This is an optimization exercise on Yosys and OpenROAD, whose aim is small area, a short achievable clock period and few clock cycles, not a production implementation. Function was checked by simulation only, so behaviour that the tests miss may differ from the original. Some runs may be left out. An edit can pass the tests and still lose a function that they never use. Power is estimated from default activity; no workload was simulated.

## design.v

```verilog
module alu (
  input             sub,
  input             sel_xor,
  input             sel_sll,
  input      [31:0] a,
  input      [31:0] b,
  input      [4:0]  shamt,
  output     [31:0] y
);
  wire [31:0] sum = a + (b ^ {32{sub}}) + {31'd0, sub};
  wire [31:0] xo  = a ^ b;
  wire [31:0] sh  = b << shamt;
  assign y = sel_xor ? xo : sel_sll ? sh : sum;
endmodule
module booth_enc (
  input      [31:0] b,
  output     [10:0] m1,
  output     [10:0] m2,
  output     [10:0] m3,
  output     [10:0] m4,
  output     [10:0] n
);
  wire [35:0] bx = {3'b000, b, 1'b0};
  genvar i;
  generate
    for (i = 0; i < 11; i = i + 1) begin : dig
      wire x2 = bx[3*i+3], x1 = bx[3*i+2], x0 = bx[3*i+1], xm = bx[3*i];
      wire e1 = x0 ^ xm;                   
      assign m1[i] = e1 & ~(x1 ^ x2);      
      assign m3[i] = e1 &  (x1 ^ x2);      
      assign m2[i] = ~e1 & (x0 ^ x1);        
      assign m4[i] = ~e1 & ~(x0 ^ x1) & (x1 ^ x2);   
      assign n[i]  = x2;
    end
  endgenerate
endmodule
module add3 (
  input      [31:0] x,
  input      [31:0] y,
  input      [31:0] z,
  output     [31:0] s
);
  wire [31:0] ps = x ^ y ^ z;
  wire [31:0] pc = (x & y) | (x & z) | (y & z);
  assign s = ps + {pc[30:0], 1'b0};
endmodule
module mul_tree (
  input  [31:0] a,
  input  [31:0] a3,
  input  [10:0] m1, m2, m3, m4, n,
  output [31:0] r0,
  output [31:0] r1,
  output [31:0] r2
);
  wire p_0_0 = ((m1[0] & a[0]) | (m3[0] & a3[0])) ^ n[0];
  wire p_0_1 = ((m1[0] & a[1]) | (m3[0] & a3[1]) | (m2[0] & a[0])) ^ n[0];
  wire p_0_2 = ((m1[0] & a[2]) | (m3[0] & a3[2]) | (m2[0] & a[1]) | (m4[0] & a[0])) ^ n[0];
  wire p_0_3 = ((m1[0] & a[3]) | (m3[0] & a3[3]) | (m2[0] & a[2]) | (m4[0] & a[1])) ^ n[0];
  wire p_0_4 = ((m1[0] & a[4]) | (m3[0] & a3[4]) | (m2[0] & a[3]) | (m4[0] & a[2])) ^ n[0];
  wire p_0_5 = ((m1[0] & a[5]) | (m3[0] & a3[5]) | (m2[0] & a[4]) | (m4[0] & a[3])) ^ n[0];
  wire p_0_6 = ((m1[0] & a[6]) | (m3[0] & a3[6]) | (m2[0] & a[5]) | (m4[0] & a[4])) ^ n[0];
  wire p_0_7 = ((m1[0] & a[7]) | (m3[0] & a3[7]) | (m2[0] & a[6]) | (m4[0] & a[5])) ^ n[0];
  wire p_0_8 = ((m1[0] & a[8]) | (m3[0] & a3[8]) | (m2[0] & a[7]) | (m4[0] & a[6])) ^ n[0];
  wire p_0_9 = ((m1[0] & a[9]) | (m3[0] & a3[9]) | (m2[0] & a[8]) | (m4[0] & a[7])) ^ n[0];
  wire p_0_10 = ((m1[0] & a[10]) | (m3[0] & a3[10]) | (m2[0] & a[9]) | (m4[0] & a[8])) ^ n[0];
  wire p_0_11 = ((m1[0] & a[11]) | (m3[0] & a3[11]) | (m2[0] & a[10]) | (m4[0] & a[9])) ^ n[0];
  wire p_0_12 = ((m1[0] & a[12]) | (m3[0] & a3[12]) | (m2[0] & a[11]) | (m4[0] & a[10])) ^ n[0];
  wire p_0_13 = ((m1[0] & a[13]) | (m3[0] & a3[13]) | (m2[0] & a[12]) | (m4[0] & a[11])) ^ n[0];
  wire p_0_14 = ((m1[0] & a[14]) | (m3[0] & a3[14]) | (m2[0] & a[13]) | (m4[0] & a[12])) ^ n[0];
  wire p_0_15 = ((m1[0] & a[15]) | (m3[0] & a3[15]) | (m2[0] & a[14]) | (m4[0] & a[13])) ^ n[0];
  wire p_0_16 = ((m1[0] & a[16]) | (m3[0] & a3[16]) | (m2[0] & a[15]) | (m4[0] & a[14])) ^ n[0];
  wire p_0_17 = ((m1[0] & a[17]) | (m3[0] & a3[17]) | (m2[0] & a[16]) | (m4[0] & a[15])) ^ n[0];
  wire p_0_18 = ((m1[0] & a[18]) | (m3[0] & a3[18]) | (m2[0] & a[17]) | (m4[0] & a[16])) ^ n[0];
  wire p_0_19 = ((m1[0] & a[19]) | (m3[0] & a3[19]) | (m2[0] & a[18]) | (m4[0] & a[17])) ^ n[0];
  wire p_0_20 = ((m1[0] & a[20]) | (m3[0] & a3[20]) | (m2[0] & a[19]) | (m4[0] & a[18])) ^ n[0];
  wire p_0_21 = ((m1[0] & a[21]) | (m3[0] & a3[21]) | (m2[0] & a[20]) | (m4[0] & a[19])) ^ n[0];
  wire p_0_22 = ((m1[0] & a[22]) | (m3[0] & a3[22]) | (m2[0] & a[21]) | (m4[0] & a[20])) ^ n[0];
  wire p_0_23 = ((m1[0] & a[23]) | (m3[0] & a3[23]) | (m2[0] & a[22]) | (m4[0] & a[21])) ^ n[0];
  wire p_0_24 = ((m1[0] & a[24]) | (m3[0] & a3[24]) | (m2[0] & a[23]) | (m4[0] & a[22])) ^ n[0];
  wire p_0_25 = ((m1[0] & a[25]) | (m3[0] & a3[25]) | (m2[0] & a[24]) | (m4[0] & a[23])) ^ n[0];
  wire p_0_26 = ((m1[0] & a[26]) | (m3[0] & a3[26]) | (m2[0] & a[25]) | (m4[0] & a[24])) ^ n[0];
  wire p_0_27 = ((m1[0] & a[27]) | (m3[0] & a3[27]) | (m2[0] & a[26]) | (m4[0] & a[25])) ^ n[0];
  wire p_0_28 = ((m1[0] & a[28]) | (m3[0] & a3[28]) | (m2[0] & a[27]) | (m4[0] & a[26])) ^ n[0];
  wire p_0_29 = ((m1[0] & a[29]) | (m3[0] & a3[29]) | (m2[0] & a[28]) | (m4[0] & a[27])) ^ n[0];
  wire p_0_30 = ((m1[0] & a[30]) | (m3[0] & a3[30]) | (m2[0] & a[29]) | (m4[0] & a[28])) ^ n[0];
  wire p_0_31 = ((m1[0] & a[31]) | (m3[0] & a3[31]) | (m2[0] & a[30]) | (m4[0] & a[29])) ^ n[0];
  wire p_1_0 = ((m1[1] & a[0]) | (m3[1] & a3[0])) ^ n[1];
  wire p_1_1 = ((m1[1] & a[1]) | (m3[1] & a3[1]) | (m2[1] & a[0])) ^ n[1];
  wire p_1_2 = ((m1[1] & a[2]) | (m3[1] & a3[2]) | (m2[1] & a[1]) | (m4[1] & a[0])) ^ n[1];
  wire p_1_3 = ((m1[1] & a[3]) | (m3[1] & a3[3]) | (m2[1] & a[2]) | (m4[1] & a[1])) ^ n[1];
  wire p_1_4 = ((m1[1] & a[4]) | (m3[1] & a3[4]) | (m2[1] & a[3]) | (m4[1] & a[2])) ^ n[1];
  wire p_1_5 = ((m1[1] & a[5]) | (m3[1] & a3[5]) | (m2[1] & a[4]) | (m4[1] & a[3])) ^ n[1];
  wire p_1_6 = ((m1[1] & a[6]) | (m3[1] & a3[6]) | (m2[1] & a[5]) | (m4[1] & a[4])) ^ n[1];
  wire p_1_7 = ((m1[1] & a[7]) | (m3[1] & a3[7]) | (m2[1] & a[6]) | (m4[1] & a[5])) ^ n[1];
  wire p_1_8 = ((m1[1] & a[8]) | (m3[1] & a3[8]) | (m2[1] & a[7]) | (m4[1] & a[6])) ^ n[1];
  wire p_1_9 = ((m1[1] & a[9]) | (m3[1] & a3[9]) | (m2[1] & a[8]) | (m4[1] & a[7])) ^ n[1];
  wire p_1_10 = ((m1[1] & a[10]) | (m3[1] & a3[10]) | (m2[1] & a[9]) | (m4[1] & a[8])) ^ n[1];
  wire p_1_11 = ((m1[1] & a[11]) | (m3[1] & a3[11]) | (m2[1] & a[10]) | (m4[1] & a[9])) ^ n[1];
  wire p_1_12 = ((m1[1] & a[12]) | (m3[1] & a3[12]) | (m2[1] & a[11]) | (m4[1] & a[10])) ^ n[1];
  wire p_1_13 = ((m1[1] & a[13]) | (m3[1] & a3[13]) | (m2[1] & a[12]) | (m4[1] & a[11])) ^ n[1];
  wire p_1_14 = ((m1[1] & a[14]) | (m3[1] & a3[14]) | (m2[1] & a[13]) | (m4[1] & a[12])) ^ n[1];
  wire p_1_15 = ((m1[1] & a[15]) | (m3[1] & a3[15]) | (m2[1] & a[14]) | (m4[1] & a[13])) ^ n[1];
  wire p_1_16 = ((m1[1] & a[16]) | (m3[1] & a3[16]) | (m2[1] & a[15]) | (m4[1] & a[14])) ^ n[1];
  wire p_1_17 = ((m1[1] & a[17]) | (m3[1] & a3[17]) | (m2[1] & a[16]) | (m4[1] & a[15])) ^ n[1];
  wire p_1_18 = ((m1[1] & a[18]) | (m3[1] & a3[18]) | (m2[1] & a[17]) | (m4[1] & a[16])) ^ n[1];
  wire p_1_19 = ((m1[1] & a[19]) | (m3[1] & a3[19]) | (m2[1] & a[18]) | (m4[1] & a[17])) ^ n[1];
  wire p_1_20 = ((m1[1] & a[20]) | (m3[1] & a3[20]) | (m2[1] & a[19]) | (m4[1] & a[18])) ^ n[1];
  wire p_1_21 = ((m1[1] & a[21]) | (m3[1] & a3[21]) | (m2[1] & a[20]) | (m4[1] & a[19])) ^ n[1];
  wire p_1_22 = ((m1[1] & a[22]) | (m3[1] & a3[22]) | (m2[1] & a[21]) | (m4[1] & a[20])) ^ n[1];
  wire p_1_23 = ((m1[1] & a[23]) | (m3[1] & a3[23]) | (m2[1] & a[22]) | (m4[1] & a[21])) ^ n[1];
  wire p_1_24 = ((m1[1] & a[24]) | (m3[1] & a3[24]) | (m2[1] & a[23]) | (m4[1] & a[22])) ^ n[1];
  wire p_1_25 = ((m1[1] & a[25]) | (m3[1] & a3[25]) | (m2[1] & a[24]) | (m4[1] & a[23])) ^ n[1];
  wire p_1_26 = ((m1[1] & a[26]) | (m3[1] & a3[26]) | (m2[1] & a[25]) | (m4[1] & a[24])) ^ n[1];
  wire p_1_27 = ((m1[1] & a[27]) | (m3[1] & a3[27]) | (m2[1] & a[26]) | (m4[1] & a[25])) ^ n[1];
  wire p_1_28 = ((m1[1] & a[28]) | (m3[1] & a3[28]) | (m2[1] & a[27]) | (m4[1] & a[26])) ^ n[1];
  wire p_2_0 = ((m1[2] & a[0]) | (m3[2] & a3[0])) ^ n[2];
  wire p_2_1 = ((m1[2] & a[1]) | (m3[2] & a3[1]) | (m2[2] & a[0])) ^ n[2];
  wire p_2_2 = ((m1[2] & a[2]) | (m3[2] & a3[2]) | (m2[2] & a[1]) | (m4[2] & a[0])) ^ n[2];
  wire p_2_3 = ((m1[2] & a[3]) | (m3[2] & a3[3]) | (m2[2] & a[2]) | (m4[2] & a[1])) ^ n[2];
  wire p_2_4 = ((m1[2] & a[4]) | (m3[2] & a3[4]) | (m2[2] & a[3]) | (m4[2] & a[2])) ^ n[2];
  wire p_2_5 = ((m1[2] & a[5]) | (m3[2] & a3[5]) | (m2[2] & a[4]) | (m4[2] & a[3])) ^ n[2];
  wire p_2_6 = ((m1[2] & a[6]) | (m3[2] & a3[6]) | (m2[2] & a[5]) | (m4[2] & a[4])) ^ n[2];
  wire p_2_7 = ((m1[2] & a[7]) | (m3[2] & a3[7]) | (m2[2] & a[6]) | (m4[2] & a[5])) ^ n[2];
  wire p_2_8 = ((m1[2] & a[8]) | (m3[2] & a3[8]) | (m2[2] & a[7]) | (m4[2] & a[6])) ^ n[2];
  wire p_2_9 = ((m1[2] & a[9]) | (m3[2] & a3[9]) | (m2[2] & a[8]) | (m4[2] & a[7])) ^ n[2];
  wire p_2_10 = ((m1[2] & a[10]) | (m3[2] & a3[10]) | (m2[2] & a[9]) | (m4[2] & a[8])) ^ n[2];
  wire p_2_11 = ((m1[2] & a[11]) | (m3[2] & a3[11]) | (m2[2] & a[10]) | (m4[2] & a[9])) ^ n[2];
  wire p_2_12 = ((m1[2] & a[12]) | (m3[2] & a3[12]) | (m2[2] & a[11]) | (m4[2] & a[10])) ^ n[2];
  wire p_2_13 = ((m1[2] & a[13]) | (m3[2] & a3[13]) | (m2[2] & a[12]) | (m4[2] & a[11])) ^ n[2];
  wire p_2_14 = ((m1[2] & a[14]) | (m3[2] & a3[14]) | (m2[2] & a[13]) | (m4[2] & a[12])) ^ n[2];
  wire p_2_15 = ((m1[2] & a[15]) | (m3[2] & a3[15]) | (m2[2] & a[14]) | (m4[2] & a[13])) ^ n[2];
  wire p_2_16 = ((m1[2] & a[16]) | (m3[2] & a3[16]) | (m2[2] & a[15]) | (m4[2] & a[14])) ^ n[2];
  wire p_2_17 = ((m1[2] & a[17]) | (m3[2] & a3[17]) | (m2[2] & a[16]) | (m4[2] & a[15])) ^ n[2];
  wire p_2_18 = ((m1[2] & a[18]) | (m3[2] & a3[18]) | (m2[2] & a[17]) | (m4[2] & a[16])) ^ n[2];
  wire p_2_19 = ((m1[2] & a[19]) | (m3[2] & a3[19]) | (m2[2] & a[18]) | (m4[2] & a[17])) ^ n[2];
  wire p_2_20 = ((m1[2] & a[20]) | (m3[2] & a3[20]) | (m2[2] & a[19]) | (m4[2] & a[18])) ^ n[2];
  wire p_2_21 = ((m1[2] & a[21]) | (m3[2] & a3[21]) | (m2[2] & a[20]) | (m4[2] & a[19])) ^ n[2];
  wire p_2_22 = ((m1[2] & a[22]) | (m3[2] & a3[22]) | (m2[2] & a[21]) | (m4[2] & a[20])) ^ n[2];
  wire p_2_23 = ((m1[2] & a[23]) | (m3[2] & a3[23]) | (m2[2] & a[22]) | (m4[2] & a[21])) ^ n[2];
  wire p_2_24 = ((m1[2] & a[24]) | (m3[2] & a3[24]) | (m2[2] & a[23]) | (m4[2] & a[22])) ^ n[2];
  wire p_2_25 = ((m1[2] & a[25]) | (m3[2] & a3[25]) | (m2[2] & a[24]) | (m4[2] & a[23])) ^ n[2];
  wire p_3_0 = ((m1[3] & a[0]) | (m3[3] & a3[0])) ^ n[3];
  wire p_3_1 = ((m1[3] & a[1]) | (m3[3] & a3[1]) | (m2[3] & a[0])) ^ n[3];
  wire p_3_2 = ((m1[3] & a[2]) | (m3[3] & a3[2]) | (m2[3] & a[1]) | (m4[3] & a[0])) ^ n[3];
  wire p_3_3 = ((m1[3] & a[3]) | (m3[3] & a3[3]) | (m2[3] & a[2]) | (m4[3] & a[1])) ^ n[3];
  wire p_3_4 = ((m1[3] & a[4]) | (m3[3] & a3[4]) | (m2[3] & a[3]) | (m4[3] & a[2])) ^ n[3];
  wire p_3_5 = ((m1[3] & a[5]) | (m3[3] & a3[5]) | (m2[3] & a[4]) | (m4[3] & a[3])) ^ n[3];
  wire p_3_6 = ((m1[3] & a[6]) | (m3[3] & a3[6]) | (m2[3] & a[5]) | (m4[3] & a[4])) ^ n[3];
  wire p_3_7 = ((m1[3] & a[7]) | (m3[3] & a3[7]) | (m2[3] & a[6]) | (m4[3] & a[5])) ^ n[3];
  wire p_3_8 = ((m1[3] & a[8]) | (m3[3] & a3[8]) | (m2[3] & a[7]) | (m4[3] & a[6])) ^ n[3];
  wire p_3_9 = ((m1[3] & a[9]) | (m3[3] & a3[9]) | (m2[3] & a[8]) | (m4[3] & a[7])) ^ n[3];
  wire p_3_10 = ((m1[3] & a[10]) | (m3[3] & a3[10]) | (m2[3] & a[9]) | (m4[3] & a[8])) ^ n[3];
  wire p_3_11 = ((m1[3] & a[11]) | (m3[3] & a3[11]) | (m2[3] & a[10]) | (m4[3] & a[9])) ^ n[3];
  wire p_3_12 = ((m1[3] & a[12]) | (m3[3] & a3[12]) | (m2[3] & a[11]) | (m4[3] & a[10])) ^ n[3];
  wire p_3_13 = ((m1[3] & a[13]) | (m3[3] & a3[13]) | (m2[3] & a[12]) | (m4[3] & a[11])) ^ n[3];
  wire p_3_14 = ((m1[3] & a[14]) | (m3[3] & a3[14]) | (m2[3] & a[13]) | (m4[3] & a[12])) ^ n[3];
  wire p_3_15 = ((m1[3] & a[15]) | (m3[3] & a3[15]) | (m2[3] & a[14]) | (m4[3] & a[13])) ^ n[3];
  wire p_3_16 = ((m1[3] & a[16]) | (m3[3] & a3[16]) | (m2[3] & a[15]) | (m4[3] & a[14])) ^ n[3];
  wire p_3_17 = ((m1[3] & a[17]) | (m3[3] & a3[17]) | (m2[3] & a[16]) | (m4[3] & a[15])) ^ n[3];
  wire p_3_18 = ((m1[3] & a[18]) | (m3[3] & a3[18]) | (m2[3] & a[17]) | (m4[3] & a[16])) ^ n[3];
  wire p_3_19 = ((m1[3] & a[19]) | (m3[3] & a3[19]) | (m2[3] & a[18]) | (m4[3] & a[17])) ^ n[3];
  wire p_3_20 = ((m1[3] & a[20]) | (m3[3] & a3[20]) | (m2[3] & a[19]) | (m4[3] & a[18])) ^ n[3];
  wire p_3_21 = ((m1[3] & a[21]) | (m3[3] & a3[21]) | (m2[3] & a[20]) | (m4[3] & a[19])) ^ n[3];
  wire p_3_22 = ((m1[3] & a[22]) | (m3[3] & a3[22]) | (m2[3] & a[21]) | (m4[3] & a[20])) ^ n[3];
  wire p_4_0 = ((m1[4] & a[0]) | (m3[4] & a3[0])) ^ n[4];
  wire p_4_1 = ((m1[4] & a[1]) | (m3[4] & a3[1]) | (m2[4] & a[0])) ^ n[4];
  wire p_4_2 = ((m1[4] & a[2]) | (m3[4] & a3[2]) | (m2[4] & a[1]) | (m4[4] & a[0])) ^ n[4];
  wire p_4_3 = ((m1[4] & a[3]) | (m3[4] & a3[3]) | (m2[4] & a[2]) | (m4[4] & a[1])) ^ n[4];
  wire p_4_4 = ((m1[4] & a[4]) | (m3[4] & a3[4]) | (m2[4] & a[3]) | (m4[4] & a[2])) ^ n[4];
  wire p_4_5 = ((m1[4] & a[5]) | (m3[4] & a3[5]) | (m2[4] & a[4]) | (m4[4] & a[3])) ^ n[4];
  wire p_4_6 = ((m1[4] & a[6]) | (m3[4] & a3[6]) | (m2[4] & a[5]) | (m4[4] & a[4])) ^ n[4];
  wire p_4_7 = ((m1[4] & a[7]) | (m3[4] & a3[7]) | (m2[4] & a[6]) | (m4[4] & a[5])) ^ n[4];
  wire p_4_8 = ((m1[4] & a[8]) | (m3[4] & a3[8]) | (m2[4] & a[7]) | (m4[4] & a[6])) ^ n[4];
  wire p_4_9 = ((m1[4] & a[9]) | (m3[4] & a3[9]) | (m2[4] & a[8]) | (m4[4] & a[7])) ^ n[4];
  wire p_4_10 = ((m1[4] & a[10]) | (m3[4] & a3[10]) | (m2[4] & a[9]) | (m4[4] & a[8])) ^ n[4];
  wire p_4_11 = ((m1[4] & a[11]) | (m3[4] & a3[11]) | (m2[4] & a[10]) | (m4[4] & a[9])) ^ n[4];
  wire p_4_12 = ((m1[4] & a[12]) | (m3[4] & a3[12]) | (m2[4] & a[11]) | (m4[4] & a[10])) ^ n[4];
  wire p_4_13 = ((m1[4] & a[13]) | (m3[4] & a3[13]) | (m2[4] & a[12]) | (m4[4] & a[11])) ^ n[4];
  wire p_4_14 = ((m1[4] & a[14]) | (m3[4] & a3[14]) | (m2[4] & a[13]) | (m4[4] & a[12])) ^ n[4];
  wire p_4_15 = ((m1[4] & a[15]) | (m3[4] & a3[15]) | (m2[4] & a[14]) | (m4[4] & a[13])) ^ n[4];
  wire p_4_16 = ((m1[4] & a[16]) | (m3[4] & a3[16]) | (m2[4] & a[15]) | (m4[4] & a[14])) ^ n[4];
  wire p_4_17 = ((m1[4] & a[17]) | (m3[4] & a3[17]) | (m2[4] & a[16]) | (m4[4] & a[15])) ^ n[4];
  wire p_4_18 = ((m1[4] & a[18]) | (m3[4] & a3[18]) | (m2[4] & a[17]) | (m4[4] & a[16])) ^ n[4];
  wire p_4_19 = ((m1[4] & a[19]) | (m3[4] & a3[19]) | (m2[4] & a[18]) | (m4[4] & a[17])) ^ n[4];
  wire p_5_0 = ((m1[5] & a[0]) | (m3[5] & a3[0])) ^ n[5];
  wire p_5_1 = ((m1[5] & a[1]) | (m3[5] & a3[1]) | (m2[5] & a[0])) ^ n[5];
  wire p_5_2 = ((m1[5] & a[2]) | (m3[5] & a3[2]) | (m2[5] & a[1]) | (m4[5] & a[0])) ^ n[5];
  wire p_5_3 = ((m1[5] & a[3]) | (m3[5] & a3[3]) | (m2[5] & a[2]) | (m4[5] & a[1])) ^ n[5];
  wire p_5_4 = ((m1[5] & a[4]) | (m3[5] & a3[4]) | (m2[5] & a[3]) | (m4[5] & a[2])) ^ n[5];
  wire p_5_5 = ((m1[5] & a[5]) | (m3[5] & a3[5]) | (m2[5] & a[4]) | (m4[5] & a[3])) ^ n[5];
  wire p_5_6 = ((m1[5] & a[6]) | (m3[5] & a3[6]) | (m2[5] & a[5]) | (m4[5] & a[4])) ^ n[5];
  wire p_5_7 = ((m1[5] & a[7]) | (m3[5] & a3[7]) | (m2[5] & a[6]) | (m4[5] & a[5])) ^ n[5];
  wire p_5_8 = ((m1[5] & a[8]) | (m3[5] & a3[8]) | (m2[5] & a[7]) | (m4[5] & a[6])) ^ n[5];
  wire p_5_9 = ((m1[5] & a[9]) | (m3[5] & a3[9]) | (m2[5] & a[8]) | (m4[5] & a[7])) ^ n[5];
  wire p_5_10 = ((m1[5] & a[10]) | (m3[5] & a3[10]) | (m2[5] & a[9]) | (m4[5] & a[8])) ^ n[5];
  wire p_5_11 = ((m1[5] & a[11]) | (m3[5] & a3[11]) | (m2[5] & a[10]) | (m4[5] & a[9])) ^ n[5];
  wire p_5_12 = ((m1[5] & a[12]) | (m3[5] & a3[12]) | (m2[5] & a[11]) | (m4[5] & a[10])) ^ n[5];
  wire p_5_13 = ((m1[5] & a[13]) | (m3[5] & a3[13]) | (m2[5] & a[12]) | (m4[5] & a[11])) ^ n[5];
  wire p_5_14 = ((m1[5] & a[14]) | (m3[5] & a3[14]) | (m2[5] & a[13]) | (m4[5] & a[12])) ^ n[5];
  wire p_5_15 = ((m1[5] & a[15]) | (m3[5] & a3[15]) | (m2[5] & a[14]) | (m4[5] & a[13])) ^ n[5];
  wire p_5_16 = ((m1[5] & a[16]) | (m3[5] & a3[16]) | (m2[5] & a[15]) | (m4[5] & a[14])) ^ n[5];
  wire p_6_0 = ((m1[6] & a[0]) | (m3[6] & a3[0])) ^ n[6];
  wire p_6_1 = ((m1[6] & a[1]) | (m3[6] & a3[1]) | (m2[6] & a[0])) ^ n[6];
  wire p_6_2 = ((m1[6] & a[2]) | (m3[6] & a3[2]) | (m2[6] & a[1]) | (m4[6] & a[0])) ^ n[6];
  wire p_6_3 = ((m1[6] & a[3]) | (m3[6] & a3[3]) | (m2[6] & a[2]) | (m4[6] & a[1])) ^ n[6];
  wire p_6_4 = ((m1[6] & a[4]) | (m3[6] & a3[4]) | (m2[6] & a[3]) | (m4[6] & a[2])) ^ n[6];
  wire p_6_5 = ((m1[6] & a[5]) | (m3[6] & a3[5]) | (m2[6] & a[4]) | (m4[6] & a[3])) ^ n[6];
  wire p_6_6 = ((m1[6] & a[6]) | (m3[6] & a3[6]) | (m2[6] & a[5]) | (m4[6] & a[4])) ^ n[6];
  wire p_6_7 = ((m1[6] & a[7]) | (m3[6] & a3[7]) | (m2[6] & a[6]) | (m4[6] & a[5])) ^ n[6];
  wire p_6_8 = ((m1[6] & a[8]) | (m3[6] & a3[8]) | (m2[6] & a[7]) | (m4[6] & a[6])) ^ n[6];
  wire p_6_9 = ((m1[6] & a[9]) | (m3[6] & a3[9]) | (m2[6] & a[8]) | (m4[6] & a[7])) ^ n[6];
  wire p_6_10 = ((m1[6] & a[10]) | (m3[6] & a3[10]) | (m2[6] & a[9]) | (m4[6] & a[8])) ^ n[6];
  wire p_6_11 = ((m1[6] & a[11]) | (m3[6] & a3[11]) | (m2[6] & a[10]) | (m4[6] & a[9])) ^ n[6];
  wire p_6_12 = ((m1[6] & a[12]) | (m3[6] & a3[12]) | (m2[6] & a[11]) | (m4[6] & a[10])) ^ n[6];
  wire p_6_13 = ((m1[6] & a[13]) | (m3[6] & a3[13]) | (m2[6] & a[12]) | (m4[6] & a[11])) ^ n[6];
  wire p_7_0 = ((m1[7] & a[0]) | (m3[7] & a3[0])) ^ n[7];
  wire p_7_1 = ((m1[7] & a[1]) | (m3[7] & a3[1]) | (m2[7] & a[0])) ^ n[7];
  wire p_7_2 = ((m1[7] & a[2]) | (m3[7] & a3[2]) | (m2[7] & a[1]) | (m4[7] & a[0])) ^ n[7];
  wire p_7_3 = ((m1[7] & a[3]) | (m3[7] & a3[3]) | (m2[7] & a[2]) | (m4[7] & a[1])) ^ n[7];
  wire p_7_4 = ((m1[7] & a[4]) | (m3[7] & a3[4]) | (m2[7] & a[3]) | (m4[7] & a[2])) ^ n[7];
  wire p_7_5 = ((m1[7] & a[5]) | (m3[7] & a3[5]) | (m2[7] & a[4]) | (m4[7] & a[3])) ^ n[7];
  wire p_7_6 = ((m1[7] & a[6]) | (m3[7] & a3[6]) | (m2[7] & a[5]) | (m4[7] & a[4])) ^ n[7];
  wire p_7_7 = ((m1[7] & a[7]) | (m3[7] & a3[7]) | (m2[7] & a[6]) | (m4[7] & a[5])) ^ n[7];
  wire p_7_8 = ((m1[7] & a[8]) | (m3[7] & a3[8]) | (m2[7] & a[7]) | (m4[7] & a[6])) ^ n[7];
  wire p_7_9 = ((m1[7] & a[9]) | (m3[7] & a3[9]) | (m2[7] & a[8]) | (m4[7] & a[7])) ^ n[7];
  wire p_7_10 = ((m1[7] & a[10]) | (m3[7] & a3[10]) | (m2[7] & a[9]) | (m4[7] & a[8])) ^ n[7];
  wire p_8_0 = ((m1[8] & a[0]) | (m3[8] & a3[0])) ^ n[8];
  wire p_8_1 = ((m1[8] & a[1]) | (m3[8] & a3[1]) | (m2[8] & a[0])) ^ n[8];
  wire p_8_2 = ((m1[8] & a[2]) | (m3[8] & a3[2]) | (m2[8] & a[1]) | (m4[8] & a[0])) ^ n[8];
  wire p_8_3 = ((m1[8] & a[3]) | (m3[8] & a3[3]) | (m2[8] & a[2]) | (m4[8] & a[1])) ^ n[8];
  wire p_8_4 = ((m1[8] & a[4]) | (m3[8] & a3[4]) | (m2[8] & a[3]) | (m4[8] & a[2])) ^ n[8];
  wire p_8_5 = ((m1[8] & a[5]) | (m3[8] & a3[5]) | (m2[8] & a[4]) | (m4[8] & a[3])) ^ n[8];
  wire p_8_6 = ((m1[8] & a[6]) | (m3[8] & a3[6]) | (m2[8] & a[5]) | (m4[8] & a[4])) ^ n[8];
  wire p_8_7 = ((m1[8] & a[7]) | (m3[8] & a3[7]) | (m2[8] & a[6]) | (m4[8] & a[5])) ^ n[8];
  wire p_9_0 = ((m1[9] & a[0]) | (m3[9] & a3[0])) ^ n[9];
  wire p_9_1 = ((m1[9] & a[1]) | (m3[9] & a3[1]) | (m2[9] & a[0])) ^ n[9];
  wire p_9_2 = ((m1[9] & a[2]) | (m3[9] & a3[2]) | (m2[9] & a[1]) | (m4[9] & a[0])) ^ n[9];
  wire p_9_3 = ((m1[9] & a[3]) | (m3[9] & a3[3]) | (m2[9] & a[2]) | (m4[9] & a[1])) ^ n[9];
  wire p_9_4 = ((m1[9] & a[4]) | (m3[9] & a3[4]) | (m2[9] & a[3]) | (m4[9] & a[2])) ^ n[9];
  wire p_10_0 = ((m1[10] & a[0]) | (m3[10] & a3[0])) ^ n[10];
  wire p_10_1 = ((m1[10] & a[1]) | (m3[10] & a3[1]) | (m2[10] & a[0])) ^ n[10];
  wire hs1 = p_0_24 ^ p_1_21;
  wire hc2 = p_0_24 & p_1_21;
  wire hs3 = p_0_25 ^ p_1_22;
  wire hc4 = p_0_25 & p_1_22;
  wire hs5 = p_0_26 ^ p_1_23;
  wire hc6 = p_0_26 & p_1_23;
  wire fs7 = p_0_27 ^ p_1_24 ^ p_2_21;
  wire fc8 = (p_0_27 & p_1_24) | (p_0_27 & p_2_21) | (p_1_24 & p_2_21);
  wire hs9 = p_3_18 ^ p_4_15;
  wire hc10 = p_3_18 & p_4_15;
  wire fs11 = p_0_28 ^ p_1_25 ^ p_2_22;
  wire fc12 = (p_0_28 & p_1_25) | (p_0_28 & p_2_22) | (p_1_25 & p_2_22);
  wire hs13 = p_3_19 ^ p_4_16;
  wire hc14 = p_3_19 & p_4_16;
  wire fs15 = p_0_29 ^ p_1_26 ^ p_2_23;
  wire fc16 = (p_0_29 & p_1_26) | (p_0_29 & p_2_23) | (p_1_26 & p_2_23);
  wire hs17 = p_3_20 ^ p_4_17;
  wire hc18 = p_3_20 & p_4_17;
  wire fs19 = p_0_30 ^ p_1_27 ^ p_2_24;
  wire fc20 = (p_0_30 & p_1_27) | (p_0_30 & p_2_24) | (p_1_27 & p_2_24);
  wire fs21 = p_3_21 ^ p_4_18 ^ p_5_15;
  wire fc22 = (p_3_21 & p_4_18) | (p_3_21 & p_5_15) | (p_4_18 & p_5_15);
  wire hs23 = p_6_12 ^ p_7_9;
  wire hc24 = p_6_12 & p_7_9;
  wire fs25 = p_0_31 ^ p_1_28 ^ p_2_25;
  wire fs26 = p_3_22 ^ p_4_19 ^ p_5_16;
  wire hs27 = p_6_13 ^ p_7_10;
  wire hs28 = p_0_15 ^ p_1_12;
  wire hc29 = p_0_15 & p_1_12;
  wire hs30 = p_0_16 ^ p_1_13;
  wire hc31 = p_0_16 & p_1_13;
  wire hs32 = p_0_17 ^ p_1_14;
  wire hc33 = p_0_17 & p_1_14;
  wire fs34 = p_0_18 ^ p_1_15 ^ p_2_12;
  wire fc35 = (p_0_18 & p_1_15) | (p_0_18 & p_2_12) | (p_1_15 & p_2_12);
  wire hs36 = p_3_9 ^ p_4_6;
  wire hc37 = p_3_9 & p_4_6;
  wire fs38 = p_0_19 ^ p_1_16 ^ p_2_13;
  wire fc39 = (p_0_19 & p_1_16) | (p_0_19 & p_2_13) | (p_1_16 & p_2_13);
  wire hs40 = p_3_10 ^ p_4_7;
  wire hc41 = p_3_10 & p_4_7;
  wire fs42 = p_0_20 ^ p_1_17 ^ p_2_14;
  wire fc43 = (p_0_20 & p_1_17) | (p_0_20 & p_2_14) | (p_1_17 & p_2_14);
  wire hs44 = p_3_11 ^ p_4_8;
  wire hc45 = p_3_11 & p_4_8;
  wire fs46 = p_0_21 ^ p_1_18 ^ p_2_15;
  wire fc47 = (p_0_21 & p_1_18) | (p_0_21 & p_2_15) | (p_1_18 & p_2_15);
  wire fs48 = p_3_12 ^ p_4_9 ^ p_5_6;
  wire fc49 = (p_3_12 & p_4_9) | (p_3_12 & p_5_6) | (p_4_9 & p_5_6);
  wire hs50 = p_6_3 ^ p_7_0;
  wire hc51 = p_6_3 & p_7_0;
  wire fs52 = p_0_22 ^ p_1_19 ^ p_2_16;
  wire fc53 = (p_0_22 & p_1_19) | (p_0_22 & p_2_16) | (p_1_19 & p_2_16);
  wire fs54 = p_3_13 ^ p_4_10 ^ p_5_7;
  wire fc55 = (p_3_13 & p_4_10) | (p_3_13 & p_5_7) | (p_4_10 & p_5_7);
  wire hs56 = p_6_4 ^ p_7_1;
  wire hc57 = p_6_4 & p_7_1;
  wire fs58 = p_0_23 ^ p_1_20 ^ p_2_17;
  wire fc59 = (p_0_23 & p_1_20) | (p_0_23 & p_2_17) | (p_1_20 & p_2_17);
  wire fs60 = p_3_14 ^ p_4_11 ^ p_5_8;
  wire fc61 = (p_3_14 & p_4_11) | (p_3_14 & p_5_8) | (p_4_11 & p_5_8);
  wire hs62 = p_6_5 ^ p_7_2;
  wire hc63 = p_6_5 & p_7_2;
  wire fs64 = hs1 ^ p_2_18 ^ p_3_15;
  wire fc65 = (hs1 & p_2_18) | (hs1 & p_3_15) | (p_2_18 & p_3_15);
  wire fs66 = p_4_12 ^ p_5_9 ^ p_6_6;
  wire fc67 = (p_4_12 & p_5_9) | (p_4_12 & p_6_6) | (p_5_9 & p_6_6);
  wire fs68 = p_7_3 ^ p_8_0 ^ n[8];
  wire fc69 = (p_7_3 & p_8_0) | (p_7_3 & n[8]) | (p_8_0 & n[8]);
  wire fs70 = hc2 ^ hs3 ^ p_2_19;
  wire fc71 = (hc2 & hs3) | (hc2 & p_2_19) | (hs3 & p_2_19);
  wire fs72 = p_3_16 ^ p_4_13 ^ p_5_10;
  wire fc73 = (p_3_16 & p_4_13) | (p_3_16 & p_5_10) | (p_4_13 & p_5_10);
  wire fs74 = p_6_7 ^ p_7_4 ^ p_8_1;
  wire fc75 = (p_6_7 & p_7_4) | (p_6_7 & p_8_1) | (p_7_4 & p_8_1);
  wire fs76 = hc4 ^ hs5 ^ p_2_20;
  wire fc77 = (hc4 & hs5) | (hc4 & p_2_20) | (hs5 & p_2_20);
  wire fs78 = p_3_17 ^ p_4_14 ^ p_5_11;
  wire fc79 = (p_3_17 & p_4_14) | (p_3_17 & p_5_11) | (p_4_14 & p_5_11);
  wire fs80 = p_6_8 ^ p_7_5 ^ p_8_2;
  wire fc81 = (p_6_8 & p_7_5) | (p_6_8 & p_8_2) | (p_7_5 & p_8_2);
  wire fs82 = hc6 ^ fs7 ^ hs9;
  wire fc83 = (hc6 & fs7) | (hc6 & hs9) | (fs7 & hs9);
  wire fs84 = p_5_12 ^ p_6_9 ^ p_7_6;
  wire fc85 = (p_5_12 & p_6_9) | (p_5_12 & p_7_6) | (p_6_9 & p_7_6);
  wire fs86 = p_8_3 ^ p_9_0 ^ n[9];
  wire fc87 = (p_8_3 & p_9_0) | (p_8_3 & n[9]) | (p_9_0 & n[9]);
  wire fs88 = fc8 ^ hc10 ^ fs11;
  wire fc89 = (fc8 & hc10) | (fc8 & fs11) | (hc10 & fs11);
  wire fs90 = hs13 ^ p_5_13 ^ p_6_10;
  wire fc91 = (hs13 & p_5_13) | (hs13 & p_6_10) | (p_5_13 & p_6_10);
  wire fs92 = p_7_7 ^ p_8_4 ^ p_9_1;
  wire fc93 = (p_7_7 & p_8_4) | (p_7_7 & p_9_1) | (p_8_4 & p_9_1);
  wire fs94 = fc12 ^ hc14 ^ fs15;
  wire fc95 = (fc12 & hc14) | (fc12 & fs15) | (hc14 & fs15);
  wire fs96 = hs17 ^ p_5_14 ^ p_6_11;
  wire fc97 = (hs17 & p_5_14) | (hs17 & p_6_11) | (p_5_14 & p_6_11);
  wire fs98 = p_7_8 ^ p_8_5 ^ p_9_2;
  wire fc99 = (p_7_8 & p_8_5) | (p_7_8 & p_9_2) | (p_8_5 & p_9_2);
  wire fs100 = fc16 ^ hc18 ^ fs19;
  wire fc101 = (fc16 & hc18) | (fc16 & fs19) | (hc18 & fs19);
  wire fs102 = fs21 ^ hs23 ^ p_8_6;
  wire fc103 = (fs21 & hs23) | (fs21 & p_8_6) | (hs23 & p_8_6);
  wire fs104 = p_9_3 ^ p_10_0 ^ n[10];
  wire fc105 = (p_9_3 & p_10_0) | (p_9_3 & n[10]) | (p_10_0 & n[10]);
  wire fs106 = fc20 ^ fc22 ^ hc24;
  wire fs107 = fs25 ^ fs26 ^ hs27;
  wire fs108 = p_8_7 ^ p_9_4 ^ p_10_1;
  wire hs109 = p_0_9 ^ p_1_6;
  wire hc110 = p_0_9 & p_1_6;
  wire hs111 = p_0_10 ^ p_1_7;
  wire hc112 = p_0_10 & p_1_7;
  wire hs113 = p_0_11 ^ p_1_8;
  wire hc114 = p_0_11 & p_1_8;
  wire fs115 = p_0_12 ^ p_1_9 ^ p_2_6;
  wire fc116 = (p_0_12 & p_1_9) | (p_0_12 & p_2_6) | (p_1_9 & p_2_6);
  wire hs117 = p_3_3 ^ p_4_0;
  wire hc118 = p_3_3 & p_4_0;
  wire fs119 = p_0_13 ^ p_1_10 ^ p_2_7;
  wire fc120 = (p_0_13 & p_1_10) | (p_0_13 & p_2_7) | (p_1_10 & p_2_7);
  wire hs121 = p_3_4 ^ p_4_1;
  wire hc122 = p_3_4 & p_4_1;
  wire fs123 = p_0_14 ^ p_1_11 ^ p_2_8;
  wire fc124 = (p_0_14 & p_1_11) | (p_0_14 & p_2_8) | (p_1_11 & p_2_8);
  wire hs125 = p_3_5 ^ p_4_2;
  wire hc126 = p_3_5 & p_4_2;
  wire fs127 = hs28 ^ p_2_9 ^ p_3_6;
  wire fc128 = (hs28 & p_2_9) | (hs28 & p_3_6) | (p_2_9 & p_3_6);
  wire fs129 = p_4_3 ^ p_5_0 ^ n[5];
  wire fc130 = (p_4_3 & p_5_0) | (p_4_3 & n[5]) | (p_5_0 & n[5]);
  wire fs131 = hc29 ^ hs30 ^ p_2_10;
  wire fc132 = (hc29 & hs30) | (hc29 & p_2_10) | (hs30 & p_2_10);
  wire fs133 = p_3_7 ^ p_4_4 ^ p_5_1;
  wire fc134 = (p_3_7 & p_4_4) | (p_3_7 & p_5_1) | (p_4_4 & p_5_1);
  wire fs135 = hc31 ^ hs32 ^ p_2_11;
  wire fc136 = (hc31 & hs32) | (hc31 & p_2_11) | (hs32 & p_2_11);
  wire fs137 = p_3_8 ^ p_4_5 ^ p_5_2;
  wire fc138 = (p_3_8 & p_4_5) | (p_3_8 & p_5_2) | (p_4_5 & p_5_2);
  wire fs139 = hc33 ^ fs34 ^ hs36;
  wire fc140 = (hc33 & fs34) | (hc33 & hs36) | (fs34 & hs36);
  wire fs141 = p_5_3 ^ p_6_0 ^ n[6];
  wire fc142 = (p_5_3 & p_6_0) | (p_5_3 & n[6]) | (p_6_0 & n[6]);
  wire fs143 = fc35 ^ hc37 ^ fs38;
  wire fc144 = (fc35 & hc37) | (fc35 & fs38) | (hc37 & fs38);
  wire fs145 = hs40 ^ p_5_4 ^ p_6_1;
  wire fc146 = (hs40 & p_5_4) | (hs40 & p_6_1) | (p_5_4 & p_6_1);
  wire fs147 = fc39 ^ hc41 ^ fs42;
  wire fc148 = (fc39 & hc41) | (fc39 & fs42) | (hc41 & fs42);
  wire fs149 = hs44 ^ p_5_5 ^ p_6_2;
  wire fc150 = (hs44 & p_5_5) | (hs44 & p_6_2) | (p_5_5 & p_6_2);
  wire fs151 = fc43 ^ hc45 ^ fs46;
  wire fc152 = (fc43 & hc45) | (fc43 & fs46) | (hc45 & fs46);
  wire fs153 = fs48 ^ hs50 ^ n[7];
  wire fc154 = (fs48 & hs50) | (fs48 & n[7]) | (hs50 & n[7]);
  wire fs155 = fc47 ^ fc49 ^ hc51;
  wire fc156 = (fc47 & fc49) | (fc47 & hc51) | (fc49 & hc51);
  wire fs157 = fs52 ^ fs54 ^ hs56;
  wire fc158 = (fs52 & fs54) | (fs52 & hs56) | (fs54 & hs56);
  wire fs159 = fc53 ^ fc55 ^ hc57;
  wire fc160 = (fc53 & fc55) | (fc53 & hc57) | (fc55 & hc57);
  wire fs161 = fs58 ^ fs60 ^ hs62;
  wire fc162 = (fs58 & fs60) | (fs58 & hs62) | (fs60 & hs62);
  wire fs163 = fc59 ^ fc61 ^ hc63;
  wire fc164 = (fc59 & fc61) | (fc59 & hc63) | (fc61 & hc63);
  wire fs165 = fs64 ^ fs66 ^ fs68;
  wire fc166 = (fs64 & fs66) | (fs64 & fs68) | (fs66 & fs68);
  wire fs167 = fc65 ^ fc67 ^ fc69;
  wire fc168 = (fc65 & fc67) | (fc65 & fc69) | (fc67 & fc69);
  wire fs169 = fs70 ^ fs72 ^ fs74;
  wire fc170 = (fs70 & fs72) | (fs70 & fs74) | (fs72 & fs74);
  wire fs171 = fc71 ^ fc73 ^ fc75;
  wire fc172 = (fc71 & fc73) | (fc71 & fc75) | (fc73 & fc75);
  wire fs173 = fs76 ^ fs78 ^ fs80;
  wire fc174 = (fs76 & fs78) | (fs76 & fs80) | (fs78 & fs80);
  wire fs175 = fc77 ^ fc79 ^ fc81;
  wire fc176 = (fc77 & fc79) | (fc77 & fc81) | (fc79 & fc81);
  wire fs177 = fs82 ^ fs84 ^ fs86;
  wire fc178 = (fs82 & fs84) | (fs82 & fs86) | (fs84 & fs86);
  wire fs179 = fc83 ^ fc85 ^ fc87;
  wire fc180 = (fc83 & fc85) | (fc83 & fc87) | (fc85 & fc87);
  wire fs181 = fs88 ^ fs90 ^ fs92;
  wire fc182 = (fs88 & fs90) | (fs88 & fs92) | (fs90 & fs92);
  wire fs183 = fc89 ^ fc91 ^ fc93;
  wire fc184 = (fc89 & fc91) | (fc89 & fc93) | (fc91 & fc93);
  wire fs185 = fs94 ^ fs96 ^ fs98;
  wire fc186 = (fs94 & fs96) | (fs94 & fs98) | (fs96 & fs98);
  wire fs187 = fc95 ^ fc97 ^ fc99;
  wire fc188 = (fc95 & fc97) | (fc95 & fc99) | (fc97 & fc99);
  wire fs189 = fs100 ^ fs102 ^ fs104;
  wire fc190 = (fs100 & fs102) | (fs100 & fs104) | (fs102 & fs104);
  wire fs191 = fc101 ^ fc103 ^ fc105;
  wire fs192 = fs106 ^ fs107 ^ fs108;
  wire hs193 = p_0_6 ^ p_1_3;
  wire hc194 = p_0_6 & p_1_3;
  wire hs195 = p_0_7 ^ p_1_4;
  wire hc196 = p_0_7 & p_1_4;
  wire hs197 = p_0_8 ^ p_1_5;
  wire hc198 = p_0_8 & p_1_5;
  wire fs199 = hs109 ^ p_2_3 ^ p_3_0;
  wire fc200 = (hs109 & p_2_3) | (hs109 & p_3_0) | (p_2_3 & p_3_0);
  wire fs201 = hc110 ^ hs111 ^ p_2_4;
  wire fc202 = (hc110 & hs111) | (hc110 & p_2_4) | (hs111 & p_2_4);
  wire fs203 = hc112 ^ hs113 ^ p_2_5;
  wire fc204 = (hc112 & hs113) | (hc112 & p_2_5) | (hs113 & p_2_5);
  wire fs205 = hc114 ^ fs115 ^ hs117;
  wire fc206 = (hc114 & fs115) | (hc114 & hs117) | (fs115 & hs117);
  wire fs207 = fc116 ^ hc118 ^ fs119;
  wire fc208 = (fc116 & hc118) | (fc116 & fs119) | (hc118 & fs119);
  wire fs209 = fc120 ^ hc122 ^ fs123;
  wire fc210 = (fc120 & hc122) | (fc120 & fs123) | (hc122 & fs123);
  wire fs211 = fc124 ^ hc126 ^ fs127;
  wire fc212 = (fc124 & hc126) | (fc124 & fs127) | (hc126 & fs127);
  wire fs213 = fc128 ^ fc130 ^ fs131;
  wire fc214 = (fc128 & fc130) | (fc128 & fs131) | (fc130 & fs131);
  wire fs215 = fc132 ^ fc134 ^ fs135;
  wire fc216 = (fc132 & fc134) | (fc132 & fs135) | (fc134 & fs135);
  wire fs217 = fc136 ^ fc138 ^ fs139;
  wire fc218 = (fc136 & fc138) | (fc136 & fs139) | (fc138 & fs139);
  wire fs219 = fc140 ^ fc142 ^ fs143;
  wire fc220 = (fc140 & fc142) | (fc140 & fs143) | (fc142 & fs143);
  wire fs221 = fc144 ^ fc146 ^ fs147;
  wire fc222 = (fc144 & fc146) | (fc144 & fs147) | (fc146 & fs147);
  wire fs223 = fc148 ^ fc150 ^ fs151;
  wire fc224 = (fc148 & fc150) | (fc148 & fs151) | (fc150 & fs151);
  wire fs225 = fc152 ^ fc154 ^ fs155;
  wire fc226 = (fc152 & fc154) | (fc152 & fs155) | (fc154 & fs155);
  wire fs227 = fc156 ^ fc158 ^ fs159;
  wire fc228 = (fc156 & fc158) | (fc156 & fs159) | (fc158 & fs159);
  wire fs229 = fc160 ^ fc162 ^ fs163;
  wire fc230 = (fc160 & fc162) | (fc160 & fs163) | (fc162 & fs163);
  wire fs231 = fc164 ^ fc166 ^ fs167;
  wire fc232 = (fc164 & fc166) | (fc164 & fs167) | (fc166 & fs167);
  wire fs233 = fc168 ^ fc170 ^ fs171;
  wire fc234 = (fc168 & fc170) | (fc168 & fs171) | (fc170 & fs171);
  wire fs235 = fc172 ^ fc174 ^ fs175;
  wire fc236 = (fc172 & fc174) | (fc172 & fs175) | (fc174 & fs175);
  wire fs237 = fc176 ^ fc178 ^ fs179;
  wire fc238 = (fc176 & fc178) | (fc176 & fs179) | (fc178 & fs179);
  wire fs239 = fc180 ^ fc182 ^ fs183;
  wire fc240 = (fc180 & fc182) | (fc180 & fs183) | (fc182 & fs183);
  wire fs241 = fc184 ^ fc186 ^ fs187;
  wire fc242 = (fc184 & fc186) | (fc184 & fs187) | (fc186 & fs187);
  wire fs243 = fc188 ^ fc190 ^ fs191;
  assign r0[0] = p_0_0;
  assign r1[0] = n[0];
  assign r2[0] = 1'b0;
  assign r0[1] = p_0_1;
  assign r1[1] = 1'b0;
  assign r2[1] = 1'b0;
  assign r0[2] = p_0_2;
  assign r1[2] = 1'b0;
  assign r2[2] = 1'b0;
  assign r0[3] = p_0_3;
  assign r1[3] = p_1_0;
  assign r2[3] = n[1];
  assign r0[4] = p_0_4;
  assign r1[4] = p_1_1;
  assign r2[4] = 1'b0;
  assign r0[5] = p_0_5;
  assign r1[5] = p_1_2;
  assign r2[5] = 1'b0;
  assign r0[6] = hs193;
  assign r1[6] = p_2_0;
  assign r2[6] = n[2];
  assign r0[7] = hc194;
  assign r1[7] = hs195;
  assign r2[7] = p_2_1;
  assign r0[8] = hc196;
  assign r1[8] = hs197;
  assign r2[8] = p_2_2;
  assign r0[9] = hc198;
  assign r1[9] = fs199;
  assign r2[9] = n[3];
  assign r0[10] = fc200;
  assign r1[10] = fs201;
  assign r2[10] = p_3_1;
  assign r0[11] = fc202;
  assign r1[11] = fs203;
  assign r2[11] = p_3_2;
  assign r0[12] = fc204;
  assign r1[12] = fs205;
  assign r2[12] = n[4];
  assign r0[13] = fc206;
  assign r1[13] = fs207;
  assign r2[13] = hs121;
  assign r0[14] = fc208;
  assign r1[14] = fs209;
  assign r2[14] = hs125;
  assign r0[15] = fc210;
  assign r1[15] = fs211;
  assign r2[15] = fs129;
  assign r0[16] = fc212;
  assign r1[16] = fs213;
  assign r2[16] = fs133;
  assign r0[17] = fc214;
  assign r1[17] = fs215;
  assign r2[17] = fs137;
  assign r0[18] = fc216;
  assign r1[18] = fs217;
  assign r2[18] = fs141;
  assign r0[19] = fc218;
  assign r1[19] = fs219;
  assign r2[19] = fs145;
  assign r0[20] = fc220;
  assign r1[20] = fs221;
  assign r2[20] = fs149;
  assign r0[21] = fc222;
  assign r1[21] = fs223;
  assign r2[21] = fs153;
  assign r0[22] = fc224;
  assign r1[22] = fs225;
  assign r2[22] = fs157;
  assign r0[23] = fc226;
  assign r1[23] = fs227;
  assign r2[23] = fs161;
  assign r0[24] = fc228;
  assign r1[24] = fs229;
  assign r2[24] = fs165;
  assign r0[25] = fc230;
  assign r1[25] = fs231;
  assign r2[25] = fs169;
  assign r0[26] = fc232;
  assign r1[26] = fs233;
  assign r2[26] = fs173;
  assign r0[27] = fc234;
  assign r1[27] = fs235;
  assign r2[27] = fs177;
  assign r0[28] = fc236;
  assign r1[28] = fs237;
  assign r2[28] = fs181;
  assign r0[29] = fc238;
  assign r1[29] = fs239;
  assign r2[29] = fs185;
  assign r0[30] = fc240;
  assign r1[30] = fs241;
  assign r2[30] = fs189;
  assign r0[31] = fc242;
  assign r1[31] = fs243;
  assign r2[31] = fs192;
endmodule
module regfile (
  input             clk,
  input      [4:0]  ra1,
  input      [4:0]  ra2,
  output     [31:0] rd1,
  output     [31:0] rd2,
  input             we,
  input      [4:0]  wa,
  input      [31:0] wd,
  input      [31:0] bd       
);
  reg [31:0] regs [1:31];
  always @(posedge clk) begin
    if (we && wa != 5'd0)
      regs[wa] <= wd;
  end
  assign rd1 = (ra1 == 5'd0) ? 32'd0 : (we && wa == ra1) ? bd : regs[ra1];
  assign rd2 = (ra2 == 5'd0) ? 32'd0 : (we && wa == ra2) ? bd : regs[ra2];
endmodule
module mips_cpu (
  input         clk,
  input         reset,
  output [31:0] imem_addr,
  input  [31:0] imem_rdata,
  output [31:0] dmem_addr,
  output [31:0] dmem_wdata,
  output        dmem_we,
  output        dmem_re,
  input  [31:0] dmem_rdata
);
  localparam OP_R    = 6'b000000;
  localparam OP_J    = 6'b000010;
  localparam OP_BEQ  = 6'b000100;
  localparam OP_BNE  = 6'b000101;
  localparam OP_ADDI = 6'b001000;
  localparam OP_LUI  = 6'b001111;
  localparam OP_LW   = 6'b100011;
  localparam OP_SW   = 6'b101011;
  localparam F_SLL   = 6'b000000;
  localparam F_MULTU = 6'b011001;
  localparam F_ADD   = 6'b100000;
  localparam F_ADDU  = 6'b100001;
  localparam F_SUB   = 6'b100010;
  localparam F_SUBU  = 6'b100011;
  localparam F_XOR   = 6'b100110;
  reg  [29:0] pc;                  
  reg         id_valid;
  reg  [31:0] id_inst;
  reg         id_pred;             
  reg  [29:0] id_pc1;              
  reg  [4:0]  ex_dest;             
  reg  [31:0] ex_a, ex_b, ex_sd;
  reg         fa_mem, fa_wb, fb_mem, fb_wb, fs_mem, fs_wb;
  reg  [4:0]  ex_shamt;
  reg         ex_sub, ex_xor, ex_sll;
  reg         ex_lw, ex_sw, ex_mul, ex_br, ex_bne, ex_pred;
  reg  [29:0] ex_alt;
  reg  [4:0]  mem_dest;
  reg  [31:0] mem_result, mem_sdata, mem_a3;
  reg  [10:0] mem_m1, mem_m2, mem_m3, mem_m4, mem_n;
  reg         mem_we, mem_re, mem_mul;
  reg  [4:0]  wb_dest;
  reg  [31:0] wb_val, wb_c, wb_d;
  wire        mispredict;
  wire [29:0] ex_target;
  wire        stall;
  assign imem_addr = {pc, 2'b00};
  wire [31:0] fi = imem_rdata;
  wire [29:0] pc1;
  wire [21:0] hi_p, hi_m, n0, n1;
  wire [7:0]  t_lo, npc_lo;
  wire        c8, f_pred;
  fetch_add FA (.pc(pc), .pc1(pc1), .hi_p(hi_p), .hi_m(hi_m));
  ks_add8 LO (.x(pc1[7:0]), .y(fi[7:0]), .s(t_lo), .co(c8));
  fetch_next FN (
    .pc(pc), .pc1(pc1), .hi_p(hi_p), .hi_m(hi_m), .fi(fi),
    .stall(stall), .t_lo(t_lo), .npc_lo(npc_lo), .n0(n0), .n1(n1),
    .pred(f_pred)
  );
  wire [29:0] npc_f = {c8 ? n1 : n0, npc_lo};
  wire [29:0] npc   = mispredict ? ex_alt : npc_f;
  wire [5:0]  op    = id_inst[31:26];
  wire [4:0]  rs    = id_inst[25:21];
  wire [4:0]  rt    = id_inst[20:16];
  wire [4:0]  rd    = id_inst[15:11];
  wire [5:0]  funct = id_inst[5:0];
  wire is_r    = (op == OP_R);
  wire r_ok    = is_r & (funct == F_ADD | funct == F_ADDU | funct == F_SUB |
                         funct == F_SUBU | funct == F_XOR | funct == F_MULTU |
                         funct == F_SLL);
  wire is_sub  = is_r & (funct == F_SUB | funct == F_SUBU);
  wire is_xor  = is_r & (funct == F_XOR);
  wire is_sll  = is_r & (funct == F_SLL);
  wire is_mul  = is_r & (funct == F_MULTU);
  wire is_addi = (op == OP_ADDI);
  wire is_lui  = (op == OP_LUI);
  wire is_lw   = (op == OP_LW);
  wire is_sw   = (op == OP_SW);
  wire is_beq  = (op == OP_BEQ);
  wire is_bne  = (op == OP_BNE);
  wire use_rs  = (r_ok & ~is_sll) | is_addi | is_lw | is_sw | is_beq | is_bne;
  wire use_rt  = r_ok | is_sw | is_beq | is_bne;
  wire use_imm = is_addi | is_lui | is_lw | is_sw | is_mul;
  wire [4:0] dest = r_ok ? rd : (is_addi | is_lui | is_lw) ? rt : 5'd0;
  wire [31:0] imm_val = is_lui ? {id_inst[15:0], 16'd0} :
                        is_mul ? 32'd0 : {{16{id_inst[15]}}, id_inst[15:0]};
  wire [31:0] wd;
  add3 WD (.x(wb_val), .y(wb_c), .z(wb_d), .s(wd));
  wire [29:0] id_tgt = id_pc1 + {{14{id_inst[15]}}, id_inst[15:0]};
  wire [31:0] rf_rs, rf_rt;
  regfile REG (
    .clk(clk),
    .ra1(rs), .ra2(rt), .rd1(rf_rs), .rd2(rf_rt),
    .we(wb_dest != 5'd0), .wa(wb_dest), .wd(wd), .bd(wb_val)
  );
  wire hit_id_fi, hit_ex_fi, hit_mem_fi, hit_ex_id, hit_mem_id;
  reads_reg H0 (.inst(fi),      .d(dest),     .hit(hit_id_fi));
  reads_reg H1 (.inst(fi),      .d(ex_dest),  .hit(hit_ex_fi));
  reads_reg H2 (.inst(fi),      .d(mem_dest), .hit(hit_mem_fi));
  reads_reg H3 (.inst(id_inst), .d(ex_dest),  .hit(hit_ex_id));
  reads_reg H4 (.inst(id_inst), .d(mem_dest), .hit(hit_mem_id));
  wire id_long  = id_valid & (is_lw | is_mul);
  wire stall_n  = stall ? ((ex_mul & hit_ex_id) | (mem_mul & hit_mem_id))
                        : ((id_long & hit_id_fi) | (ex_mul & hit_ex_fi) |
                           (mem_mul & hit_mem_fi));
  reg  stall_r;
  assign stall  = id_valid & stall_r;
  wire go = id_valid & ~stall & ~mispredict;
  wire [31:0] a  = fa_mem ? mem_result : fa_wb ? wb_val : ex_a;
  wire [31:0] b  = fb_mem ? mem_result : fb_wb ? wb_val : ex_b;
  wire [31:0] sd = fs_mem ? mem_result : fs_wb ? wb_val : ex_sd;
  wire [31:0] alu_y;
  alu ALU (
    .sub(ex_sub), .sel_xor(ex_xor), .sel_sll(ex_sll),
    .a(a), .b(b), .shamt(ex_shamt), .y(alu_y)
  );
  wire [31:0] a3 = a + {a[30:0], 1'b0};
  wire [10:0] bm1, bm2, bm3, bm4, bn;
  booth_enc BE (.b(sd), .m1(bm1), .m2(bm2), .m3(bm3), .m4(bm4), .n(bn));
  wire br_eq = (a == b);
  assign mispredict = ex_br & ((br_eq ^ ex_bne) ^ ex_pred);
  assign dmem_addr  = mem_result;
  assign dmem_wdata = mem_sdata;
  assign dmem_we    = mem_we;
  assign dmem_re    = mem_re;
  wire [31:0] mul_r0, mul_r1, mul_r2;
  mul_tree MUL (
    .a(mem_result), .a3(mem_a3),
    .m1(mem_m1), .m2(mem_m2), .m3(mem_m3), .m4(mem_m4), .n(mem_n),
    .r0(mul_r0), .r1(mul_r1), .r2(mul_r2)
  );
  always @(posedge clk) begin
    if (reset) begin
      pc       <= 30'd0;
      id_valid <= 1'b0;
      stall_r  <= 1'b0;
      ex_dest  <= 5'd0;
      ex_lw    <= 1'b0;
      ex_sw    <= 1'b0;
      ex_mul   <= 1'b0;
      ex_br    <= 1'b0;
      mem_dest <= 5'd0;
      mem_we   <= 1'b0;
      mem_re   <= 1'b0;
      mem_mul  <= 1'b0;
      wb_dest  <= 5'd0;
    end else begin
      pc <= npc;
      stall_r <= stall_n;
      if (mispredict)  id_valid <= 1'b0;
      else if (!stall) id_valid <= 1'b1;
      ex_dest  <= go ? dest : 5'd0;
      ex_lw    <= go & is_lw;
      ex_sw    <= go & is_sw;
      ex_mul   <= go & is_mul;
      ex_br    <= go & (is_beq | is_bne);
      mem_dest <= ex_dest;
      mem_we   <= ex_sw;
      mem_re   <= ex_lw;
      mem_mul  <= ex_mul;
      wb_dest  <= mem_dest;
    end
    if (!stall) begin
      id_inst <= fi;
      id_pred <= f_pred;
      id_pc1  <= pc1;
    end
    ex_a     <= use_rs ? rf_rs : 32'd0;
    ex_b     <= use_imm ? imm_val : rf_rt;
    ex_sd    <= rf_rt;
    fa_mem   <= use_rs & (ex_dest != 5'd0) & (rs == ex_dest);
    fa_wb    <= use_rs & (mem_dest != 5'd0) & (rs == mem_dest);
    fb_mem   <= ~use_imm & (ex_dest != 5'd0) & (rt == ex_dest);
    fb_wb    <= ~use_imm & (mem_dest != 5'd0) & (rt == mem_dest);
    fs_mem   <= (ex_dest != 5'd0) & (rt == ex_dest);
    fs_wb    <= (mem_dest != 5'd0) & (rt == mem_dest);
    ex_shamt <= id_inst[10:6];
    ex_sub   <= is_sub;
    ex_xor   <= is_xor;
    ex_sll   <= is_sll;
    ex_bne   <= is_bne;
    ex_pred  <= id_pred;
    ex_alt   <= id_pred ? id_pc1 : id_tgt;
    mem_result <= alu_y;
    mem_sdata  <= sd;
    mem_a3     <= a3;
    mem_m1     <= bm1;
    mem_m2     <= bm2;
    mem_m3     <= bm3;
    mem_m4     <= bm4;
    mem_n      <= bn;
    wb_val <= mem_mul ? mul_r0 : mem_re ? dmem_rdata : mem_result;
    wb_c   <= mem_mul ? mul_r1 : 32'd0;
    wb_d   <= mem_mul ? mul_r2 : 32'd0;
  end
endmodule
module reads_reg (
  input  [31:0] inst,
  input  [4:0]  d,
  output        hit
);
  wire [5:0] op = inst[31:26];
  wire [5:0] f  = inst[5:0];
  wire r_ok  = (op == 6'b000000) &
               (f == 6'b100000 | f == 6'b100001 | f == 6'b100010 | f == 6'b100011 |
                f == 6'b100110 | f == 6'b011001 | f == 6'b000000);
  wire other = (op == 6'b001000) | (op == 6'b100011);             
  wire two   = (op == 6'b101011) | (op[5:1] == 5'b00010);         
  wire use_rs = (r_ok & f != 6'b000000) | other | two;
  wire use_rt = r_ok | two;
  assign hit = (d != 5'd0) & ((use_rs & inst[25:21] == d) | (use_rt & inst[20:16] == d));
endmodule
module fetch_next (
  input      [29:0] pc,
  input      [29:0] pc1,
  input      [21:0] hi_p,
  input      [21:0] hi_m,
  input      [31:0] fi,
  input             stall,
  input      [7:0]  t_lo,
  output     [7:0]  npc_lo,
  output     [21:0] n0,
  output     [21:0] n1,
  output            pred
);
  wire [5:0] op    = fi[31:26];
  wire       j     = (op == 6'b000010);
  wire       br    = (op[5:1] == 5'b00010);
  wire       short = (fi[15:7] == 9'h000) | (fi[15:7] == 9'h1ff);
  assign pred = br & short & (op[0] ^ (fi[25:21] == fi[20:16]));
  wire [21:0] hi = pc1[29:8];
  wire        s_s = stall;
  wire        s_j = ~stall & j;
  wire        s_t = ~stall & ~j & pred;
  wire        s_n = ~stall & ~j & ~pred;
  wire [21:0] base = ({22{s_s}} & pc[29:8]) | ({22{s_j}} & {pc[29:26], fi[25:8]}) |
                     ({22{s_n}} & hi);
  assign n0 = base | ({22{s_t}} & (fi[7] ? hi_m : hi));
  assign n1 = base | ({22{s_t}} & (fi[7] ? hi : hi_p));
  assign npc_lo = ({8{s_s}} & pc[7:0]) | ({8{s_j}} & fi[7:0]) |
                  ({8{s_n}} & pc1[7:0]) | ({8{s_t}} & t_lo);
endmodule
module ks_add8 (
  input  [7:0] x,
  input  [7:0] y,
  output [7:0] s,
  output       co
);
  wire [7:0] g0 = x & y, p0 = x ^ y;
  wire [7:0] g1, p1, g2, p2, g3;
  genvar i;
  generate
    for (i = 0; i < 8; i = i + 1) begin : l1
      if (i >= 1) begin : a
        assign g1[i] = g0[i] | (p0[i] & g0[i-1]);
        assign p1[i] = p0[i] & p0[i-1];
      end else begin : b
        assign g1[i] = g0[i];
        assign p1[i] = p0[i];
      end
    end
    for (i = 0; i < 8; i = i + 1) begin : l2
      if (i >= 2) begin : a
        assign g2[i] = g1[i] | (p1[i] & g1[i-2]);
        assign p2[i] = p1[i] & p1[i-2];
      end else begin : b
        assign g2[i] = g1[i];
        assign p2[i] = p1[i];
      end
    end
    for (i = 0; i < 8; i = i + 1) begin : l3
      if (i >= 4) begin : a
        assign g3[i] = g2[i] | (p2[i] & g2[i-4]);
      end else begin : b
        assign g3[i] = g2[i];
      end
    end
  endgenerate
  assign s  = p0 ^ {g3[6:0], 1'b0};
  assign co = g3[7];
endmodule
module fetch_add (
  input      [29:0] pc,
  output     [29:0] pc1,
  output     [21:0] hi_p,
  output     [21:0] hi_m
);
  assign pc1  = pc + 30'd1;
  assign hi_p = pc1[29:8] + 22'd1;
  assign hi_m = pc1[29:8] - 22'd1;
endmodule
```

## run.sh

```bash
#!/bin/bash
# synth_recipe.tcl (not shown) runs the flow's synth.tcl, then flattens the netlist and writes it again
# the make line also repeats each setting of config.mk as NAME=value (left out here)
make -C /OpenROAD-flow-scripts/flow DESIGN_CONFIG=/design/flow/config.mk WORK_HOME=/design/flow/orfs CLKGATE_MAP_FILE= SYNTH_SCRIPT=/design/flow/synth_recipe.tcl finish
```

## config.mk

```make
export PLATFORM = sky130hd
export DESIGN_NAME = mips_cpu
export DESIGN_NICKNAME = mips_cpu
export VERILOG_FILES = /design/flow/design.v
export SDC_FILE = /design/flow/constraint.sdc
export NUM_CORES = 4
export LEC_CHECK = 0
export CAP_MARGIN = 20
export CORE_MARGIN = 2
export CORE_UTILIZATION = 40
export SLEW_MARGIN = 20
export SYNTH_HIERARCHICAL = 1
```

## constraint.sdc

```tcl
create_clock -name core_clock -period 11.5 [get_ports {clk}]
set_input_delay 2.3000 -clock core_clock [delete_from_list [all_inputs] [get_ports {clk}]]
set_output_delay 2.3000 -clock core_clock [all_outputs]
set_load 0.01 [all_outputs]
```

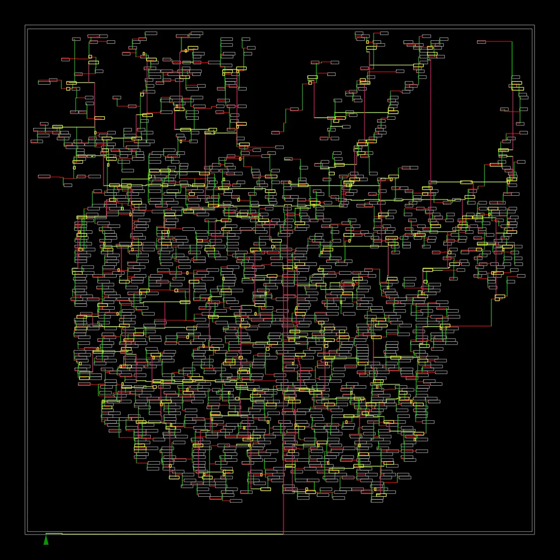
run_1/clocks.png
Seq cells: 1497
CTS buffer count: 165

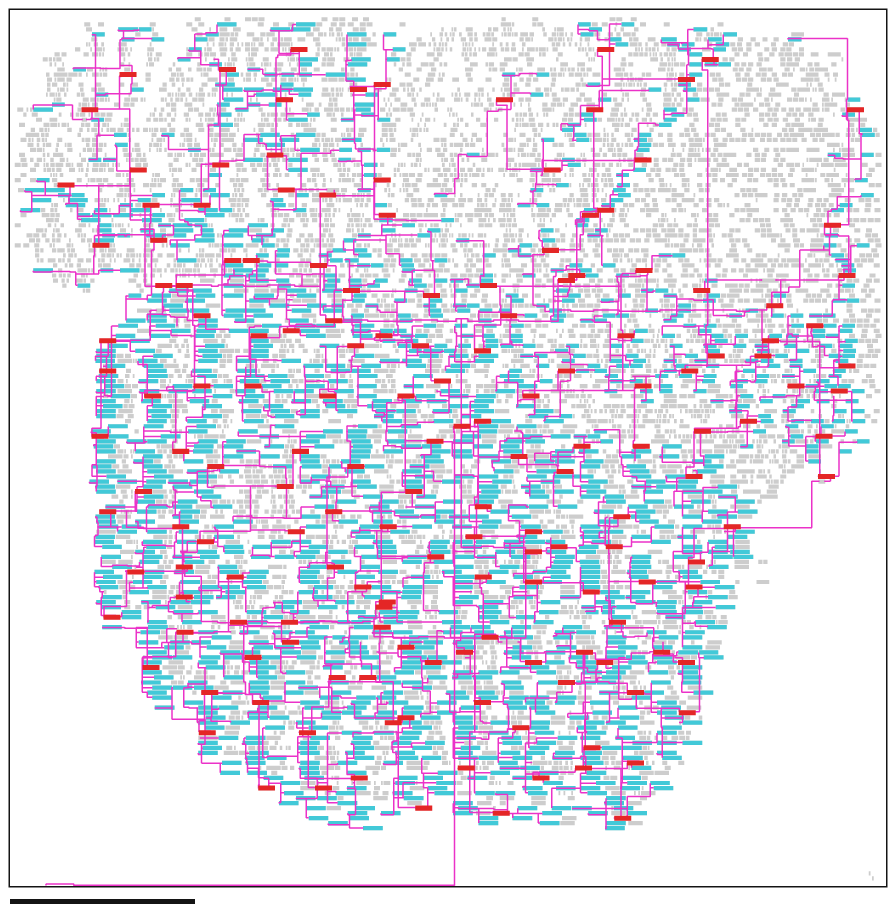
run_1/clk_routes.png
The bar under the picture is 100 um long.
[cyan] flip-flops | count: 1497
[red] clock drivers | count: 165
[magenta] clock wires | length: 19800 um
flops lie: spread over the die
routed clock nets: 166

==> impl_metrics.toml, run 1 <==
[drt]
wirelength_um = 331300
routedWlPerCell_um = 32.07
drc = 0
wl_met3_um = 36750
drtAntennaViolNets = 0
vias_per_cell = 6.416
met1_length_um = 129000
first_pass_iters = 8

[placed_design]
port_buffers = 161
placed_area_um2 = 92630
placed_cells = 10020
dp_hpwl_um = 220900

[layout]
fin_util_pct = 44.66
syn_to_final_growth_pct = 10.96
nNetsFinal = 7576
final_common_cell = "edfxtp_1"
nonClkBufAreaFrac_pct = 3.422
inverters = 236
multi_input_area_um2 = 44210
fill_cells = 19930
register_area_um2 = 40550
largest_reg_flops = 992
multi_input_gates = 4948
n_clock_buffer = 216
nNonClkBuffers = 381

[floorplan]
ios = 164
die_h_um = 474.2
initial_core_util_pct = 40.25
taps = 2958

[power_and_ir_drop]
power_leader = "sequential cells"
swShare_pct = 35.26
clkPwrFrac_pct = 31.1
power_leakage_nw = 34.73
p_comb_share_pct = 31.5
power.switching_w = 0.006086
p_comb_w = 0.00544
ir_drop_uv = 241.8
cellPowerDensity_nw_per_um2 = 175.9
pwr-share-seq_pct = 37.4
p_clk_w = 0.00536

[cts]
clk_latency_ns = 0.83
ctsLongestPathBuffers = 3
ctsResizeCount = 0
post_cts.repair.setup_buffers = 0
clk_pin_slew_ns = 0.06
cts_hold_buf = 0

[timing]
post-route-period-util_pct = 44.32
rsz0062_at_grt = "no"
tns_ns = 0
tightest_slew_ns = 1.233
max-slew-margin-rel_pct = 17.28
hold_violations = 0

[worst_setup_path]
crit_path_cell_trace = "clkdlybuf4s50_1 > nor3_1 > and3_1 > buf_4 > or2_2 > nor4_4 > buf_4 > a221o_1 > mux2_2 > nand2_1 > mux2i_1"
worst-path-stages = 11
timing.rr.end = "ex_b[26]"
crit_top_cell = "buf_4"
cp-endpoint = "pc[10]"
r2r_setup_slack_ns = 6.75
critPathArrivalTime_ns = 5.76
worstPathMaxFanout = 36
cp_top_family = "simple AND/OR/NAND/NOR gates"
cp_data_required_time_ns = 12.16
crit_buf_inv = 3
path_class = "in -> reg"
r2r_start = "id_inst[17]"
critical-path-slowest-cell = "or2_2"
slowest_delay_ns = 0.77
crit_start = "imem_rdata[29]"

[synthesis]
syn_inst = 7344
syn_area_um2 = 88440
ys_warn_count = 8
avgSynthCellArea_um2 = 12.04

[hold_path]
hp-start = "ex_lw"
hold_end = "mem_re"
hold_depth = 1
hold_path.class = "reg -> reg"

[global_route]
first_global_vias = 64870
grt.met2_usage_pct = 43.56
met3_usage_pct = 6.777
grt_use_met1_pct = 38.33
busiest_layer = "met2"
overflow = 0

[job]
cap_violations = 0

[run_status]
status = "finished clean"
Testbench counts for the RTL of run 1, summed over its fixed seeds: cycles 64,177.
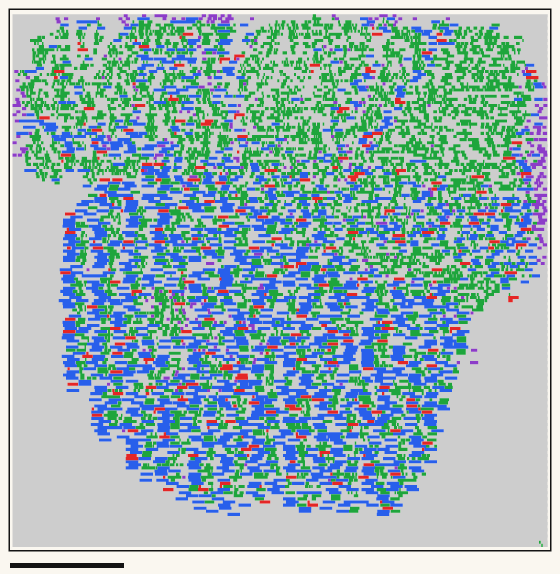
run_1/placement_by_type.png
The bar under the picture is 100 um long. Fill, decap, tap and diode cells in gray.
| color | class | cells | share of their area |
|---|---|---|---|
| blue | flops | 1497 | 43% |
| purple | other buffers and delay cells | 381 | 3.6% |
| red | clock drivers and dummy loads | 305 | 5.7% |
| green | combinational and other logic | 5184 | 48% |
Core Area: 219700 um^2
cell row count: 172
Seq area share: 41.33%
Final Cell Area: 98130 um^2

--- run 2 (diff from run 1) ---
--- a/design.v
+++ b/design.v
@@ -596,6 +596,39 @@
       regs[wa] <= wd;
   end
-  assign rd1 = (ra1 == 5'd0) ? 32'd0 : (we && wa == ra1) ? bd : regs[ra1];
-  assign rd2 = (ra2 == 5'd0) ? 32'd0 : (we && wa == ra2) ? bd : regs[ra2];
+  wire [30:0] s1, s2;
+  rf_dec D1 (.a(ra1), .s(s1));
+  rf_dec D2 (.a(ra2), .s(s2));
+  wire [31:0] m1, m2;
+  genvar b, r;
+  generate
+    for (b = 0; b < 32; b = b + 1) begin : bits
+      wire [30:0] col;
+      for (r = 1; r < 32; r = r + 1) begin : reg_
+        assign col[r-1] = regs[r][b];
+      end
+      rf_mux31 X1 (.d(col), .s(s1), .y(m1[b]));
+      rf_mux31 X2 (.d(col), .s(s2), .y(m2[b]));
+    end
+  endgenerate
+  assign rd1 = (we && wa == ra1 && ra1 != 5'd0) ? bd : m1;
+  assign rd2 = (we && wa == ra2 && ra2 != 5'd0) ? bd : m2;
+endmodule
+module rf_dec (
+  input      [4:0]  a,
+  output     [30:0] s
+);
+  genvar i;
+  generate
+    for (i = 1; i < 32; i = i + 1) begin : d
+      assign s[i-1] = (a == i);
+    end
+  endgenerate
+endmodule
+module rf_mux31 (
+  input      [30:0] d,
+  input      [30:0] s,
+  output            y
+);
+  assign y = |(d & s);
 endmodule
 module mips_cpu (
@@ -628,5 +661,5 @@
   reg         id_valid;
   reg  [31:0] id_inst;
-  reg         id_pred;             
+  reg         id_fastok;           
   reg  [29:0] id_pc1;              
   reg  [4:0]  ex_dest;             
@@ -638,7 +671,7 @@
   reg  [29:0] ex_alt;
   reg  [4:0]  mem_dest;
-  reg  [31:0] mem_result, mem_sdata, mem_a3;
+  reg  [31:0] mem_result, mem_sdata, mem_ma, mem_a3;
   reg  [10:0] mem_m1, mem_m2, mem_m3, mem_m4, mem_n;
-  reg         mem_we, mem_re, mem_mul;
+  reg         mem_we, mem_re, mem_ld, mem_mul;
   reg  [4:0]  wb_dest;
   reg  [31:0] wb_val, wb_c, wb_d;
@@ -649,16 +682,23 @@
   wire [31:0] fi = imem_rdata;
   wire [29:0] pc1;
-  wire [21:0] hi_p, hi_m, n0, n1;
   wire [7:0]  t_lo, npc_lo;
   wire        c8, f_pred;
-  fetch_add FA (.pc(pc), .pc1(pc1), .hi_p(hi_p), .hi_m(hi_m));
+  wire        fix;
+  assign pc1 = pc + 30'd1;
   ks_add8 LO (.x(pc1[7:0]), .y(fi[7:0]), .s(t_lo), .co(c8));
-  fetch_next FN (
-    .pc(pc), .pc1(pc1), .hi_p(hi_p), .hi_m(hi_m), .fi(fi),
-    .stall(stall), .t_lo(t_lo), .npc_lo(npc_lo), .n0(n0), .n1(n1),
-    .pred(f_pred)
+  wire [29:0] jt = {pc[29:26], fi[25:0]};
+  fetch_lo FL (
+    .fi(fi), .stall(stall), .pc_s(pc[7:0]), .pc1_s(pc1[7:0]), .t_lo(t_lo),
+    .npc_lo(npc_lo), .pred(f_pred)
+  );
+  wire [21:0] n_hi;
+  fetch_hi #(11) FH0 (
+    .fi(fi), .stall(stall), .pc_s(pc[18:8]), .hi(pc1[18:8]), .jt(jt[18:8]), .n(n_hi[10:0])
   );
-  wire [29:0] npc_f = {c8 ? n1 : n0, npc_lo};
-  wire [29:0] npc   = mispredict ? ex_alt : npc_f;
+  fetch_hi #(11) FH1 (
+    .fi(fi), .stall(stall), .pc_s(pc[29:19]), .hi(pc1[29:19]), .jt(jt[29:19]), .n(n_hi[21:11])
+  );
+  wire [29:0] npc_f = {n_hi, npc_lo};
+  wire [29:0] npc   = mispredict ? ex_alt : fix ? id_tgt : npc_f;
   wire [5:0]  op    = id_inst[31:26];
   wire [4:0]  rs    = id_inst[25:21];
@@ -689,4 +729,6 @@
   add3 WD (.x(wb_val), .y(wb_c), .z(wb_d), .s(wd));
   wire [29:0] id_tgt = id_pc1 + {{14{id_inst[15]}}, id_inst[15:0]};
+  wire id_pred = (is_beq | is_bne) & (op[0] ^ (rs == rt));
+  assign fix   = id_valid & id_pred & ~id_fastok & ~stall;
   wire [31:0] rf_rs, rf_rt;
   regfile REG (
@@ -695,10 +737,17 @@
     .we(wb_dest != 5'd0), .wa(wb_dest), .wd(wd), .bd(wb_val)
   );
-  wire hit_id_fi, hit_ex_fi, hit_mem_fi, hit_ex_id, hit_mem_id;
-  reads_reg H0 (.inst(fi),      .d(dest),     .hit(hit_id_fi));
-  reads_reg H1 (.inst(fi),      .d(ex_dest),  .hit(hit_ex_fi));
-  reads_reg H2 (.inst(fi),      .d(mem_dest), .hit(hit_mem_fi));
-  reads_reg H3 (.inst(id_inst), .d(ex_dest),  .hit(hit_ex_id));
-  reads_reg H4 (.inst(id_inst), .d(mem_dest), .hit(hit_mem_id));
+  wire f_use_rs, f_use_rt;
+  src_use FU (.inst(fi), .use_rs(f_use_rs), .use_rt(f_use_rt));
+  wire [4:0] f_rs = fi[25:21], f_rt = fi[20:16];
+  wire hit_id_fi  = (dest != 5'd0) &
+                    ((f_use_rs & f_rs == dest) | (f_use_rt & f_rt == dest));
+  wire hit_ex_fi  = (ex_dest != 5'd0) &
+                    ((f_use_rs & f_rs == ex_dest) | (f_use_rt & f_rt == ex_dest));
+  wire hit_mem_fi = (mem_dest != 5'd0) &
+                    ((f_use_rs & f_rs == mem_dest) | (f_use_rt & f_rt == mem_dest));
+  wire hit_ex_id  = (ex_dest != 5'd0) &
+                    ((use_rs & rs == ex_dest) | (use_rt & rt == ex_dest));
+  wire hit_mem_id = (mem_dest != 5'd0) &
+                    ((use_rs & rs == mem_dest) | (use_rt & rt == mem_dest));
   wire id_long  = id_valid & (is_lw | is_mul);
   wire stall_n  = stall ? ((ex_mul & hit_ex_id) | (mem_mul & hit_mem_id))
@@ -727,5 +776,5 @@
   wire [31:0] mul_r0, mul_r1, mul_r2;
   mul_tree MUL (
-    .a(mem_result), .a3(mem_a3),
+    .a(mem_ma), .a3(mem_a3),
     .m1(mem_m1), .m2(mem_m2), .m3(mem_m3), .m4(mem_m4), .n(mem_n),
     .r0(mul_r0), .r1(mul_r1), .r2(mul_r2)
@@ -744,4 +793,5 @@
       mem_we   <= 1'b0;
       mem_re   <= 1'b0;
+      mem_ld   <= 1'b0;
       mem_mul  <= 1'b0;
       wb_dest  <= 5'd0;
@@ -749,6 +799,6 @@
       pc <= npc;
       stall_r <= stall_n;
-      if (mispredict)  id_valid <= 1'b0;
-      else if (!stall) id_valid <= 1'b1;
+      if (mispredict | fix) id_valid <= 1'b0;
+      else if (!stall)      id_valid <= 1'b1;
       ex_dest  <= go ? dest : 5'd0;
       ex_lw    <= go & is_lw;
@@ -759,4 +809,5 @@
       mem_we   <= ex_sw;
       mem_re   <= ex_lw;
+      mem_ld   <= ex_lw & ~ex_mul;    
       mem_mul  <= ex_mul;
       wb_dest  <= mem_dest;
@@ -764,5 +815,5 @@
     if (!stall) begin
       id_inst <= fi;
-      id_pred <= f_pred;
+      id_fastok <= f_pred & (c8 ~^ fi[7]);
       id_pc1  <= pc1;
     end
@@ -784,4 +835,5 @@
     ex_alt   <= id_pred ? id_pc1 : id_tgt;
     mem_result <= alu_y;
+    mem_ma     <= a;
     mem_sdata  <= sd;
     mem_a3     <= a3;
@@ -791,13 +843,13 @@
     mem_m4     <= bm4;
     mem_n      <= bn;
-    wb_val <= mem_mul ? mul_r0 : mem_re ? dmem_rdata : mem_result;
+    wb_val <= mem_mul ? mul_r0 : mem_ld ? dmem_rdata : mem_result;
     wb_c   <= mem_mul ? mul_r1 : 32'd0;
     wb_d   <= mem_mul ? mul_r2 : 32'd0;
   end
 endmodule
-module reads_reg (
+module src_use (
   input  [31:0] inst,
-  input  [4:0]  d,
-  output        hit
+  output        use_rs,
+  output        use_rt
 );
   wire [5:0] op = inst[31:26];
@@ -808,20 +860,15 @@
   wire other = (op == 6'b001000) | (op == 6'b100011);             
   wire two   = (op == 6'b101011) | (op[5:1] == 5'b00010);         
-  wire use_rs = (r_ok & f != 6'b000000) | other | two;
-  wire use_rt = r_ok | two;
-  assign hit = (d != 5'd0) & ((use_rs & inst[25:21] == d) | (use_rt & inst[20:16] == d));
+  assign use_rs = (r_ok & f != 6'b000000) | other | two;
+  assign use_rt = r_ok | two;
 endmodule
-module fetch_next (
-  input      [29:0] pc,
-  input      [29:0] pc1,
-  input      [21:0] hi_p,
-  input      [21:0] hi_m,
-  input      [31:0] fi,
-  input             stall,
-  input      [7:0]  t_lo,
-  output     [7:0]  npc_lo,
-  output     [21:0] n0,
-  output     [21:0] n1,
-  output            pred
+module fetch_dec (
+  input  [31:0] fi,
+  input         stall,
+  output        s_s,         
+  output        s_j,         
+  output        s_t,         
+  output        s_n,         
+  output        pred
 );
   wire [5:0] op    = fi[31:26];
@@ -830,15 +877,35 @@
   wire       short = (fi[15:7] == 9'h000) | (fi[15:7] == 9'h1ff);
   assign pred = br & short & (op[0] ^ (fi[25:21] == fi[20:16]));
-  wire [21:0] hi = pc1[29:8];
-  wire        s_s = stall;
-  wire        s_j = ~stall & j;
-  wire        s_t = ~stall & ~j & pred;
-  wire        s_n = ~stall & ~j & ~pred;
-  wire [21:0] base = ({22{s_s}} & pc[29:8]) | ({22{s_j}} & {pc[29:26], fi[25:8]}) |
-                     ({22{s_n}} & hi);
-  assign n0 = base | ({22{s_t}} & (fi[7] ? hi_m : hi));
-  assign n1 = base | ({22{s_t}} & (fi[7] ? hi : hi_p));
-  assign npc_lo = ({8{s_s}} & pc[7:0]) | ({8{s_j}} & fi[7:0]) |
-                  ({8{s_n}} & pc1[7:0]) | ({8{s_t}} & t_lo);
+  assign s_s = stall;
+  assign s_j = ~stall & j;
+  assign s_t = ~stall & ~j & pred;
+  assign s_n = ~stall & ~j & ~pred;
+endmodule
+module fetch_hi #(parameter W = 8) (
+  input  [31:0]  fi,
+  input          stall,
+  input  [W-1:0] pc_s,       
+  input  [W-1:0] hi,         
+  input  [W-1:0] jt,         
+  output [W-1:0] n
+);
+  wire j   = (fi[31:26] == 6'b000010);
+  wire s_j = ~stall & j;
+  wire s_n = ~stall & ~j;
+  assign n = ({W{stall}} & pc_s) | ({W{s_j}} & jt) | ({W{s_n}} & hi);
+endmodule
+module fetch_lo (
+  input  [31:0] fi,
+  input         stall,
+  input  [7:0]  pc_s,
+  input  [7:0]  pc1_s,
+  input  [7:0]  t_lo,        
+  output [7:0]  npc_lo,
+  output        pred
+);
+  wire s_s, s_j, s_t, s_n;
+  fetch_dec D (.fi(fi), .stall(stall), .s_s(s_s), .s_j(s_j), .s_t(s_t), .s_n(s_n), .pred(pred));
+  assign npc_lo = ({8{s_s}} & pc_s) | ({8{s_j}} & fi[7:0]) |
+                  ({8{s_n}} & pc1_s) | ({8{s_t}} & t_lo);
 endmodule
 module ks_add8 (
@@ -881,12 +948,2 @@
   assign co = g3[7];
 endmodule
-module fetch_add (
-  input      [29:0] pc,
-  output     [29:0] pc1,
-  output     [21:0] hi_p,
-  output     [21:0] hi_m
-);
-  assign pc1  = pc + 30'd1;
-  assign hi_p = pc1[29:8] + 22'd1;
-  assign hi_m = pc1[29:8] - 22'd1;
-endmodule
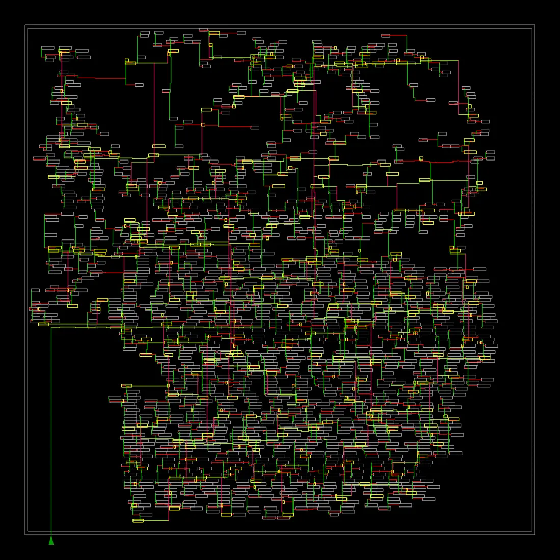
run_2/clocks.png
Clock Power: 0.00547 W
CTS buffer count: 167
Setup Skew: 0.05680 ns
Seq cells: 1529

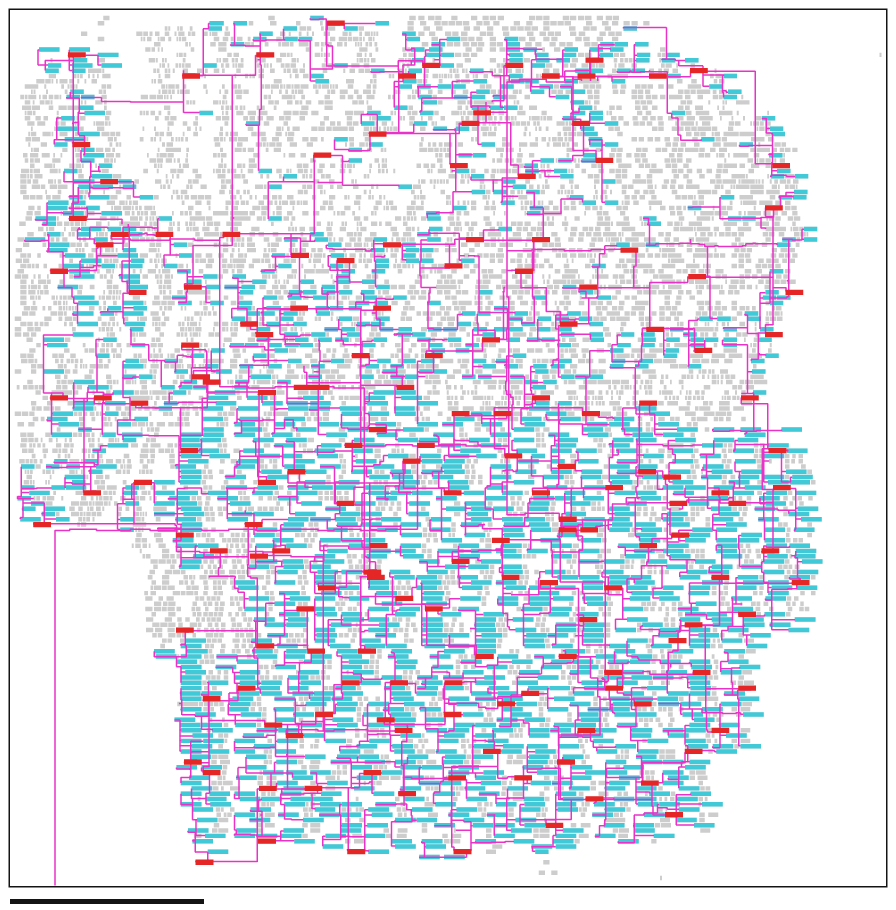
run_2/clk_routes.png
The bar under the picture is 100 um long.
[magenta] clock wires | length: 19700 um
[cyan] flip-flops | count: 1529
[red] clock drivers | count: 167
routed clock nets: 168
Clock power frac: 35.8%
Clk Latency, worst-skew pair: 0.87 ns

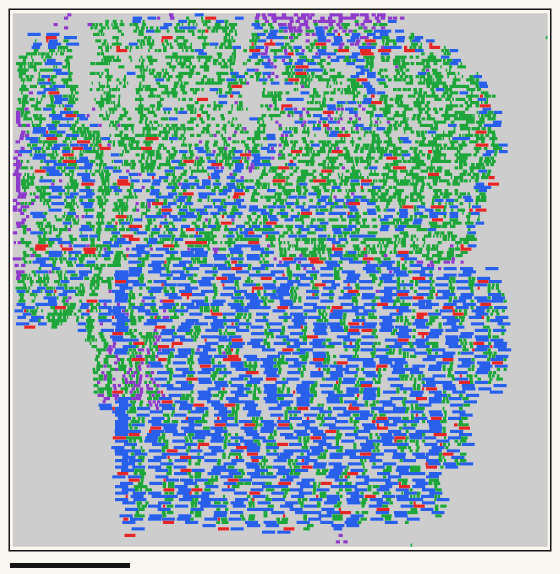
run_2/placement_by_type.png
The bar under the picture is 100 um long. Fill, decap, tap and diode cells in gray.
Seq area share: 45.38%
Final Cell Area: 90760 um^2
Core Util, Final: 45.50%

==> run 2 against run 1 <==
Cell count fell by 5.8%; largest power group unchanged; combinational power fell by 43%; total power down 12%; largest cell class is now flip-flops and latches.
==> impl_metrics.toml, run 2 <==
[floorplan]
ios = 164
initial_core_util_pct = 40.17
die_h_um = 451.5
taps = 2656

[timing]
rsz0062_at_grt = "no"

[cts]
ctsLongestPathBuffers = 3
post_cts.repair.setup_buffers = 0

[hold_path]
hold_path.class = "reg -> reg"
hold_depth = 2
hold_end = "pc[7]"

[power_and_ir_drop]
p_comb_share_pct = 20.2
power_leakage_nw = 31.29
ir_drop_uv = 147.7
pwr-share-seq_pct = 43.9
cellPowerDensity_nw_per_um2 = 168.3
swShare_pct = 31.56
power_leader = "sequential cells"

[synthesis]
syn_area_um2 = 80120
syn_inst = 6792
avgSynthCellArea_um2 = 11.80

[placed_design]
placed_area_um2 = 85170
dp_hpwl_um = 207800
port_buffers = 161

[job]
cap_violations = 0

[worst_setup_path]
cp-endpoint = "mem_a3[29]"
r2r_start = "fa_wb"
timing.rr.end = "mem_a3[29]"
critPathArrivalTime_ns = 6.14
crit_top_cell = "o21ai_0"
path_class = "reg -> reg"
crit_path_cell_trace = "mux2i_1 > o21ai_0 > ha_1 > inv_1 > fa_1 > nor2b_1 > o21ai_0 > a21oi_1 > o31a_1 > a21oi_1 > o21ai_0 > a211oi_1 > nor3_1 > a41oi_1 > nor2b_1 > xnor2_1"
cp_top_family = "compound AO/OA/AOI/OAI gates"
crit_buf_inv = 1

[layout]
fill_cells = 18210
final_common_cell = "edfxtp_1"
multi_input_area_um2 = 36710
largest_reg_flops = 992
syn_to_final_growth_pct = 13.28
nonClkBufAreaFrac_pct = 3.731
inverters = 152
nNetsFinal = 7266

[run_status]
status = "finished clean"

[drt]
drc = 0
drtAntennaViolNets = 0
vias_per_cell = 6.517
first_pass_iters = 8
wl_met3_um = 32290

[global_route]
first_global_vias = 60050
overflow = 0
Testbench counts for the RTL of run 2, summed over its fixed seeds: cycles 64,223.
--- run 3 (diff from run 2) ---
==> flow/run.sh (new file) <==
#!/bin/bash
# The standard layout (standard.sh: standard synthesis, floorplan,
# placement, CTS, routing) with two changes:
# - the buffers that placement puts on every input and output port are
#   buf_4 cells (the platform's MIN_BUF_CELL_AND_PORTS) rather than the
#   default choice;
# - repair_timing works to a setup margin of 7.5 ns, so that it improves
#   paths that already meet the clock period (the SDC is unchanged).
set -euo pipefail
export BUFFER_PORTS_ARGS="-buffer_cell sky130_fd_sc_hd__buf_4"
export SETUP_SLACK_MARGIN=7.5
bash standard.sh > standard_flow.log 2>&1
==> standard.sh (new file) <==
#!/bin/bash
# synth_recipe.tcl (not shown) runs the flow's synth.tcl, then flattens the netlist and writes it again
# the make line also repeats each setting of config.mk as NAME=value (left out here)
make -C /OpenROAD-flow-scripts/flow DESIGN_CONFIG=/design/flow/config.mk WORK_HOME=/design/flow/orfs CLKGATE_MAP_FILE= SYNTH_SCRIPT=/design/flow/synth_recipe.tcl "${@:-finish}"
removed: run.sh
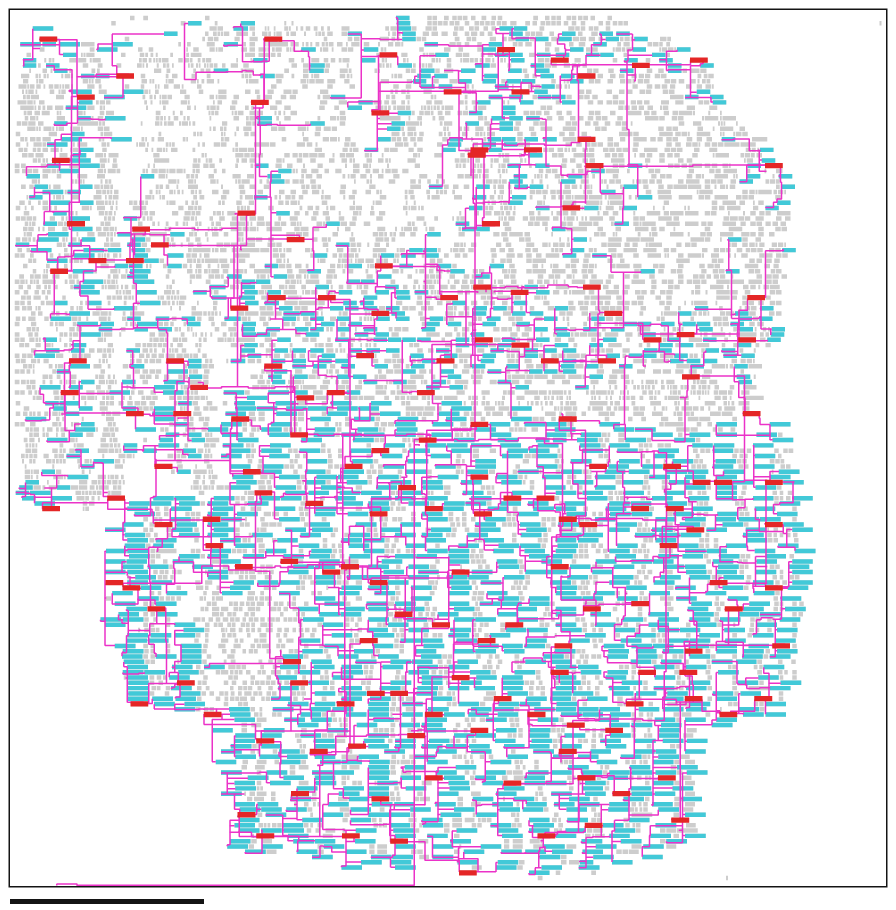
run_3/clk_routes.png
The bar under the picture is 100 um long.
Clock Power: 0.00529 W
Setup Skew: 0.05553 ns
Clock power frac: 34.8%
Clk Latency, worst-skew pair: 0.85 ns

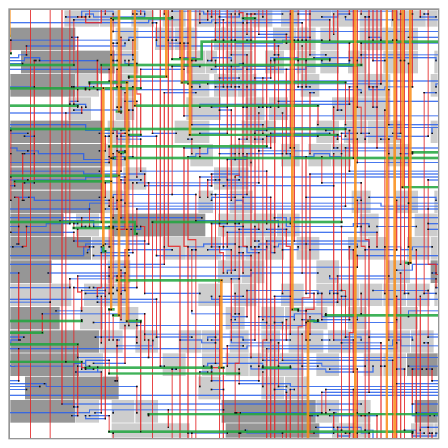
run_3/detail.png
Window x 88 to 138, y 88 to 138 um. Cells in gray, sequential cells in the stronger gray; small squares are vias.
| color | layer |
|---|---|
| orange | metal 4 |
| blue | metal 1 |
| green | metal 3 |
| red | metal 2 |
sequential cells in the window: 17
cells with their middle in the window: 154
netlist names of flops here include: REG.regs (17)
most frequent: buf_4 (45), nor2_2 (35), a22oi_1 (19)

==> run 3 against run 2 <==
Still clean on timing, DRC and antenna; synthesized area unchanged; clock power fell by 3%; total power shrank 0.46%; critical path depth is 7 lower; clock-buffer cell count shrank 5; sequential cell count is the same; core utilization about the same; combinational power is 2% higher; sequential share of layout area rose by 0.11 points.
==> impl_metrics.toml, run 3 <==
[floorplan]
initial_core_util_pct = 40.17
ios = 164
taps = 2656
die_h_um = 451.5

[hold_path]
hold_path.class = "reg -> reg"
hold_depth = 2
hold_end = "pc[16]"

[placed_design]
place_congestion = 0.9819
post-place-ws_ns = 6.261
dp_hpwl_um = 213700
port_buffers = 161
placed_area_um2 = 84640
placed_cells = 9386

[drt]
drtAntennaViolNets = 0
routedWlPerCell_um = 33.15
drc = 0
vias_per_cell = 6.576
top_layer = "met5"
first_pass_iters = 9
wirelength_um = 322600
wl_met3_um = 36730

[worst_setup_path]
r2r_start = "id_inst[18]"
cp-endpoint = "ex_b[17]"
crit_buf_inv = 1
timing.rr.end = "ex_b[17]"
end_kind = "register"
path_class = "reg -> reg"
crit_path_cell_trace = "or3b_4 > nor2_2 > buf_4 > a22o_1 > a221oi_2 > nand3_1 > or4_1 > mux2_1 > a221o_1"
critPathArrivalTime_ns = 4.75
cp_top_family = "simple AND/OR/NAND/NOR gates"

[layout]
nonClkBufAreaFrac_pct = 3.591
nNetsFinal = 7278
largest_reg_flops = 992
register_area_um2 = 41250
multi_input_area_share_pct = 40.79
fill_cells = 18250
syn_to_final_growth_pct = 13.20
fin_util_pct = 45.47
stdcell_area_um2 = 90690
multi_input_area_um2 = 36990
inverters = 152
design.seq.count = 1529
regMostFlops = "REG.regs"
final_cell_mix = "1055 x edfxtp_1, 797 x a22oi_1, 416 x dfxtp_1"
sh_seq_area_pct = 45.49
final_common_cell = "edfxtp_1"

[cts]
ctsLongestPathBuffers = 3
cts_made_buffers = 163
cts_root_buffer = "clkbuf_16"
post_cts.repair.setup_buffers = 17

[power_and_ir_drop]
p_comb_w = 0.00316
pwr-share-seq_pct = 44.4
swShare_pct = 31.97
cellPowerDensity_nw_per_um2 = 167.7
ir_drop_uv = 136.9
power_leakage_nw = 31.60
power_leader = "sequential cells"
p_comb_share_pct = 20.8

[timing]
fmax_mhz = 245.7
hold_violations = 0
setup_viol = 0
tightest_slew_ns = 1.219
rsz0062_at_grt = "yes"

[global_route]
first_global_vias = 60760
overflow = 0
grt_pass1_wl_um = 452200
grt.met2_usage_pct = 45.31

[synthesis]
avgSynthCellArea_um2 = 11.80
ys_warn_count = 8
syn_inst = 6792
syn_area_um2 = 80120

[job]
cap_violations = 0

[run_status]
status = "finished clean"
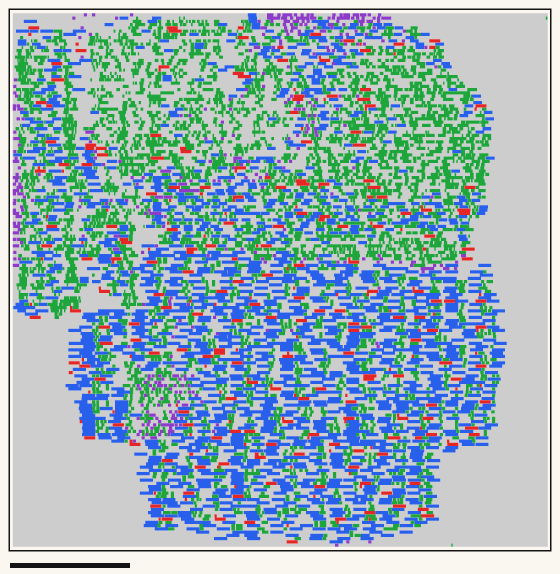
run_3/placement_by_type.png
The bar under the picture is 100 um long. Fill, decap, tap and diode cells in gray.
| color | class | cells | share of their area |
|---|---|---|---|
| blue | flops | 1529 | 47% |
| green | combinational and other logic | 4826 | 43% |
| purple | other buffers and delay cells | 413 | 3.7% |
| red | clock drivers and dummy loads | 297 | 6.0% |

run_3/clocks.png
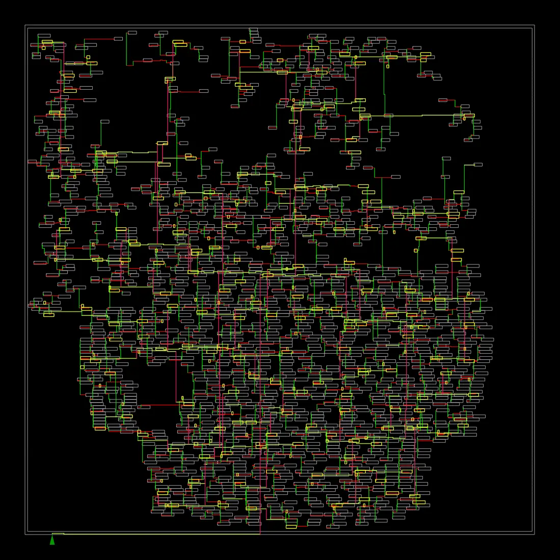

--- run 4 (diff from run 3) ---
--- a/design.v
+++ b/design.v
@@ -35,4 +35,10 @@
   endgenerate
 endmodule
+module add_x3 (
+  input      [31:0] a,
+  output     [31:0] y
+);
+  assign y = a + {a[30:0], 1'b0};
+endmodule
 module add3 (
   input      [31:0] x,
@@ -765,5 +771,6 @@
     .a(a), .b(b), .shamt(ex_shamt), .y(alu_y)
   );
-  wire [31:0] a3 = a + {a[30:0], 1'b0};
+  wire [31:0] a3;
+  add_x3 A3 (.a(a), .y(a3));
   wire [10:0] bm1, bm2, bm3, bm4, bn;
   booth_enc BE (.b(sd), .m1(bm1), .m2(bm2), .m3(bm3), .m4(bm4), .n(bn));
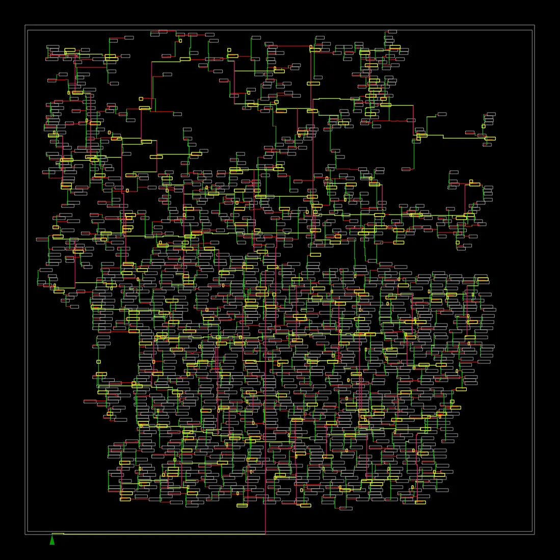
run_4/clocks.png
Setup Skew: 0.03278 ns
CTS Sinks: 1530

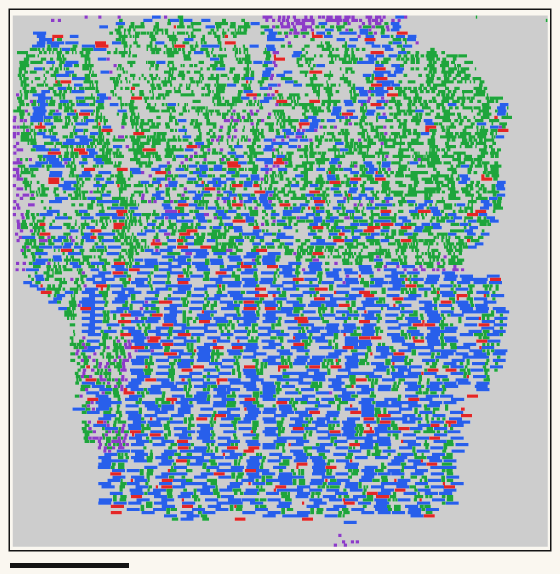
run_4/placement_by_type.png
The bar under the picture is 100 um long. Fill, decap, tap and diode cells in gray.
| color | class | cells | share of their area |
|---|---|---|---|
| purple | other buffers and delay cells | 424 | 3.7% |
| green | combinational and other logic | 4901 | 43% |
| blue | flops | 1530 | 47% |
| red | clock drivers and dummy loads | 304 | 6.4% |
cell row count: 164
Final Cell Area: 91410 um^2
Core Util, Final: 45.64%

==> run 4 against run 3 <==
Combinational power down 5%; first-iteration DRC count shrank 6.6%; die area is 0.81% higher; sequential cell count up 1; critical endpoint is now dmem_addr[31].
==> impl_metrics.toml, run 4 <==
[global_route]
busiest_layer = "met2"
grt.met2_usage_pct = 43.85
grt_pass1_wl_um = 440400
overflow = 0
grt_usage_pct = 29.32
grt_use_met1_pct = 39.94
first_global_vias = 60580

[worst_setup_path]
cp_top_family = "flip-flops"
crit_path_cell_trace = "buf_4"
cp-start-kind = "register"
r2r_setup_slack_ns = 7.55
slowest_delay_ns = 0.64
cp-endpoint = "dmem_addr[31]"
r2r_start = "id_inst[16]"
end_kind = "primary output"
path_class = "reg -> out"
crit_buf_inv = 1
cp_data_required_time_ns = 9.20
critPathArrivalTime_ns = 1.68
worst-r2r-cell-count = 10
timing.rr.end = "ex_b[20]"

[layout]
fin_cells = 9825
sh_seq_area_pct = 45.13
design.seq.count = 1530
syn_to_final_growth_pct = 13.18
register_area_um2 = 41250
biggestCellCategory = "flip-flops and latches"
regMostFlops = "REG.regs"
largest_reg_flops = 992
fill_cells = 18290
inverters = 158
clk_share_pct = 6.158
final_cell_mix = "1055 x edfxtp_1, 794 x a22oi_1, 432 x dfxtp_1"
antenna_cells = 10
nNetsFinal = 7367
n_clock_buffer = 228
nonClkBufAreaFrac_pct = 3.544
drive_above_1_share_pct = 15.63
multi_input_gates = 4743
multi_input_area_um2 = 37350
multi_input_area_share_pct = 40.86
final_common_cell = "edfxtp_1"

[drt]
drtAntennaViolNets = 0
routedWlPerCell_um = 31.56
drc = 0
top_layer = "met5"
dr_total_vias = 63880
dr_wl_met2_um = 135800
first_pass_iters = 8
wirelength_um = 310100
wl_met3_um = 32170
vias_per_cell = 6.502
drt_iter0_markers = 8833

[cts]
ctsResizeCount = 37
ctsLongestPathBuffers = 3
cts_root_buffer = "clkbuf_16"
cts_made_buffers = 165
cts_max_level = 4
clk_latency_ns = 0.83
post_cts.repair.setup_buffers = 1
cts_tree = "yes"

[synthesis]
avgSynthCellArea_um2 = 11.74
ys_warn_count = 8
syn_inst = 6882
syn_area_um2 = 80770

[hold_path]
hold_path.class = "reg -> reg"
hold_depth = 2
hp-start = "ex_alt[13]"
hold_end = "pc[13]"

[power_and_ir_drop]
p_comb_w = 0.00299
cellPowerDensity_nw_per_um2 = 167.0
power_leader = "sequential cells"
swShare_pct = 30.63
p_comb_share_pct = 19.6
ir_drop_uv = 122.1
p_int_w = 0.01059
pwr-share-seq_pct = 44.1
power_leakage_nw = 31.80

[timing]
maxSlewViolCount = 0
post-route-period-util_pct = 34.60
max-slew-margin-rel_pct = 14.67
tns_ns = 0
setup_viol = 0
hold_violations = 0
rsz0062_at_grt = "yes"
fmax_mhz = 251.3
tightest_slew_ns = 1.267

[run_status]
status = "finished clean"

[floorplan]
initial_core_util_pct = 40.33
die-area_um2 = 205500
ios = 164
taps = 2656
die_h_um = 453.4
die_x_um = 453.4

[placed_design]
port_buffers = 161
placed_area_um2 = 85510
placed_cells = 9503
dp_hpwl_um = 209800
post-place-ws_ns = 6.789
place_congestion = 0.9689

[job]
cap_violations = 0
Testbench counts for the RTL of run 4, summed over its fixed seeds: cycles 64,223.
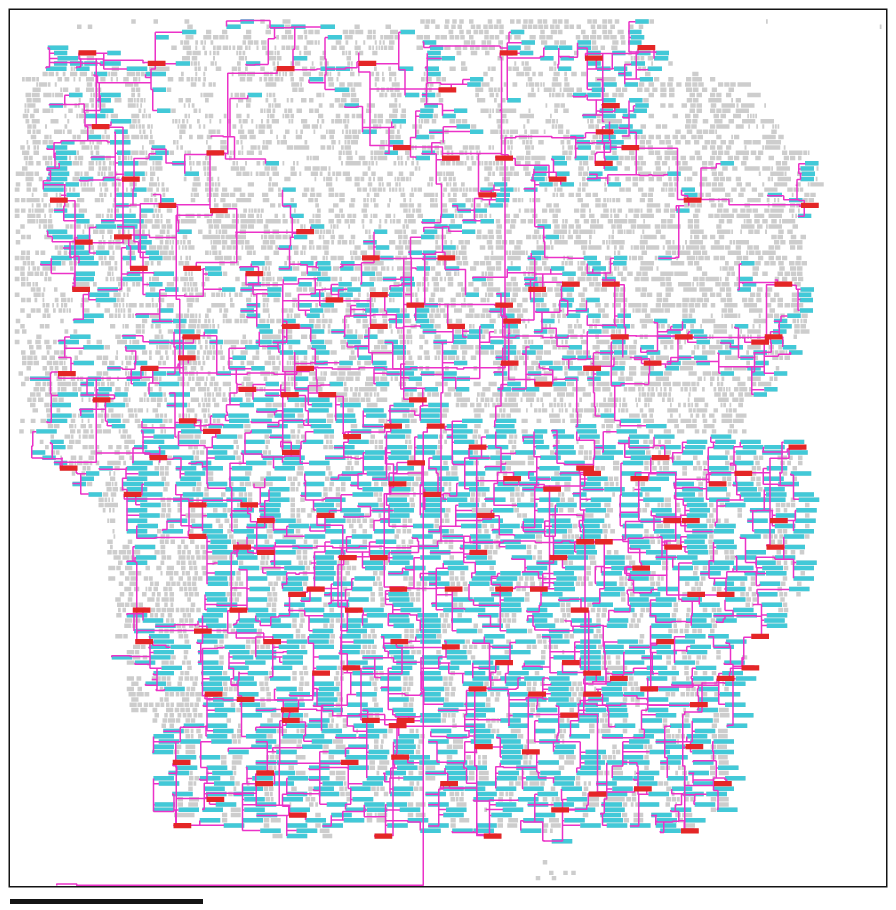
run_4/clk_routes.png
The bar under the picture is 100 um long.
[magenta] clock wires | length: 19100 um
[cyan] flip-flops | count: 1530
[red] clock drivers | count: 165
routed clock nets: 166
flops lie: spread over the die
Clock power frac: 36.3%
Clock Power: 0.00555 W

--- run 5 (diff from run 4) ---
--- a/flow/run.sh
+++ b/flow/run.sh
@@ -5,8 +5,8 @@
 #   buf_4 cells (the platform's MIN_BUF_CELL_AND_PORTS) rather than the
 #   default choice;
-# - repair_timing works to a setup margin of 7.5 ns, so that it improves
+# - repair_timing works to a setup margin of 8.0 ns, so that it improves
 #   paths that already meet the clock period (the SDC is unchanged).
 set -euo pipefail
 export BUFFER_PORTS_ARGS="-buffer_cell sky130_fd_sc_hd__buf_4"
-export SETUP_SLACK_MARGIN=7.5
+export SETUP_SLACK_MARGIN=8.0
 bash standard.sh > standard_flow.log 2>&1
==> run 5 against run 4 <==
Maximum frequency up 7.5%; cell count up 2.2%; first-iteration DRC count up 1.3%; critical path depth unchanged; via count up 3.0%; total power up 2.2%; register-to-register slack better by 0.44 ns; design area up 4.5%; critical path type unchanged.
==> impl_metrics.toml, run 5 <==
[run_status]
status = "finished clean"

[job]
cap_violations = 0

[hold_path]
hold_end = "pc[3]"
hold_path.class = "reg -> reg"

[cts]
cts_max_level = 4
cts_tree = "yes"
clk_latency_ns = 0.84
cts_root_buffer = "clkbuf_16"
cts_made_buffers = 166
post_cts.repair.setup_buffers = 120
ctsLongestPathBuffers = 3
ctsResizeCount = 410

[placed_design]
place_congestion = 0.9489
port_buffers = 161
placed_area_um2 = 85720
post-place-ws_ns = 6.850
dp_hpwl_um = 209200

[drt]
wl_met3_um = 35740
wirelength_um = 323800
dr_total_vias = 65830
first_pass_iters = 7
drtAntennaViolNets = 0
top_layer = "met5"

[global_route]
busiest_layer = "met2"
first_global_vias = 63070
overflow = 0
grt_usage_pct = 30.31
grt.met2_usage_pct = 45.20

[floorplan]
die-area_um2 = 205500
die_x_um = 453.4
die_h_um = 453.4
fp-row-count = 164

[power_and_ir_drop]
swShare_pct = 31.32
cellPowerDensity_nw_per_um2 = 163.4
p_clk_w = 0.00547
pwr-share-seq_pct = 42.3
p_comb_share_pct = 22.7
p_int_w = 0.01072
p_comb_w = 0.00354
ir_drop_uv = 163.7
power_leader = "sequential cells"

[layout]
syn_to_final_growth_pct = 18.30
inverters = 158
biggestCellCategory = "flip-flops and latches"
design.seq.count = 1530
final_cell_mix = "1055 x edfxtp_1, 789 x a22oi_1, 476 x buf_4"
fill_cells = 17990
nonClkBufAreaFrac_pct = 6.002
final_common_cell = "edfxtp_1"
n_clock_buffer = 224
fin_cells = 10040
multi_input_area_share_pct = 40.57
nNetsFinal = 7581
clk_share_pct = 5.797
regMostFlops = "REG.regs"

[worst_setup_path]
cp_data_required_time_ns = 9.20
end_kind = "primary output"
cp-endpoint = "dmem_wdata[24]"
crit_path_cell_trace = "buf_6"
crit_buf_inv = 1
slowest_delay_ns = 0.44
timing.rr.end = "ex_b[15]"
r2r_start = "id_inst[16]"
r2r_setup_slack_ns = 7.99
path_class = "reg -> out"
cp-start-kind = "register"

[synthesis]
avgSynthCellArea_um2 = 11.74
ys_warn_count = 8
syn_area_um2 = 80770

[timing]
fmax_mhz = 270.0
tns_ns = 0
setup_viol = 0
rsz0062_at_grt = "yes"
tightest_slew_ns = 1.149
maxSlewViolCount = 0
hold_violations = 0
max-slew-margin-rel_pct = 22.58
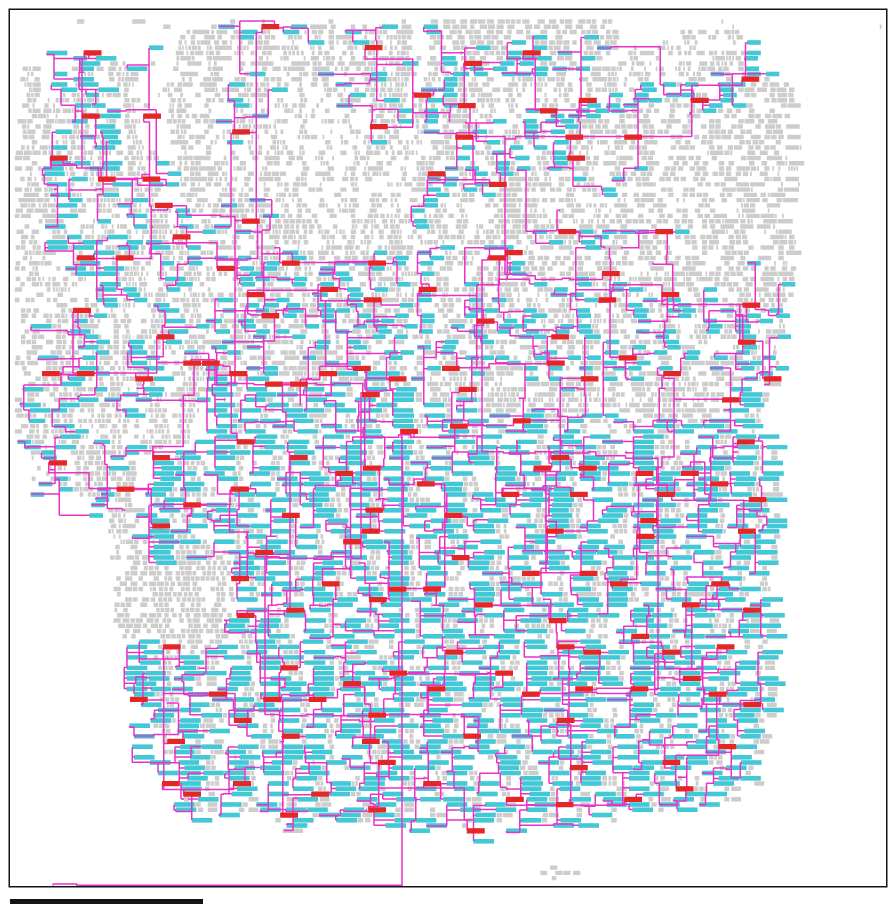
run_5/clk_routes.png
The bar under the picture is 100 um long.
[cyan] flip-flops | count: 1530
[magenta] clock wires | length: 19400 um
[red] clock drivers | count: 166
routed clock nets: 167
flops lie: spread over the die

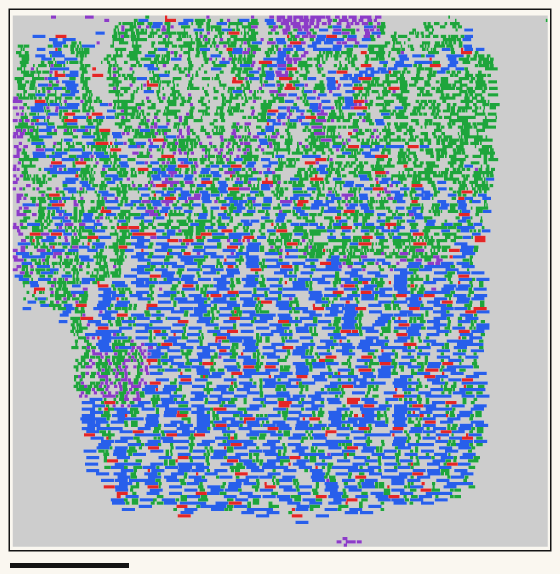
run_5/placement_by_type.png
The bar under the picture is 100 um long. Fill, decap, tap and diode cells in gray.
| color | class | cells | share of their area |
|---|---|---|---|
| purple | other buffers and delay cells | 635 | 6.2% |
| red | clock drivers and dummy loads | 308 | 6.0% |
| green | combinational and other logic | 4903 | 43% |
| blue | flops | 1530 | 45% |
Core Util, Final: 47.71%
Final Cell Area: 95540 um^2
Seq area share: 43.52%
Core Area: 200300 um^2

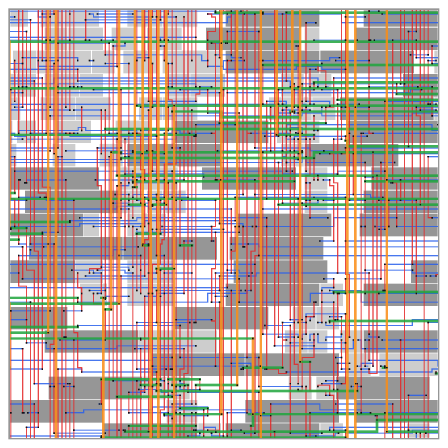
run_5/detail.png
Window x 88 to 138, y 88 to 138 um. Cells in gray, sequential cells in the stronger gray; small squares are vias.
| color | layer |
|---|---|
| green | metal 3 |
| red | metal 2 |
| orange | metal 4 |
| blue | metal 1 |
most frequent: edfxtp_1 (39), a22oi_1 (24)
cells with their middle in the window: 111
netlist names of flops here include: REG.regs (39)
sequential cells in the window: 39

run_5/clocks.png
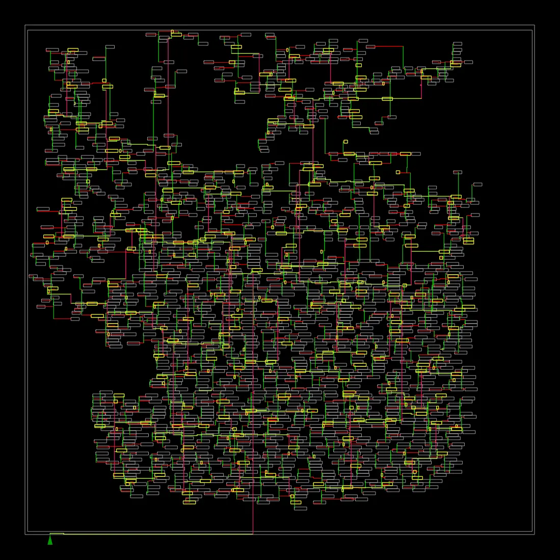

--- run 6 (diff from run 5) ---
--- a/config.mk
+++ b/config.mk
@@ -8,5 +8,7 @@
 export CAP_MARGIN = 20
 export CORE_MARGIN = 2
-export CORE_UTILIZATION = 40
+export CORE_UTILIZATION = 60
+export CTS_CLUSTER_DIAMETER = 80
+export CTS_CLUSTER_SIZE = 24
 export SLEW_MARGIN = 20
 export SYNTH_HIERARCHICAL = 1
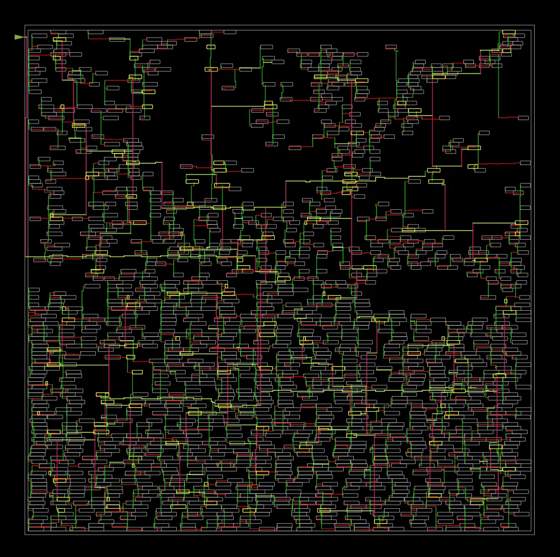
run_6/clocks.png
Layout clock buffers: 97
Setup Skew: 0.05613 ns
Clk Latency, worst-skew pair: 0.77 ns

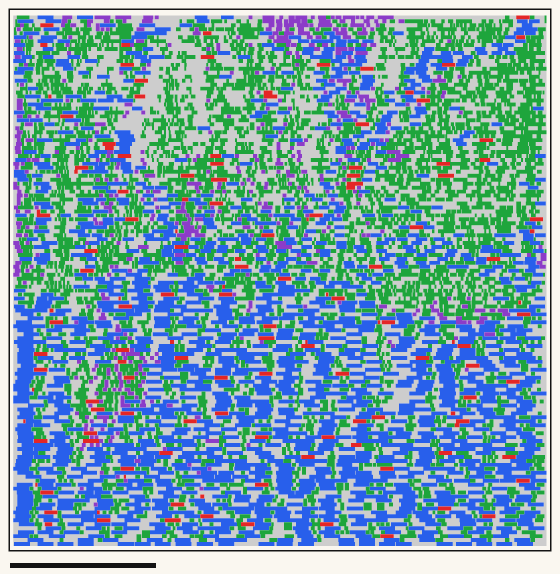
run_6/placement_by_type.png
The bar under the picture is 100 um long. Fill, decap, tap and diode cells in gray.
Core Util, Final: 68.27%
Core Area: 133500 um^2
Seq area share: 45.63%
cell row count: 134
Final Cell Area: 91110 um^2

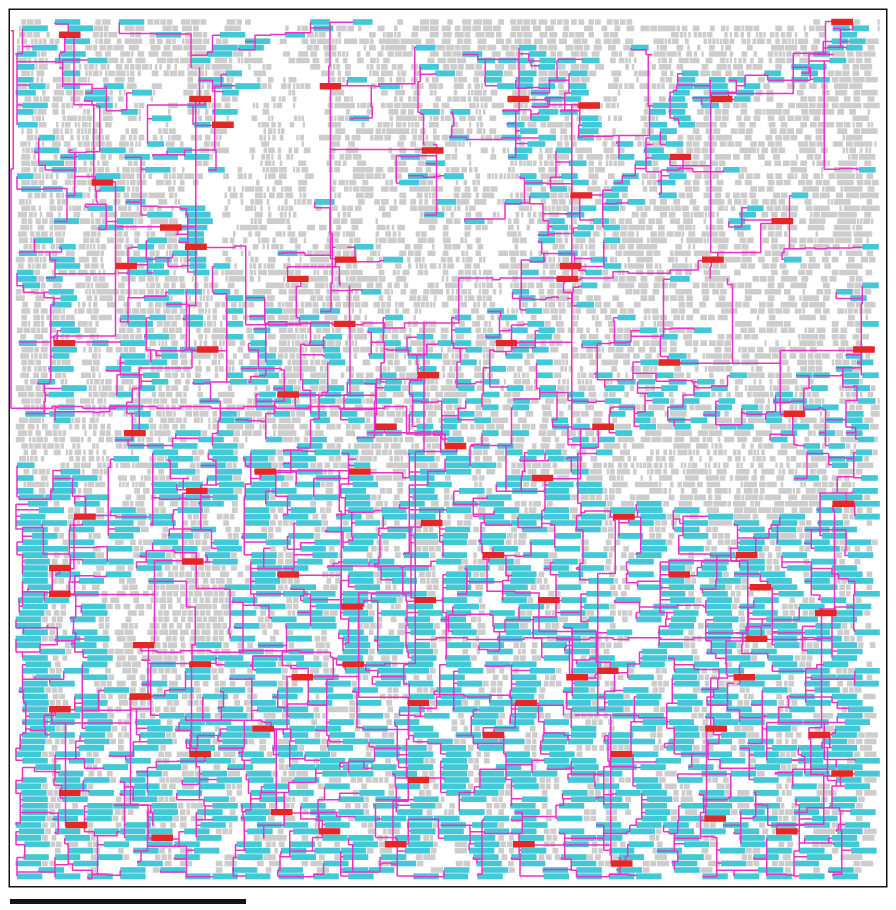
run_6/clk_routes.png
The bar under the picture is 100 um long.
[red] clock drivers | count: 84
[magenta] clock wires | length: 16500 um
[cyan] flip-flops | count: 1530
routed clock nets: 85
flops lie: spread over the die
Clock Power: 0.00350 W
Clock power frac: 25.5%

==> run 6 against run 5 <==
Clock skew up 0.014 ns; design area down 4.6%; sequential share of layout area up 2.1 points; synthesized cell count unchanged; critical path type is now in -> reg.
==> impl_metrics.toml, run 6 <==
[cts]
cts_max_level = 3
cts_tree = "yes"
cts_root_buffer = "clkbuf_16"
post_cts.repair.setup_buffers = 120
clk_pin_slew_ns = 0.09
ctsResizeCount = 380
ctsLongestPathBuffers = 3
clock-sinks = 1530
cts_made_buffers = 84

[drt]
top_layer = "met5"
wl_met3_um = 46600
drtAntennaViolNets = 0
dr_total_vias = 66270
first_pass_iters = 10
wirelength_um = 314400
met1_length_um = 109400

[layout]
fin_cells = 8933
biggestCellCategory = "flip-flops and latches"
fill_cells = 9872
final_cell_mix = "1055 x edfxtp_1, 789 x a22oi_1, 433 x buf_4"
final_common_cell = "edfxtp_1"
syn_to_final_growth_pct = 12.81
multi_input_area_share_pct = 42.38
regMostFlops = "REG.regs"
nonClkBufAreaFrac_pct = 5.853
clk_share_pct = 3.028
inverters = 158
design.seq.count = 1530
nNetsFinal = 7452

[job]
cap_violations = 0

[power_and_ir_drop]
p_comb_w = 0.00358
cellPowerDensity_nw_per_um2 = 150.2
p_comb_share_pct = 26.2
ir_drop_uv = 148.1
power_leader = "sequential cells"
pwr-share-seq_pct = 48.3
p_int_w = 0.009107
finalPower_w = 0.01368
swShare_pct = 33.45

[floorplan]
die_h_um = 370.9
die_x_um = 370.9
die-area_um2 = 137600

[global_route]
first_global_vias = 61720
grt_usage_pct = 44.19
antenna_found_initial = 27
busiest_layer = "met2"
grt.met2_usage_pct = 64.45
overflow = 0

[timing]
rsz0062_at_grt = "yes"
maxSlewViolCount = 0
hold_violations = 0
fmax_mhz = 279.1
max-slew-margin-rel_pct = 18.13
tightest_slew_ns = 1.215
setup_viol = 0
tns_ns = 0

[hold_path]
hp-start = "ex_alt[18]"
hold_end = "pc[18]"
hold_path.class = "reg -> reg"

[placed_design]
dp_hpwl_um = 205200
place_congestion = 1.014
placed_area_um2 = 84340
post-place-ws_ns = 6.772
port_buffers = 161

[worst_setup_path]
cp-start-kind = "primary input"
cp-endpoint = "stall_r"
end_kind = "register"
crit_buf_inv = 2
crit_path_cell_trace = "buf_8 > or3_4 > buf_4 > nor4_2 > or3_1 > o22ai_2 > nand3_1 > nand2_1 > nand3b_1 > o311ai_2 > a311oi_1 > nor4_1"
slowest_delay_ns = 0.39
cp_data_required_time_ns = 12.12
r2r_start = "id_inst[17]"
path_class = "in -> reg"
timing.rr.end = "ex_b[16]"
r2r_setup_slack_ns = 7.92

[synthesis]
ys_warn_count = 8
syn_area_um2 = 80770
avgSynthCellArea_um2 = 11.74

[run_status]
status = "finished clean"
--- run 7 (diff from run 6) ---
--- a/config.mk
+++ b/config.mk
@@ -13,2 +13,3 @@
 export SLEW_MARGIN = 20
 export SYNTH_HIERARCHICAL = 1
+export TNS_END_PERCENT = 50
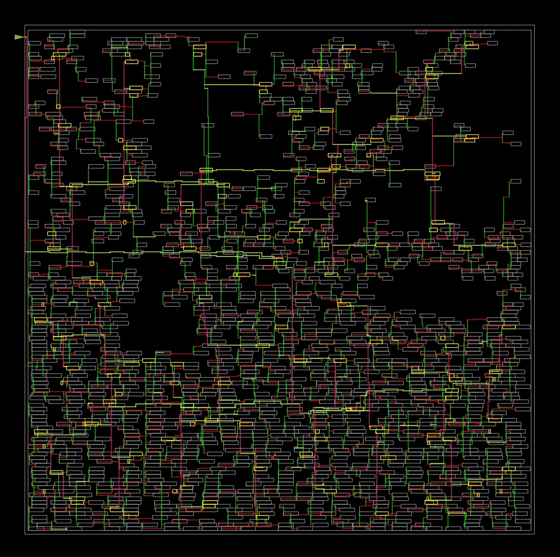
run_7/clocks.png
Layout clock buffers: 104
Setup Skew: 0.05110 ns
CTS buffer count: 86
Clock Power: 0.00360 W
Seq cells: 1530

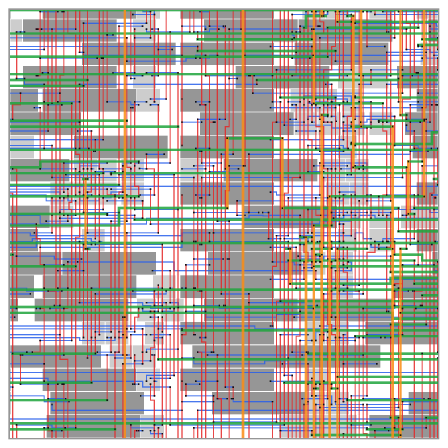
run_7/detail.png
Window x 68 to 118, y 68 to 118 um. Cells in gray, sequential cells in the stronger gray; small squares are vias.

==> run 7 against run 6 <==
Sequential cell count unchanged; hold slack got worse by 0.0035 ns; routed wire length increased by 1.5%; synthesized area unchanged; total power increased by 1.7%; register-to-register slack got worse by 0.10 ns; clock-buffer cell count increased by 7; sequential share of layout area decreased by 0.11 points; combinational power increased by 3%; largest power group unchanged.
==> impl_metrics.toml, run 7 <==
[job]
cap_violations = 0

[drt]
dr_total_vias = 66230
first_pass_iters = 12
drtAntennaViolNets = 0
met1_length_um = 113200
wirelength_um = 319000
wl_met3_um = 51610
vias_per_cell = 7.391

[worst_setup_path]
r2r_setup_slack_ns = 7.82
cp-start-kind = "register"
cp-endpoint = "dmem_addr[9]"
end_kind = "primary output"
cp_data_required_time_ns = 9.20
crit_path_cell_trace = "buf_4"
crit_buf_inv = 1
r2r_start = "id_inst[17]"
timing.rr.end = "ex_b[23]"
slowest_delay_ns = 0.46

[layout]
nNetsFinal = 7455
biggestCellCategory = "flip-flops and latches"
nonClkBufAreaFrac_pct = 5.830
multi_input_area_share_pct = 42.34
final_cell_mix = "1055 x edfxtp_1, 791 x a22oi_1, 473 x buf_4"
final_common_cell = "edfxtp_1"
fin_util_pct = 68.30
stdcell_area_um2 = 91150
regMostFlops = "REG.regs"
syn_to_final_growth_pct = 12.86
fill_cells = 10020

[placed_design]
port_buffers = 161
placed_area_um2 = 84310
post-place-ws_ns = 6.764
place_congestion = 1.022
dp_hpwl_um = 203100

[cts]
clock-sinks = 1530
cts_tree = "yes"
post_cts.repair.setup_buffers = 64
cts_root_buffer = "clkbuf_16"
cts_max_level = 3
ctsResizeCount = 246
clk_pin_slew_ns = 0.10

[global_route]
busiest_layer = "met2"
antenna_found_initial = 36
first_global_vias = 61190
overflow = 0

[timing]
post-route-min-period_ns = 3.685
hold_violations = 0
fmax_mhz = 271.4
tns_ns = 0
maxSlewViolCount = 0
tightest_slew_ns = 1.201
setup_viol = 0
rsz0062_at_grt = "yes"

[synthesis]
syn_area_um2 = 80770
ys_warn_count = 8
avgSynthCellArea_um2 = 11.74

[hold_path]
hp-start = "ex_alt[23]"
hold_end = "pc[23]"

[floorplan]
die_h_um = 370.9
die-area_um2 = 137600
die_x_um = 370.9
fp-row-count = 134

[power_and_ir_drop]
power_leader = "sequential cells"
p_comb_w = 0.00367
p_comb_share_pct = 26.3
cellPowerDensity_nw_per_um2 = 152.7
swShare_pct = 33.69
ir_drop_uv = 163.0
pwr-share-seq_pct = 47.8
p_int_w = 0.009231
finalPower_w = 0.01392

[run_status]
status = "finished clean"
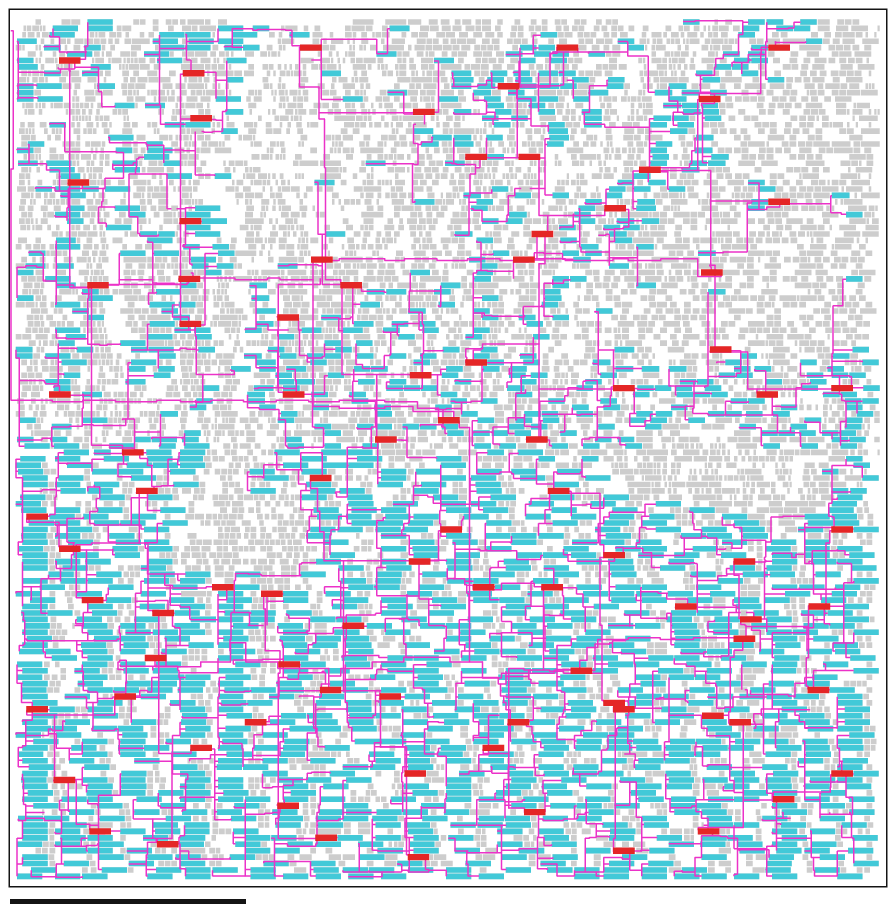
run_7/clk_routes.png
The bar under the picture is 100 um long.
Clk Latency, worst-skew pair: 0.79 ns
Clock power frac: 25.9%

--- run 8 (diff from run 7) ---
--- a/config.mk
+++ b/config.mk
@@ -8,8 +8,7 @@
 export CAP_MARGIN = 20
 export CORE_MARGIN = 2
-export CORE_UTILIZATION = 60
+export CORE_UTILIZATION = 70
 export CTS_CLUSTER_DIAMETER = 80
 export CTS_CLUSTER_SIZE = 24
 export SLEW_MARGIN = 20
 export SYNTH_HIERARCHICAL = 1
-export TNS_END_PERCENT = 50
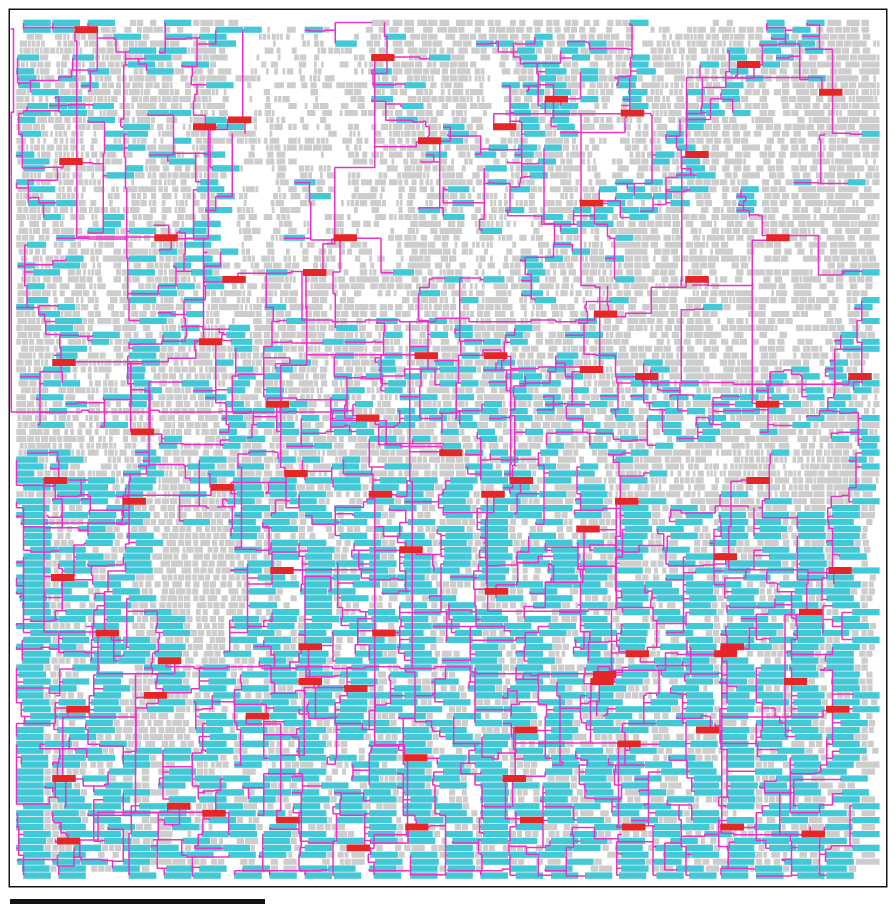
run_8/clk_routes.png
The bar under the picture is 100 um long.
[magenta] clock wires | length: 15600 um
[red] clock drivers | count: 81
[cyan] flip-flops | count: 1530
flops lie: spread over the die

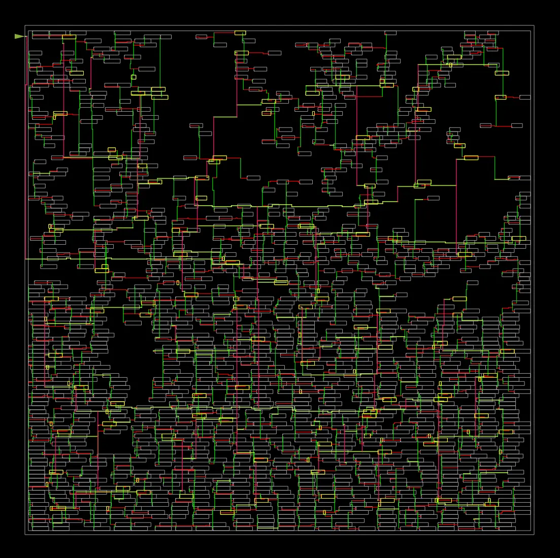
run_8/clocks.png
Clock Power: 0.00335 W
Layout clock buffers: 119
CTS buffer count: 81
Clk Latency, worst-skew pair: 0.74 ns
Setup Skew: 0.03739 ns

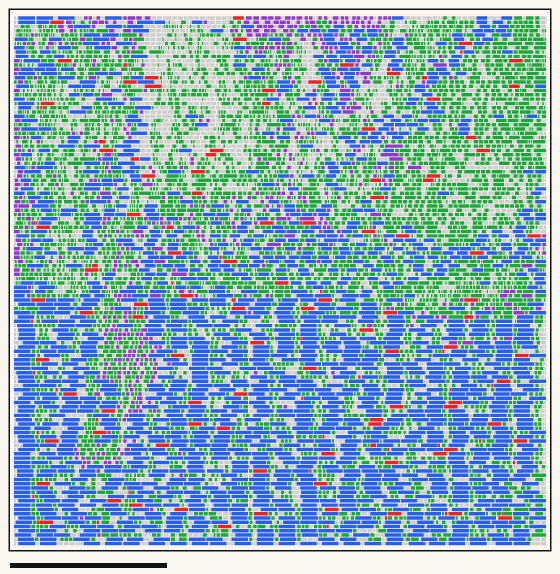
run_8/placement_by_type.png
The bar under the picture is 100 um long. Fill, decap, tap and diode cells in gray.
| color | class | cells | share of their area |
|---|---|---|---|
| blue | flops | 1530 | 47% |
| green | combinational and other logic | 4903 | 44% |
| red | clock drivers and dummy loads | 137 | 2.9% |
| purple | other buffers and delay cells | 582 | 5.9% |
Final Cell Area: 90530 um^2
Core Area: 114300 um^2
cell row count: 124
Seq area share: 45.90%
Core Util, Final: 79.18%

==> run 8 against run 7 <==
Still clean on timing, DRC and antenna; clock-buffer cell count rose by 15; critical path depth is 9 higher; combinational power is 1% lower; hold slack improved by 0.0060 ns; global-route usage rose by 6.5 points; sequential cell count stayed put; cell count down 3.1%; critical endpoint is now stall_r; highest routed layer unchanged.
==> impl_metrics.toml, run 8 <==
[run_status]
status = "finished clean"

[worst_setup_path]
end_kind = "register"
crit_path_cell_trace = "buf_8 > or3_4 > a211oi_4 > o21ai_2 > a21oi_2 > and3_1 > a31oi_1 > o311ai_2 > nor2_1 > nor4_1"
r2r_start = "id_inst[18]"
r2r_setup_slack_ns = 7.88
timing.rr.end = "ex_b[14]"
cp-endpoint = "stall_r"
cp_data_required_time_ns = 12.13
cp-start-kind = "primary input"

[drt]
dr_total_vias = 68590
drtAntennaViolNets = 0
met1_length_um = 97660

[floorplan]
die_h_um = 343.7
die_x_um = 343.7
die-area_um2 = 118100

[layout]
biggestCellCategory = "flip-flops and latches"
fill_cells = 6931
syn_to_final_growth_pct = 12.09
regMostFlops = "REG.regs"
multi_input_area_share_pct = 42.73
nNetsFinal = 7443
final_cell_mix = "1055 x edfxtp_1, 789 x a22oi_1, 450 x buf_4"
design.seq.count = 1530
nonClkBufAreaFrac_pct = 5.756
final_common_cell = "edfxtp_1"

[placed_design]
place_congestion = 1.042
dp_hpwl_um = 200000
port_buffers = 161

[global_route]
first_global_vias = 64550
busiest_layer = "met2"
overflow = 0
antenna_found_initial = 45

[timing]
tightest_slew_ns = 1.435
hold_violations = 0
fmax_mhz = 272.7
setup_viol = 0
rsz0062_at_grt = "yes"

[cts]
cts_root_buffer = "clkbuf_16"
ctsResizeCount = 375
clock-sinks = 1530
cts_tree = "yes"
post_cts.repair.setup_buffers = 109

[power_and_ir_drop]
pwr-share-seq_pct = 48.8
power_leader = "sequential cells"
cellPowerDensity_nw_per_um2 = 150.5
finalPower_w = 0.01363

[hold_path]
hp-start = "ex_alt[5]"
hold_end = "pc[5]"

[job]
cap_violations = 0

[synthesis]
syn_area_um2 = 80770
--- run 9 (diff from run 8) ---
--- a/flow/run.sh
+++ b/flow/run.sh
@@ -5,8 +5,8 @@
 #   buf_4 cells (the platform's MIN_BUF_CELL_AND_PORTS) rather than the
 #   default choice;
-# - repair_timing works to a setup margin of 8.0 ns, so that it improves
+# - repair_timing works to a setup margin of 7.85 ns, so that it improves
 #   paths that already meet the clock period (the SDC is unchanged).
 set -euo pipefail
 export BUFFER_PORTS_ARGS="-buffer_cell sky130_fd_sc_hd__buf_4"
-export SETUP_SLACK_MARGIN=8.0
+export SETUP_SLACK_MARGIN=7.85
 bash standard.sh > standard_flow.log 2>&1
--- a/config.mk
+++ b/config.mk
@@ -8,5 +8,5 @@
 export CAP_MARGIN = 20
 export CORE_MARGIN = 2
-export CORE_UTILIZATION = 70
+export CORE_UTILIZATION = 40
 export CTS_CLUSTER_DIAMETER = 80
 export CTS_CLUSTER_SIZE = 24
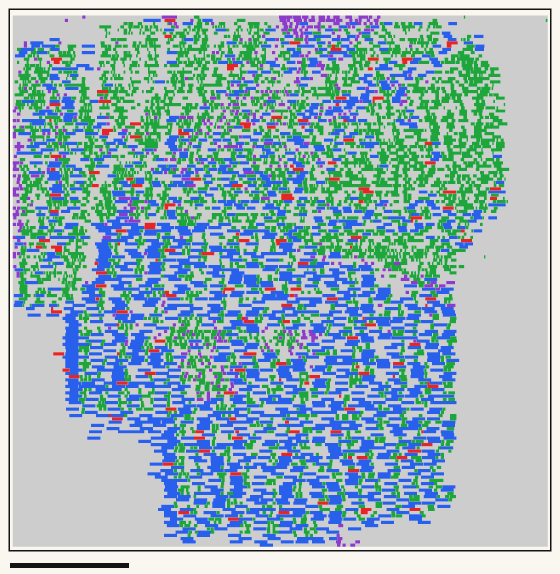
run_9/placement_by_type.png
The bar under the picture is 100 um long. Fill, decap, tap and diode cells in gray.
| color | class | cells | share of their area |
|---|---|---|---|
| red | clock drivers and dummy loads | 165 | 3.7% |
| green | combinational and other logic | 4902 | 44% |
| blue | flops | 1530 | 47% |
| purple | other buffers and delay cells | 527 | 4.9% |
Core Area: 200300 um^2
Seq area share: 45.56%

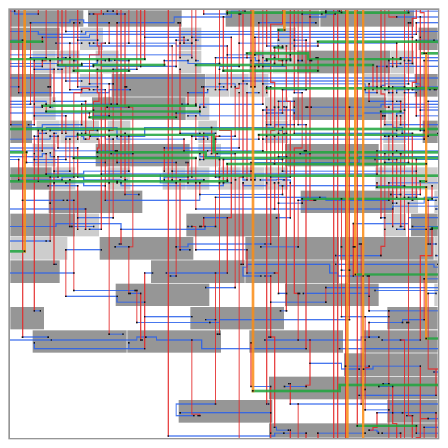
run_9/detail.png
Window x 88 to 138, y 88 to 138 um. Cells in gray, sequential cells in the stronger gray; small squares are vias.
| color | layer |
|---|---|
| green | metal 3 |
| blue | metal 1 |
| orange | metal 4 |
| red | metal 2 |
sequential cells in the window: 37
netlist names of flops here include: REG.regs (37)
most frequent: edfxtp_1 (37), a22oi_1 (32), nand4_1 (8)
cells with their middle in the window: 79

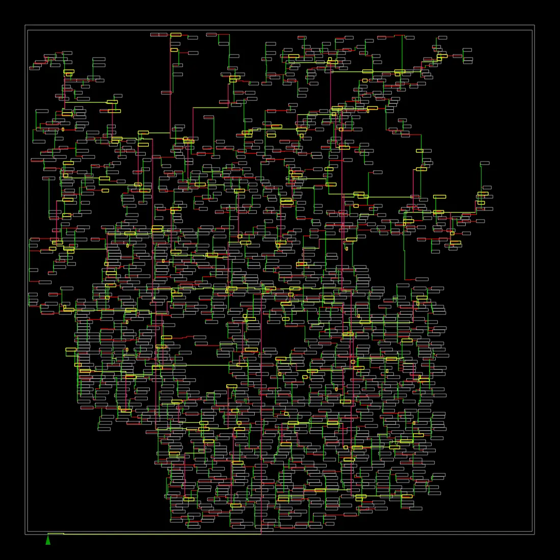
run_9/clocks.png
Setup Skew: 0.05307 ns
Layout clock buffers: 109
CTS buffer count: 94

==> run 9 against run 8 <==
Non-clock buffer count is 55 lower; synthesized area stayed put; via count is 5.3% lower; design area is 0.59% higher; global-route usage is 21 points lower; cell count is 13% higher; synthesized cell count stayed put; largest cell class unchanged; maximum frequency is 1.2% lower; routed wire length is 4.3% higher; combinational power is 5% lower; core utilization is 34 points lower.
==> impl_metrics.toml, run 9 <==
[run_status]
status = "finished clean"

[worst_setup_path]
worstPathMaxFanout = 32
cp-start-kind = "register"
path_class = "reg -> reg"
r2r_setup_slack_ns = 7.79
crit_path_cell_trace = "buf_4 > nand2b_4 > nor2_2 > buf_4 > a22o_1 > a221oi_2 > nand3_1 > or4_1 > mux2_1 > a22o_1"
r2r_start = "id_inst[19]"
timing.rr.end = "ex_b[11]"
cp-endpoint = "ex_b[11]"
cp_data_required_time_ns = 12.19

[hold_path]
hold_end = "pc[15]"
hp-start = "ex_alt[15]"

[timing]
hold_violations = 0
rsz0062_at_grt = "yes"
tightest_slew_ns = 1.209
setup_viol = 0
fmax_mhz = 269.5

[placed_design]
port_buffers = 161
place_congestion = 1.036

[power_and_ir_drop]
swShare_pct = 33.92
power_leader = "sequential cells"
ir_drop_uv = 115.3
pwr-share-seq_pct = 47.7

[drt]
drtAntennaViolNets = 0
dr_total_vias = 64940
met1_length_um = 124100

[cts]
cts_root_buffer = "clkbuf_16"
post_cts.repair.setup_buffers = 70
ctsResizeCount = 248
cts_tree = "yes"
clk_latency_ns = 0.80
clock-sinks = 1530

[layout]
fill_cells = 18420
fin_cells = 9799
biggestCellCategory = "flip-flops and latches"
multi_input_area_share_pct = 41.82
final_common_cell = "edfxtp_1"
fin_util_pct = 45.47
design.seq.count = 1530
final_cell_mix = "1055 x edfxtp_1, 789 x a22oi_1, 479 x buf_4"
nNetsFinal = 7400
stdcell_area_um2 = 91060
nonClkBufAreaFrac_pct = 4.739
drive_above_1_share_pct = 18.44
regMostFlops = "REG.regs"
syn_to_final_growth_pct = 12.75

[floorplan]
fp-row-count = 164
die-area_um2 = 205500
die_h_um = 453.4
die_x_um = 453.4

[global_route]
first_global_vias = 60640
antenna_found_initial = 32
overflow = 0
busiest_layer = "met2"
met3_usage_pct = 8.152

[job]
cap_violations = 0

[synthesis]
syn_area_um2 = 80770
run_9/clk_routes.png
The bar under the picture is 100 um long.
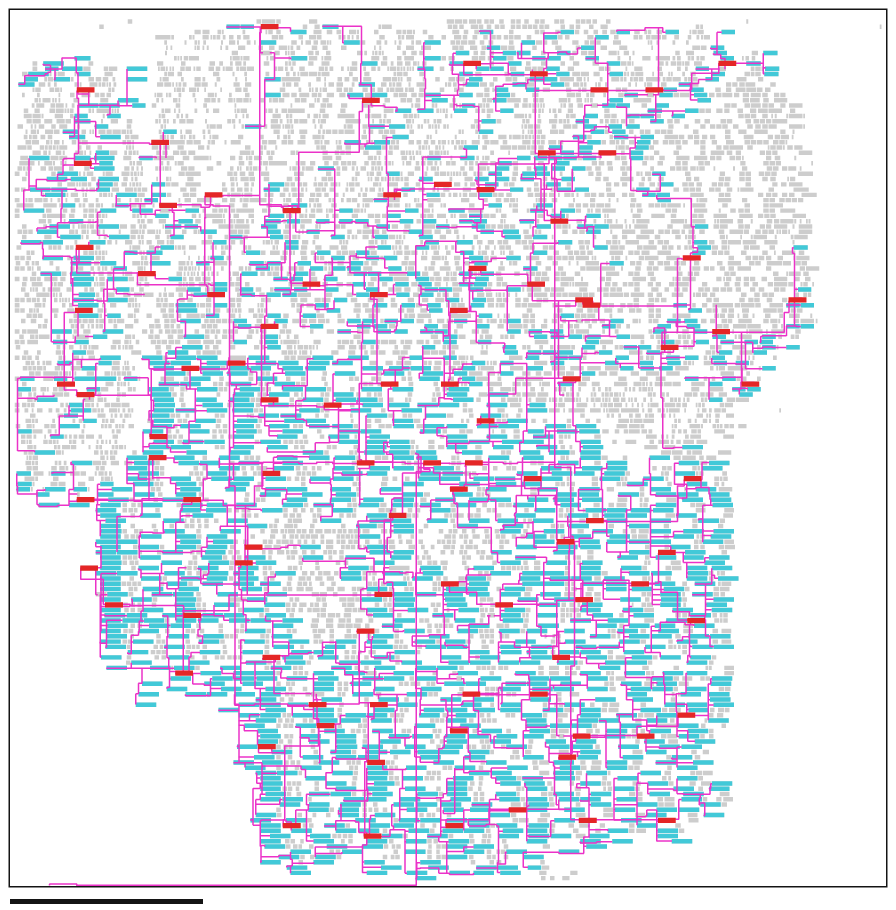

--- run 10 (diff from run 9) ---
--- a/config.mk
+++ b/config.mk
@@ -8,5 +8,5 @@
 export CAP_MARGIN = 20
 export CORE_MARGIN = 2
-export CORE_UTILIZATION = 40
+export CORE_UTILIZATION = 60
 export CTS_CLUSTER_DIAMETER = 80
 export CTS_CLUSTER_SIZE = 24
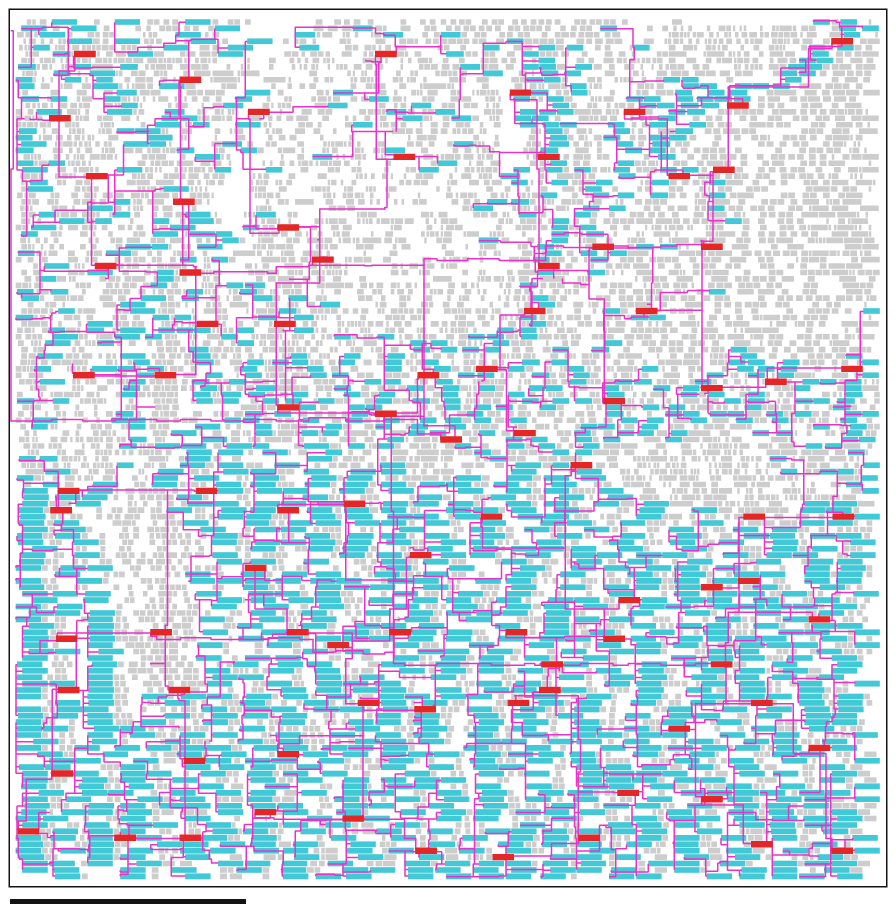
run_10/clk_routes.png
The bar under the picture is 100 um long.
[cyan] flip-flops | count: 1530
[red] clock drivers | count: 86
[magenta] clock wires | length: 16300 um
flops lie: spread over the die
routed clock nets: 87

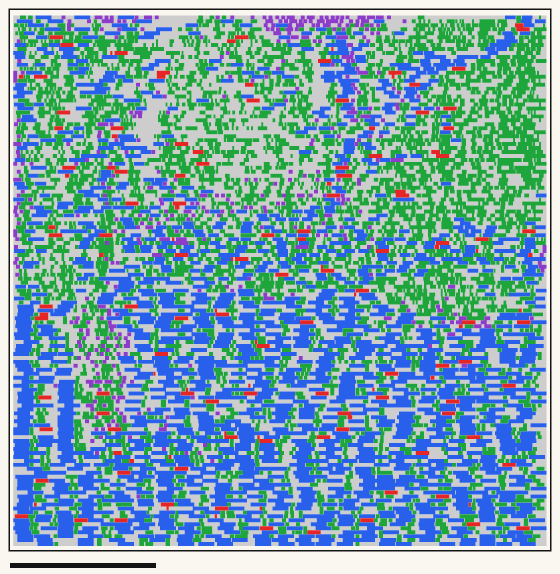
run_10/placement_by_type.png
The bar under the picture is 100 um long. Fill, decap, tap and diode cells in gray.
cell row count: 134
Core Area: 133500 um^2
Final Cell Area: 88530 um^2

==> run 10 against run 9 <==
Clock power down about 10%; total power down 3.8%; non-clock buffer count decreased by 64; sequential power about the same; synthesized cell count unchanged; critical path depth is 1 lower; design area down 2.8%; global-route usage increased by 14 points; hold slack better by 0.0013 ns.
==> impl_metrics.toml, run 10 <==
[run_status]
status = "finished clean"

[synthesis]
syn_inst = 6882
ys_warn_count = 8
syn_area_um2 = 80770

[worst_setup_path]
worst-r2r-cell-count = 9
slowest_delay_ns = 0.75
cp-endpoint = "ex_b[8]"
crit_path_cell_trace = "buf_4 > or3b_4 > nor2_2 > buf_4 > a22oi_1 > nand4_1 > or4_1 > mux2_1 > a22o_1"
crit_buf_inv = 2
r2r_start = "id_inst[18]"
path_class = "reg -> reg"
cp_data_required_time_ns = 12.18
end_kind = "register"
cp-start-kind = "register"
critPathArrivalTime_ns = 4.44
r2r_setup_slack_ns = 7.74
cp_top_family = "simple AND/OR/NAND/NOR gates"
worstPathMaxFanout = 19
timing.rr.end = "ex_b[8]"

[power_and_ir_drop]
p_comb_share_pct = 24.7
swShare_pct = 33.24
p_comb_w = 0.00331
power.switching_w = 0.004448
cellPowerDensity_nw_per_um2 = 151.2
power_leader = "sequential cells"
pwr-share-seq_pct = 49.5
p_seq_w = 0.00662
finalPower_w = 0.01338
ir_drop_uv = 190.9
p_int_w = 0.008935
clkPwrFrac_pct = 25.8

[hold_path]
hold_end = "pc[3]"
hold_path.class = "reg -> reg"
hold_depth = 2
hp-start = "ex_alt[3]"

[cts]
clk_latency_ns = 0.77
cts_tree = "yes"
ctsLongestPathBuffers = 3
ctsResizeCount = 150
cts_hold_buf = 0
clock-sinks = 1530
cts_root_buffer = "clkbuf_16"
cts_made_buffers = 86
post_cts.repair.setup_buffers = 35

[timing]
hold_violations = 0
maxSlewViolCount = 0
max-slew-margin-rel_pct = 15.70
holdWs_ns = 0.4351
fmax_mhz = 265.8
tns_ns = 0
finalWorstSetupSlack_ns = 7.738
tightest_slew_ns = 1.256
rsz0062_at_grt = "yes"
setup_viol = 0

[floorplan]
initial_core_util_pct = 60.52
die_h_um = 370.9
die_x_um = 370.9
die-area_um2 = 137600
ios = 164

[drt]
vias_per_cell = 7.419
drtAntennaViolNets = 0
met1_length_um = 109300
wirelength_um = 311800
wl_met3_um = 45250
dr_total_vias = 65400
drt_iter0_markers = 10450

[layout]
clk_share_pct = 3.096
fill_cells = 10160
antenna_cells = 11
final_common_cell = "edfxtp_1"
final_cell_mix = "1055 x edfxtp_1, 789 x a22oi_1, 437 x buf_4"
largest_reg_flops = 992
multi_input_area_share_pct = 42.72
nonClkBufAreaFrac_pct = 4.192
biggestCellCategory = "flip-flops and latches"
regMostFlops = "REG.regs"
fin_cells = 8815
fin_util_pct = 66.34
design.seq.count = 1530
n_clock_buffer = 106
sh_seq_area_pct = 46.79
multi_input_gates = 4743
syn_to_final_growth_pct = 9.617
inverters = 158
drive_above_1_share_pct = 16.71
nNetsFinal = 7327

[global_route]
antenna_found_initial = 31
grt_usage_pct = 44.28
first_global_vias = 61950
busiest_layer = "met2"
met3_usage_pct = 14.79
overflow = 0

[job]
cap_violations = 0

[placed_design]
port_buffers = 161
place_congestion = 1.016
placed_area_um2 = 84420
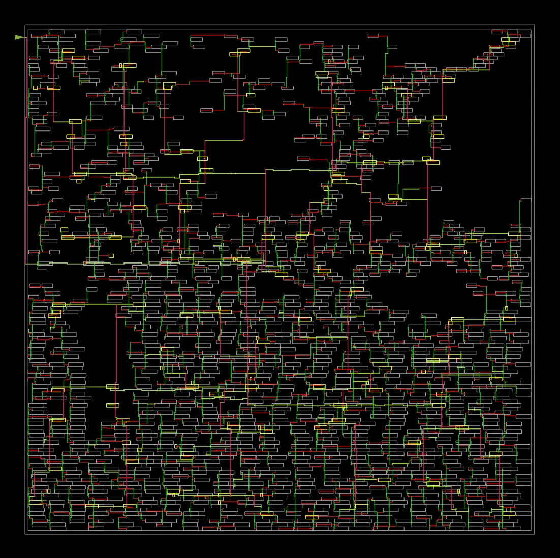
run_10/clocks.png
Clock Power: 0.00345 W
Setup Skew: 0.05730 ns

run_10/detail.png
Window x 68 to 118, y 68 to 118 um. Cells in gray, sequential cells in the stronger gray; small squares are vias.
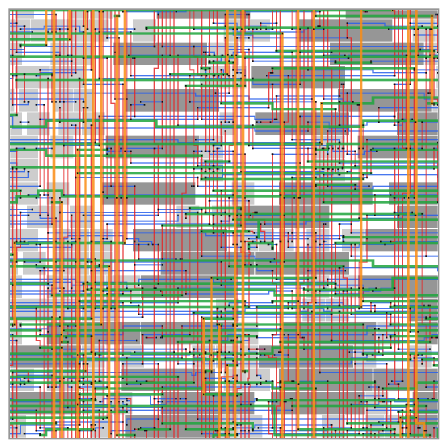

--- run 11 (diff from run 10) ---
--- a/design.v
+++ b/design.v
@@ -677,5 +677,5 @@
   reg  [29:0] ex_alt;
   reg  [4:0]  mem_dest;
-  reg  [31:0] mem_result, mem_sdata, mem_ma, mem_a3;
+  reg  [31:0] mem_result, mem_sdata, mem_a3;
   reg  [10:0] mem_m1, mem_m2, mem_m3, mem_m4, mem_n;
   reg         mem_we, mem_re, mem_ld, mem_mul;
@@ -783,5 +783,5 @@
   wire [31:0] mul_r0, mul_r1, mul_r2;
   mul_tree MUL (
-    .a(mem_ma), .a3(mem_a3),
+    .a(mem_result), .a3(mem_a3),
     .m1(mem_m1), .m2(mem_m2), .m3(mem_m3), .m4(mem_m4), .n(mem_n),
     .r0(mul_r0), .r1(mul_r1), .r2(mul_r2)
@@ -842,5 +842,4 @@
     ex_alt   <= id_pred ? id_pc1 : id_tgt;
     mem_result <= alu_y;
-    mem_ma     <= a;
     mem_sdata  <= sd;
     mem_a3     <= a3;
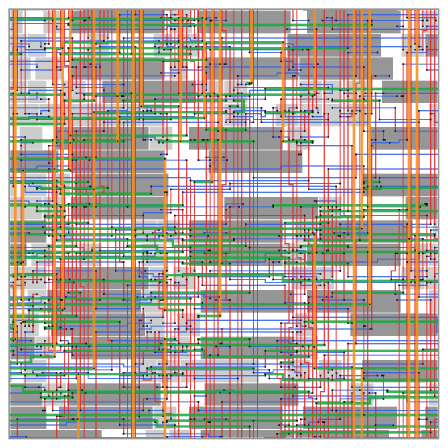
run_11/detail.png
Window x 67 to 117, y 67 to 117 um. Cells in gray, sequential cells in the stronger gray; small squares are vias.
| color | layer |
|---|---|
| orange | metal 4 |
| red | metal 2 |
| green | metal 3 |
| blue | metal 1 |
cells with their middle in the window: 111
most frequent: edfxtp_1 (37), a22oi_1 (37), buf_4 (11)
netlist names of flops here include: REG.regs (37)
sequential cells in the window: 37

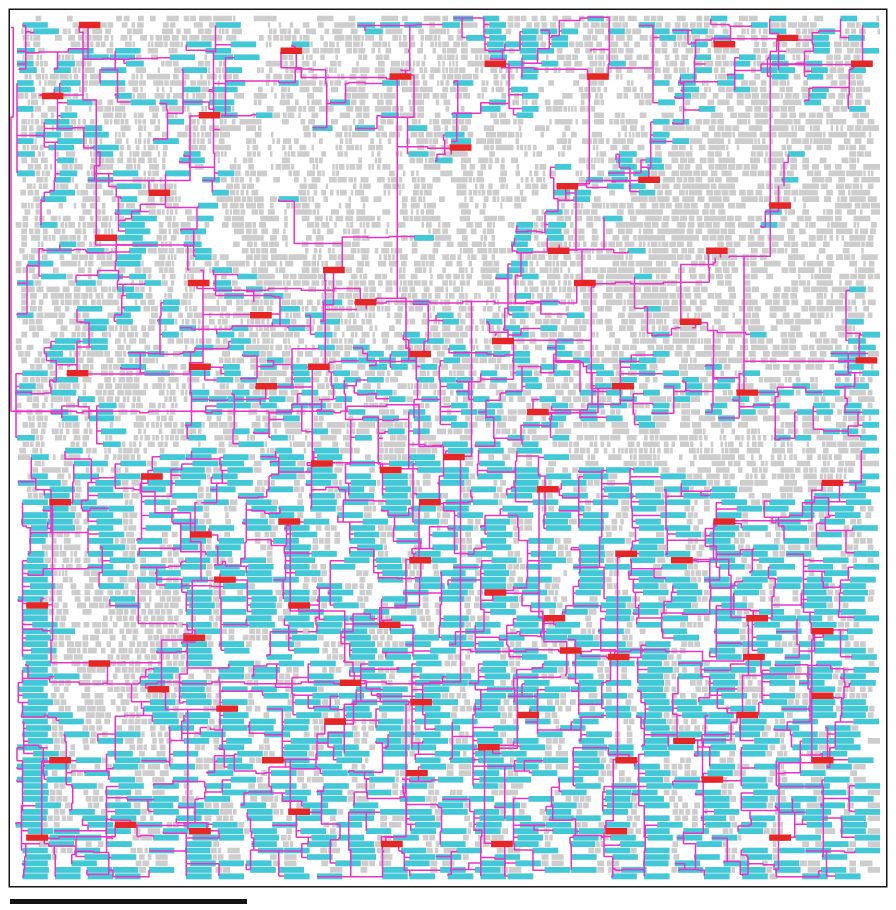
run_11/clk_routes.png
The bar under the picture is 100 um long.
Clock power frac: 22.1%
Clk Latency, worst-skew pair: 0.76 ns

==> run 11 against run 10 <==
Maximum frequency hardly changed; sequential cell count is 32 lower; cell count up 1.2%; clock skew down 0.011 ns; still clean; die area is 0.79% lower; critical endpoint is now dmem_addr[2].
==> impl_metrics.toml, run 11 <==
[drt]
dr_total_vias = 66210
wirelength_um = 314600
drt_iter0_markers = 10950
met1_length_um = 112500
top_layer = "met5"
drtAntennaViolNets = 0
dr_wl_met2_um = 131500
wl_met3_um = 46580
vias_per_cell = 7.423

[run_status]
status = "finished clean"

[synthesis]
syn_inst = 6850
ys_warn_count = 8
syn_area_um2 = 80130
avgSynthCellArea_um2 = 11.70

[layout]
n_clock_buffer = 101
fill_cells = 9962
final_cell_mix = "1055 x edfxtp_1, 789 x a22oi_1, 495 x buf_4"
antenna_cells = 9
multi_input_area_share_pct = 42.19
biggestCellCategory = "flip-flops and latches"
nNetsFinal = 7434
largest_reg_flops = 992
clk_share_pct = 3.101
inverters = 158
syn_to_final_growth_pct = 12.23
fin_cells = 8920
drive_above_1_share_pct = 18.66
final_common_cell = "edfxtp_1"
design.seq.count = 1498
regMostFlops = "REG.regs"
multi_input_gates = 4745
nNonClkBuffers = 601
nonClkBufAreaFrac_pct = 6.232

[timing]
skew_ns = 0.04636
max-slew-margin-rel_pct = 10.21
fmax_mhz = 265.7
maxSlewViolCount = 0
holdWs_ns = 0.4277
hold_violations = 0
tns_ns = 0
rsz0062_at_grt = "yes"
tightest_slew_ns = 1.333
setup_viol = 0
finalWorstSetupSlack_ns = 7.736

[cts]
cts_hold_buf = 0
ctsLongestPathBuffers = 3
post_cts.repair.setup_buffers = 133
ctsResizeCount = 247
cts_made_buffers = 85
cts_root_buffer = "clkbuf_16"

[floorplan]
die-area_um2 = 136500
ios = 164
taps = 1768
die_h_um = 369.4
initial_core_util_pct = 60.27
die_x_um = 369.4
fp-row-count = 134

[worst_setup_path]
r2r_start = "id_inst[19]"
end_kind = "primary output"
cp-start-kind = "register"
crit_buf_inv = 2
critPathArrivalTime_ns = 1.46
cp_data_required_time_ns = 9.20
cp_top_family = "flip-flops"
worst-r2r-cell-count = 9
timing.rr.end = "ex_b[24]"
slowest_delay_ns = 0.46
r2r_setup_slack_ns = 7.80
cp-endpoint = "dmem_addr[2]"
worstPathMaxFanout = 2
path_class = "reg -> out"

[hold_path]
hold_path.class = "reg -> reg"
hold_depth = 2
hold_end = "pc[0]"
hp-start = "ex_alt[0]"

[global_route]
busiest_layer = "met2"
grt_use_met1_pct = 59.05
overflow = 0
antenna_found_initial = 24
grt_usage_pct = 44.64
met3_usage_pct = 14.24
grt.met2_usage_pct = 63.99

[placed_design]
placed_area_um2 = 83910
place_congestion = 0.9967
port_buffers = 161

[power_and_ir_drop]
power_leader = "sequential cells"
finalPower_w = 0.01577
p_int_w = 0.009987
power.switching_w = 0.005778
p_comb_w = 0.00578
ir_drop_uv = 392.5
p_comb_share_pct = 36.7
swShare_pct = 36.65
pwr-share-seq_pct = 41.2
p_seq_w = 0.00649
cellPowerDensity_nw_per_um2 = 175.3
p_clk_w = 0.00349
Testbench counts for the RTL of run 11, summed over its fixed seeds: cycles 64,223.
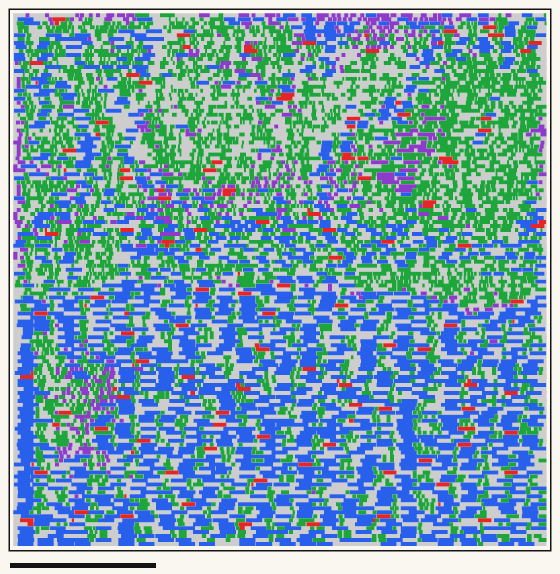
run_11/placement_by_type.png
The bar under the picture is 100 um long. Fill, decap, tap and diode cells in gray.
Core Area: 133000 um^2
Final Cell Area: 89930 um^2
Core Util, Final: 67.64%
Seq area share: 45.33%

--- run 12 (diff from run 11) ---
--- a/design.v
+++ b/design.v
@@ -677,5 +677,5 @@
   reg  [29:0] ex_alt;
   reg  [4:0]  mem_dest;
-  reg  [31:0] mem_result, mem_sdata, mem_a3;
+  reg  [31:0] mem_result, mem_sdata, mem_ma, mem_a3;
   reg  [10:0] mem_m1, mem_m2, mem_m3, mem_m4, mem_n;
   reg         mem_we, mem_re, mem_ld, mem_mul;
@@ -783,5 +783,5 @@
   wire [31:0] mul_r0, mul_r1, mul_r2;
   mul_tree MUL (
-    .a(mem_result), .a3(mem_a3),
+    .a(mem_ma), .a3(mem_a3),
     .m1(mem_m1), .m2(mem_m2), .m3(mem_m3), .m4(mem_m4), .n(mem_n),
     .r0(mul_r0), .r1(mul_r1), .r2(mul_r2)
@@ -842,4 +842,5 @@
     ex_alt   <= id_pred ? id_pc1 : id_tgt;
     mem_result <= alu_y;
+    mem_ma     <= a;
     mem_sdata  <= sd;
     mem_a3     <= a3;
--- a/flow/run.sh
+++ b/flow/run.sh
@@ -5,8 +5,8 @@
 #   buf_4 cells (the platform's MIN_BUF_CELL_AND_PORTS) rather than the
 #   default choice;
-# - repair_timing works to a setup margin of 7.85 ns, so that it improves
+# - repair_timing works to a setup margin of 8.2 ns, so that it improves
 #   paths that already meet the clock period (the SDC is unchanged).
 set -euo pipefail
 export BUFFER_PORTS_ARGS="-buffer_cell sky130_fd_sc_hd__buf_4"
-export SETUP_SLACK_MARGIN=7.85
+export SETUP_SLACK_MARGIN=8.2
 bash standard.sh > standard_flow.log 2>&1
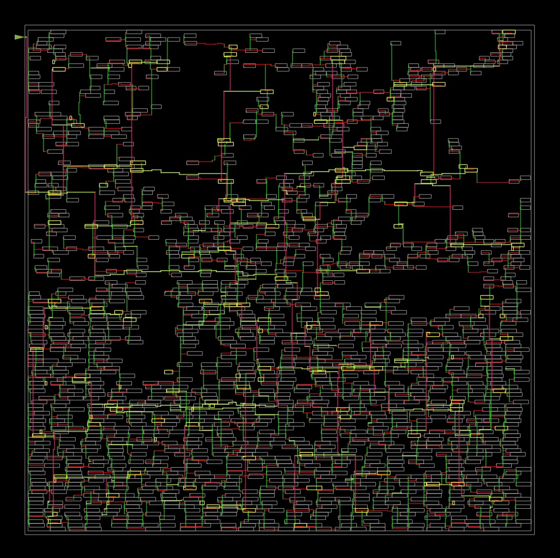
run_12/clocks.png
Clock Power: 0.00355 W
Clk Latency, worst-skew pair: 0.78 ns

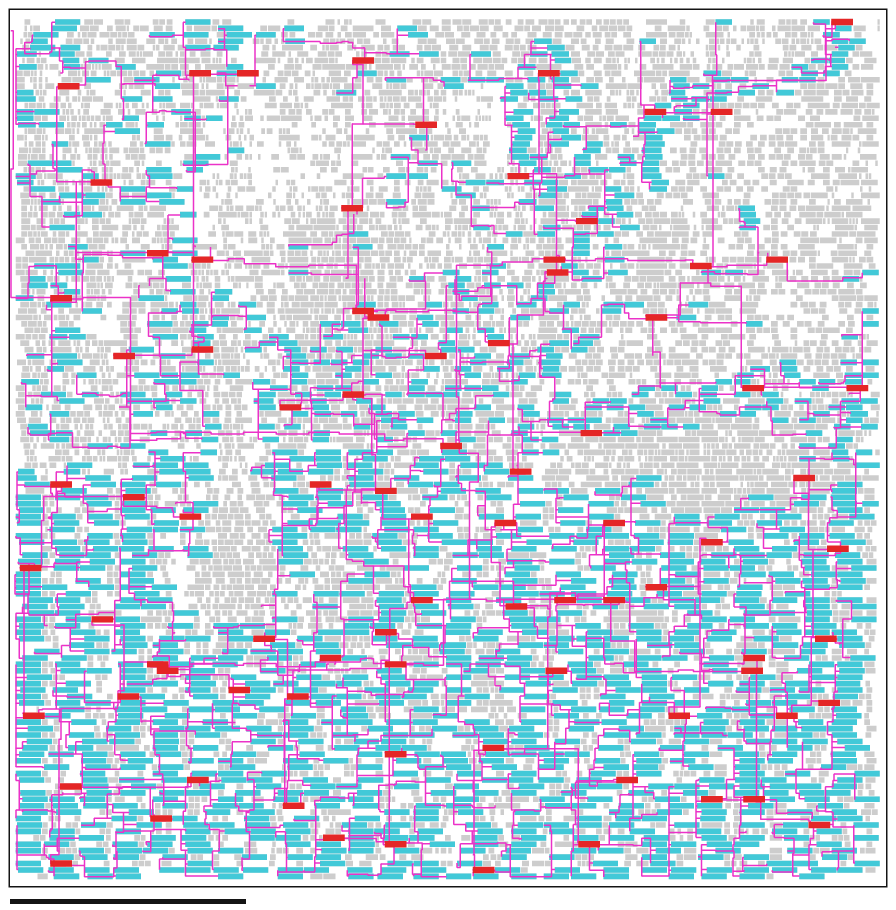
run_12/clk_routes.png
The bar under the picture is 100 um long.
Setup Skew: 0.05648 ns
Clock power frac: 24.7%

==> run 12 against run 11 <==
Still clean; clock skew grew 0.010 ns; synthesized cell count rose by 0.47%; clock-buffer cell count grew 2; register-to-register slack gained 0.04 ns; global-route usage rose by 1.9 points; critical path type is now reg -> reg; largest cell class unchanged; largest power group unchanged.
==> impl_metrics.toml, run 12 <==
[drt]
met1_length_um = 115500
dr_wl_met2_um = 139700
wl_met3_um = 59520

[power_and_ir_drop]
cellPowerDensity_nw_per_um2 = 148.4
power_leader = "sequential cells"
p_comb_share_pct = 29.3
finalPower_w = 0.01439
power.switching_w = 0.004956
p_comb_w = 0.00422
p_seq_w = 0.00662
p_int_w = 0.009437

[cts]
post_cts.repair.setup_buffers = 202
cts_made_buffers = 84
cts_hold_buf = 0
cts_root_buffer = "clkbuf_16"
ctsResizeCount = 731
ctsLongestPathBuffers = 3

[timing]
fmax_mhz = 273.5
setup_viol = 0
finalWorstSetupSlack_ns = 7.844
maxSlewViolCount = 0
hold_violations = 0
holdWs_ns = 0.4303
max-slew-margin-rel_pct = 22.49

[floorplan]
fp-row-count = 134
die_h_um = 370.9
die-area_um2 = 137600
ios = 164
initial_core_util_pct = 60.52
taps = 1768

[worst_setup_path]
cp_data_required_time_ns = 12.13
cp-start-kind = "register"
worst-r2r-cell-count = 12
critPathArrivalTime_ns = 4.28
r2r_setup_slack_ns = 7.84
worstPathMaxFanout = 8
path_class = "reg -> reg"

[global_route]
met3_usage_pct = 21.39
overflow = 0
busiest_layer = "met2"
grt_usage_pct = 46.53

[layout]
sh_seq_area_pct = 42.93
regMostFlops = "REG.regs"
nonClkBufAreaFrac_pct = 8.652
nNonClkBuffers = 802
nNetsFinal = 7681
fill_cells = 9057
final_common_cell = "edfxtp_1"
multi_input_area_share_pct = 42.57
clk_share_pct = 2.886
final_cell_mix = "1055 x edfxtp_1, 737 x a22oi_1, 509 x buf_4"
drive_above_1_share_pct = 27.12
multi_input_gates = 4760

[synthesis]
avgSynthCellArea_um2 = 11.74
syn_inst = 6882
syn_area_um2 = 80770

[placed_design]
place_congestion = 1.026
placed_area_um2 = 84430

[hold_path]
hp-start = "ex_alt[24]"
hold_end = "pc[24]"
hold_path.class = "reg -> reg"

[run_status]
status = "finished clean"
Testbench counts for the RTL of run 12, summed over its fixed seeds: cycles 64,223.
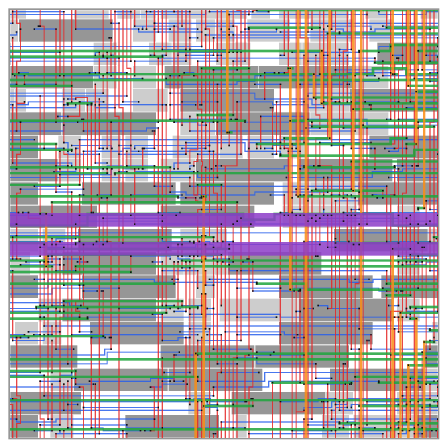
run_12/detail.png
Window x 68 to 118, y 68 to 118 um. Cells in gray, sequential cells in the stronger gray; small squares are vias.
| color | layer |
|---|---|
| purple | metal 5 |
| orange | metal 4 |
| blue | metal 1 |
| green | metal 3 |
| red | metal 2 |
netlist names of flops here include: REG.regs (39)
sequential cells in the window: 39
most frequent: edfxtp_1 (39), a22oi_1 (24), buf_4 (7)
cells with their middle in the window: 107

--- run 13 (diff from run 12) ---
--- a/design.v
+++ b/design.v
@@ -741,5 +741,5 @@
     .clk(clk),
     .ra1(rs), .ra2(rt), .rd1(rf_rs), .rd2(rf_rt),
-    .we(wb_dest != 5'd0), .wa(wb_dest), .wd(wd), .bd(wb_val)
+    .we(wb_dest != 5'd0), .wa(wb_dest), .wd(wd), .bd(wd)
   );
   wire f_use_rs, f_use_rt;
@@ -750,14 +750,9 @@
   wire hit_ex_fi  = (ex_dest != 5'd0) &
                     ((f_use_rs & f_rs == ex_dest) | (f_use_rt & f_rt == ex_dest));
-  wire hit_mem_fi = (mem_dest != 5'd0) &
-                    ((f_use_rs & f_rs == mem_dest) | (f_use_rt & f_rt == mem_dest));
   wire hit_ex_id  = (ex_dest != 5'd0) &
                     ((use_rs & rs == ex_dest) | (use_rt & rt == ex_dest));
-  wire hit_mem_id = (mem_dest != 5'd0) &
-                    ((use_rs & rs == mem_dest) | (use_rt & rt == mem_dest));
   wire id_long  = id_valid & (is_lw | is_mul);
-  wire stall_n  = stall ? ((ex_mul & hit_ex_id) | (mem_mul & hit_mem_id))
-                        : ((id_long & hit_id_fi) | (ex_mul & hit_ex_fi) |
-                           (mem_mul & hit_mem_fi));
+  wire stall_n  = stall ? (ex_mul & hit_ex_id)
+                        : ((id_long & hit_id_fi) | (ex_mul & hit_ex_fi));
   reg  stall_r;
   assign stall  = id_valid & stall_r;
--- a/flow/run.sh
+++ b/flow/run.sh
@@ -5,8 +5,8 @@
 #   buf_4 cells (the platform's MIN_BUF_CELL_AND_PORTS) rather than the
 #   default choice;
-# - repair_timing works to a setup margin of 8.2 ns, so that it improves
+# - repair_timing works to a setup margin of 8.0 ns, so that it improves
 #   paths that already meet the clock period (the SDC is unchanged).
 set -euo pipefail
 export BUFFER_PORTS_ARGS="-buffer_cell sky130_fd_sc_hd__buf_4"
-export SETUP_SLACK_MARGIN=8.2
+export SETUP_SLACK_MARGIN=8.0
 bash standard.sh > standard_flow.log 2>&1
--- a/config.mk
+++ b/config.mk
@@ -8,7 +8,5 @@
 export CAP_MARGIN = 20
 export CORE_MARGIN = 2
-export CORE_UTILIZATION = 60
-export CTS_CLUSTER_DIAMETER = 80
-export CTS_CLUSTER_SIZE = 24
+export CORE_UTILIZATION = 40
 export SLEW_MARGIN = 20
 export SYNTH_HIERARCHICAL = 1
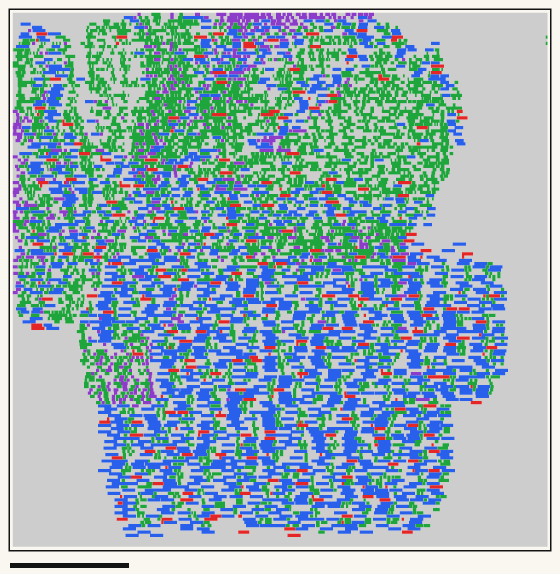
run_13/placement_by_type.png
The bar under the picture is 100 um long. Fill, decap, tap and diode cells in gray.
| color | class | cells | share of their area |
|---|---|---|---|
| green | combinational and other logic | 4868 | 44% |
| purple | other buffers and delay cells | 631 | 6.4% |
| blue | flops | 1530 | 44% |
| red | clock drivers and dummy loads | 300 | 5.9% |

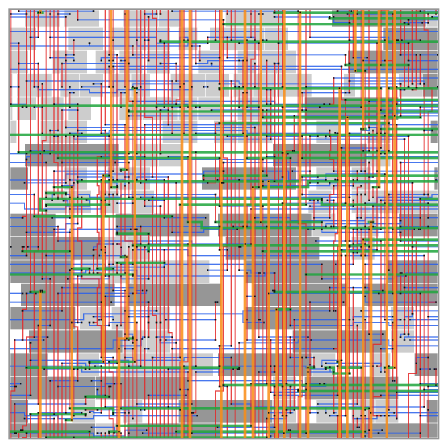
run_13/detail.png
Window x 88 to 138, y 88 to 138 um. Cells in gray, sequential cells in the stronger gray; small squares are vias.
| color | layer |
|---|---|
| green | metal 3 |
| orange | metal 4 |
| blue | metal 1 |
| red | metal 2 |
most frequent: a22oi_1 (34), edfxtp_1 (31), buf_4 (19)
cells with their middle in the window: 123
netlist names of flops here include: REG.regs (31)
sequential cells in the window: 31

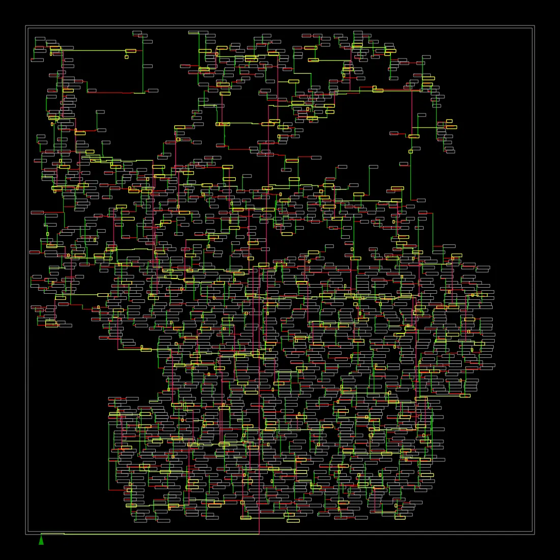
run_13/clocks.png
Clock Power: 0.00551 W
Layout clock buffers: 196
Setup Skew: 0.07778 ns

==> run 13 against run 12 <==
Still clean; setup slack worse by 0.011 ns; design area is 0.89% higher; clock power rose by 55%; sequential share of layout area is 0.44 points lower; routed wire length decreased by 2.3%; hold slack improved by 0.0052 ns; core utilization down 24 points; critical path type is now reg -> out; clock-buffer cell count is 93 higher; sequential cell count unchanged; non-clock buffer count decreased by 171.
==> impl_metrics.toml, run 13 <==
[layout]
multi_input_gates = 4659
inverters = 209
nonClkBufAreaFrac_pct = 6.185
final_common_cell = "edfxtp_1"
nNetsFinal = 7539
nNonClkBuffers = 631
sh_seq_area_pct = 42.49
clk_share_pct = 5.662
fill_cells = 17600
drive_above_1_share_pct = 25.50
regMostFlops = "REG.regs"
final_cell_mix = "1055 x edfxtp_1, 789 x a22oi_1, 444 x buf_4"

[hold_path]
hp-start = "ex_alt[24]"
hold_end = "pc[24]"
hold_path.class = "reg -> reg"

[power_and_ir_drop]
p_comb_share_pct = 23.8
p_seq_w = 0.00663
clkPwrFrac_pct = 34.6
p_comb_w = 0.00379
power_leader = "sequential cells"
power.switching_w = 0.005041
cellPowerDensity_nw_per_um2 = 162.8
p_int_w = 0.01089
finalPower_w = 0.01593

[floorplan]
fp-row-count = 165
taps = 2672
initial_core_util_pct = 40.13
die_h_um = 453.8
die-area_um2 = 206000
ios = 164

[cts]
post_cts.repair.setup_buffers = 177
cts_hold_buf = 0
cts_made_buffers = 163
ctsResizeCount = 707
cts_max_level = 4
ctsLongestPathBuffers = 3
cts_root_buffer = "clkbuf_16"
clk_latency_ns = 0.85

[drt]
vias_per_cell = 6.615
dr_total_vias = 66210
dr_wl_met2_um = 143900
met1_length_um = 121500
wl_met3_um = 40860

[worst_setup_path]
r2r_setup_slack_ns = 7.90
critPathArrivalTime_ns = 1.37
worstPathMaxFanout = 2
cp-start-kind = "register"
path_class = "reg -> out"
worst-r2r-cell-count = 12

[placed_design]
place_congestion = 1.003
placed_area_um2 = 85600

[global_route]
busiest_layer = "met2"
overflow = 0
grt_usage_pct = 31.13
met3_usage_pct = 9.096

[synthesis]
syn_area_um2 = 80940
syn_inst = 6822

[timing]
finalWorstSetupSlack_ns = 7.833
maxSlewViolCount = 0
holdWs_ns = 0.4355
max-slew-margin-rel_pct = 16.68
hold_violations = 0
setup_viol = 0
fmax_mhz = 272.7

[run_status]
status = "finished clean"
Testbench counts for the RTL of run 13, summed over its fixed seeds: cycles 63,824.
--- run 14 (diff from run 13) ---
--- a/config.mk
+++ b/config.mk
@@ -9,4 +9,6 @@
 export CORE_MARGIN = 2
 export CORE_UTILIZATION = 40
+export CTS_CLUSTER_DIAMETER = 100
+export CTS_CLUSTER_SIZE = 30
 export SLEW_MARGIN = 20
 export SYNTH_HIERARCHICAL = 1
==> run 14 against run 13 <==
Still clean on timing, DRC and antenna; non-clock buffer count increased by 21; via count decreased by 1.3%; hold slack got worse by 0.0077 ns; register-to-register slack got worse by 0.02 ns; first-iteration DRC count increased by 2.1%; critical path type is now reg -> reg; critical endpoint is now ex_a[25]; highest routed layer unchanged.
==> impl_metrics.toml, run 14 <==
[run_status]
status = "finished clean"

[cts]
cts_tree = "yes"
cts_hold_buf = 0
ctsResizeCount = 658
cts_root_buffer = "clkbuf_16"
cts_max_level = 3
ctsLongestPathBuffers = 3
post_cts.repair.setup_buffers = 175

[worst_setup_path]
path_class = "reg -> reg"
crit_buf_inv = 3
cp-start-kind = "register"
critPathArrivalTime_ns = 4.24
worstPathMaxFanout = 5
r2r_setup_slack_ns = 7.88
worst-r2r-cell-count = 15

[layout]
fill_cells = 17920
sh_seq_area_pct = 43.99
clk_share_pct = 2.266
register_area_um2 = 41610
multi_input_gates = 4660
regMostFlops = "REG.regs"
nonClkBufAreaFrac_pct = 6.514
final_common_cell = "edfxtp_1"
drive_above_1_share_pct = 24.43
nNonClkBuffers = 652
inverters = 209
nNetsFinal = 7464
final_cell_mix = "1055 x edfxtp_1, 792 x a22oi_1, 461 x buf_4"

[drt]
dr_wl_met2_um = 143500
dr_total_vias = 65360
wirelength_um = 330100
wl_met3_um = 38690
vias_per_cell = 6.641
met1_length_um = 122700
routedWlPerCell_um = 33.54
drt_iter0_markers = 9530

[placed_design]
placed_area_um2 = 85600
place_congestion = 1.003

[timing]
max-slew-margin-rel_pct = 12.78
maxSlewViolCount = 0
holdWs_ns = 0.4278
hold_violations = 0
setup_viol = 0
finalWorstSetupSlack_ns = 7.878
post-route-min-period_ns = 3.622
fmax_mhz = 276.1

[hold_path]
hold_end = "pc[26]"
hp-start = "ex_alt[26]"
hold_path.class = "reg -> reg"

[power_and_ir_drop]
power.switching_w = 0.004553
p_seq_w = 0.00662
power_leader = "sequential cells"
finalPower_w = 0.01348
ir_drop_uv = 117.4
p_comb_share_pct = 28.0
p_int_w = 0.008927
clkPwrFrac_pct = 22.9
cellPowerDensity_nw_per_um2 = 142.5
p_comb_w = 0.00378
pwr-share-seq_pct = 49.1

[floorplan]
die-area_um2 = 206000
die_h_um = 453.8
initial_core_util_pct = 40.13
ios = 164
taps = 2672

[global_route]
grt.met2_usage_pct = 45.75
grt_use_met1_pct = 39.81
met3_usage_pct = 7.609
busiest_layer = "met2"
antenna_found_initial = 27
grt_usage_pct = 30.61
overflow = 0

[synthesis]
syn_area_um2 = 80940
syn_inst = 6822
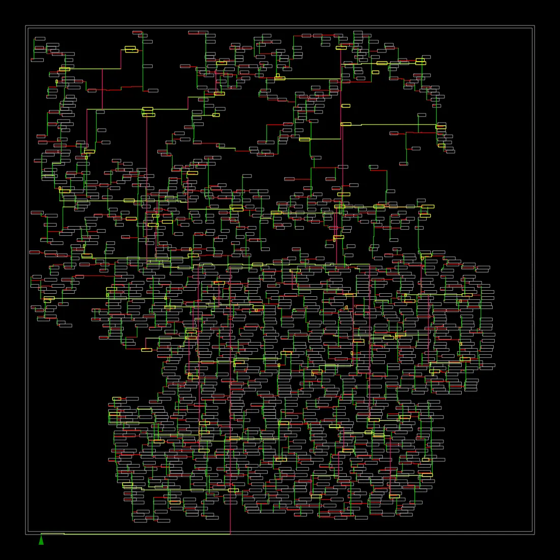
run_14/clocks.png
CTS buffer count: 66
Setup Skew: 0.1030 ns
Layout clock buffers: 89
Clk Latency, worst-skew pair: 0.77 ns
Clock Power: 0.00309 W

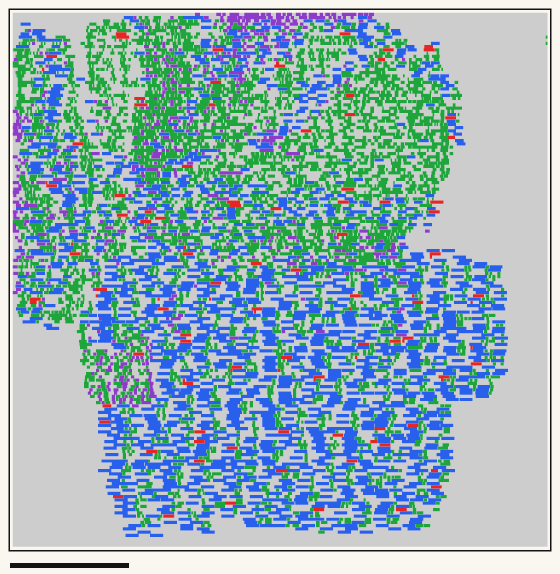
run_14/placement_by_type.png
The bar under the picture is 100 um long. Fill, decap, tap and diode cells in gray.
| color | class | cells | share of their area |
|---|---|---|---|
| red | clock drivers and dummy loads | 107 | 2.3% |
| green | combinational and other logic | 4869 | 45% |
| purple | other buffers and delay cells | 652 | 6.8% |
| blue | flops | 1530 | 46% |
Core Util, Final: 46.90%
Final Cell Area: 94610 um^2
Core Area: 201700 um^2
cell row count: 165

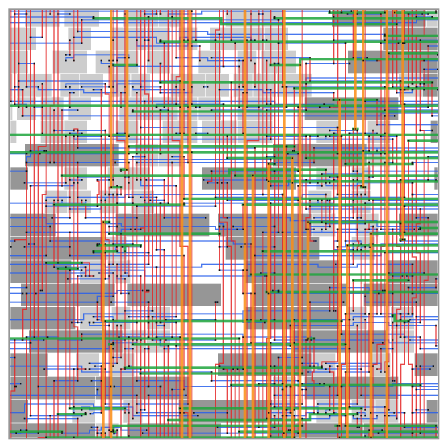
run_14/detail.png
Window x 88 to 138, y 88 to 138 um. Cells in gray, sequential cells in the stronger gray; small squares are vias.
| color | layer |
|---|---|
| orange | metal 4 |
| green | metal 3 |
| red | metal 2 |
| blue | metal 1 |
sequential cells in the window: 31
cells with their middle in the window: 120
netlist names of flops here include: REG.regs (31)
most frequent: a22oi_1 (34), edfxtp_1 (31), buf_4 (20)

run_14/clk_routes.png
The bar under the picture is 100 um long.
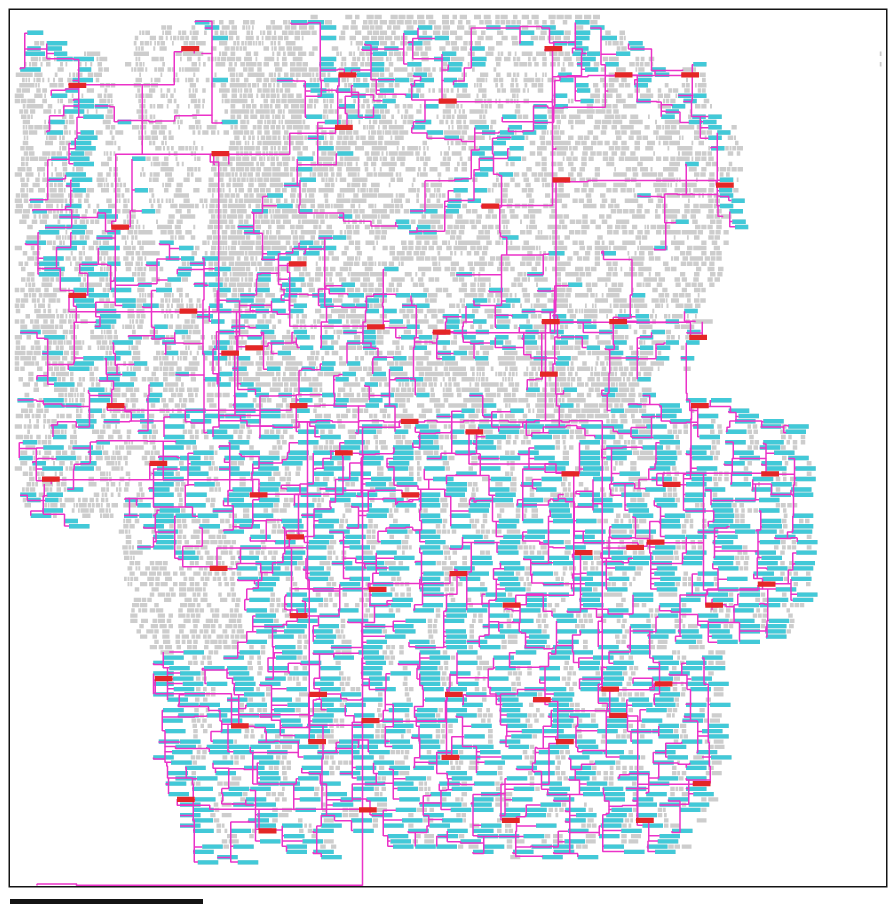

--- run 15 (diff from run 14) ---
--- a/design.v
+++ b/design.v
@@ -695,5 +695,5 @@
   wire [29:0] jt = {pc[29:26], fi[25:0]};
   fetch_lo FL (
-    .fi(fi), .stall(stall), .pc_s(pc[7:0]), .pc1_s(pc1[7:0]), .t_lo(t_lo),
+    .fi(fi), .stall(stall), .lpexit(f_lpexit), .pc_s(pc[7:0]), .pc1_s(pc1[7:0]), .t_lo(t_lo),
     .npc_lo(npc_lo), .pred(f_pred)
   );
@@ -707,4 +707,12 @@
   wire [29:0] npc_f = {n_hi, npc_lo};
   wire [29:0] npc   = mispredict ? ex_alt : fix ? id_tgt : npc_f;
+  reg  [11:0] lp_tag;              
+  reg  [3:0]  lp_cnt, lp_trip;
+  reg         lp_valid;
+  reg         id_lphit, id_lpexit, ex_lphit, ex_bwd;
+  reg         lu_hit, lu_alloc, lu_taken;
+  reg  [11:0] lu_tag;
+  wire        f_lphit  = (pc1[11:0] == lp_tag);
+  wire        f_lpexit = f_lphit & lp_valid & (lp_cnt == lp_trip);
   wire [5:0]  op    = id_inst[31:26];
   wire [4:0]  rs    = id_inst[25:21];
@@ -735,5 +743,5 @@
   add3 WD (.x(wb_val), .y(wb_c), .z(wb_d), .s(wd));
   wire [29:0] id_tgt = id_pc1 + {{14{id_inst[15]}}, id_inst[15:0]};
-  wire id_pred = (is_beq | is_bne) & (op[0] ^ (rs == rt));
+  wire id_pred = (is_beq | is_bne) & (op[0] ^ (rs == rt)) & ~id_lpexit;
   assign fix   = id_valid & id_pred & ~id_fastok & ~stall;
   wire [31:0] rf_rs, rf_rt;
@@ -741,5 +749,5 @@
     .clk(clk),
     .ra1(rs), .ra2(rt), .rd1(rf_rs), .rd2(rf_rt),
-    .we(wb_dest != 5'd0), .wa(wb_dest), .wd(wd), .bd(wd)
+    .we(wb_dest != 5'd0), .wa(wb_dest), .wd(wd), .bd(wb_val)
   );
   wire f_use_rs, f_use_rt;
@@ -750,9 +758,14 @@
   wire hit_ex_fi  = (ex_dest != 5'd0) &
                     ((f_use_rs & f_rs == ex_dest) | (f_use_rt & f_rt == ex_dest));
+  wire hit_mem_fi = (mem_dest != 5'd0) &
+                    ((f_use_rs & f_rs == mem_dest) | (f_use_rt & f_rt == mem_dest));
   wire hit_ex_id  = (ex_dest != 5'd0) &
                     ((use_rs & rs == ex_dest) | (use_rt & rt == ex_dest));
+  wire hit_mem_id = (mem_dest != 5'd0) &
+                    ((use_rs & rs == mem_dest) | (use_rt & rt == mem_dest));
   wire id_long  = id_valid & (is_lw | is_mul);
-  wire stall_n  = stall ? (ex_mul & hit_ex_id)
-                        : ((id_long & hit_id_fi) | (ex_mul & hit_ex_fi));
+  wire stall_n  = stall ? ((ex_mul & hit_ex_id) | (mem_mul & hit_mem_id))
+                        : ((id_long & hit_id_fi) | (ex_mul & hit_ex_fi) |
+                           (mem_mul & hit_mem_fi));
   reg  stall_r;
   assign stall  = id_valid & stall_r;
@@ -787,4 +800,8 @@
       id_valid <= 1'b0;
       stall_r  <= 1'b0;
+      lp_valid <= 1'b0;
+      lp_cnt   <= 4'd0;
+      lu_hit   <= 1'b0;
+      lu_alloc <= 1'b0;
       ex_dest  <= 5'd0;
       ex_lw    <= 1'b0;
@@ -800,4 +817,19 @@
     end else begin
       pc <= npc;
+      lu_hit   <= ex_br & ex_lphit;
+      lu_alloc <= ex_br & ~ex_lphit & ex_bwd & ex_pred;
+      lu_taken <= br_eq ^ ex_bne;
+      if (lu_hit) begin
+        if (lu_taken) lp_cnt <= lp_cnt + 4'd1;
+        else begin
+          lp_cnt   <= 4'd0;
+          lp_trip  <= lp_cnt;
+          lp_valid <= 1'b1;
+        end
+      end else if (lu_alloc & ~lu_taken) begin
+        lp_tag   <= lu_tag;
+        lp_cnt   <= 4'd0;
+        lp_valid <= 1'b0;
+      end
       stall_r <= stall_n;
       if (mispredict | fix) id_valid <= 1'b0;
@@ -817,5 +849,7 @@
     if (!stall) begin
       id_inst <= fi;
-      id_fastok <= f_pred & (c8 ~^ fi[7]);
+      id_fastok <= f_pred & ~f_lpexit & (c8 ~^ fi[7]);
+      id_lphit  <= f_lphit;
+      id_lpexit <= f_lpexit;
       id_pc1  <= pc1;
     end
@@ -835,4 +869,7 @@
     ex_bne   <= is_bne;
     ex_pred  <= id_pred;
+    ex_lphit <= id_lphit;
+    ex_bwd   <= id_inst[15];
+    lu_tag   <= ex_alt[11:0];
     ex_alt   <= id_pred ? id_pc1 : id_tgt;
     mem_result <= alu_y;
@@ -902,10 +939,13 @@
   input  [7:0]  pc_s,
   input  [7:0]  pc1_s,
+  input         lpexit,      
   input  [7:0]  t_lo,        
   output [7:0]  npc_lo,
   output        pred
 );
-  wire s_s, s_j, s_t, s_n;
-  fetch_dec D (.fi(fi), .stall(stall), .s_s(s_s), .s_j(s_j), .s_t(s_t), .s_n(s_n), .pred(pred));
+  wire s_s, s_j, s_t0, s_n0;
+  fetch_dec D (.fi(fi), .stall(stall), .s_s(s_s), .s_j(s_j), .s_t(s_t0), .s_n(s_n0), .pred(pred));
+  wire s_t = s_t0 & ~lpexit;
+  wire s_n = s_n0 | (s_t0 & lpexit);
   assign npc_lo = ({8{s_s}} & pc_s) | ({8{s_j}} & fi[7:0]) |
                   ({8{s_n}} & pc1_s) | ({8{s_t}} & t_lo);
--- a/config.mk
+++ b/config.mk
@@ -8,7 +8,7 @@
 export CAP_MARGIN = 20
 export CORE_MARGIN = 2
-export CORE_UTILIZATION = 40
-export CTS_CLUSTER_DIAMETER = 100
-export CTS_CLUSTER_SIZE = 30
+export CORE_UTILIZATION = 60
+export CTS_CLUSTER_DIAMETER = 80
+export CTS_CLUSTER_SIZE = 24
 export SLEW_MARGIN = 20
 export SYNTH_HIERARCHICAL = 1
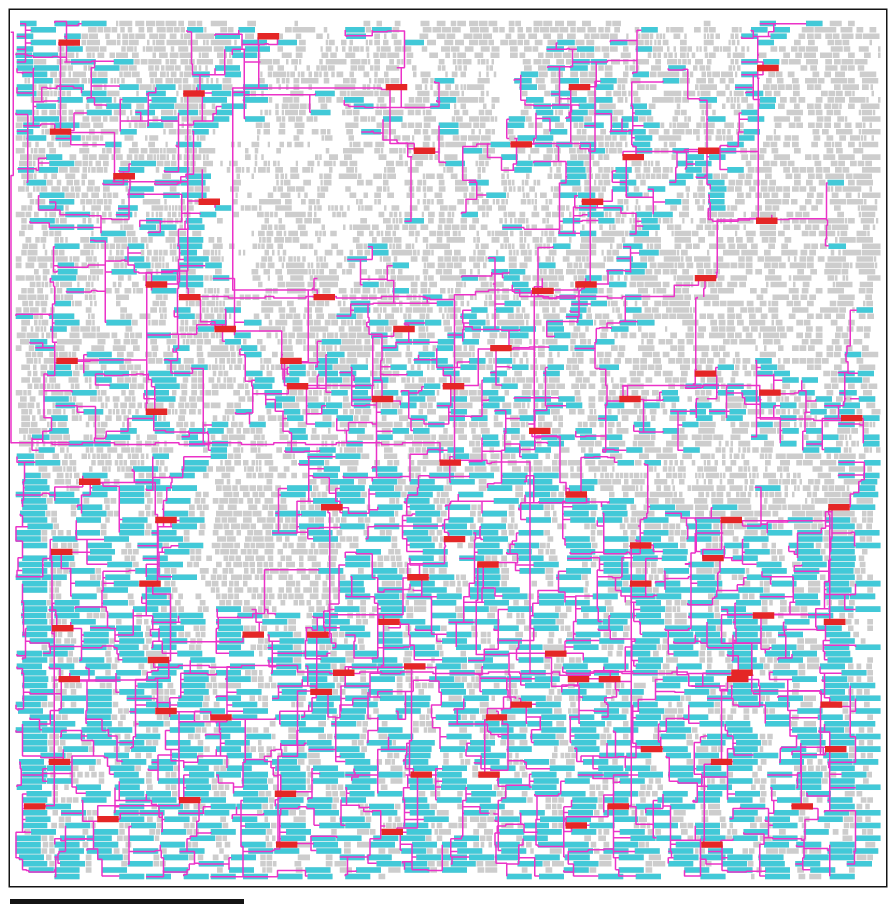
run_15/clk_routes.png
The bar under the picture is 100 um long.
[red] clock drivers | count: 87
[cyan] flip-flops | count: 1570
[magenta] clock wires | length: 16800 um
routed clock nets: 88
Clock Power: 0.00357 W
Setup Skew: 0.04731 ns
Clock power frac: 25.1%

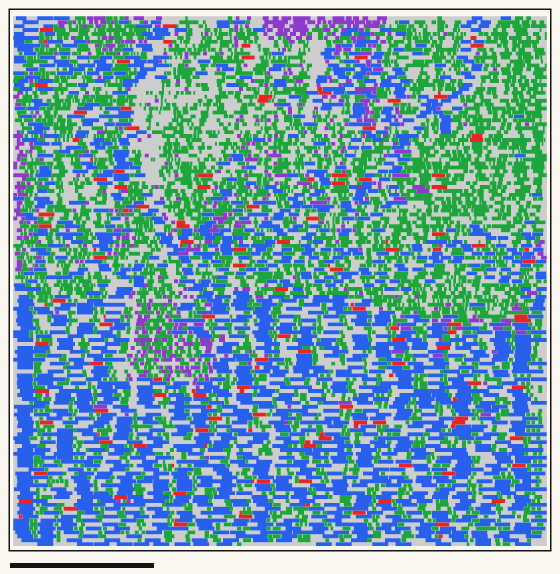
run_15/placement_by_type.png
The bar under the picture is 100 um long. Fill, decap, tap and diode cells in gray.
| color | class | cells | share of their area |
|---|---|---|---|
| red | clock drivers and dummy loads | 142 | 3.1% |
| green | combinational and other logic | 4938 | 44% |
| purple | other buffers and delay cells | 583 | 6.0% |
| blue | flops | 1570 | 47% |

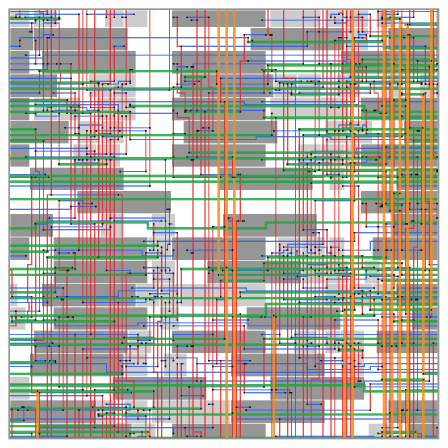
run_15/detail.png
Window x 69 to 119, y 69 to 119 um. Cells in gray, sequential cells in the stronger gray; small squares are vias.
| color | layer |
|---|---|
| orange | metal 4 |
| red | metal 2 |
| green | metal 3 |
| blue | metal 1 |
cells with their middle in the window: 101
most frequent: edfxtp_1 (40), a22oi_1 (36), nand3_1 (7)
netlist names of flops here include: REG.regs (40)
sequential cells in the window: 40

==> run 15 against run 14 <==
Highest routed layer unchanged; sequential share of layout area rose by 1.6 points; clock skew fell by 0.056 ns; largest cell class unchanged; non-clock buffer count fell by 69; via count rose by 3.1%; cell count fell by 8.2%; design area fell by 1.3%; synthesized cell count rose by 2.0%; still clean on timing, DRC and antenna; hold slack got worse by 0.083 ns; clock-buffer cell count rose by 10.
==> impl_metrics.toml, run 15 <==
[timing]
holdWs_ns = 0.3449
max-slew-margin-rel_pct = 17.02
maxSlewViolCount = 0
fmax_mhz = 272.4
hold_violations = 0
post-route-min-period_ns = 3.672

[layout]
nNonClkBuffers = 583
biggestCellCategory = "flip-flops and latches"
sh_seq_area_pct = 45.62
clk_share_pct = 3.015
fill_cells = 10100
register_area_um2 = 42580
final_common_cell = "edfxtp_1"
regMostFlops = "REG.regs"
multi_input_gates = 4781
n_clock_buffer = 99
final_cell_mix = "1074 x edfxtp_1, 776 x a22oi_1, 417 x buf_4"
stdcell_area_um2 = 93340
fin_util_pct = 68.73
inverters = 157
drive_above_1_share_pct = 21.29

[worst_setup_path]
critical-path-slowest-cell = "dfxtp_4"
worst-r2r-cell-count = 9
critPathArrivalTime_ns = 1.37
path_class = "reg -> out"
timing.rr.end = "ex_b[18]"
cp-start-kind = "register"
cp-endpoint = "dmem_addr[3]"
r2r_setup_slack_ns = 7.91
crit_buf_inv = 1

[cts]
cts_tree = "yes"
clk_latency_ns = 0.77
ctsResizeCount = 475
cts_made_buffers = 87
cts_max_level = 3
cts_root_buffer = "clkbuf_16"
ctsLongestPathBuffers = 3
cts_hold_buf = 0

[floorplan]
core_um2 = 135800
die_h_um = 374.3
ios = 164
taps = 1781
initial_core_util_pct = 60.59
die-area_um2 = 140100
fp-row-count = 135

[power_and_ir_drop]
pwr-share-seq_pct = 47.8
p_seq_w = 0.00680
cellPowerDensity_nw_per_um2 = 152.4
p_int_w = 0.009372
ir_drop_uv = 245.7
p_comb_w = 0.00386
power_leader = "sequential cells"
power.switching_w = 0.004851
p_comb_share_pct = 27.1

[drt]
dr_total_vias = 67410
wl_met3_um = 53090
drt_iter0_markers = 11930
dr_wl_met2_um = 136800
routedWlPerCell_um = 36.37
wirelength_um = 328600
vias_per_cell = 7.459

[hold_path]
hold_path.class = "reg -> reg"
hp-start = "ex_alt[2]"

[global_route]
busiest_layer = "met2"
antenna_found_initial = 36
overflow = 0
grt_usage_pct = 45.00
grt.met2_usage_pct = 64.15
first_global_vias = 62410
grt_use_met1_pct = 57.47
met3_usage_pct = 18.81

[run_status]
status = "finished clean"

[placed_design]
place_congestion = 1.015
placed_area_um2 = 85910

[synthesis]
syn_area_um2 = 82280
syn_inst = 6957
Testbench counts for the RTL of run 15, summed over its fixed seeds: cycles 63,547.

==> re-timing with driven ports <==
The flow's constraints put no driver on any port. The routed layouts listed below were extracted and timed again, unchanged, in two steps. Step 1, drivers: a clkbuf_16 drives clk and a buf_2 each remaining input, both assumed. Step 2, shift: input delay + t, output delay - t, t = (earliest + latest rising clock arrival at the registers) / 2. This alone moves slack from input paths to output paths. Three values: ideal, step 1, step 2; two values: the first two.
| run | t (ns) | setup WS [ns] | latest minus earliest clock arrival (ns) |
|---|---|---|---|
| run 1 | 0.901 | 6.403 / 6.445 / 5.564 | 0.044 / 0.044 |
| run 2 | 0.917 | 6.087 / 6.087 / 6.087 | 0.058 / 0.059 |
| run 3 | 0.913 | 7.430 / 7.428 / 6.799 | 0.062 / 0.062 |
| run 4 | 0.897 | 7.521 / 7.436 / 6.770 | 0.035 / 0.035 |
| run 5 | 0.897 | 7.797 / 7.717 / 7.163 | 0.043 / 0.043 |
| run 6 | 0.827 | 7.918 / 7.850 / 7.124 | 0.056 / 0.056 |
| run 7 | 0.839 | 7.815 / 7.739 / 7.055 | 0.051 / 0.051 |
| run 8 | 0.801 | 7.834 / 7.814 / 7.074 | 0.039 / 0.039 |
| run 9 | 0.851 | 7.789 / 7.755 / 7.131 | 0.060 / 0.060 |
| run 10 | 0.820 | 7.738 / 7.738 / 7.025 | 0.064 / 0.064 |
| run 11 | 0.818 | 7.736 / 7.657 / 7.111 | 0.047 / 0.047 |
| run 12 | 0.837 | 7.844 / 7.803 / 7.113 | 0.061 / 0.060 |
| run 13 | 0.904 | 7.833 / 7.744 / 7.122 | 0.078 / 0.079 |
| run 14 | 0.810 | 7.878 / 7.800 / 7.358 | 0.103 / 0.103 |
| run 15 | 0.828 | 7.828 / 7.751 / 7.169 | 0.047 / 0.047 |
After both steps every run listed still meets setup and hold. For run 1, which loses most, drivers alone change the setup slack by +0.042 ns; drivers and shift together by -0.839 ns.
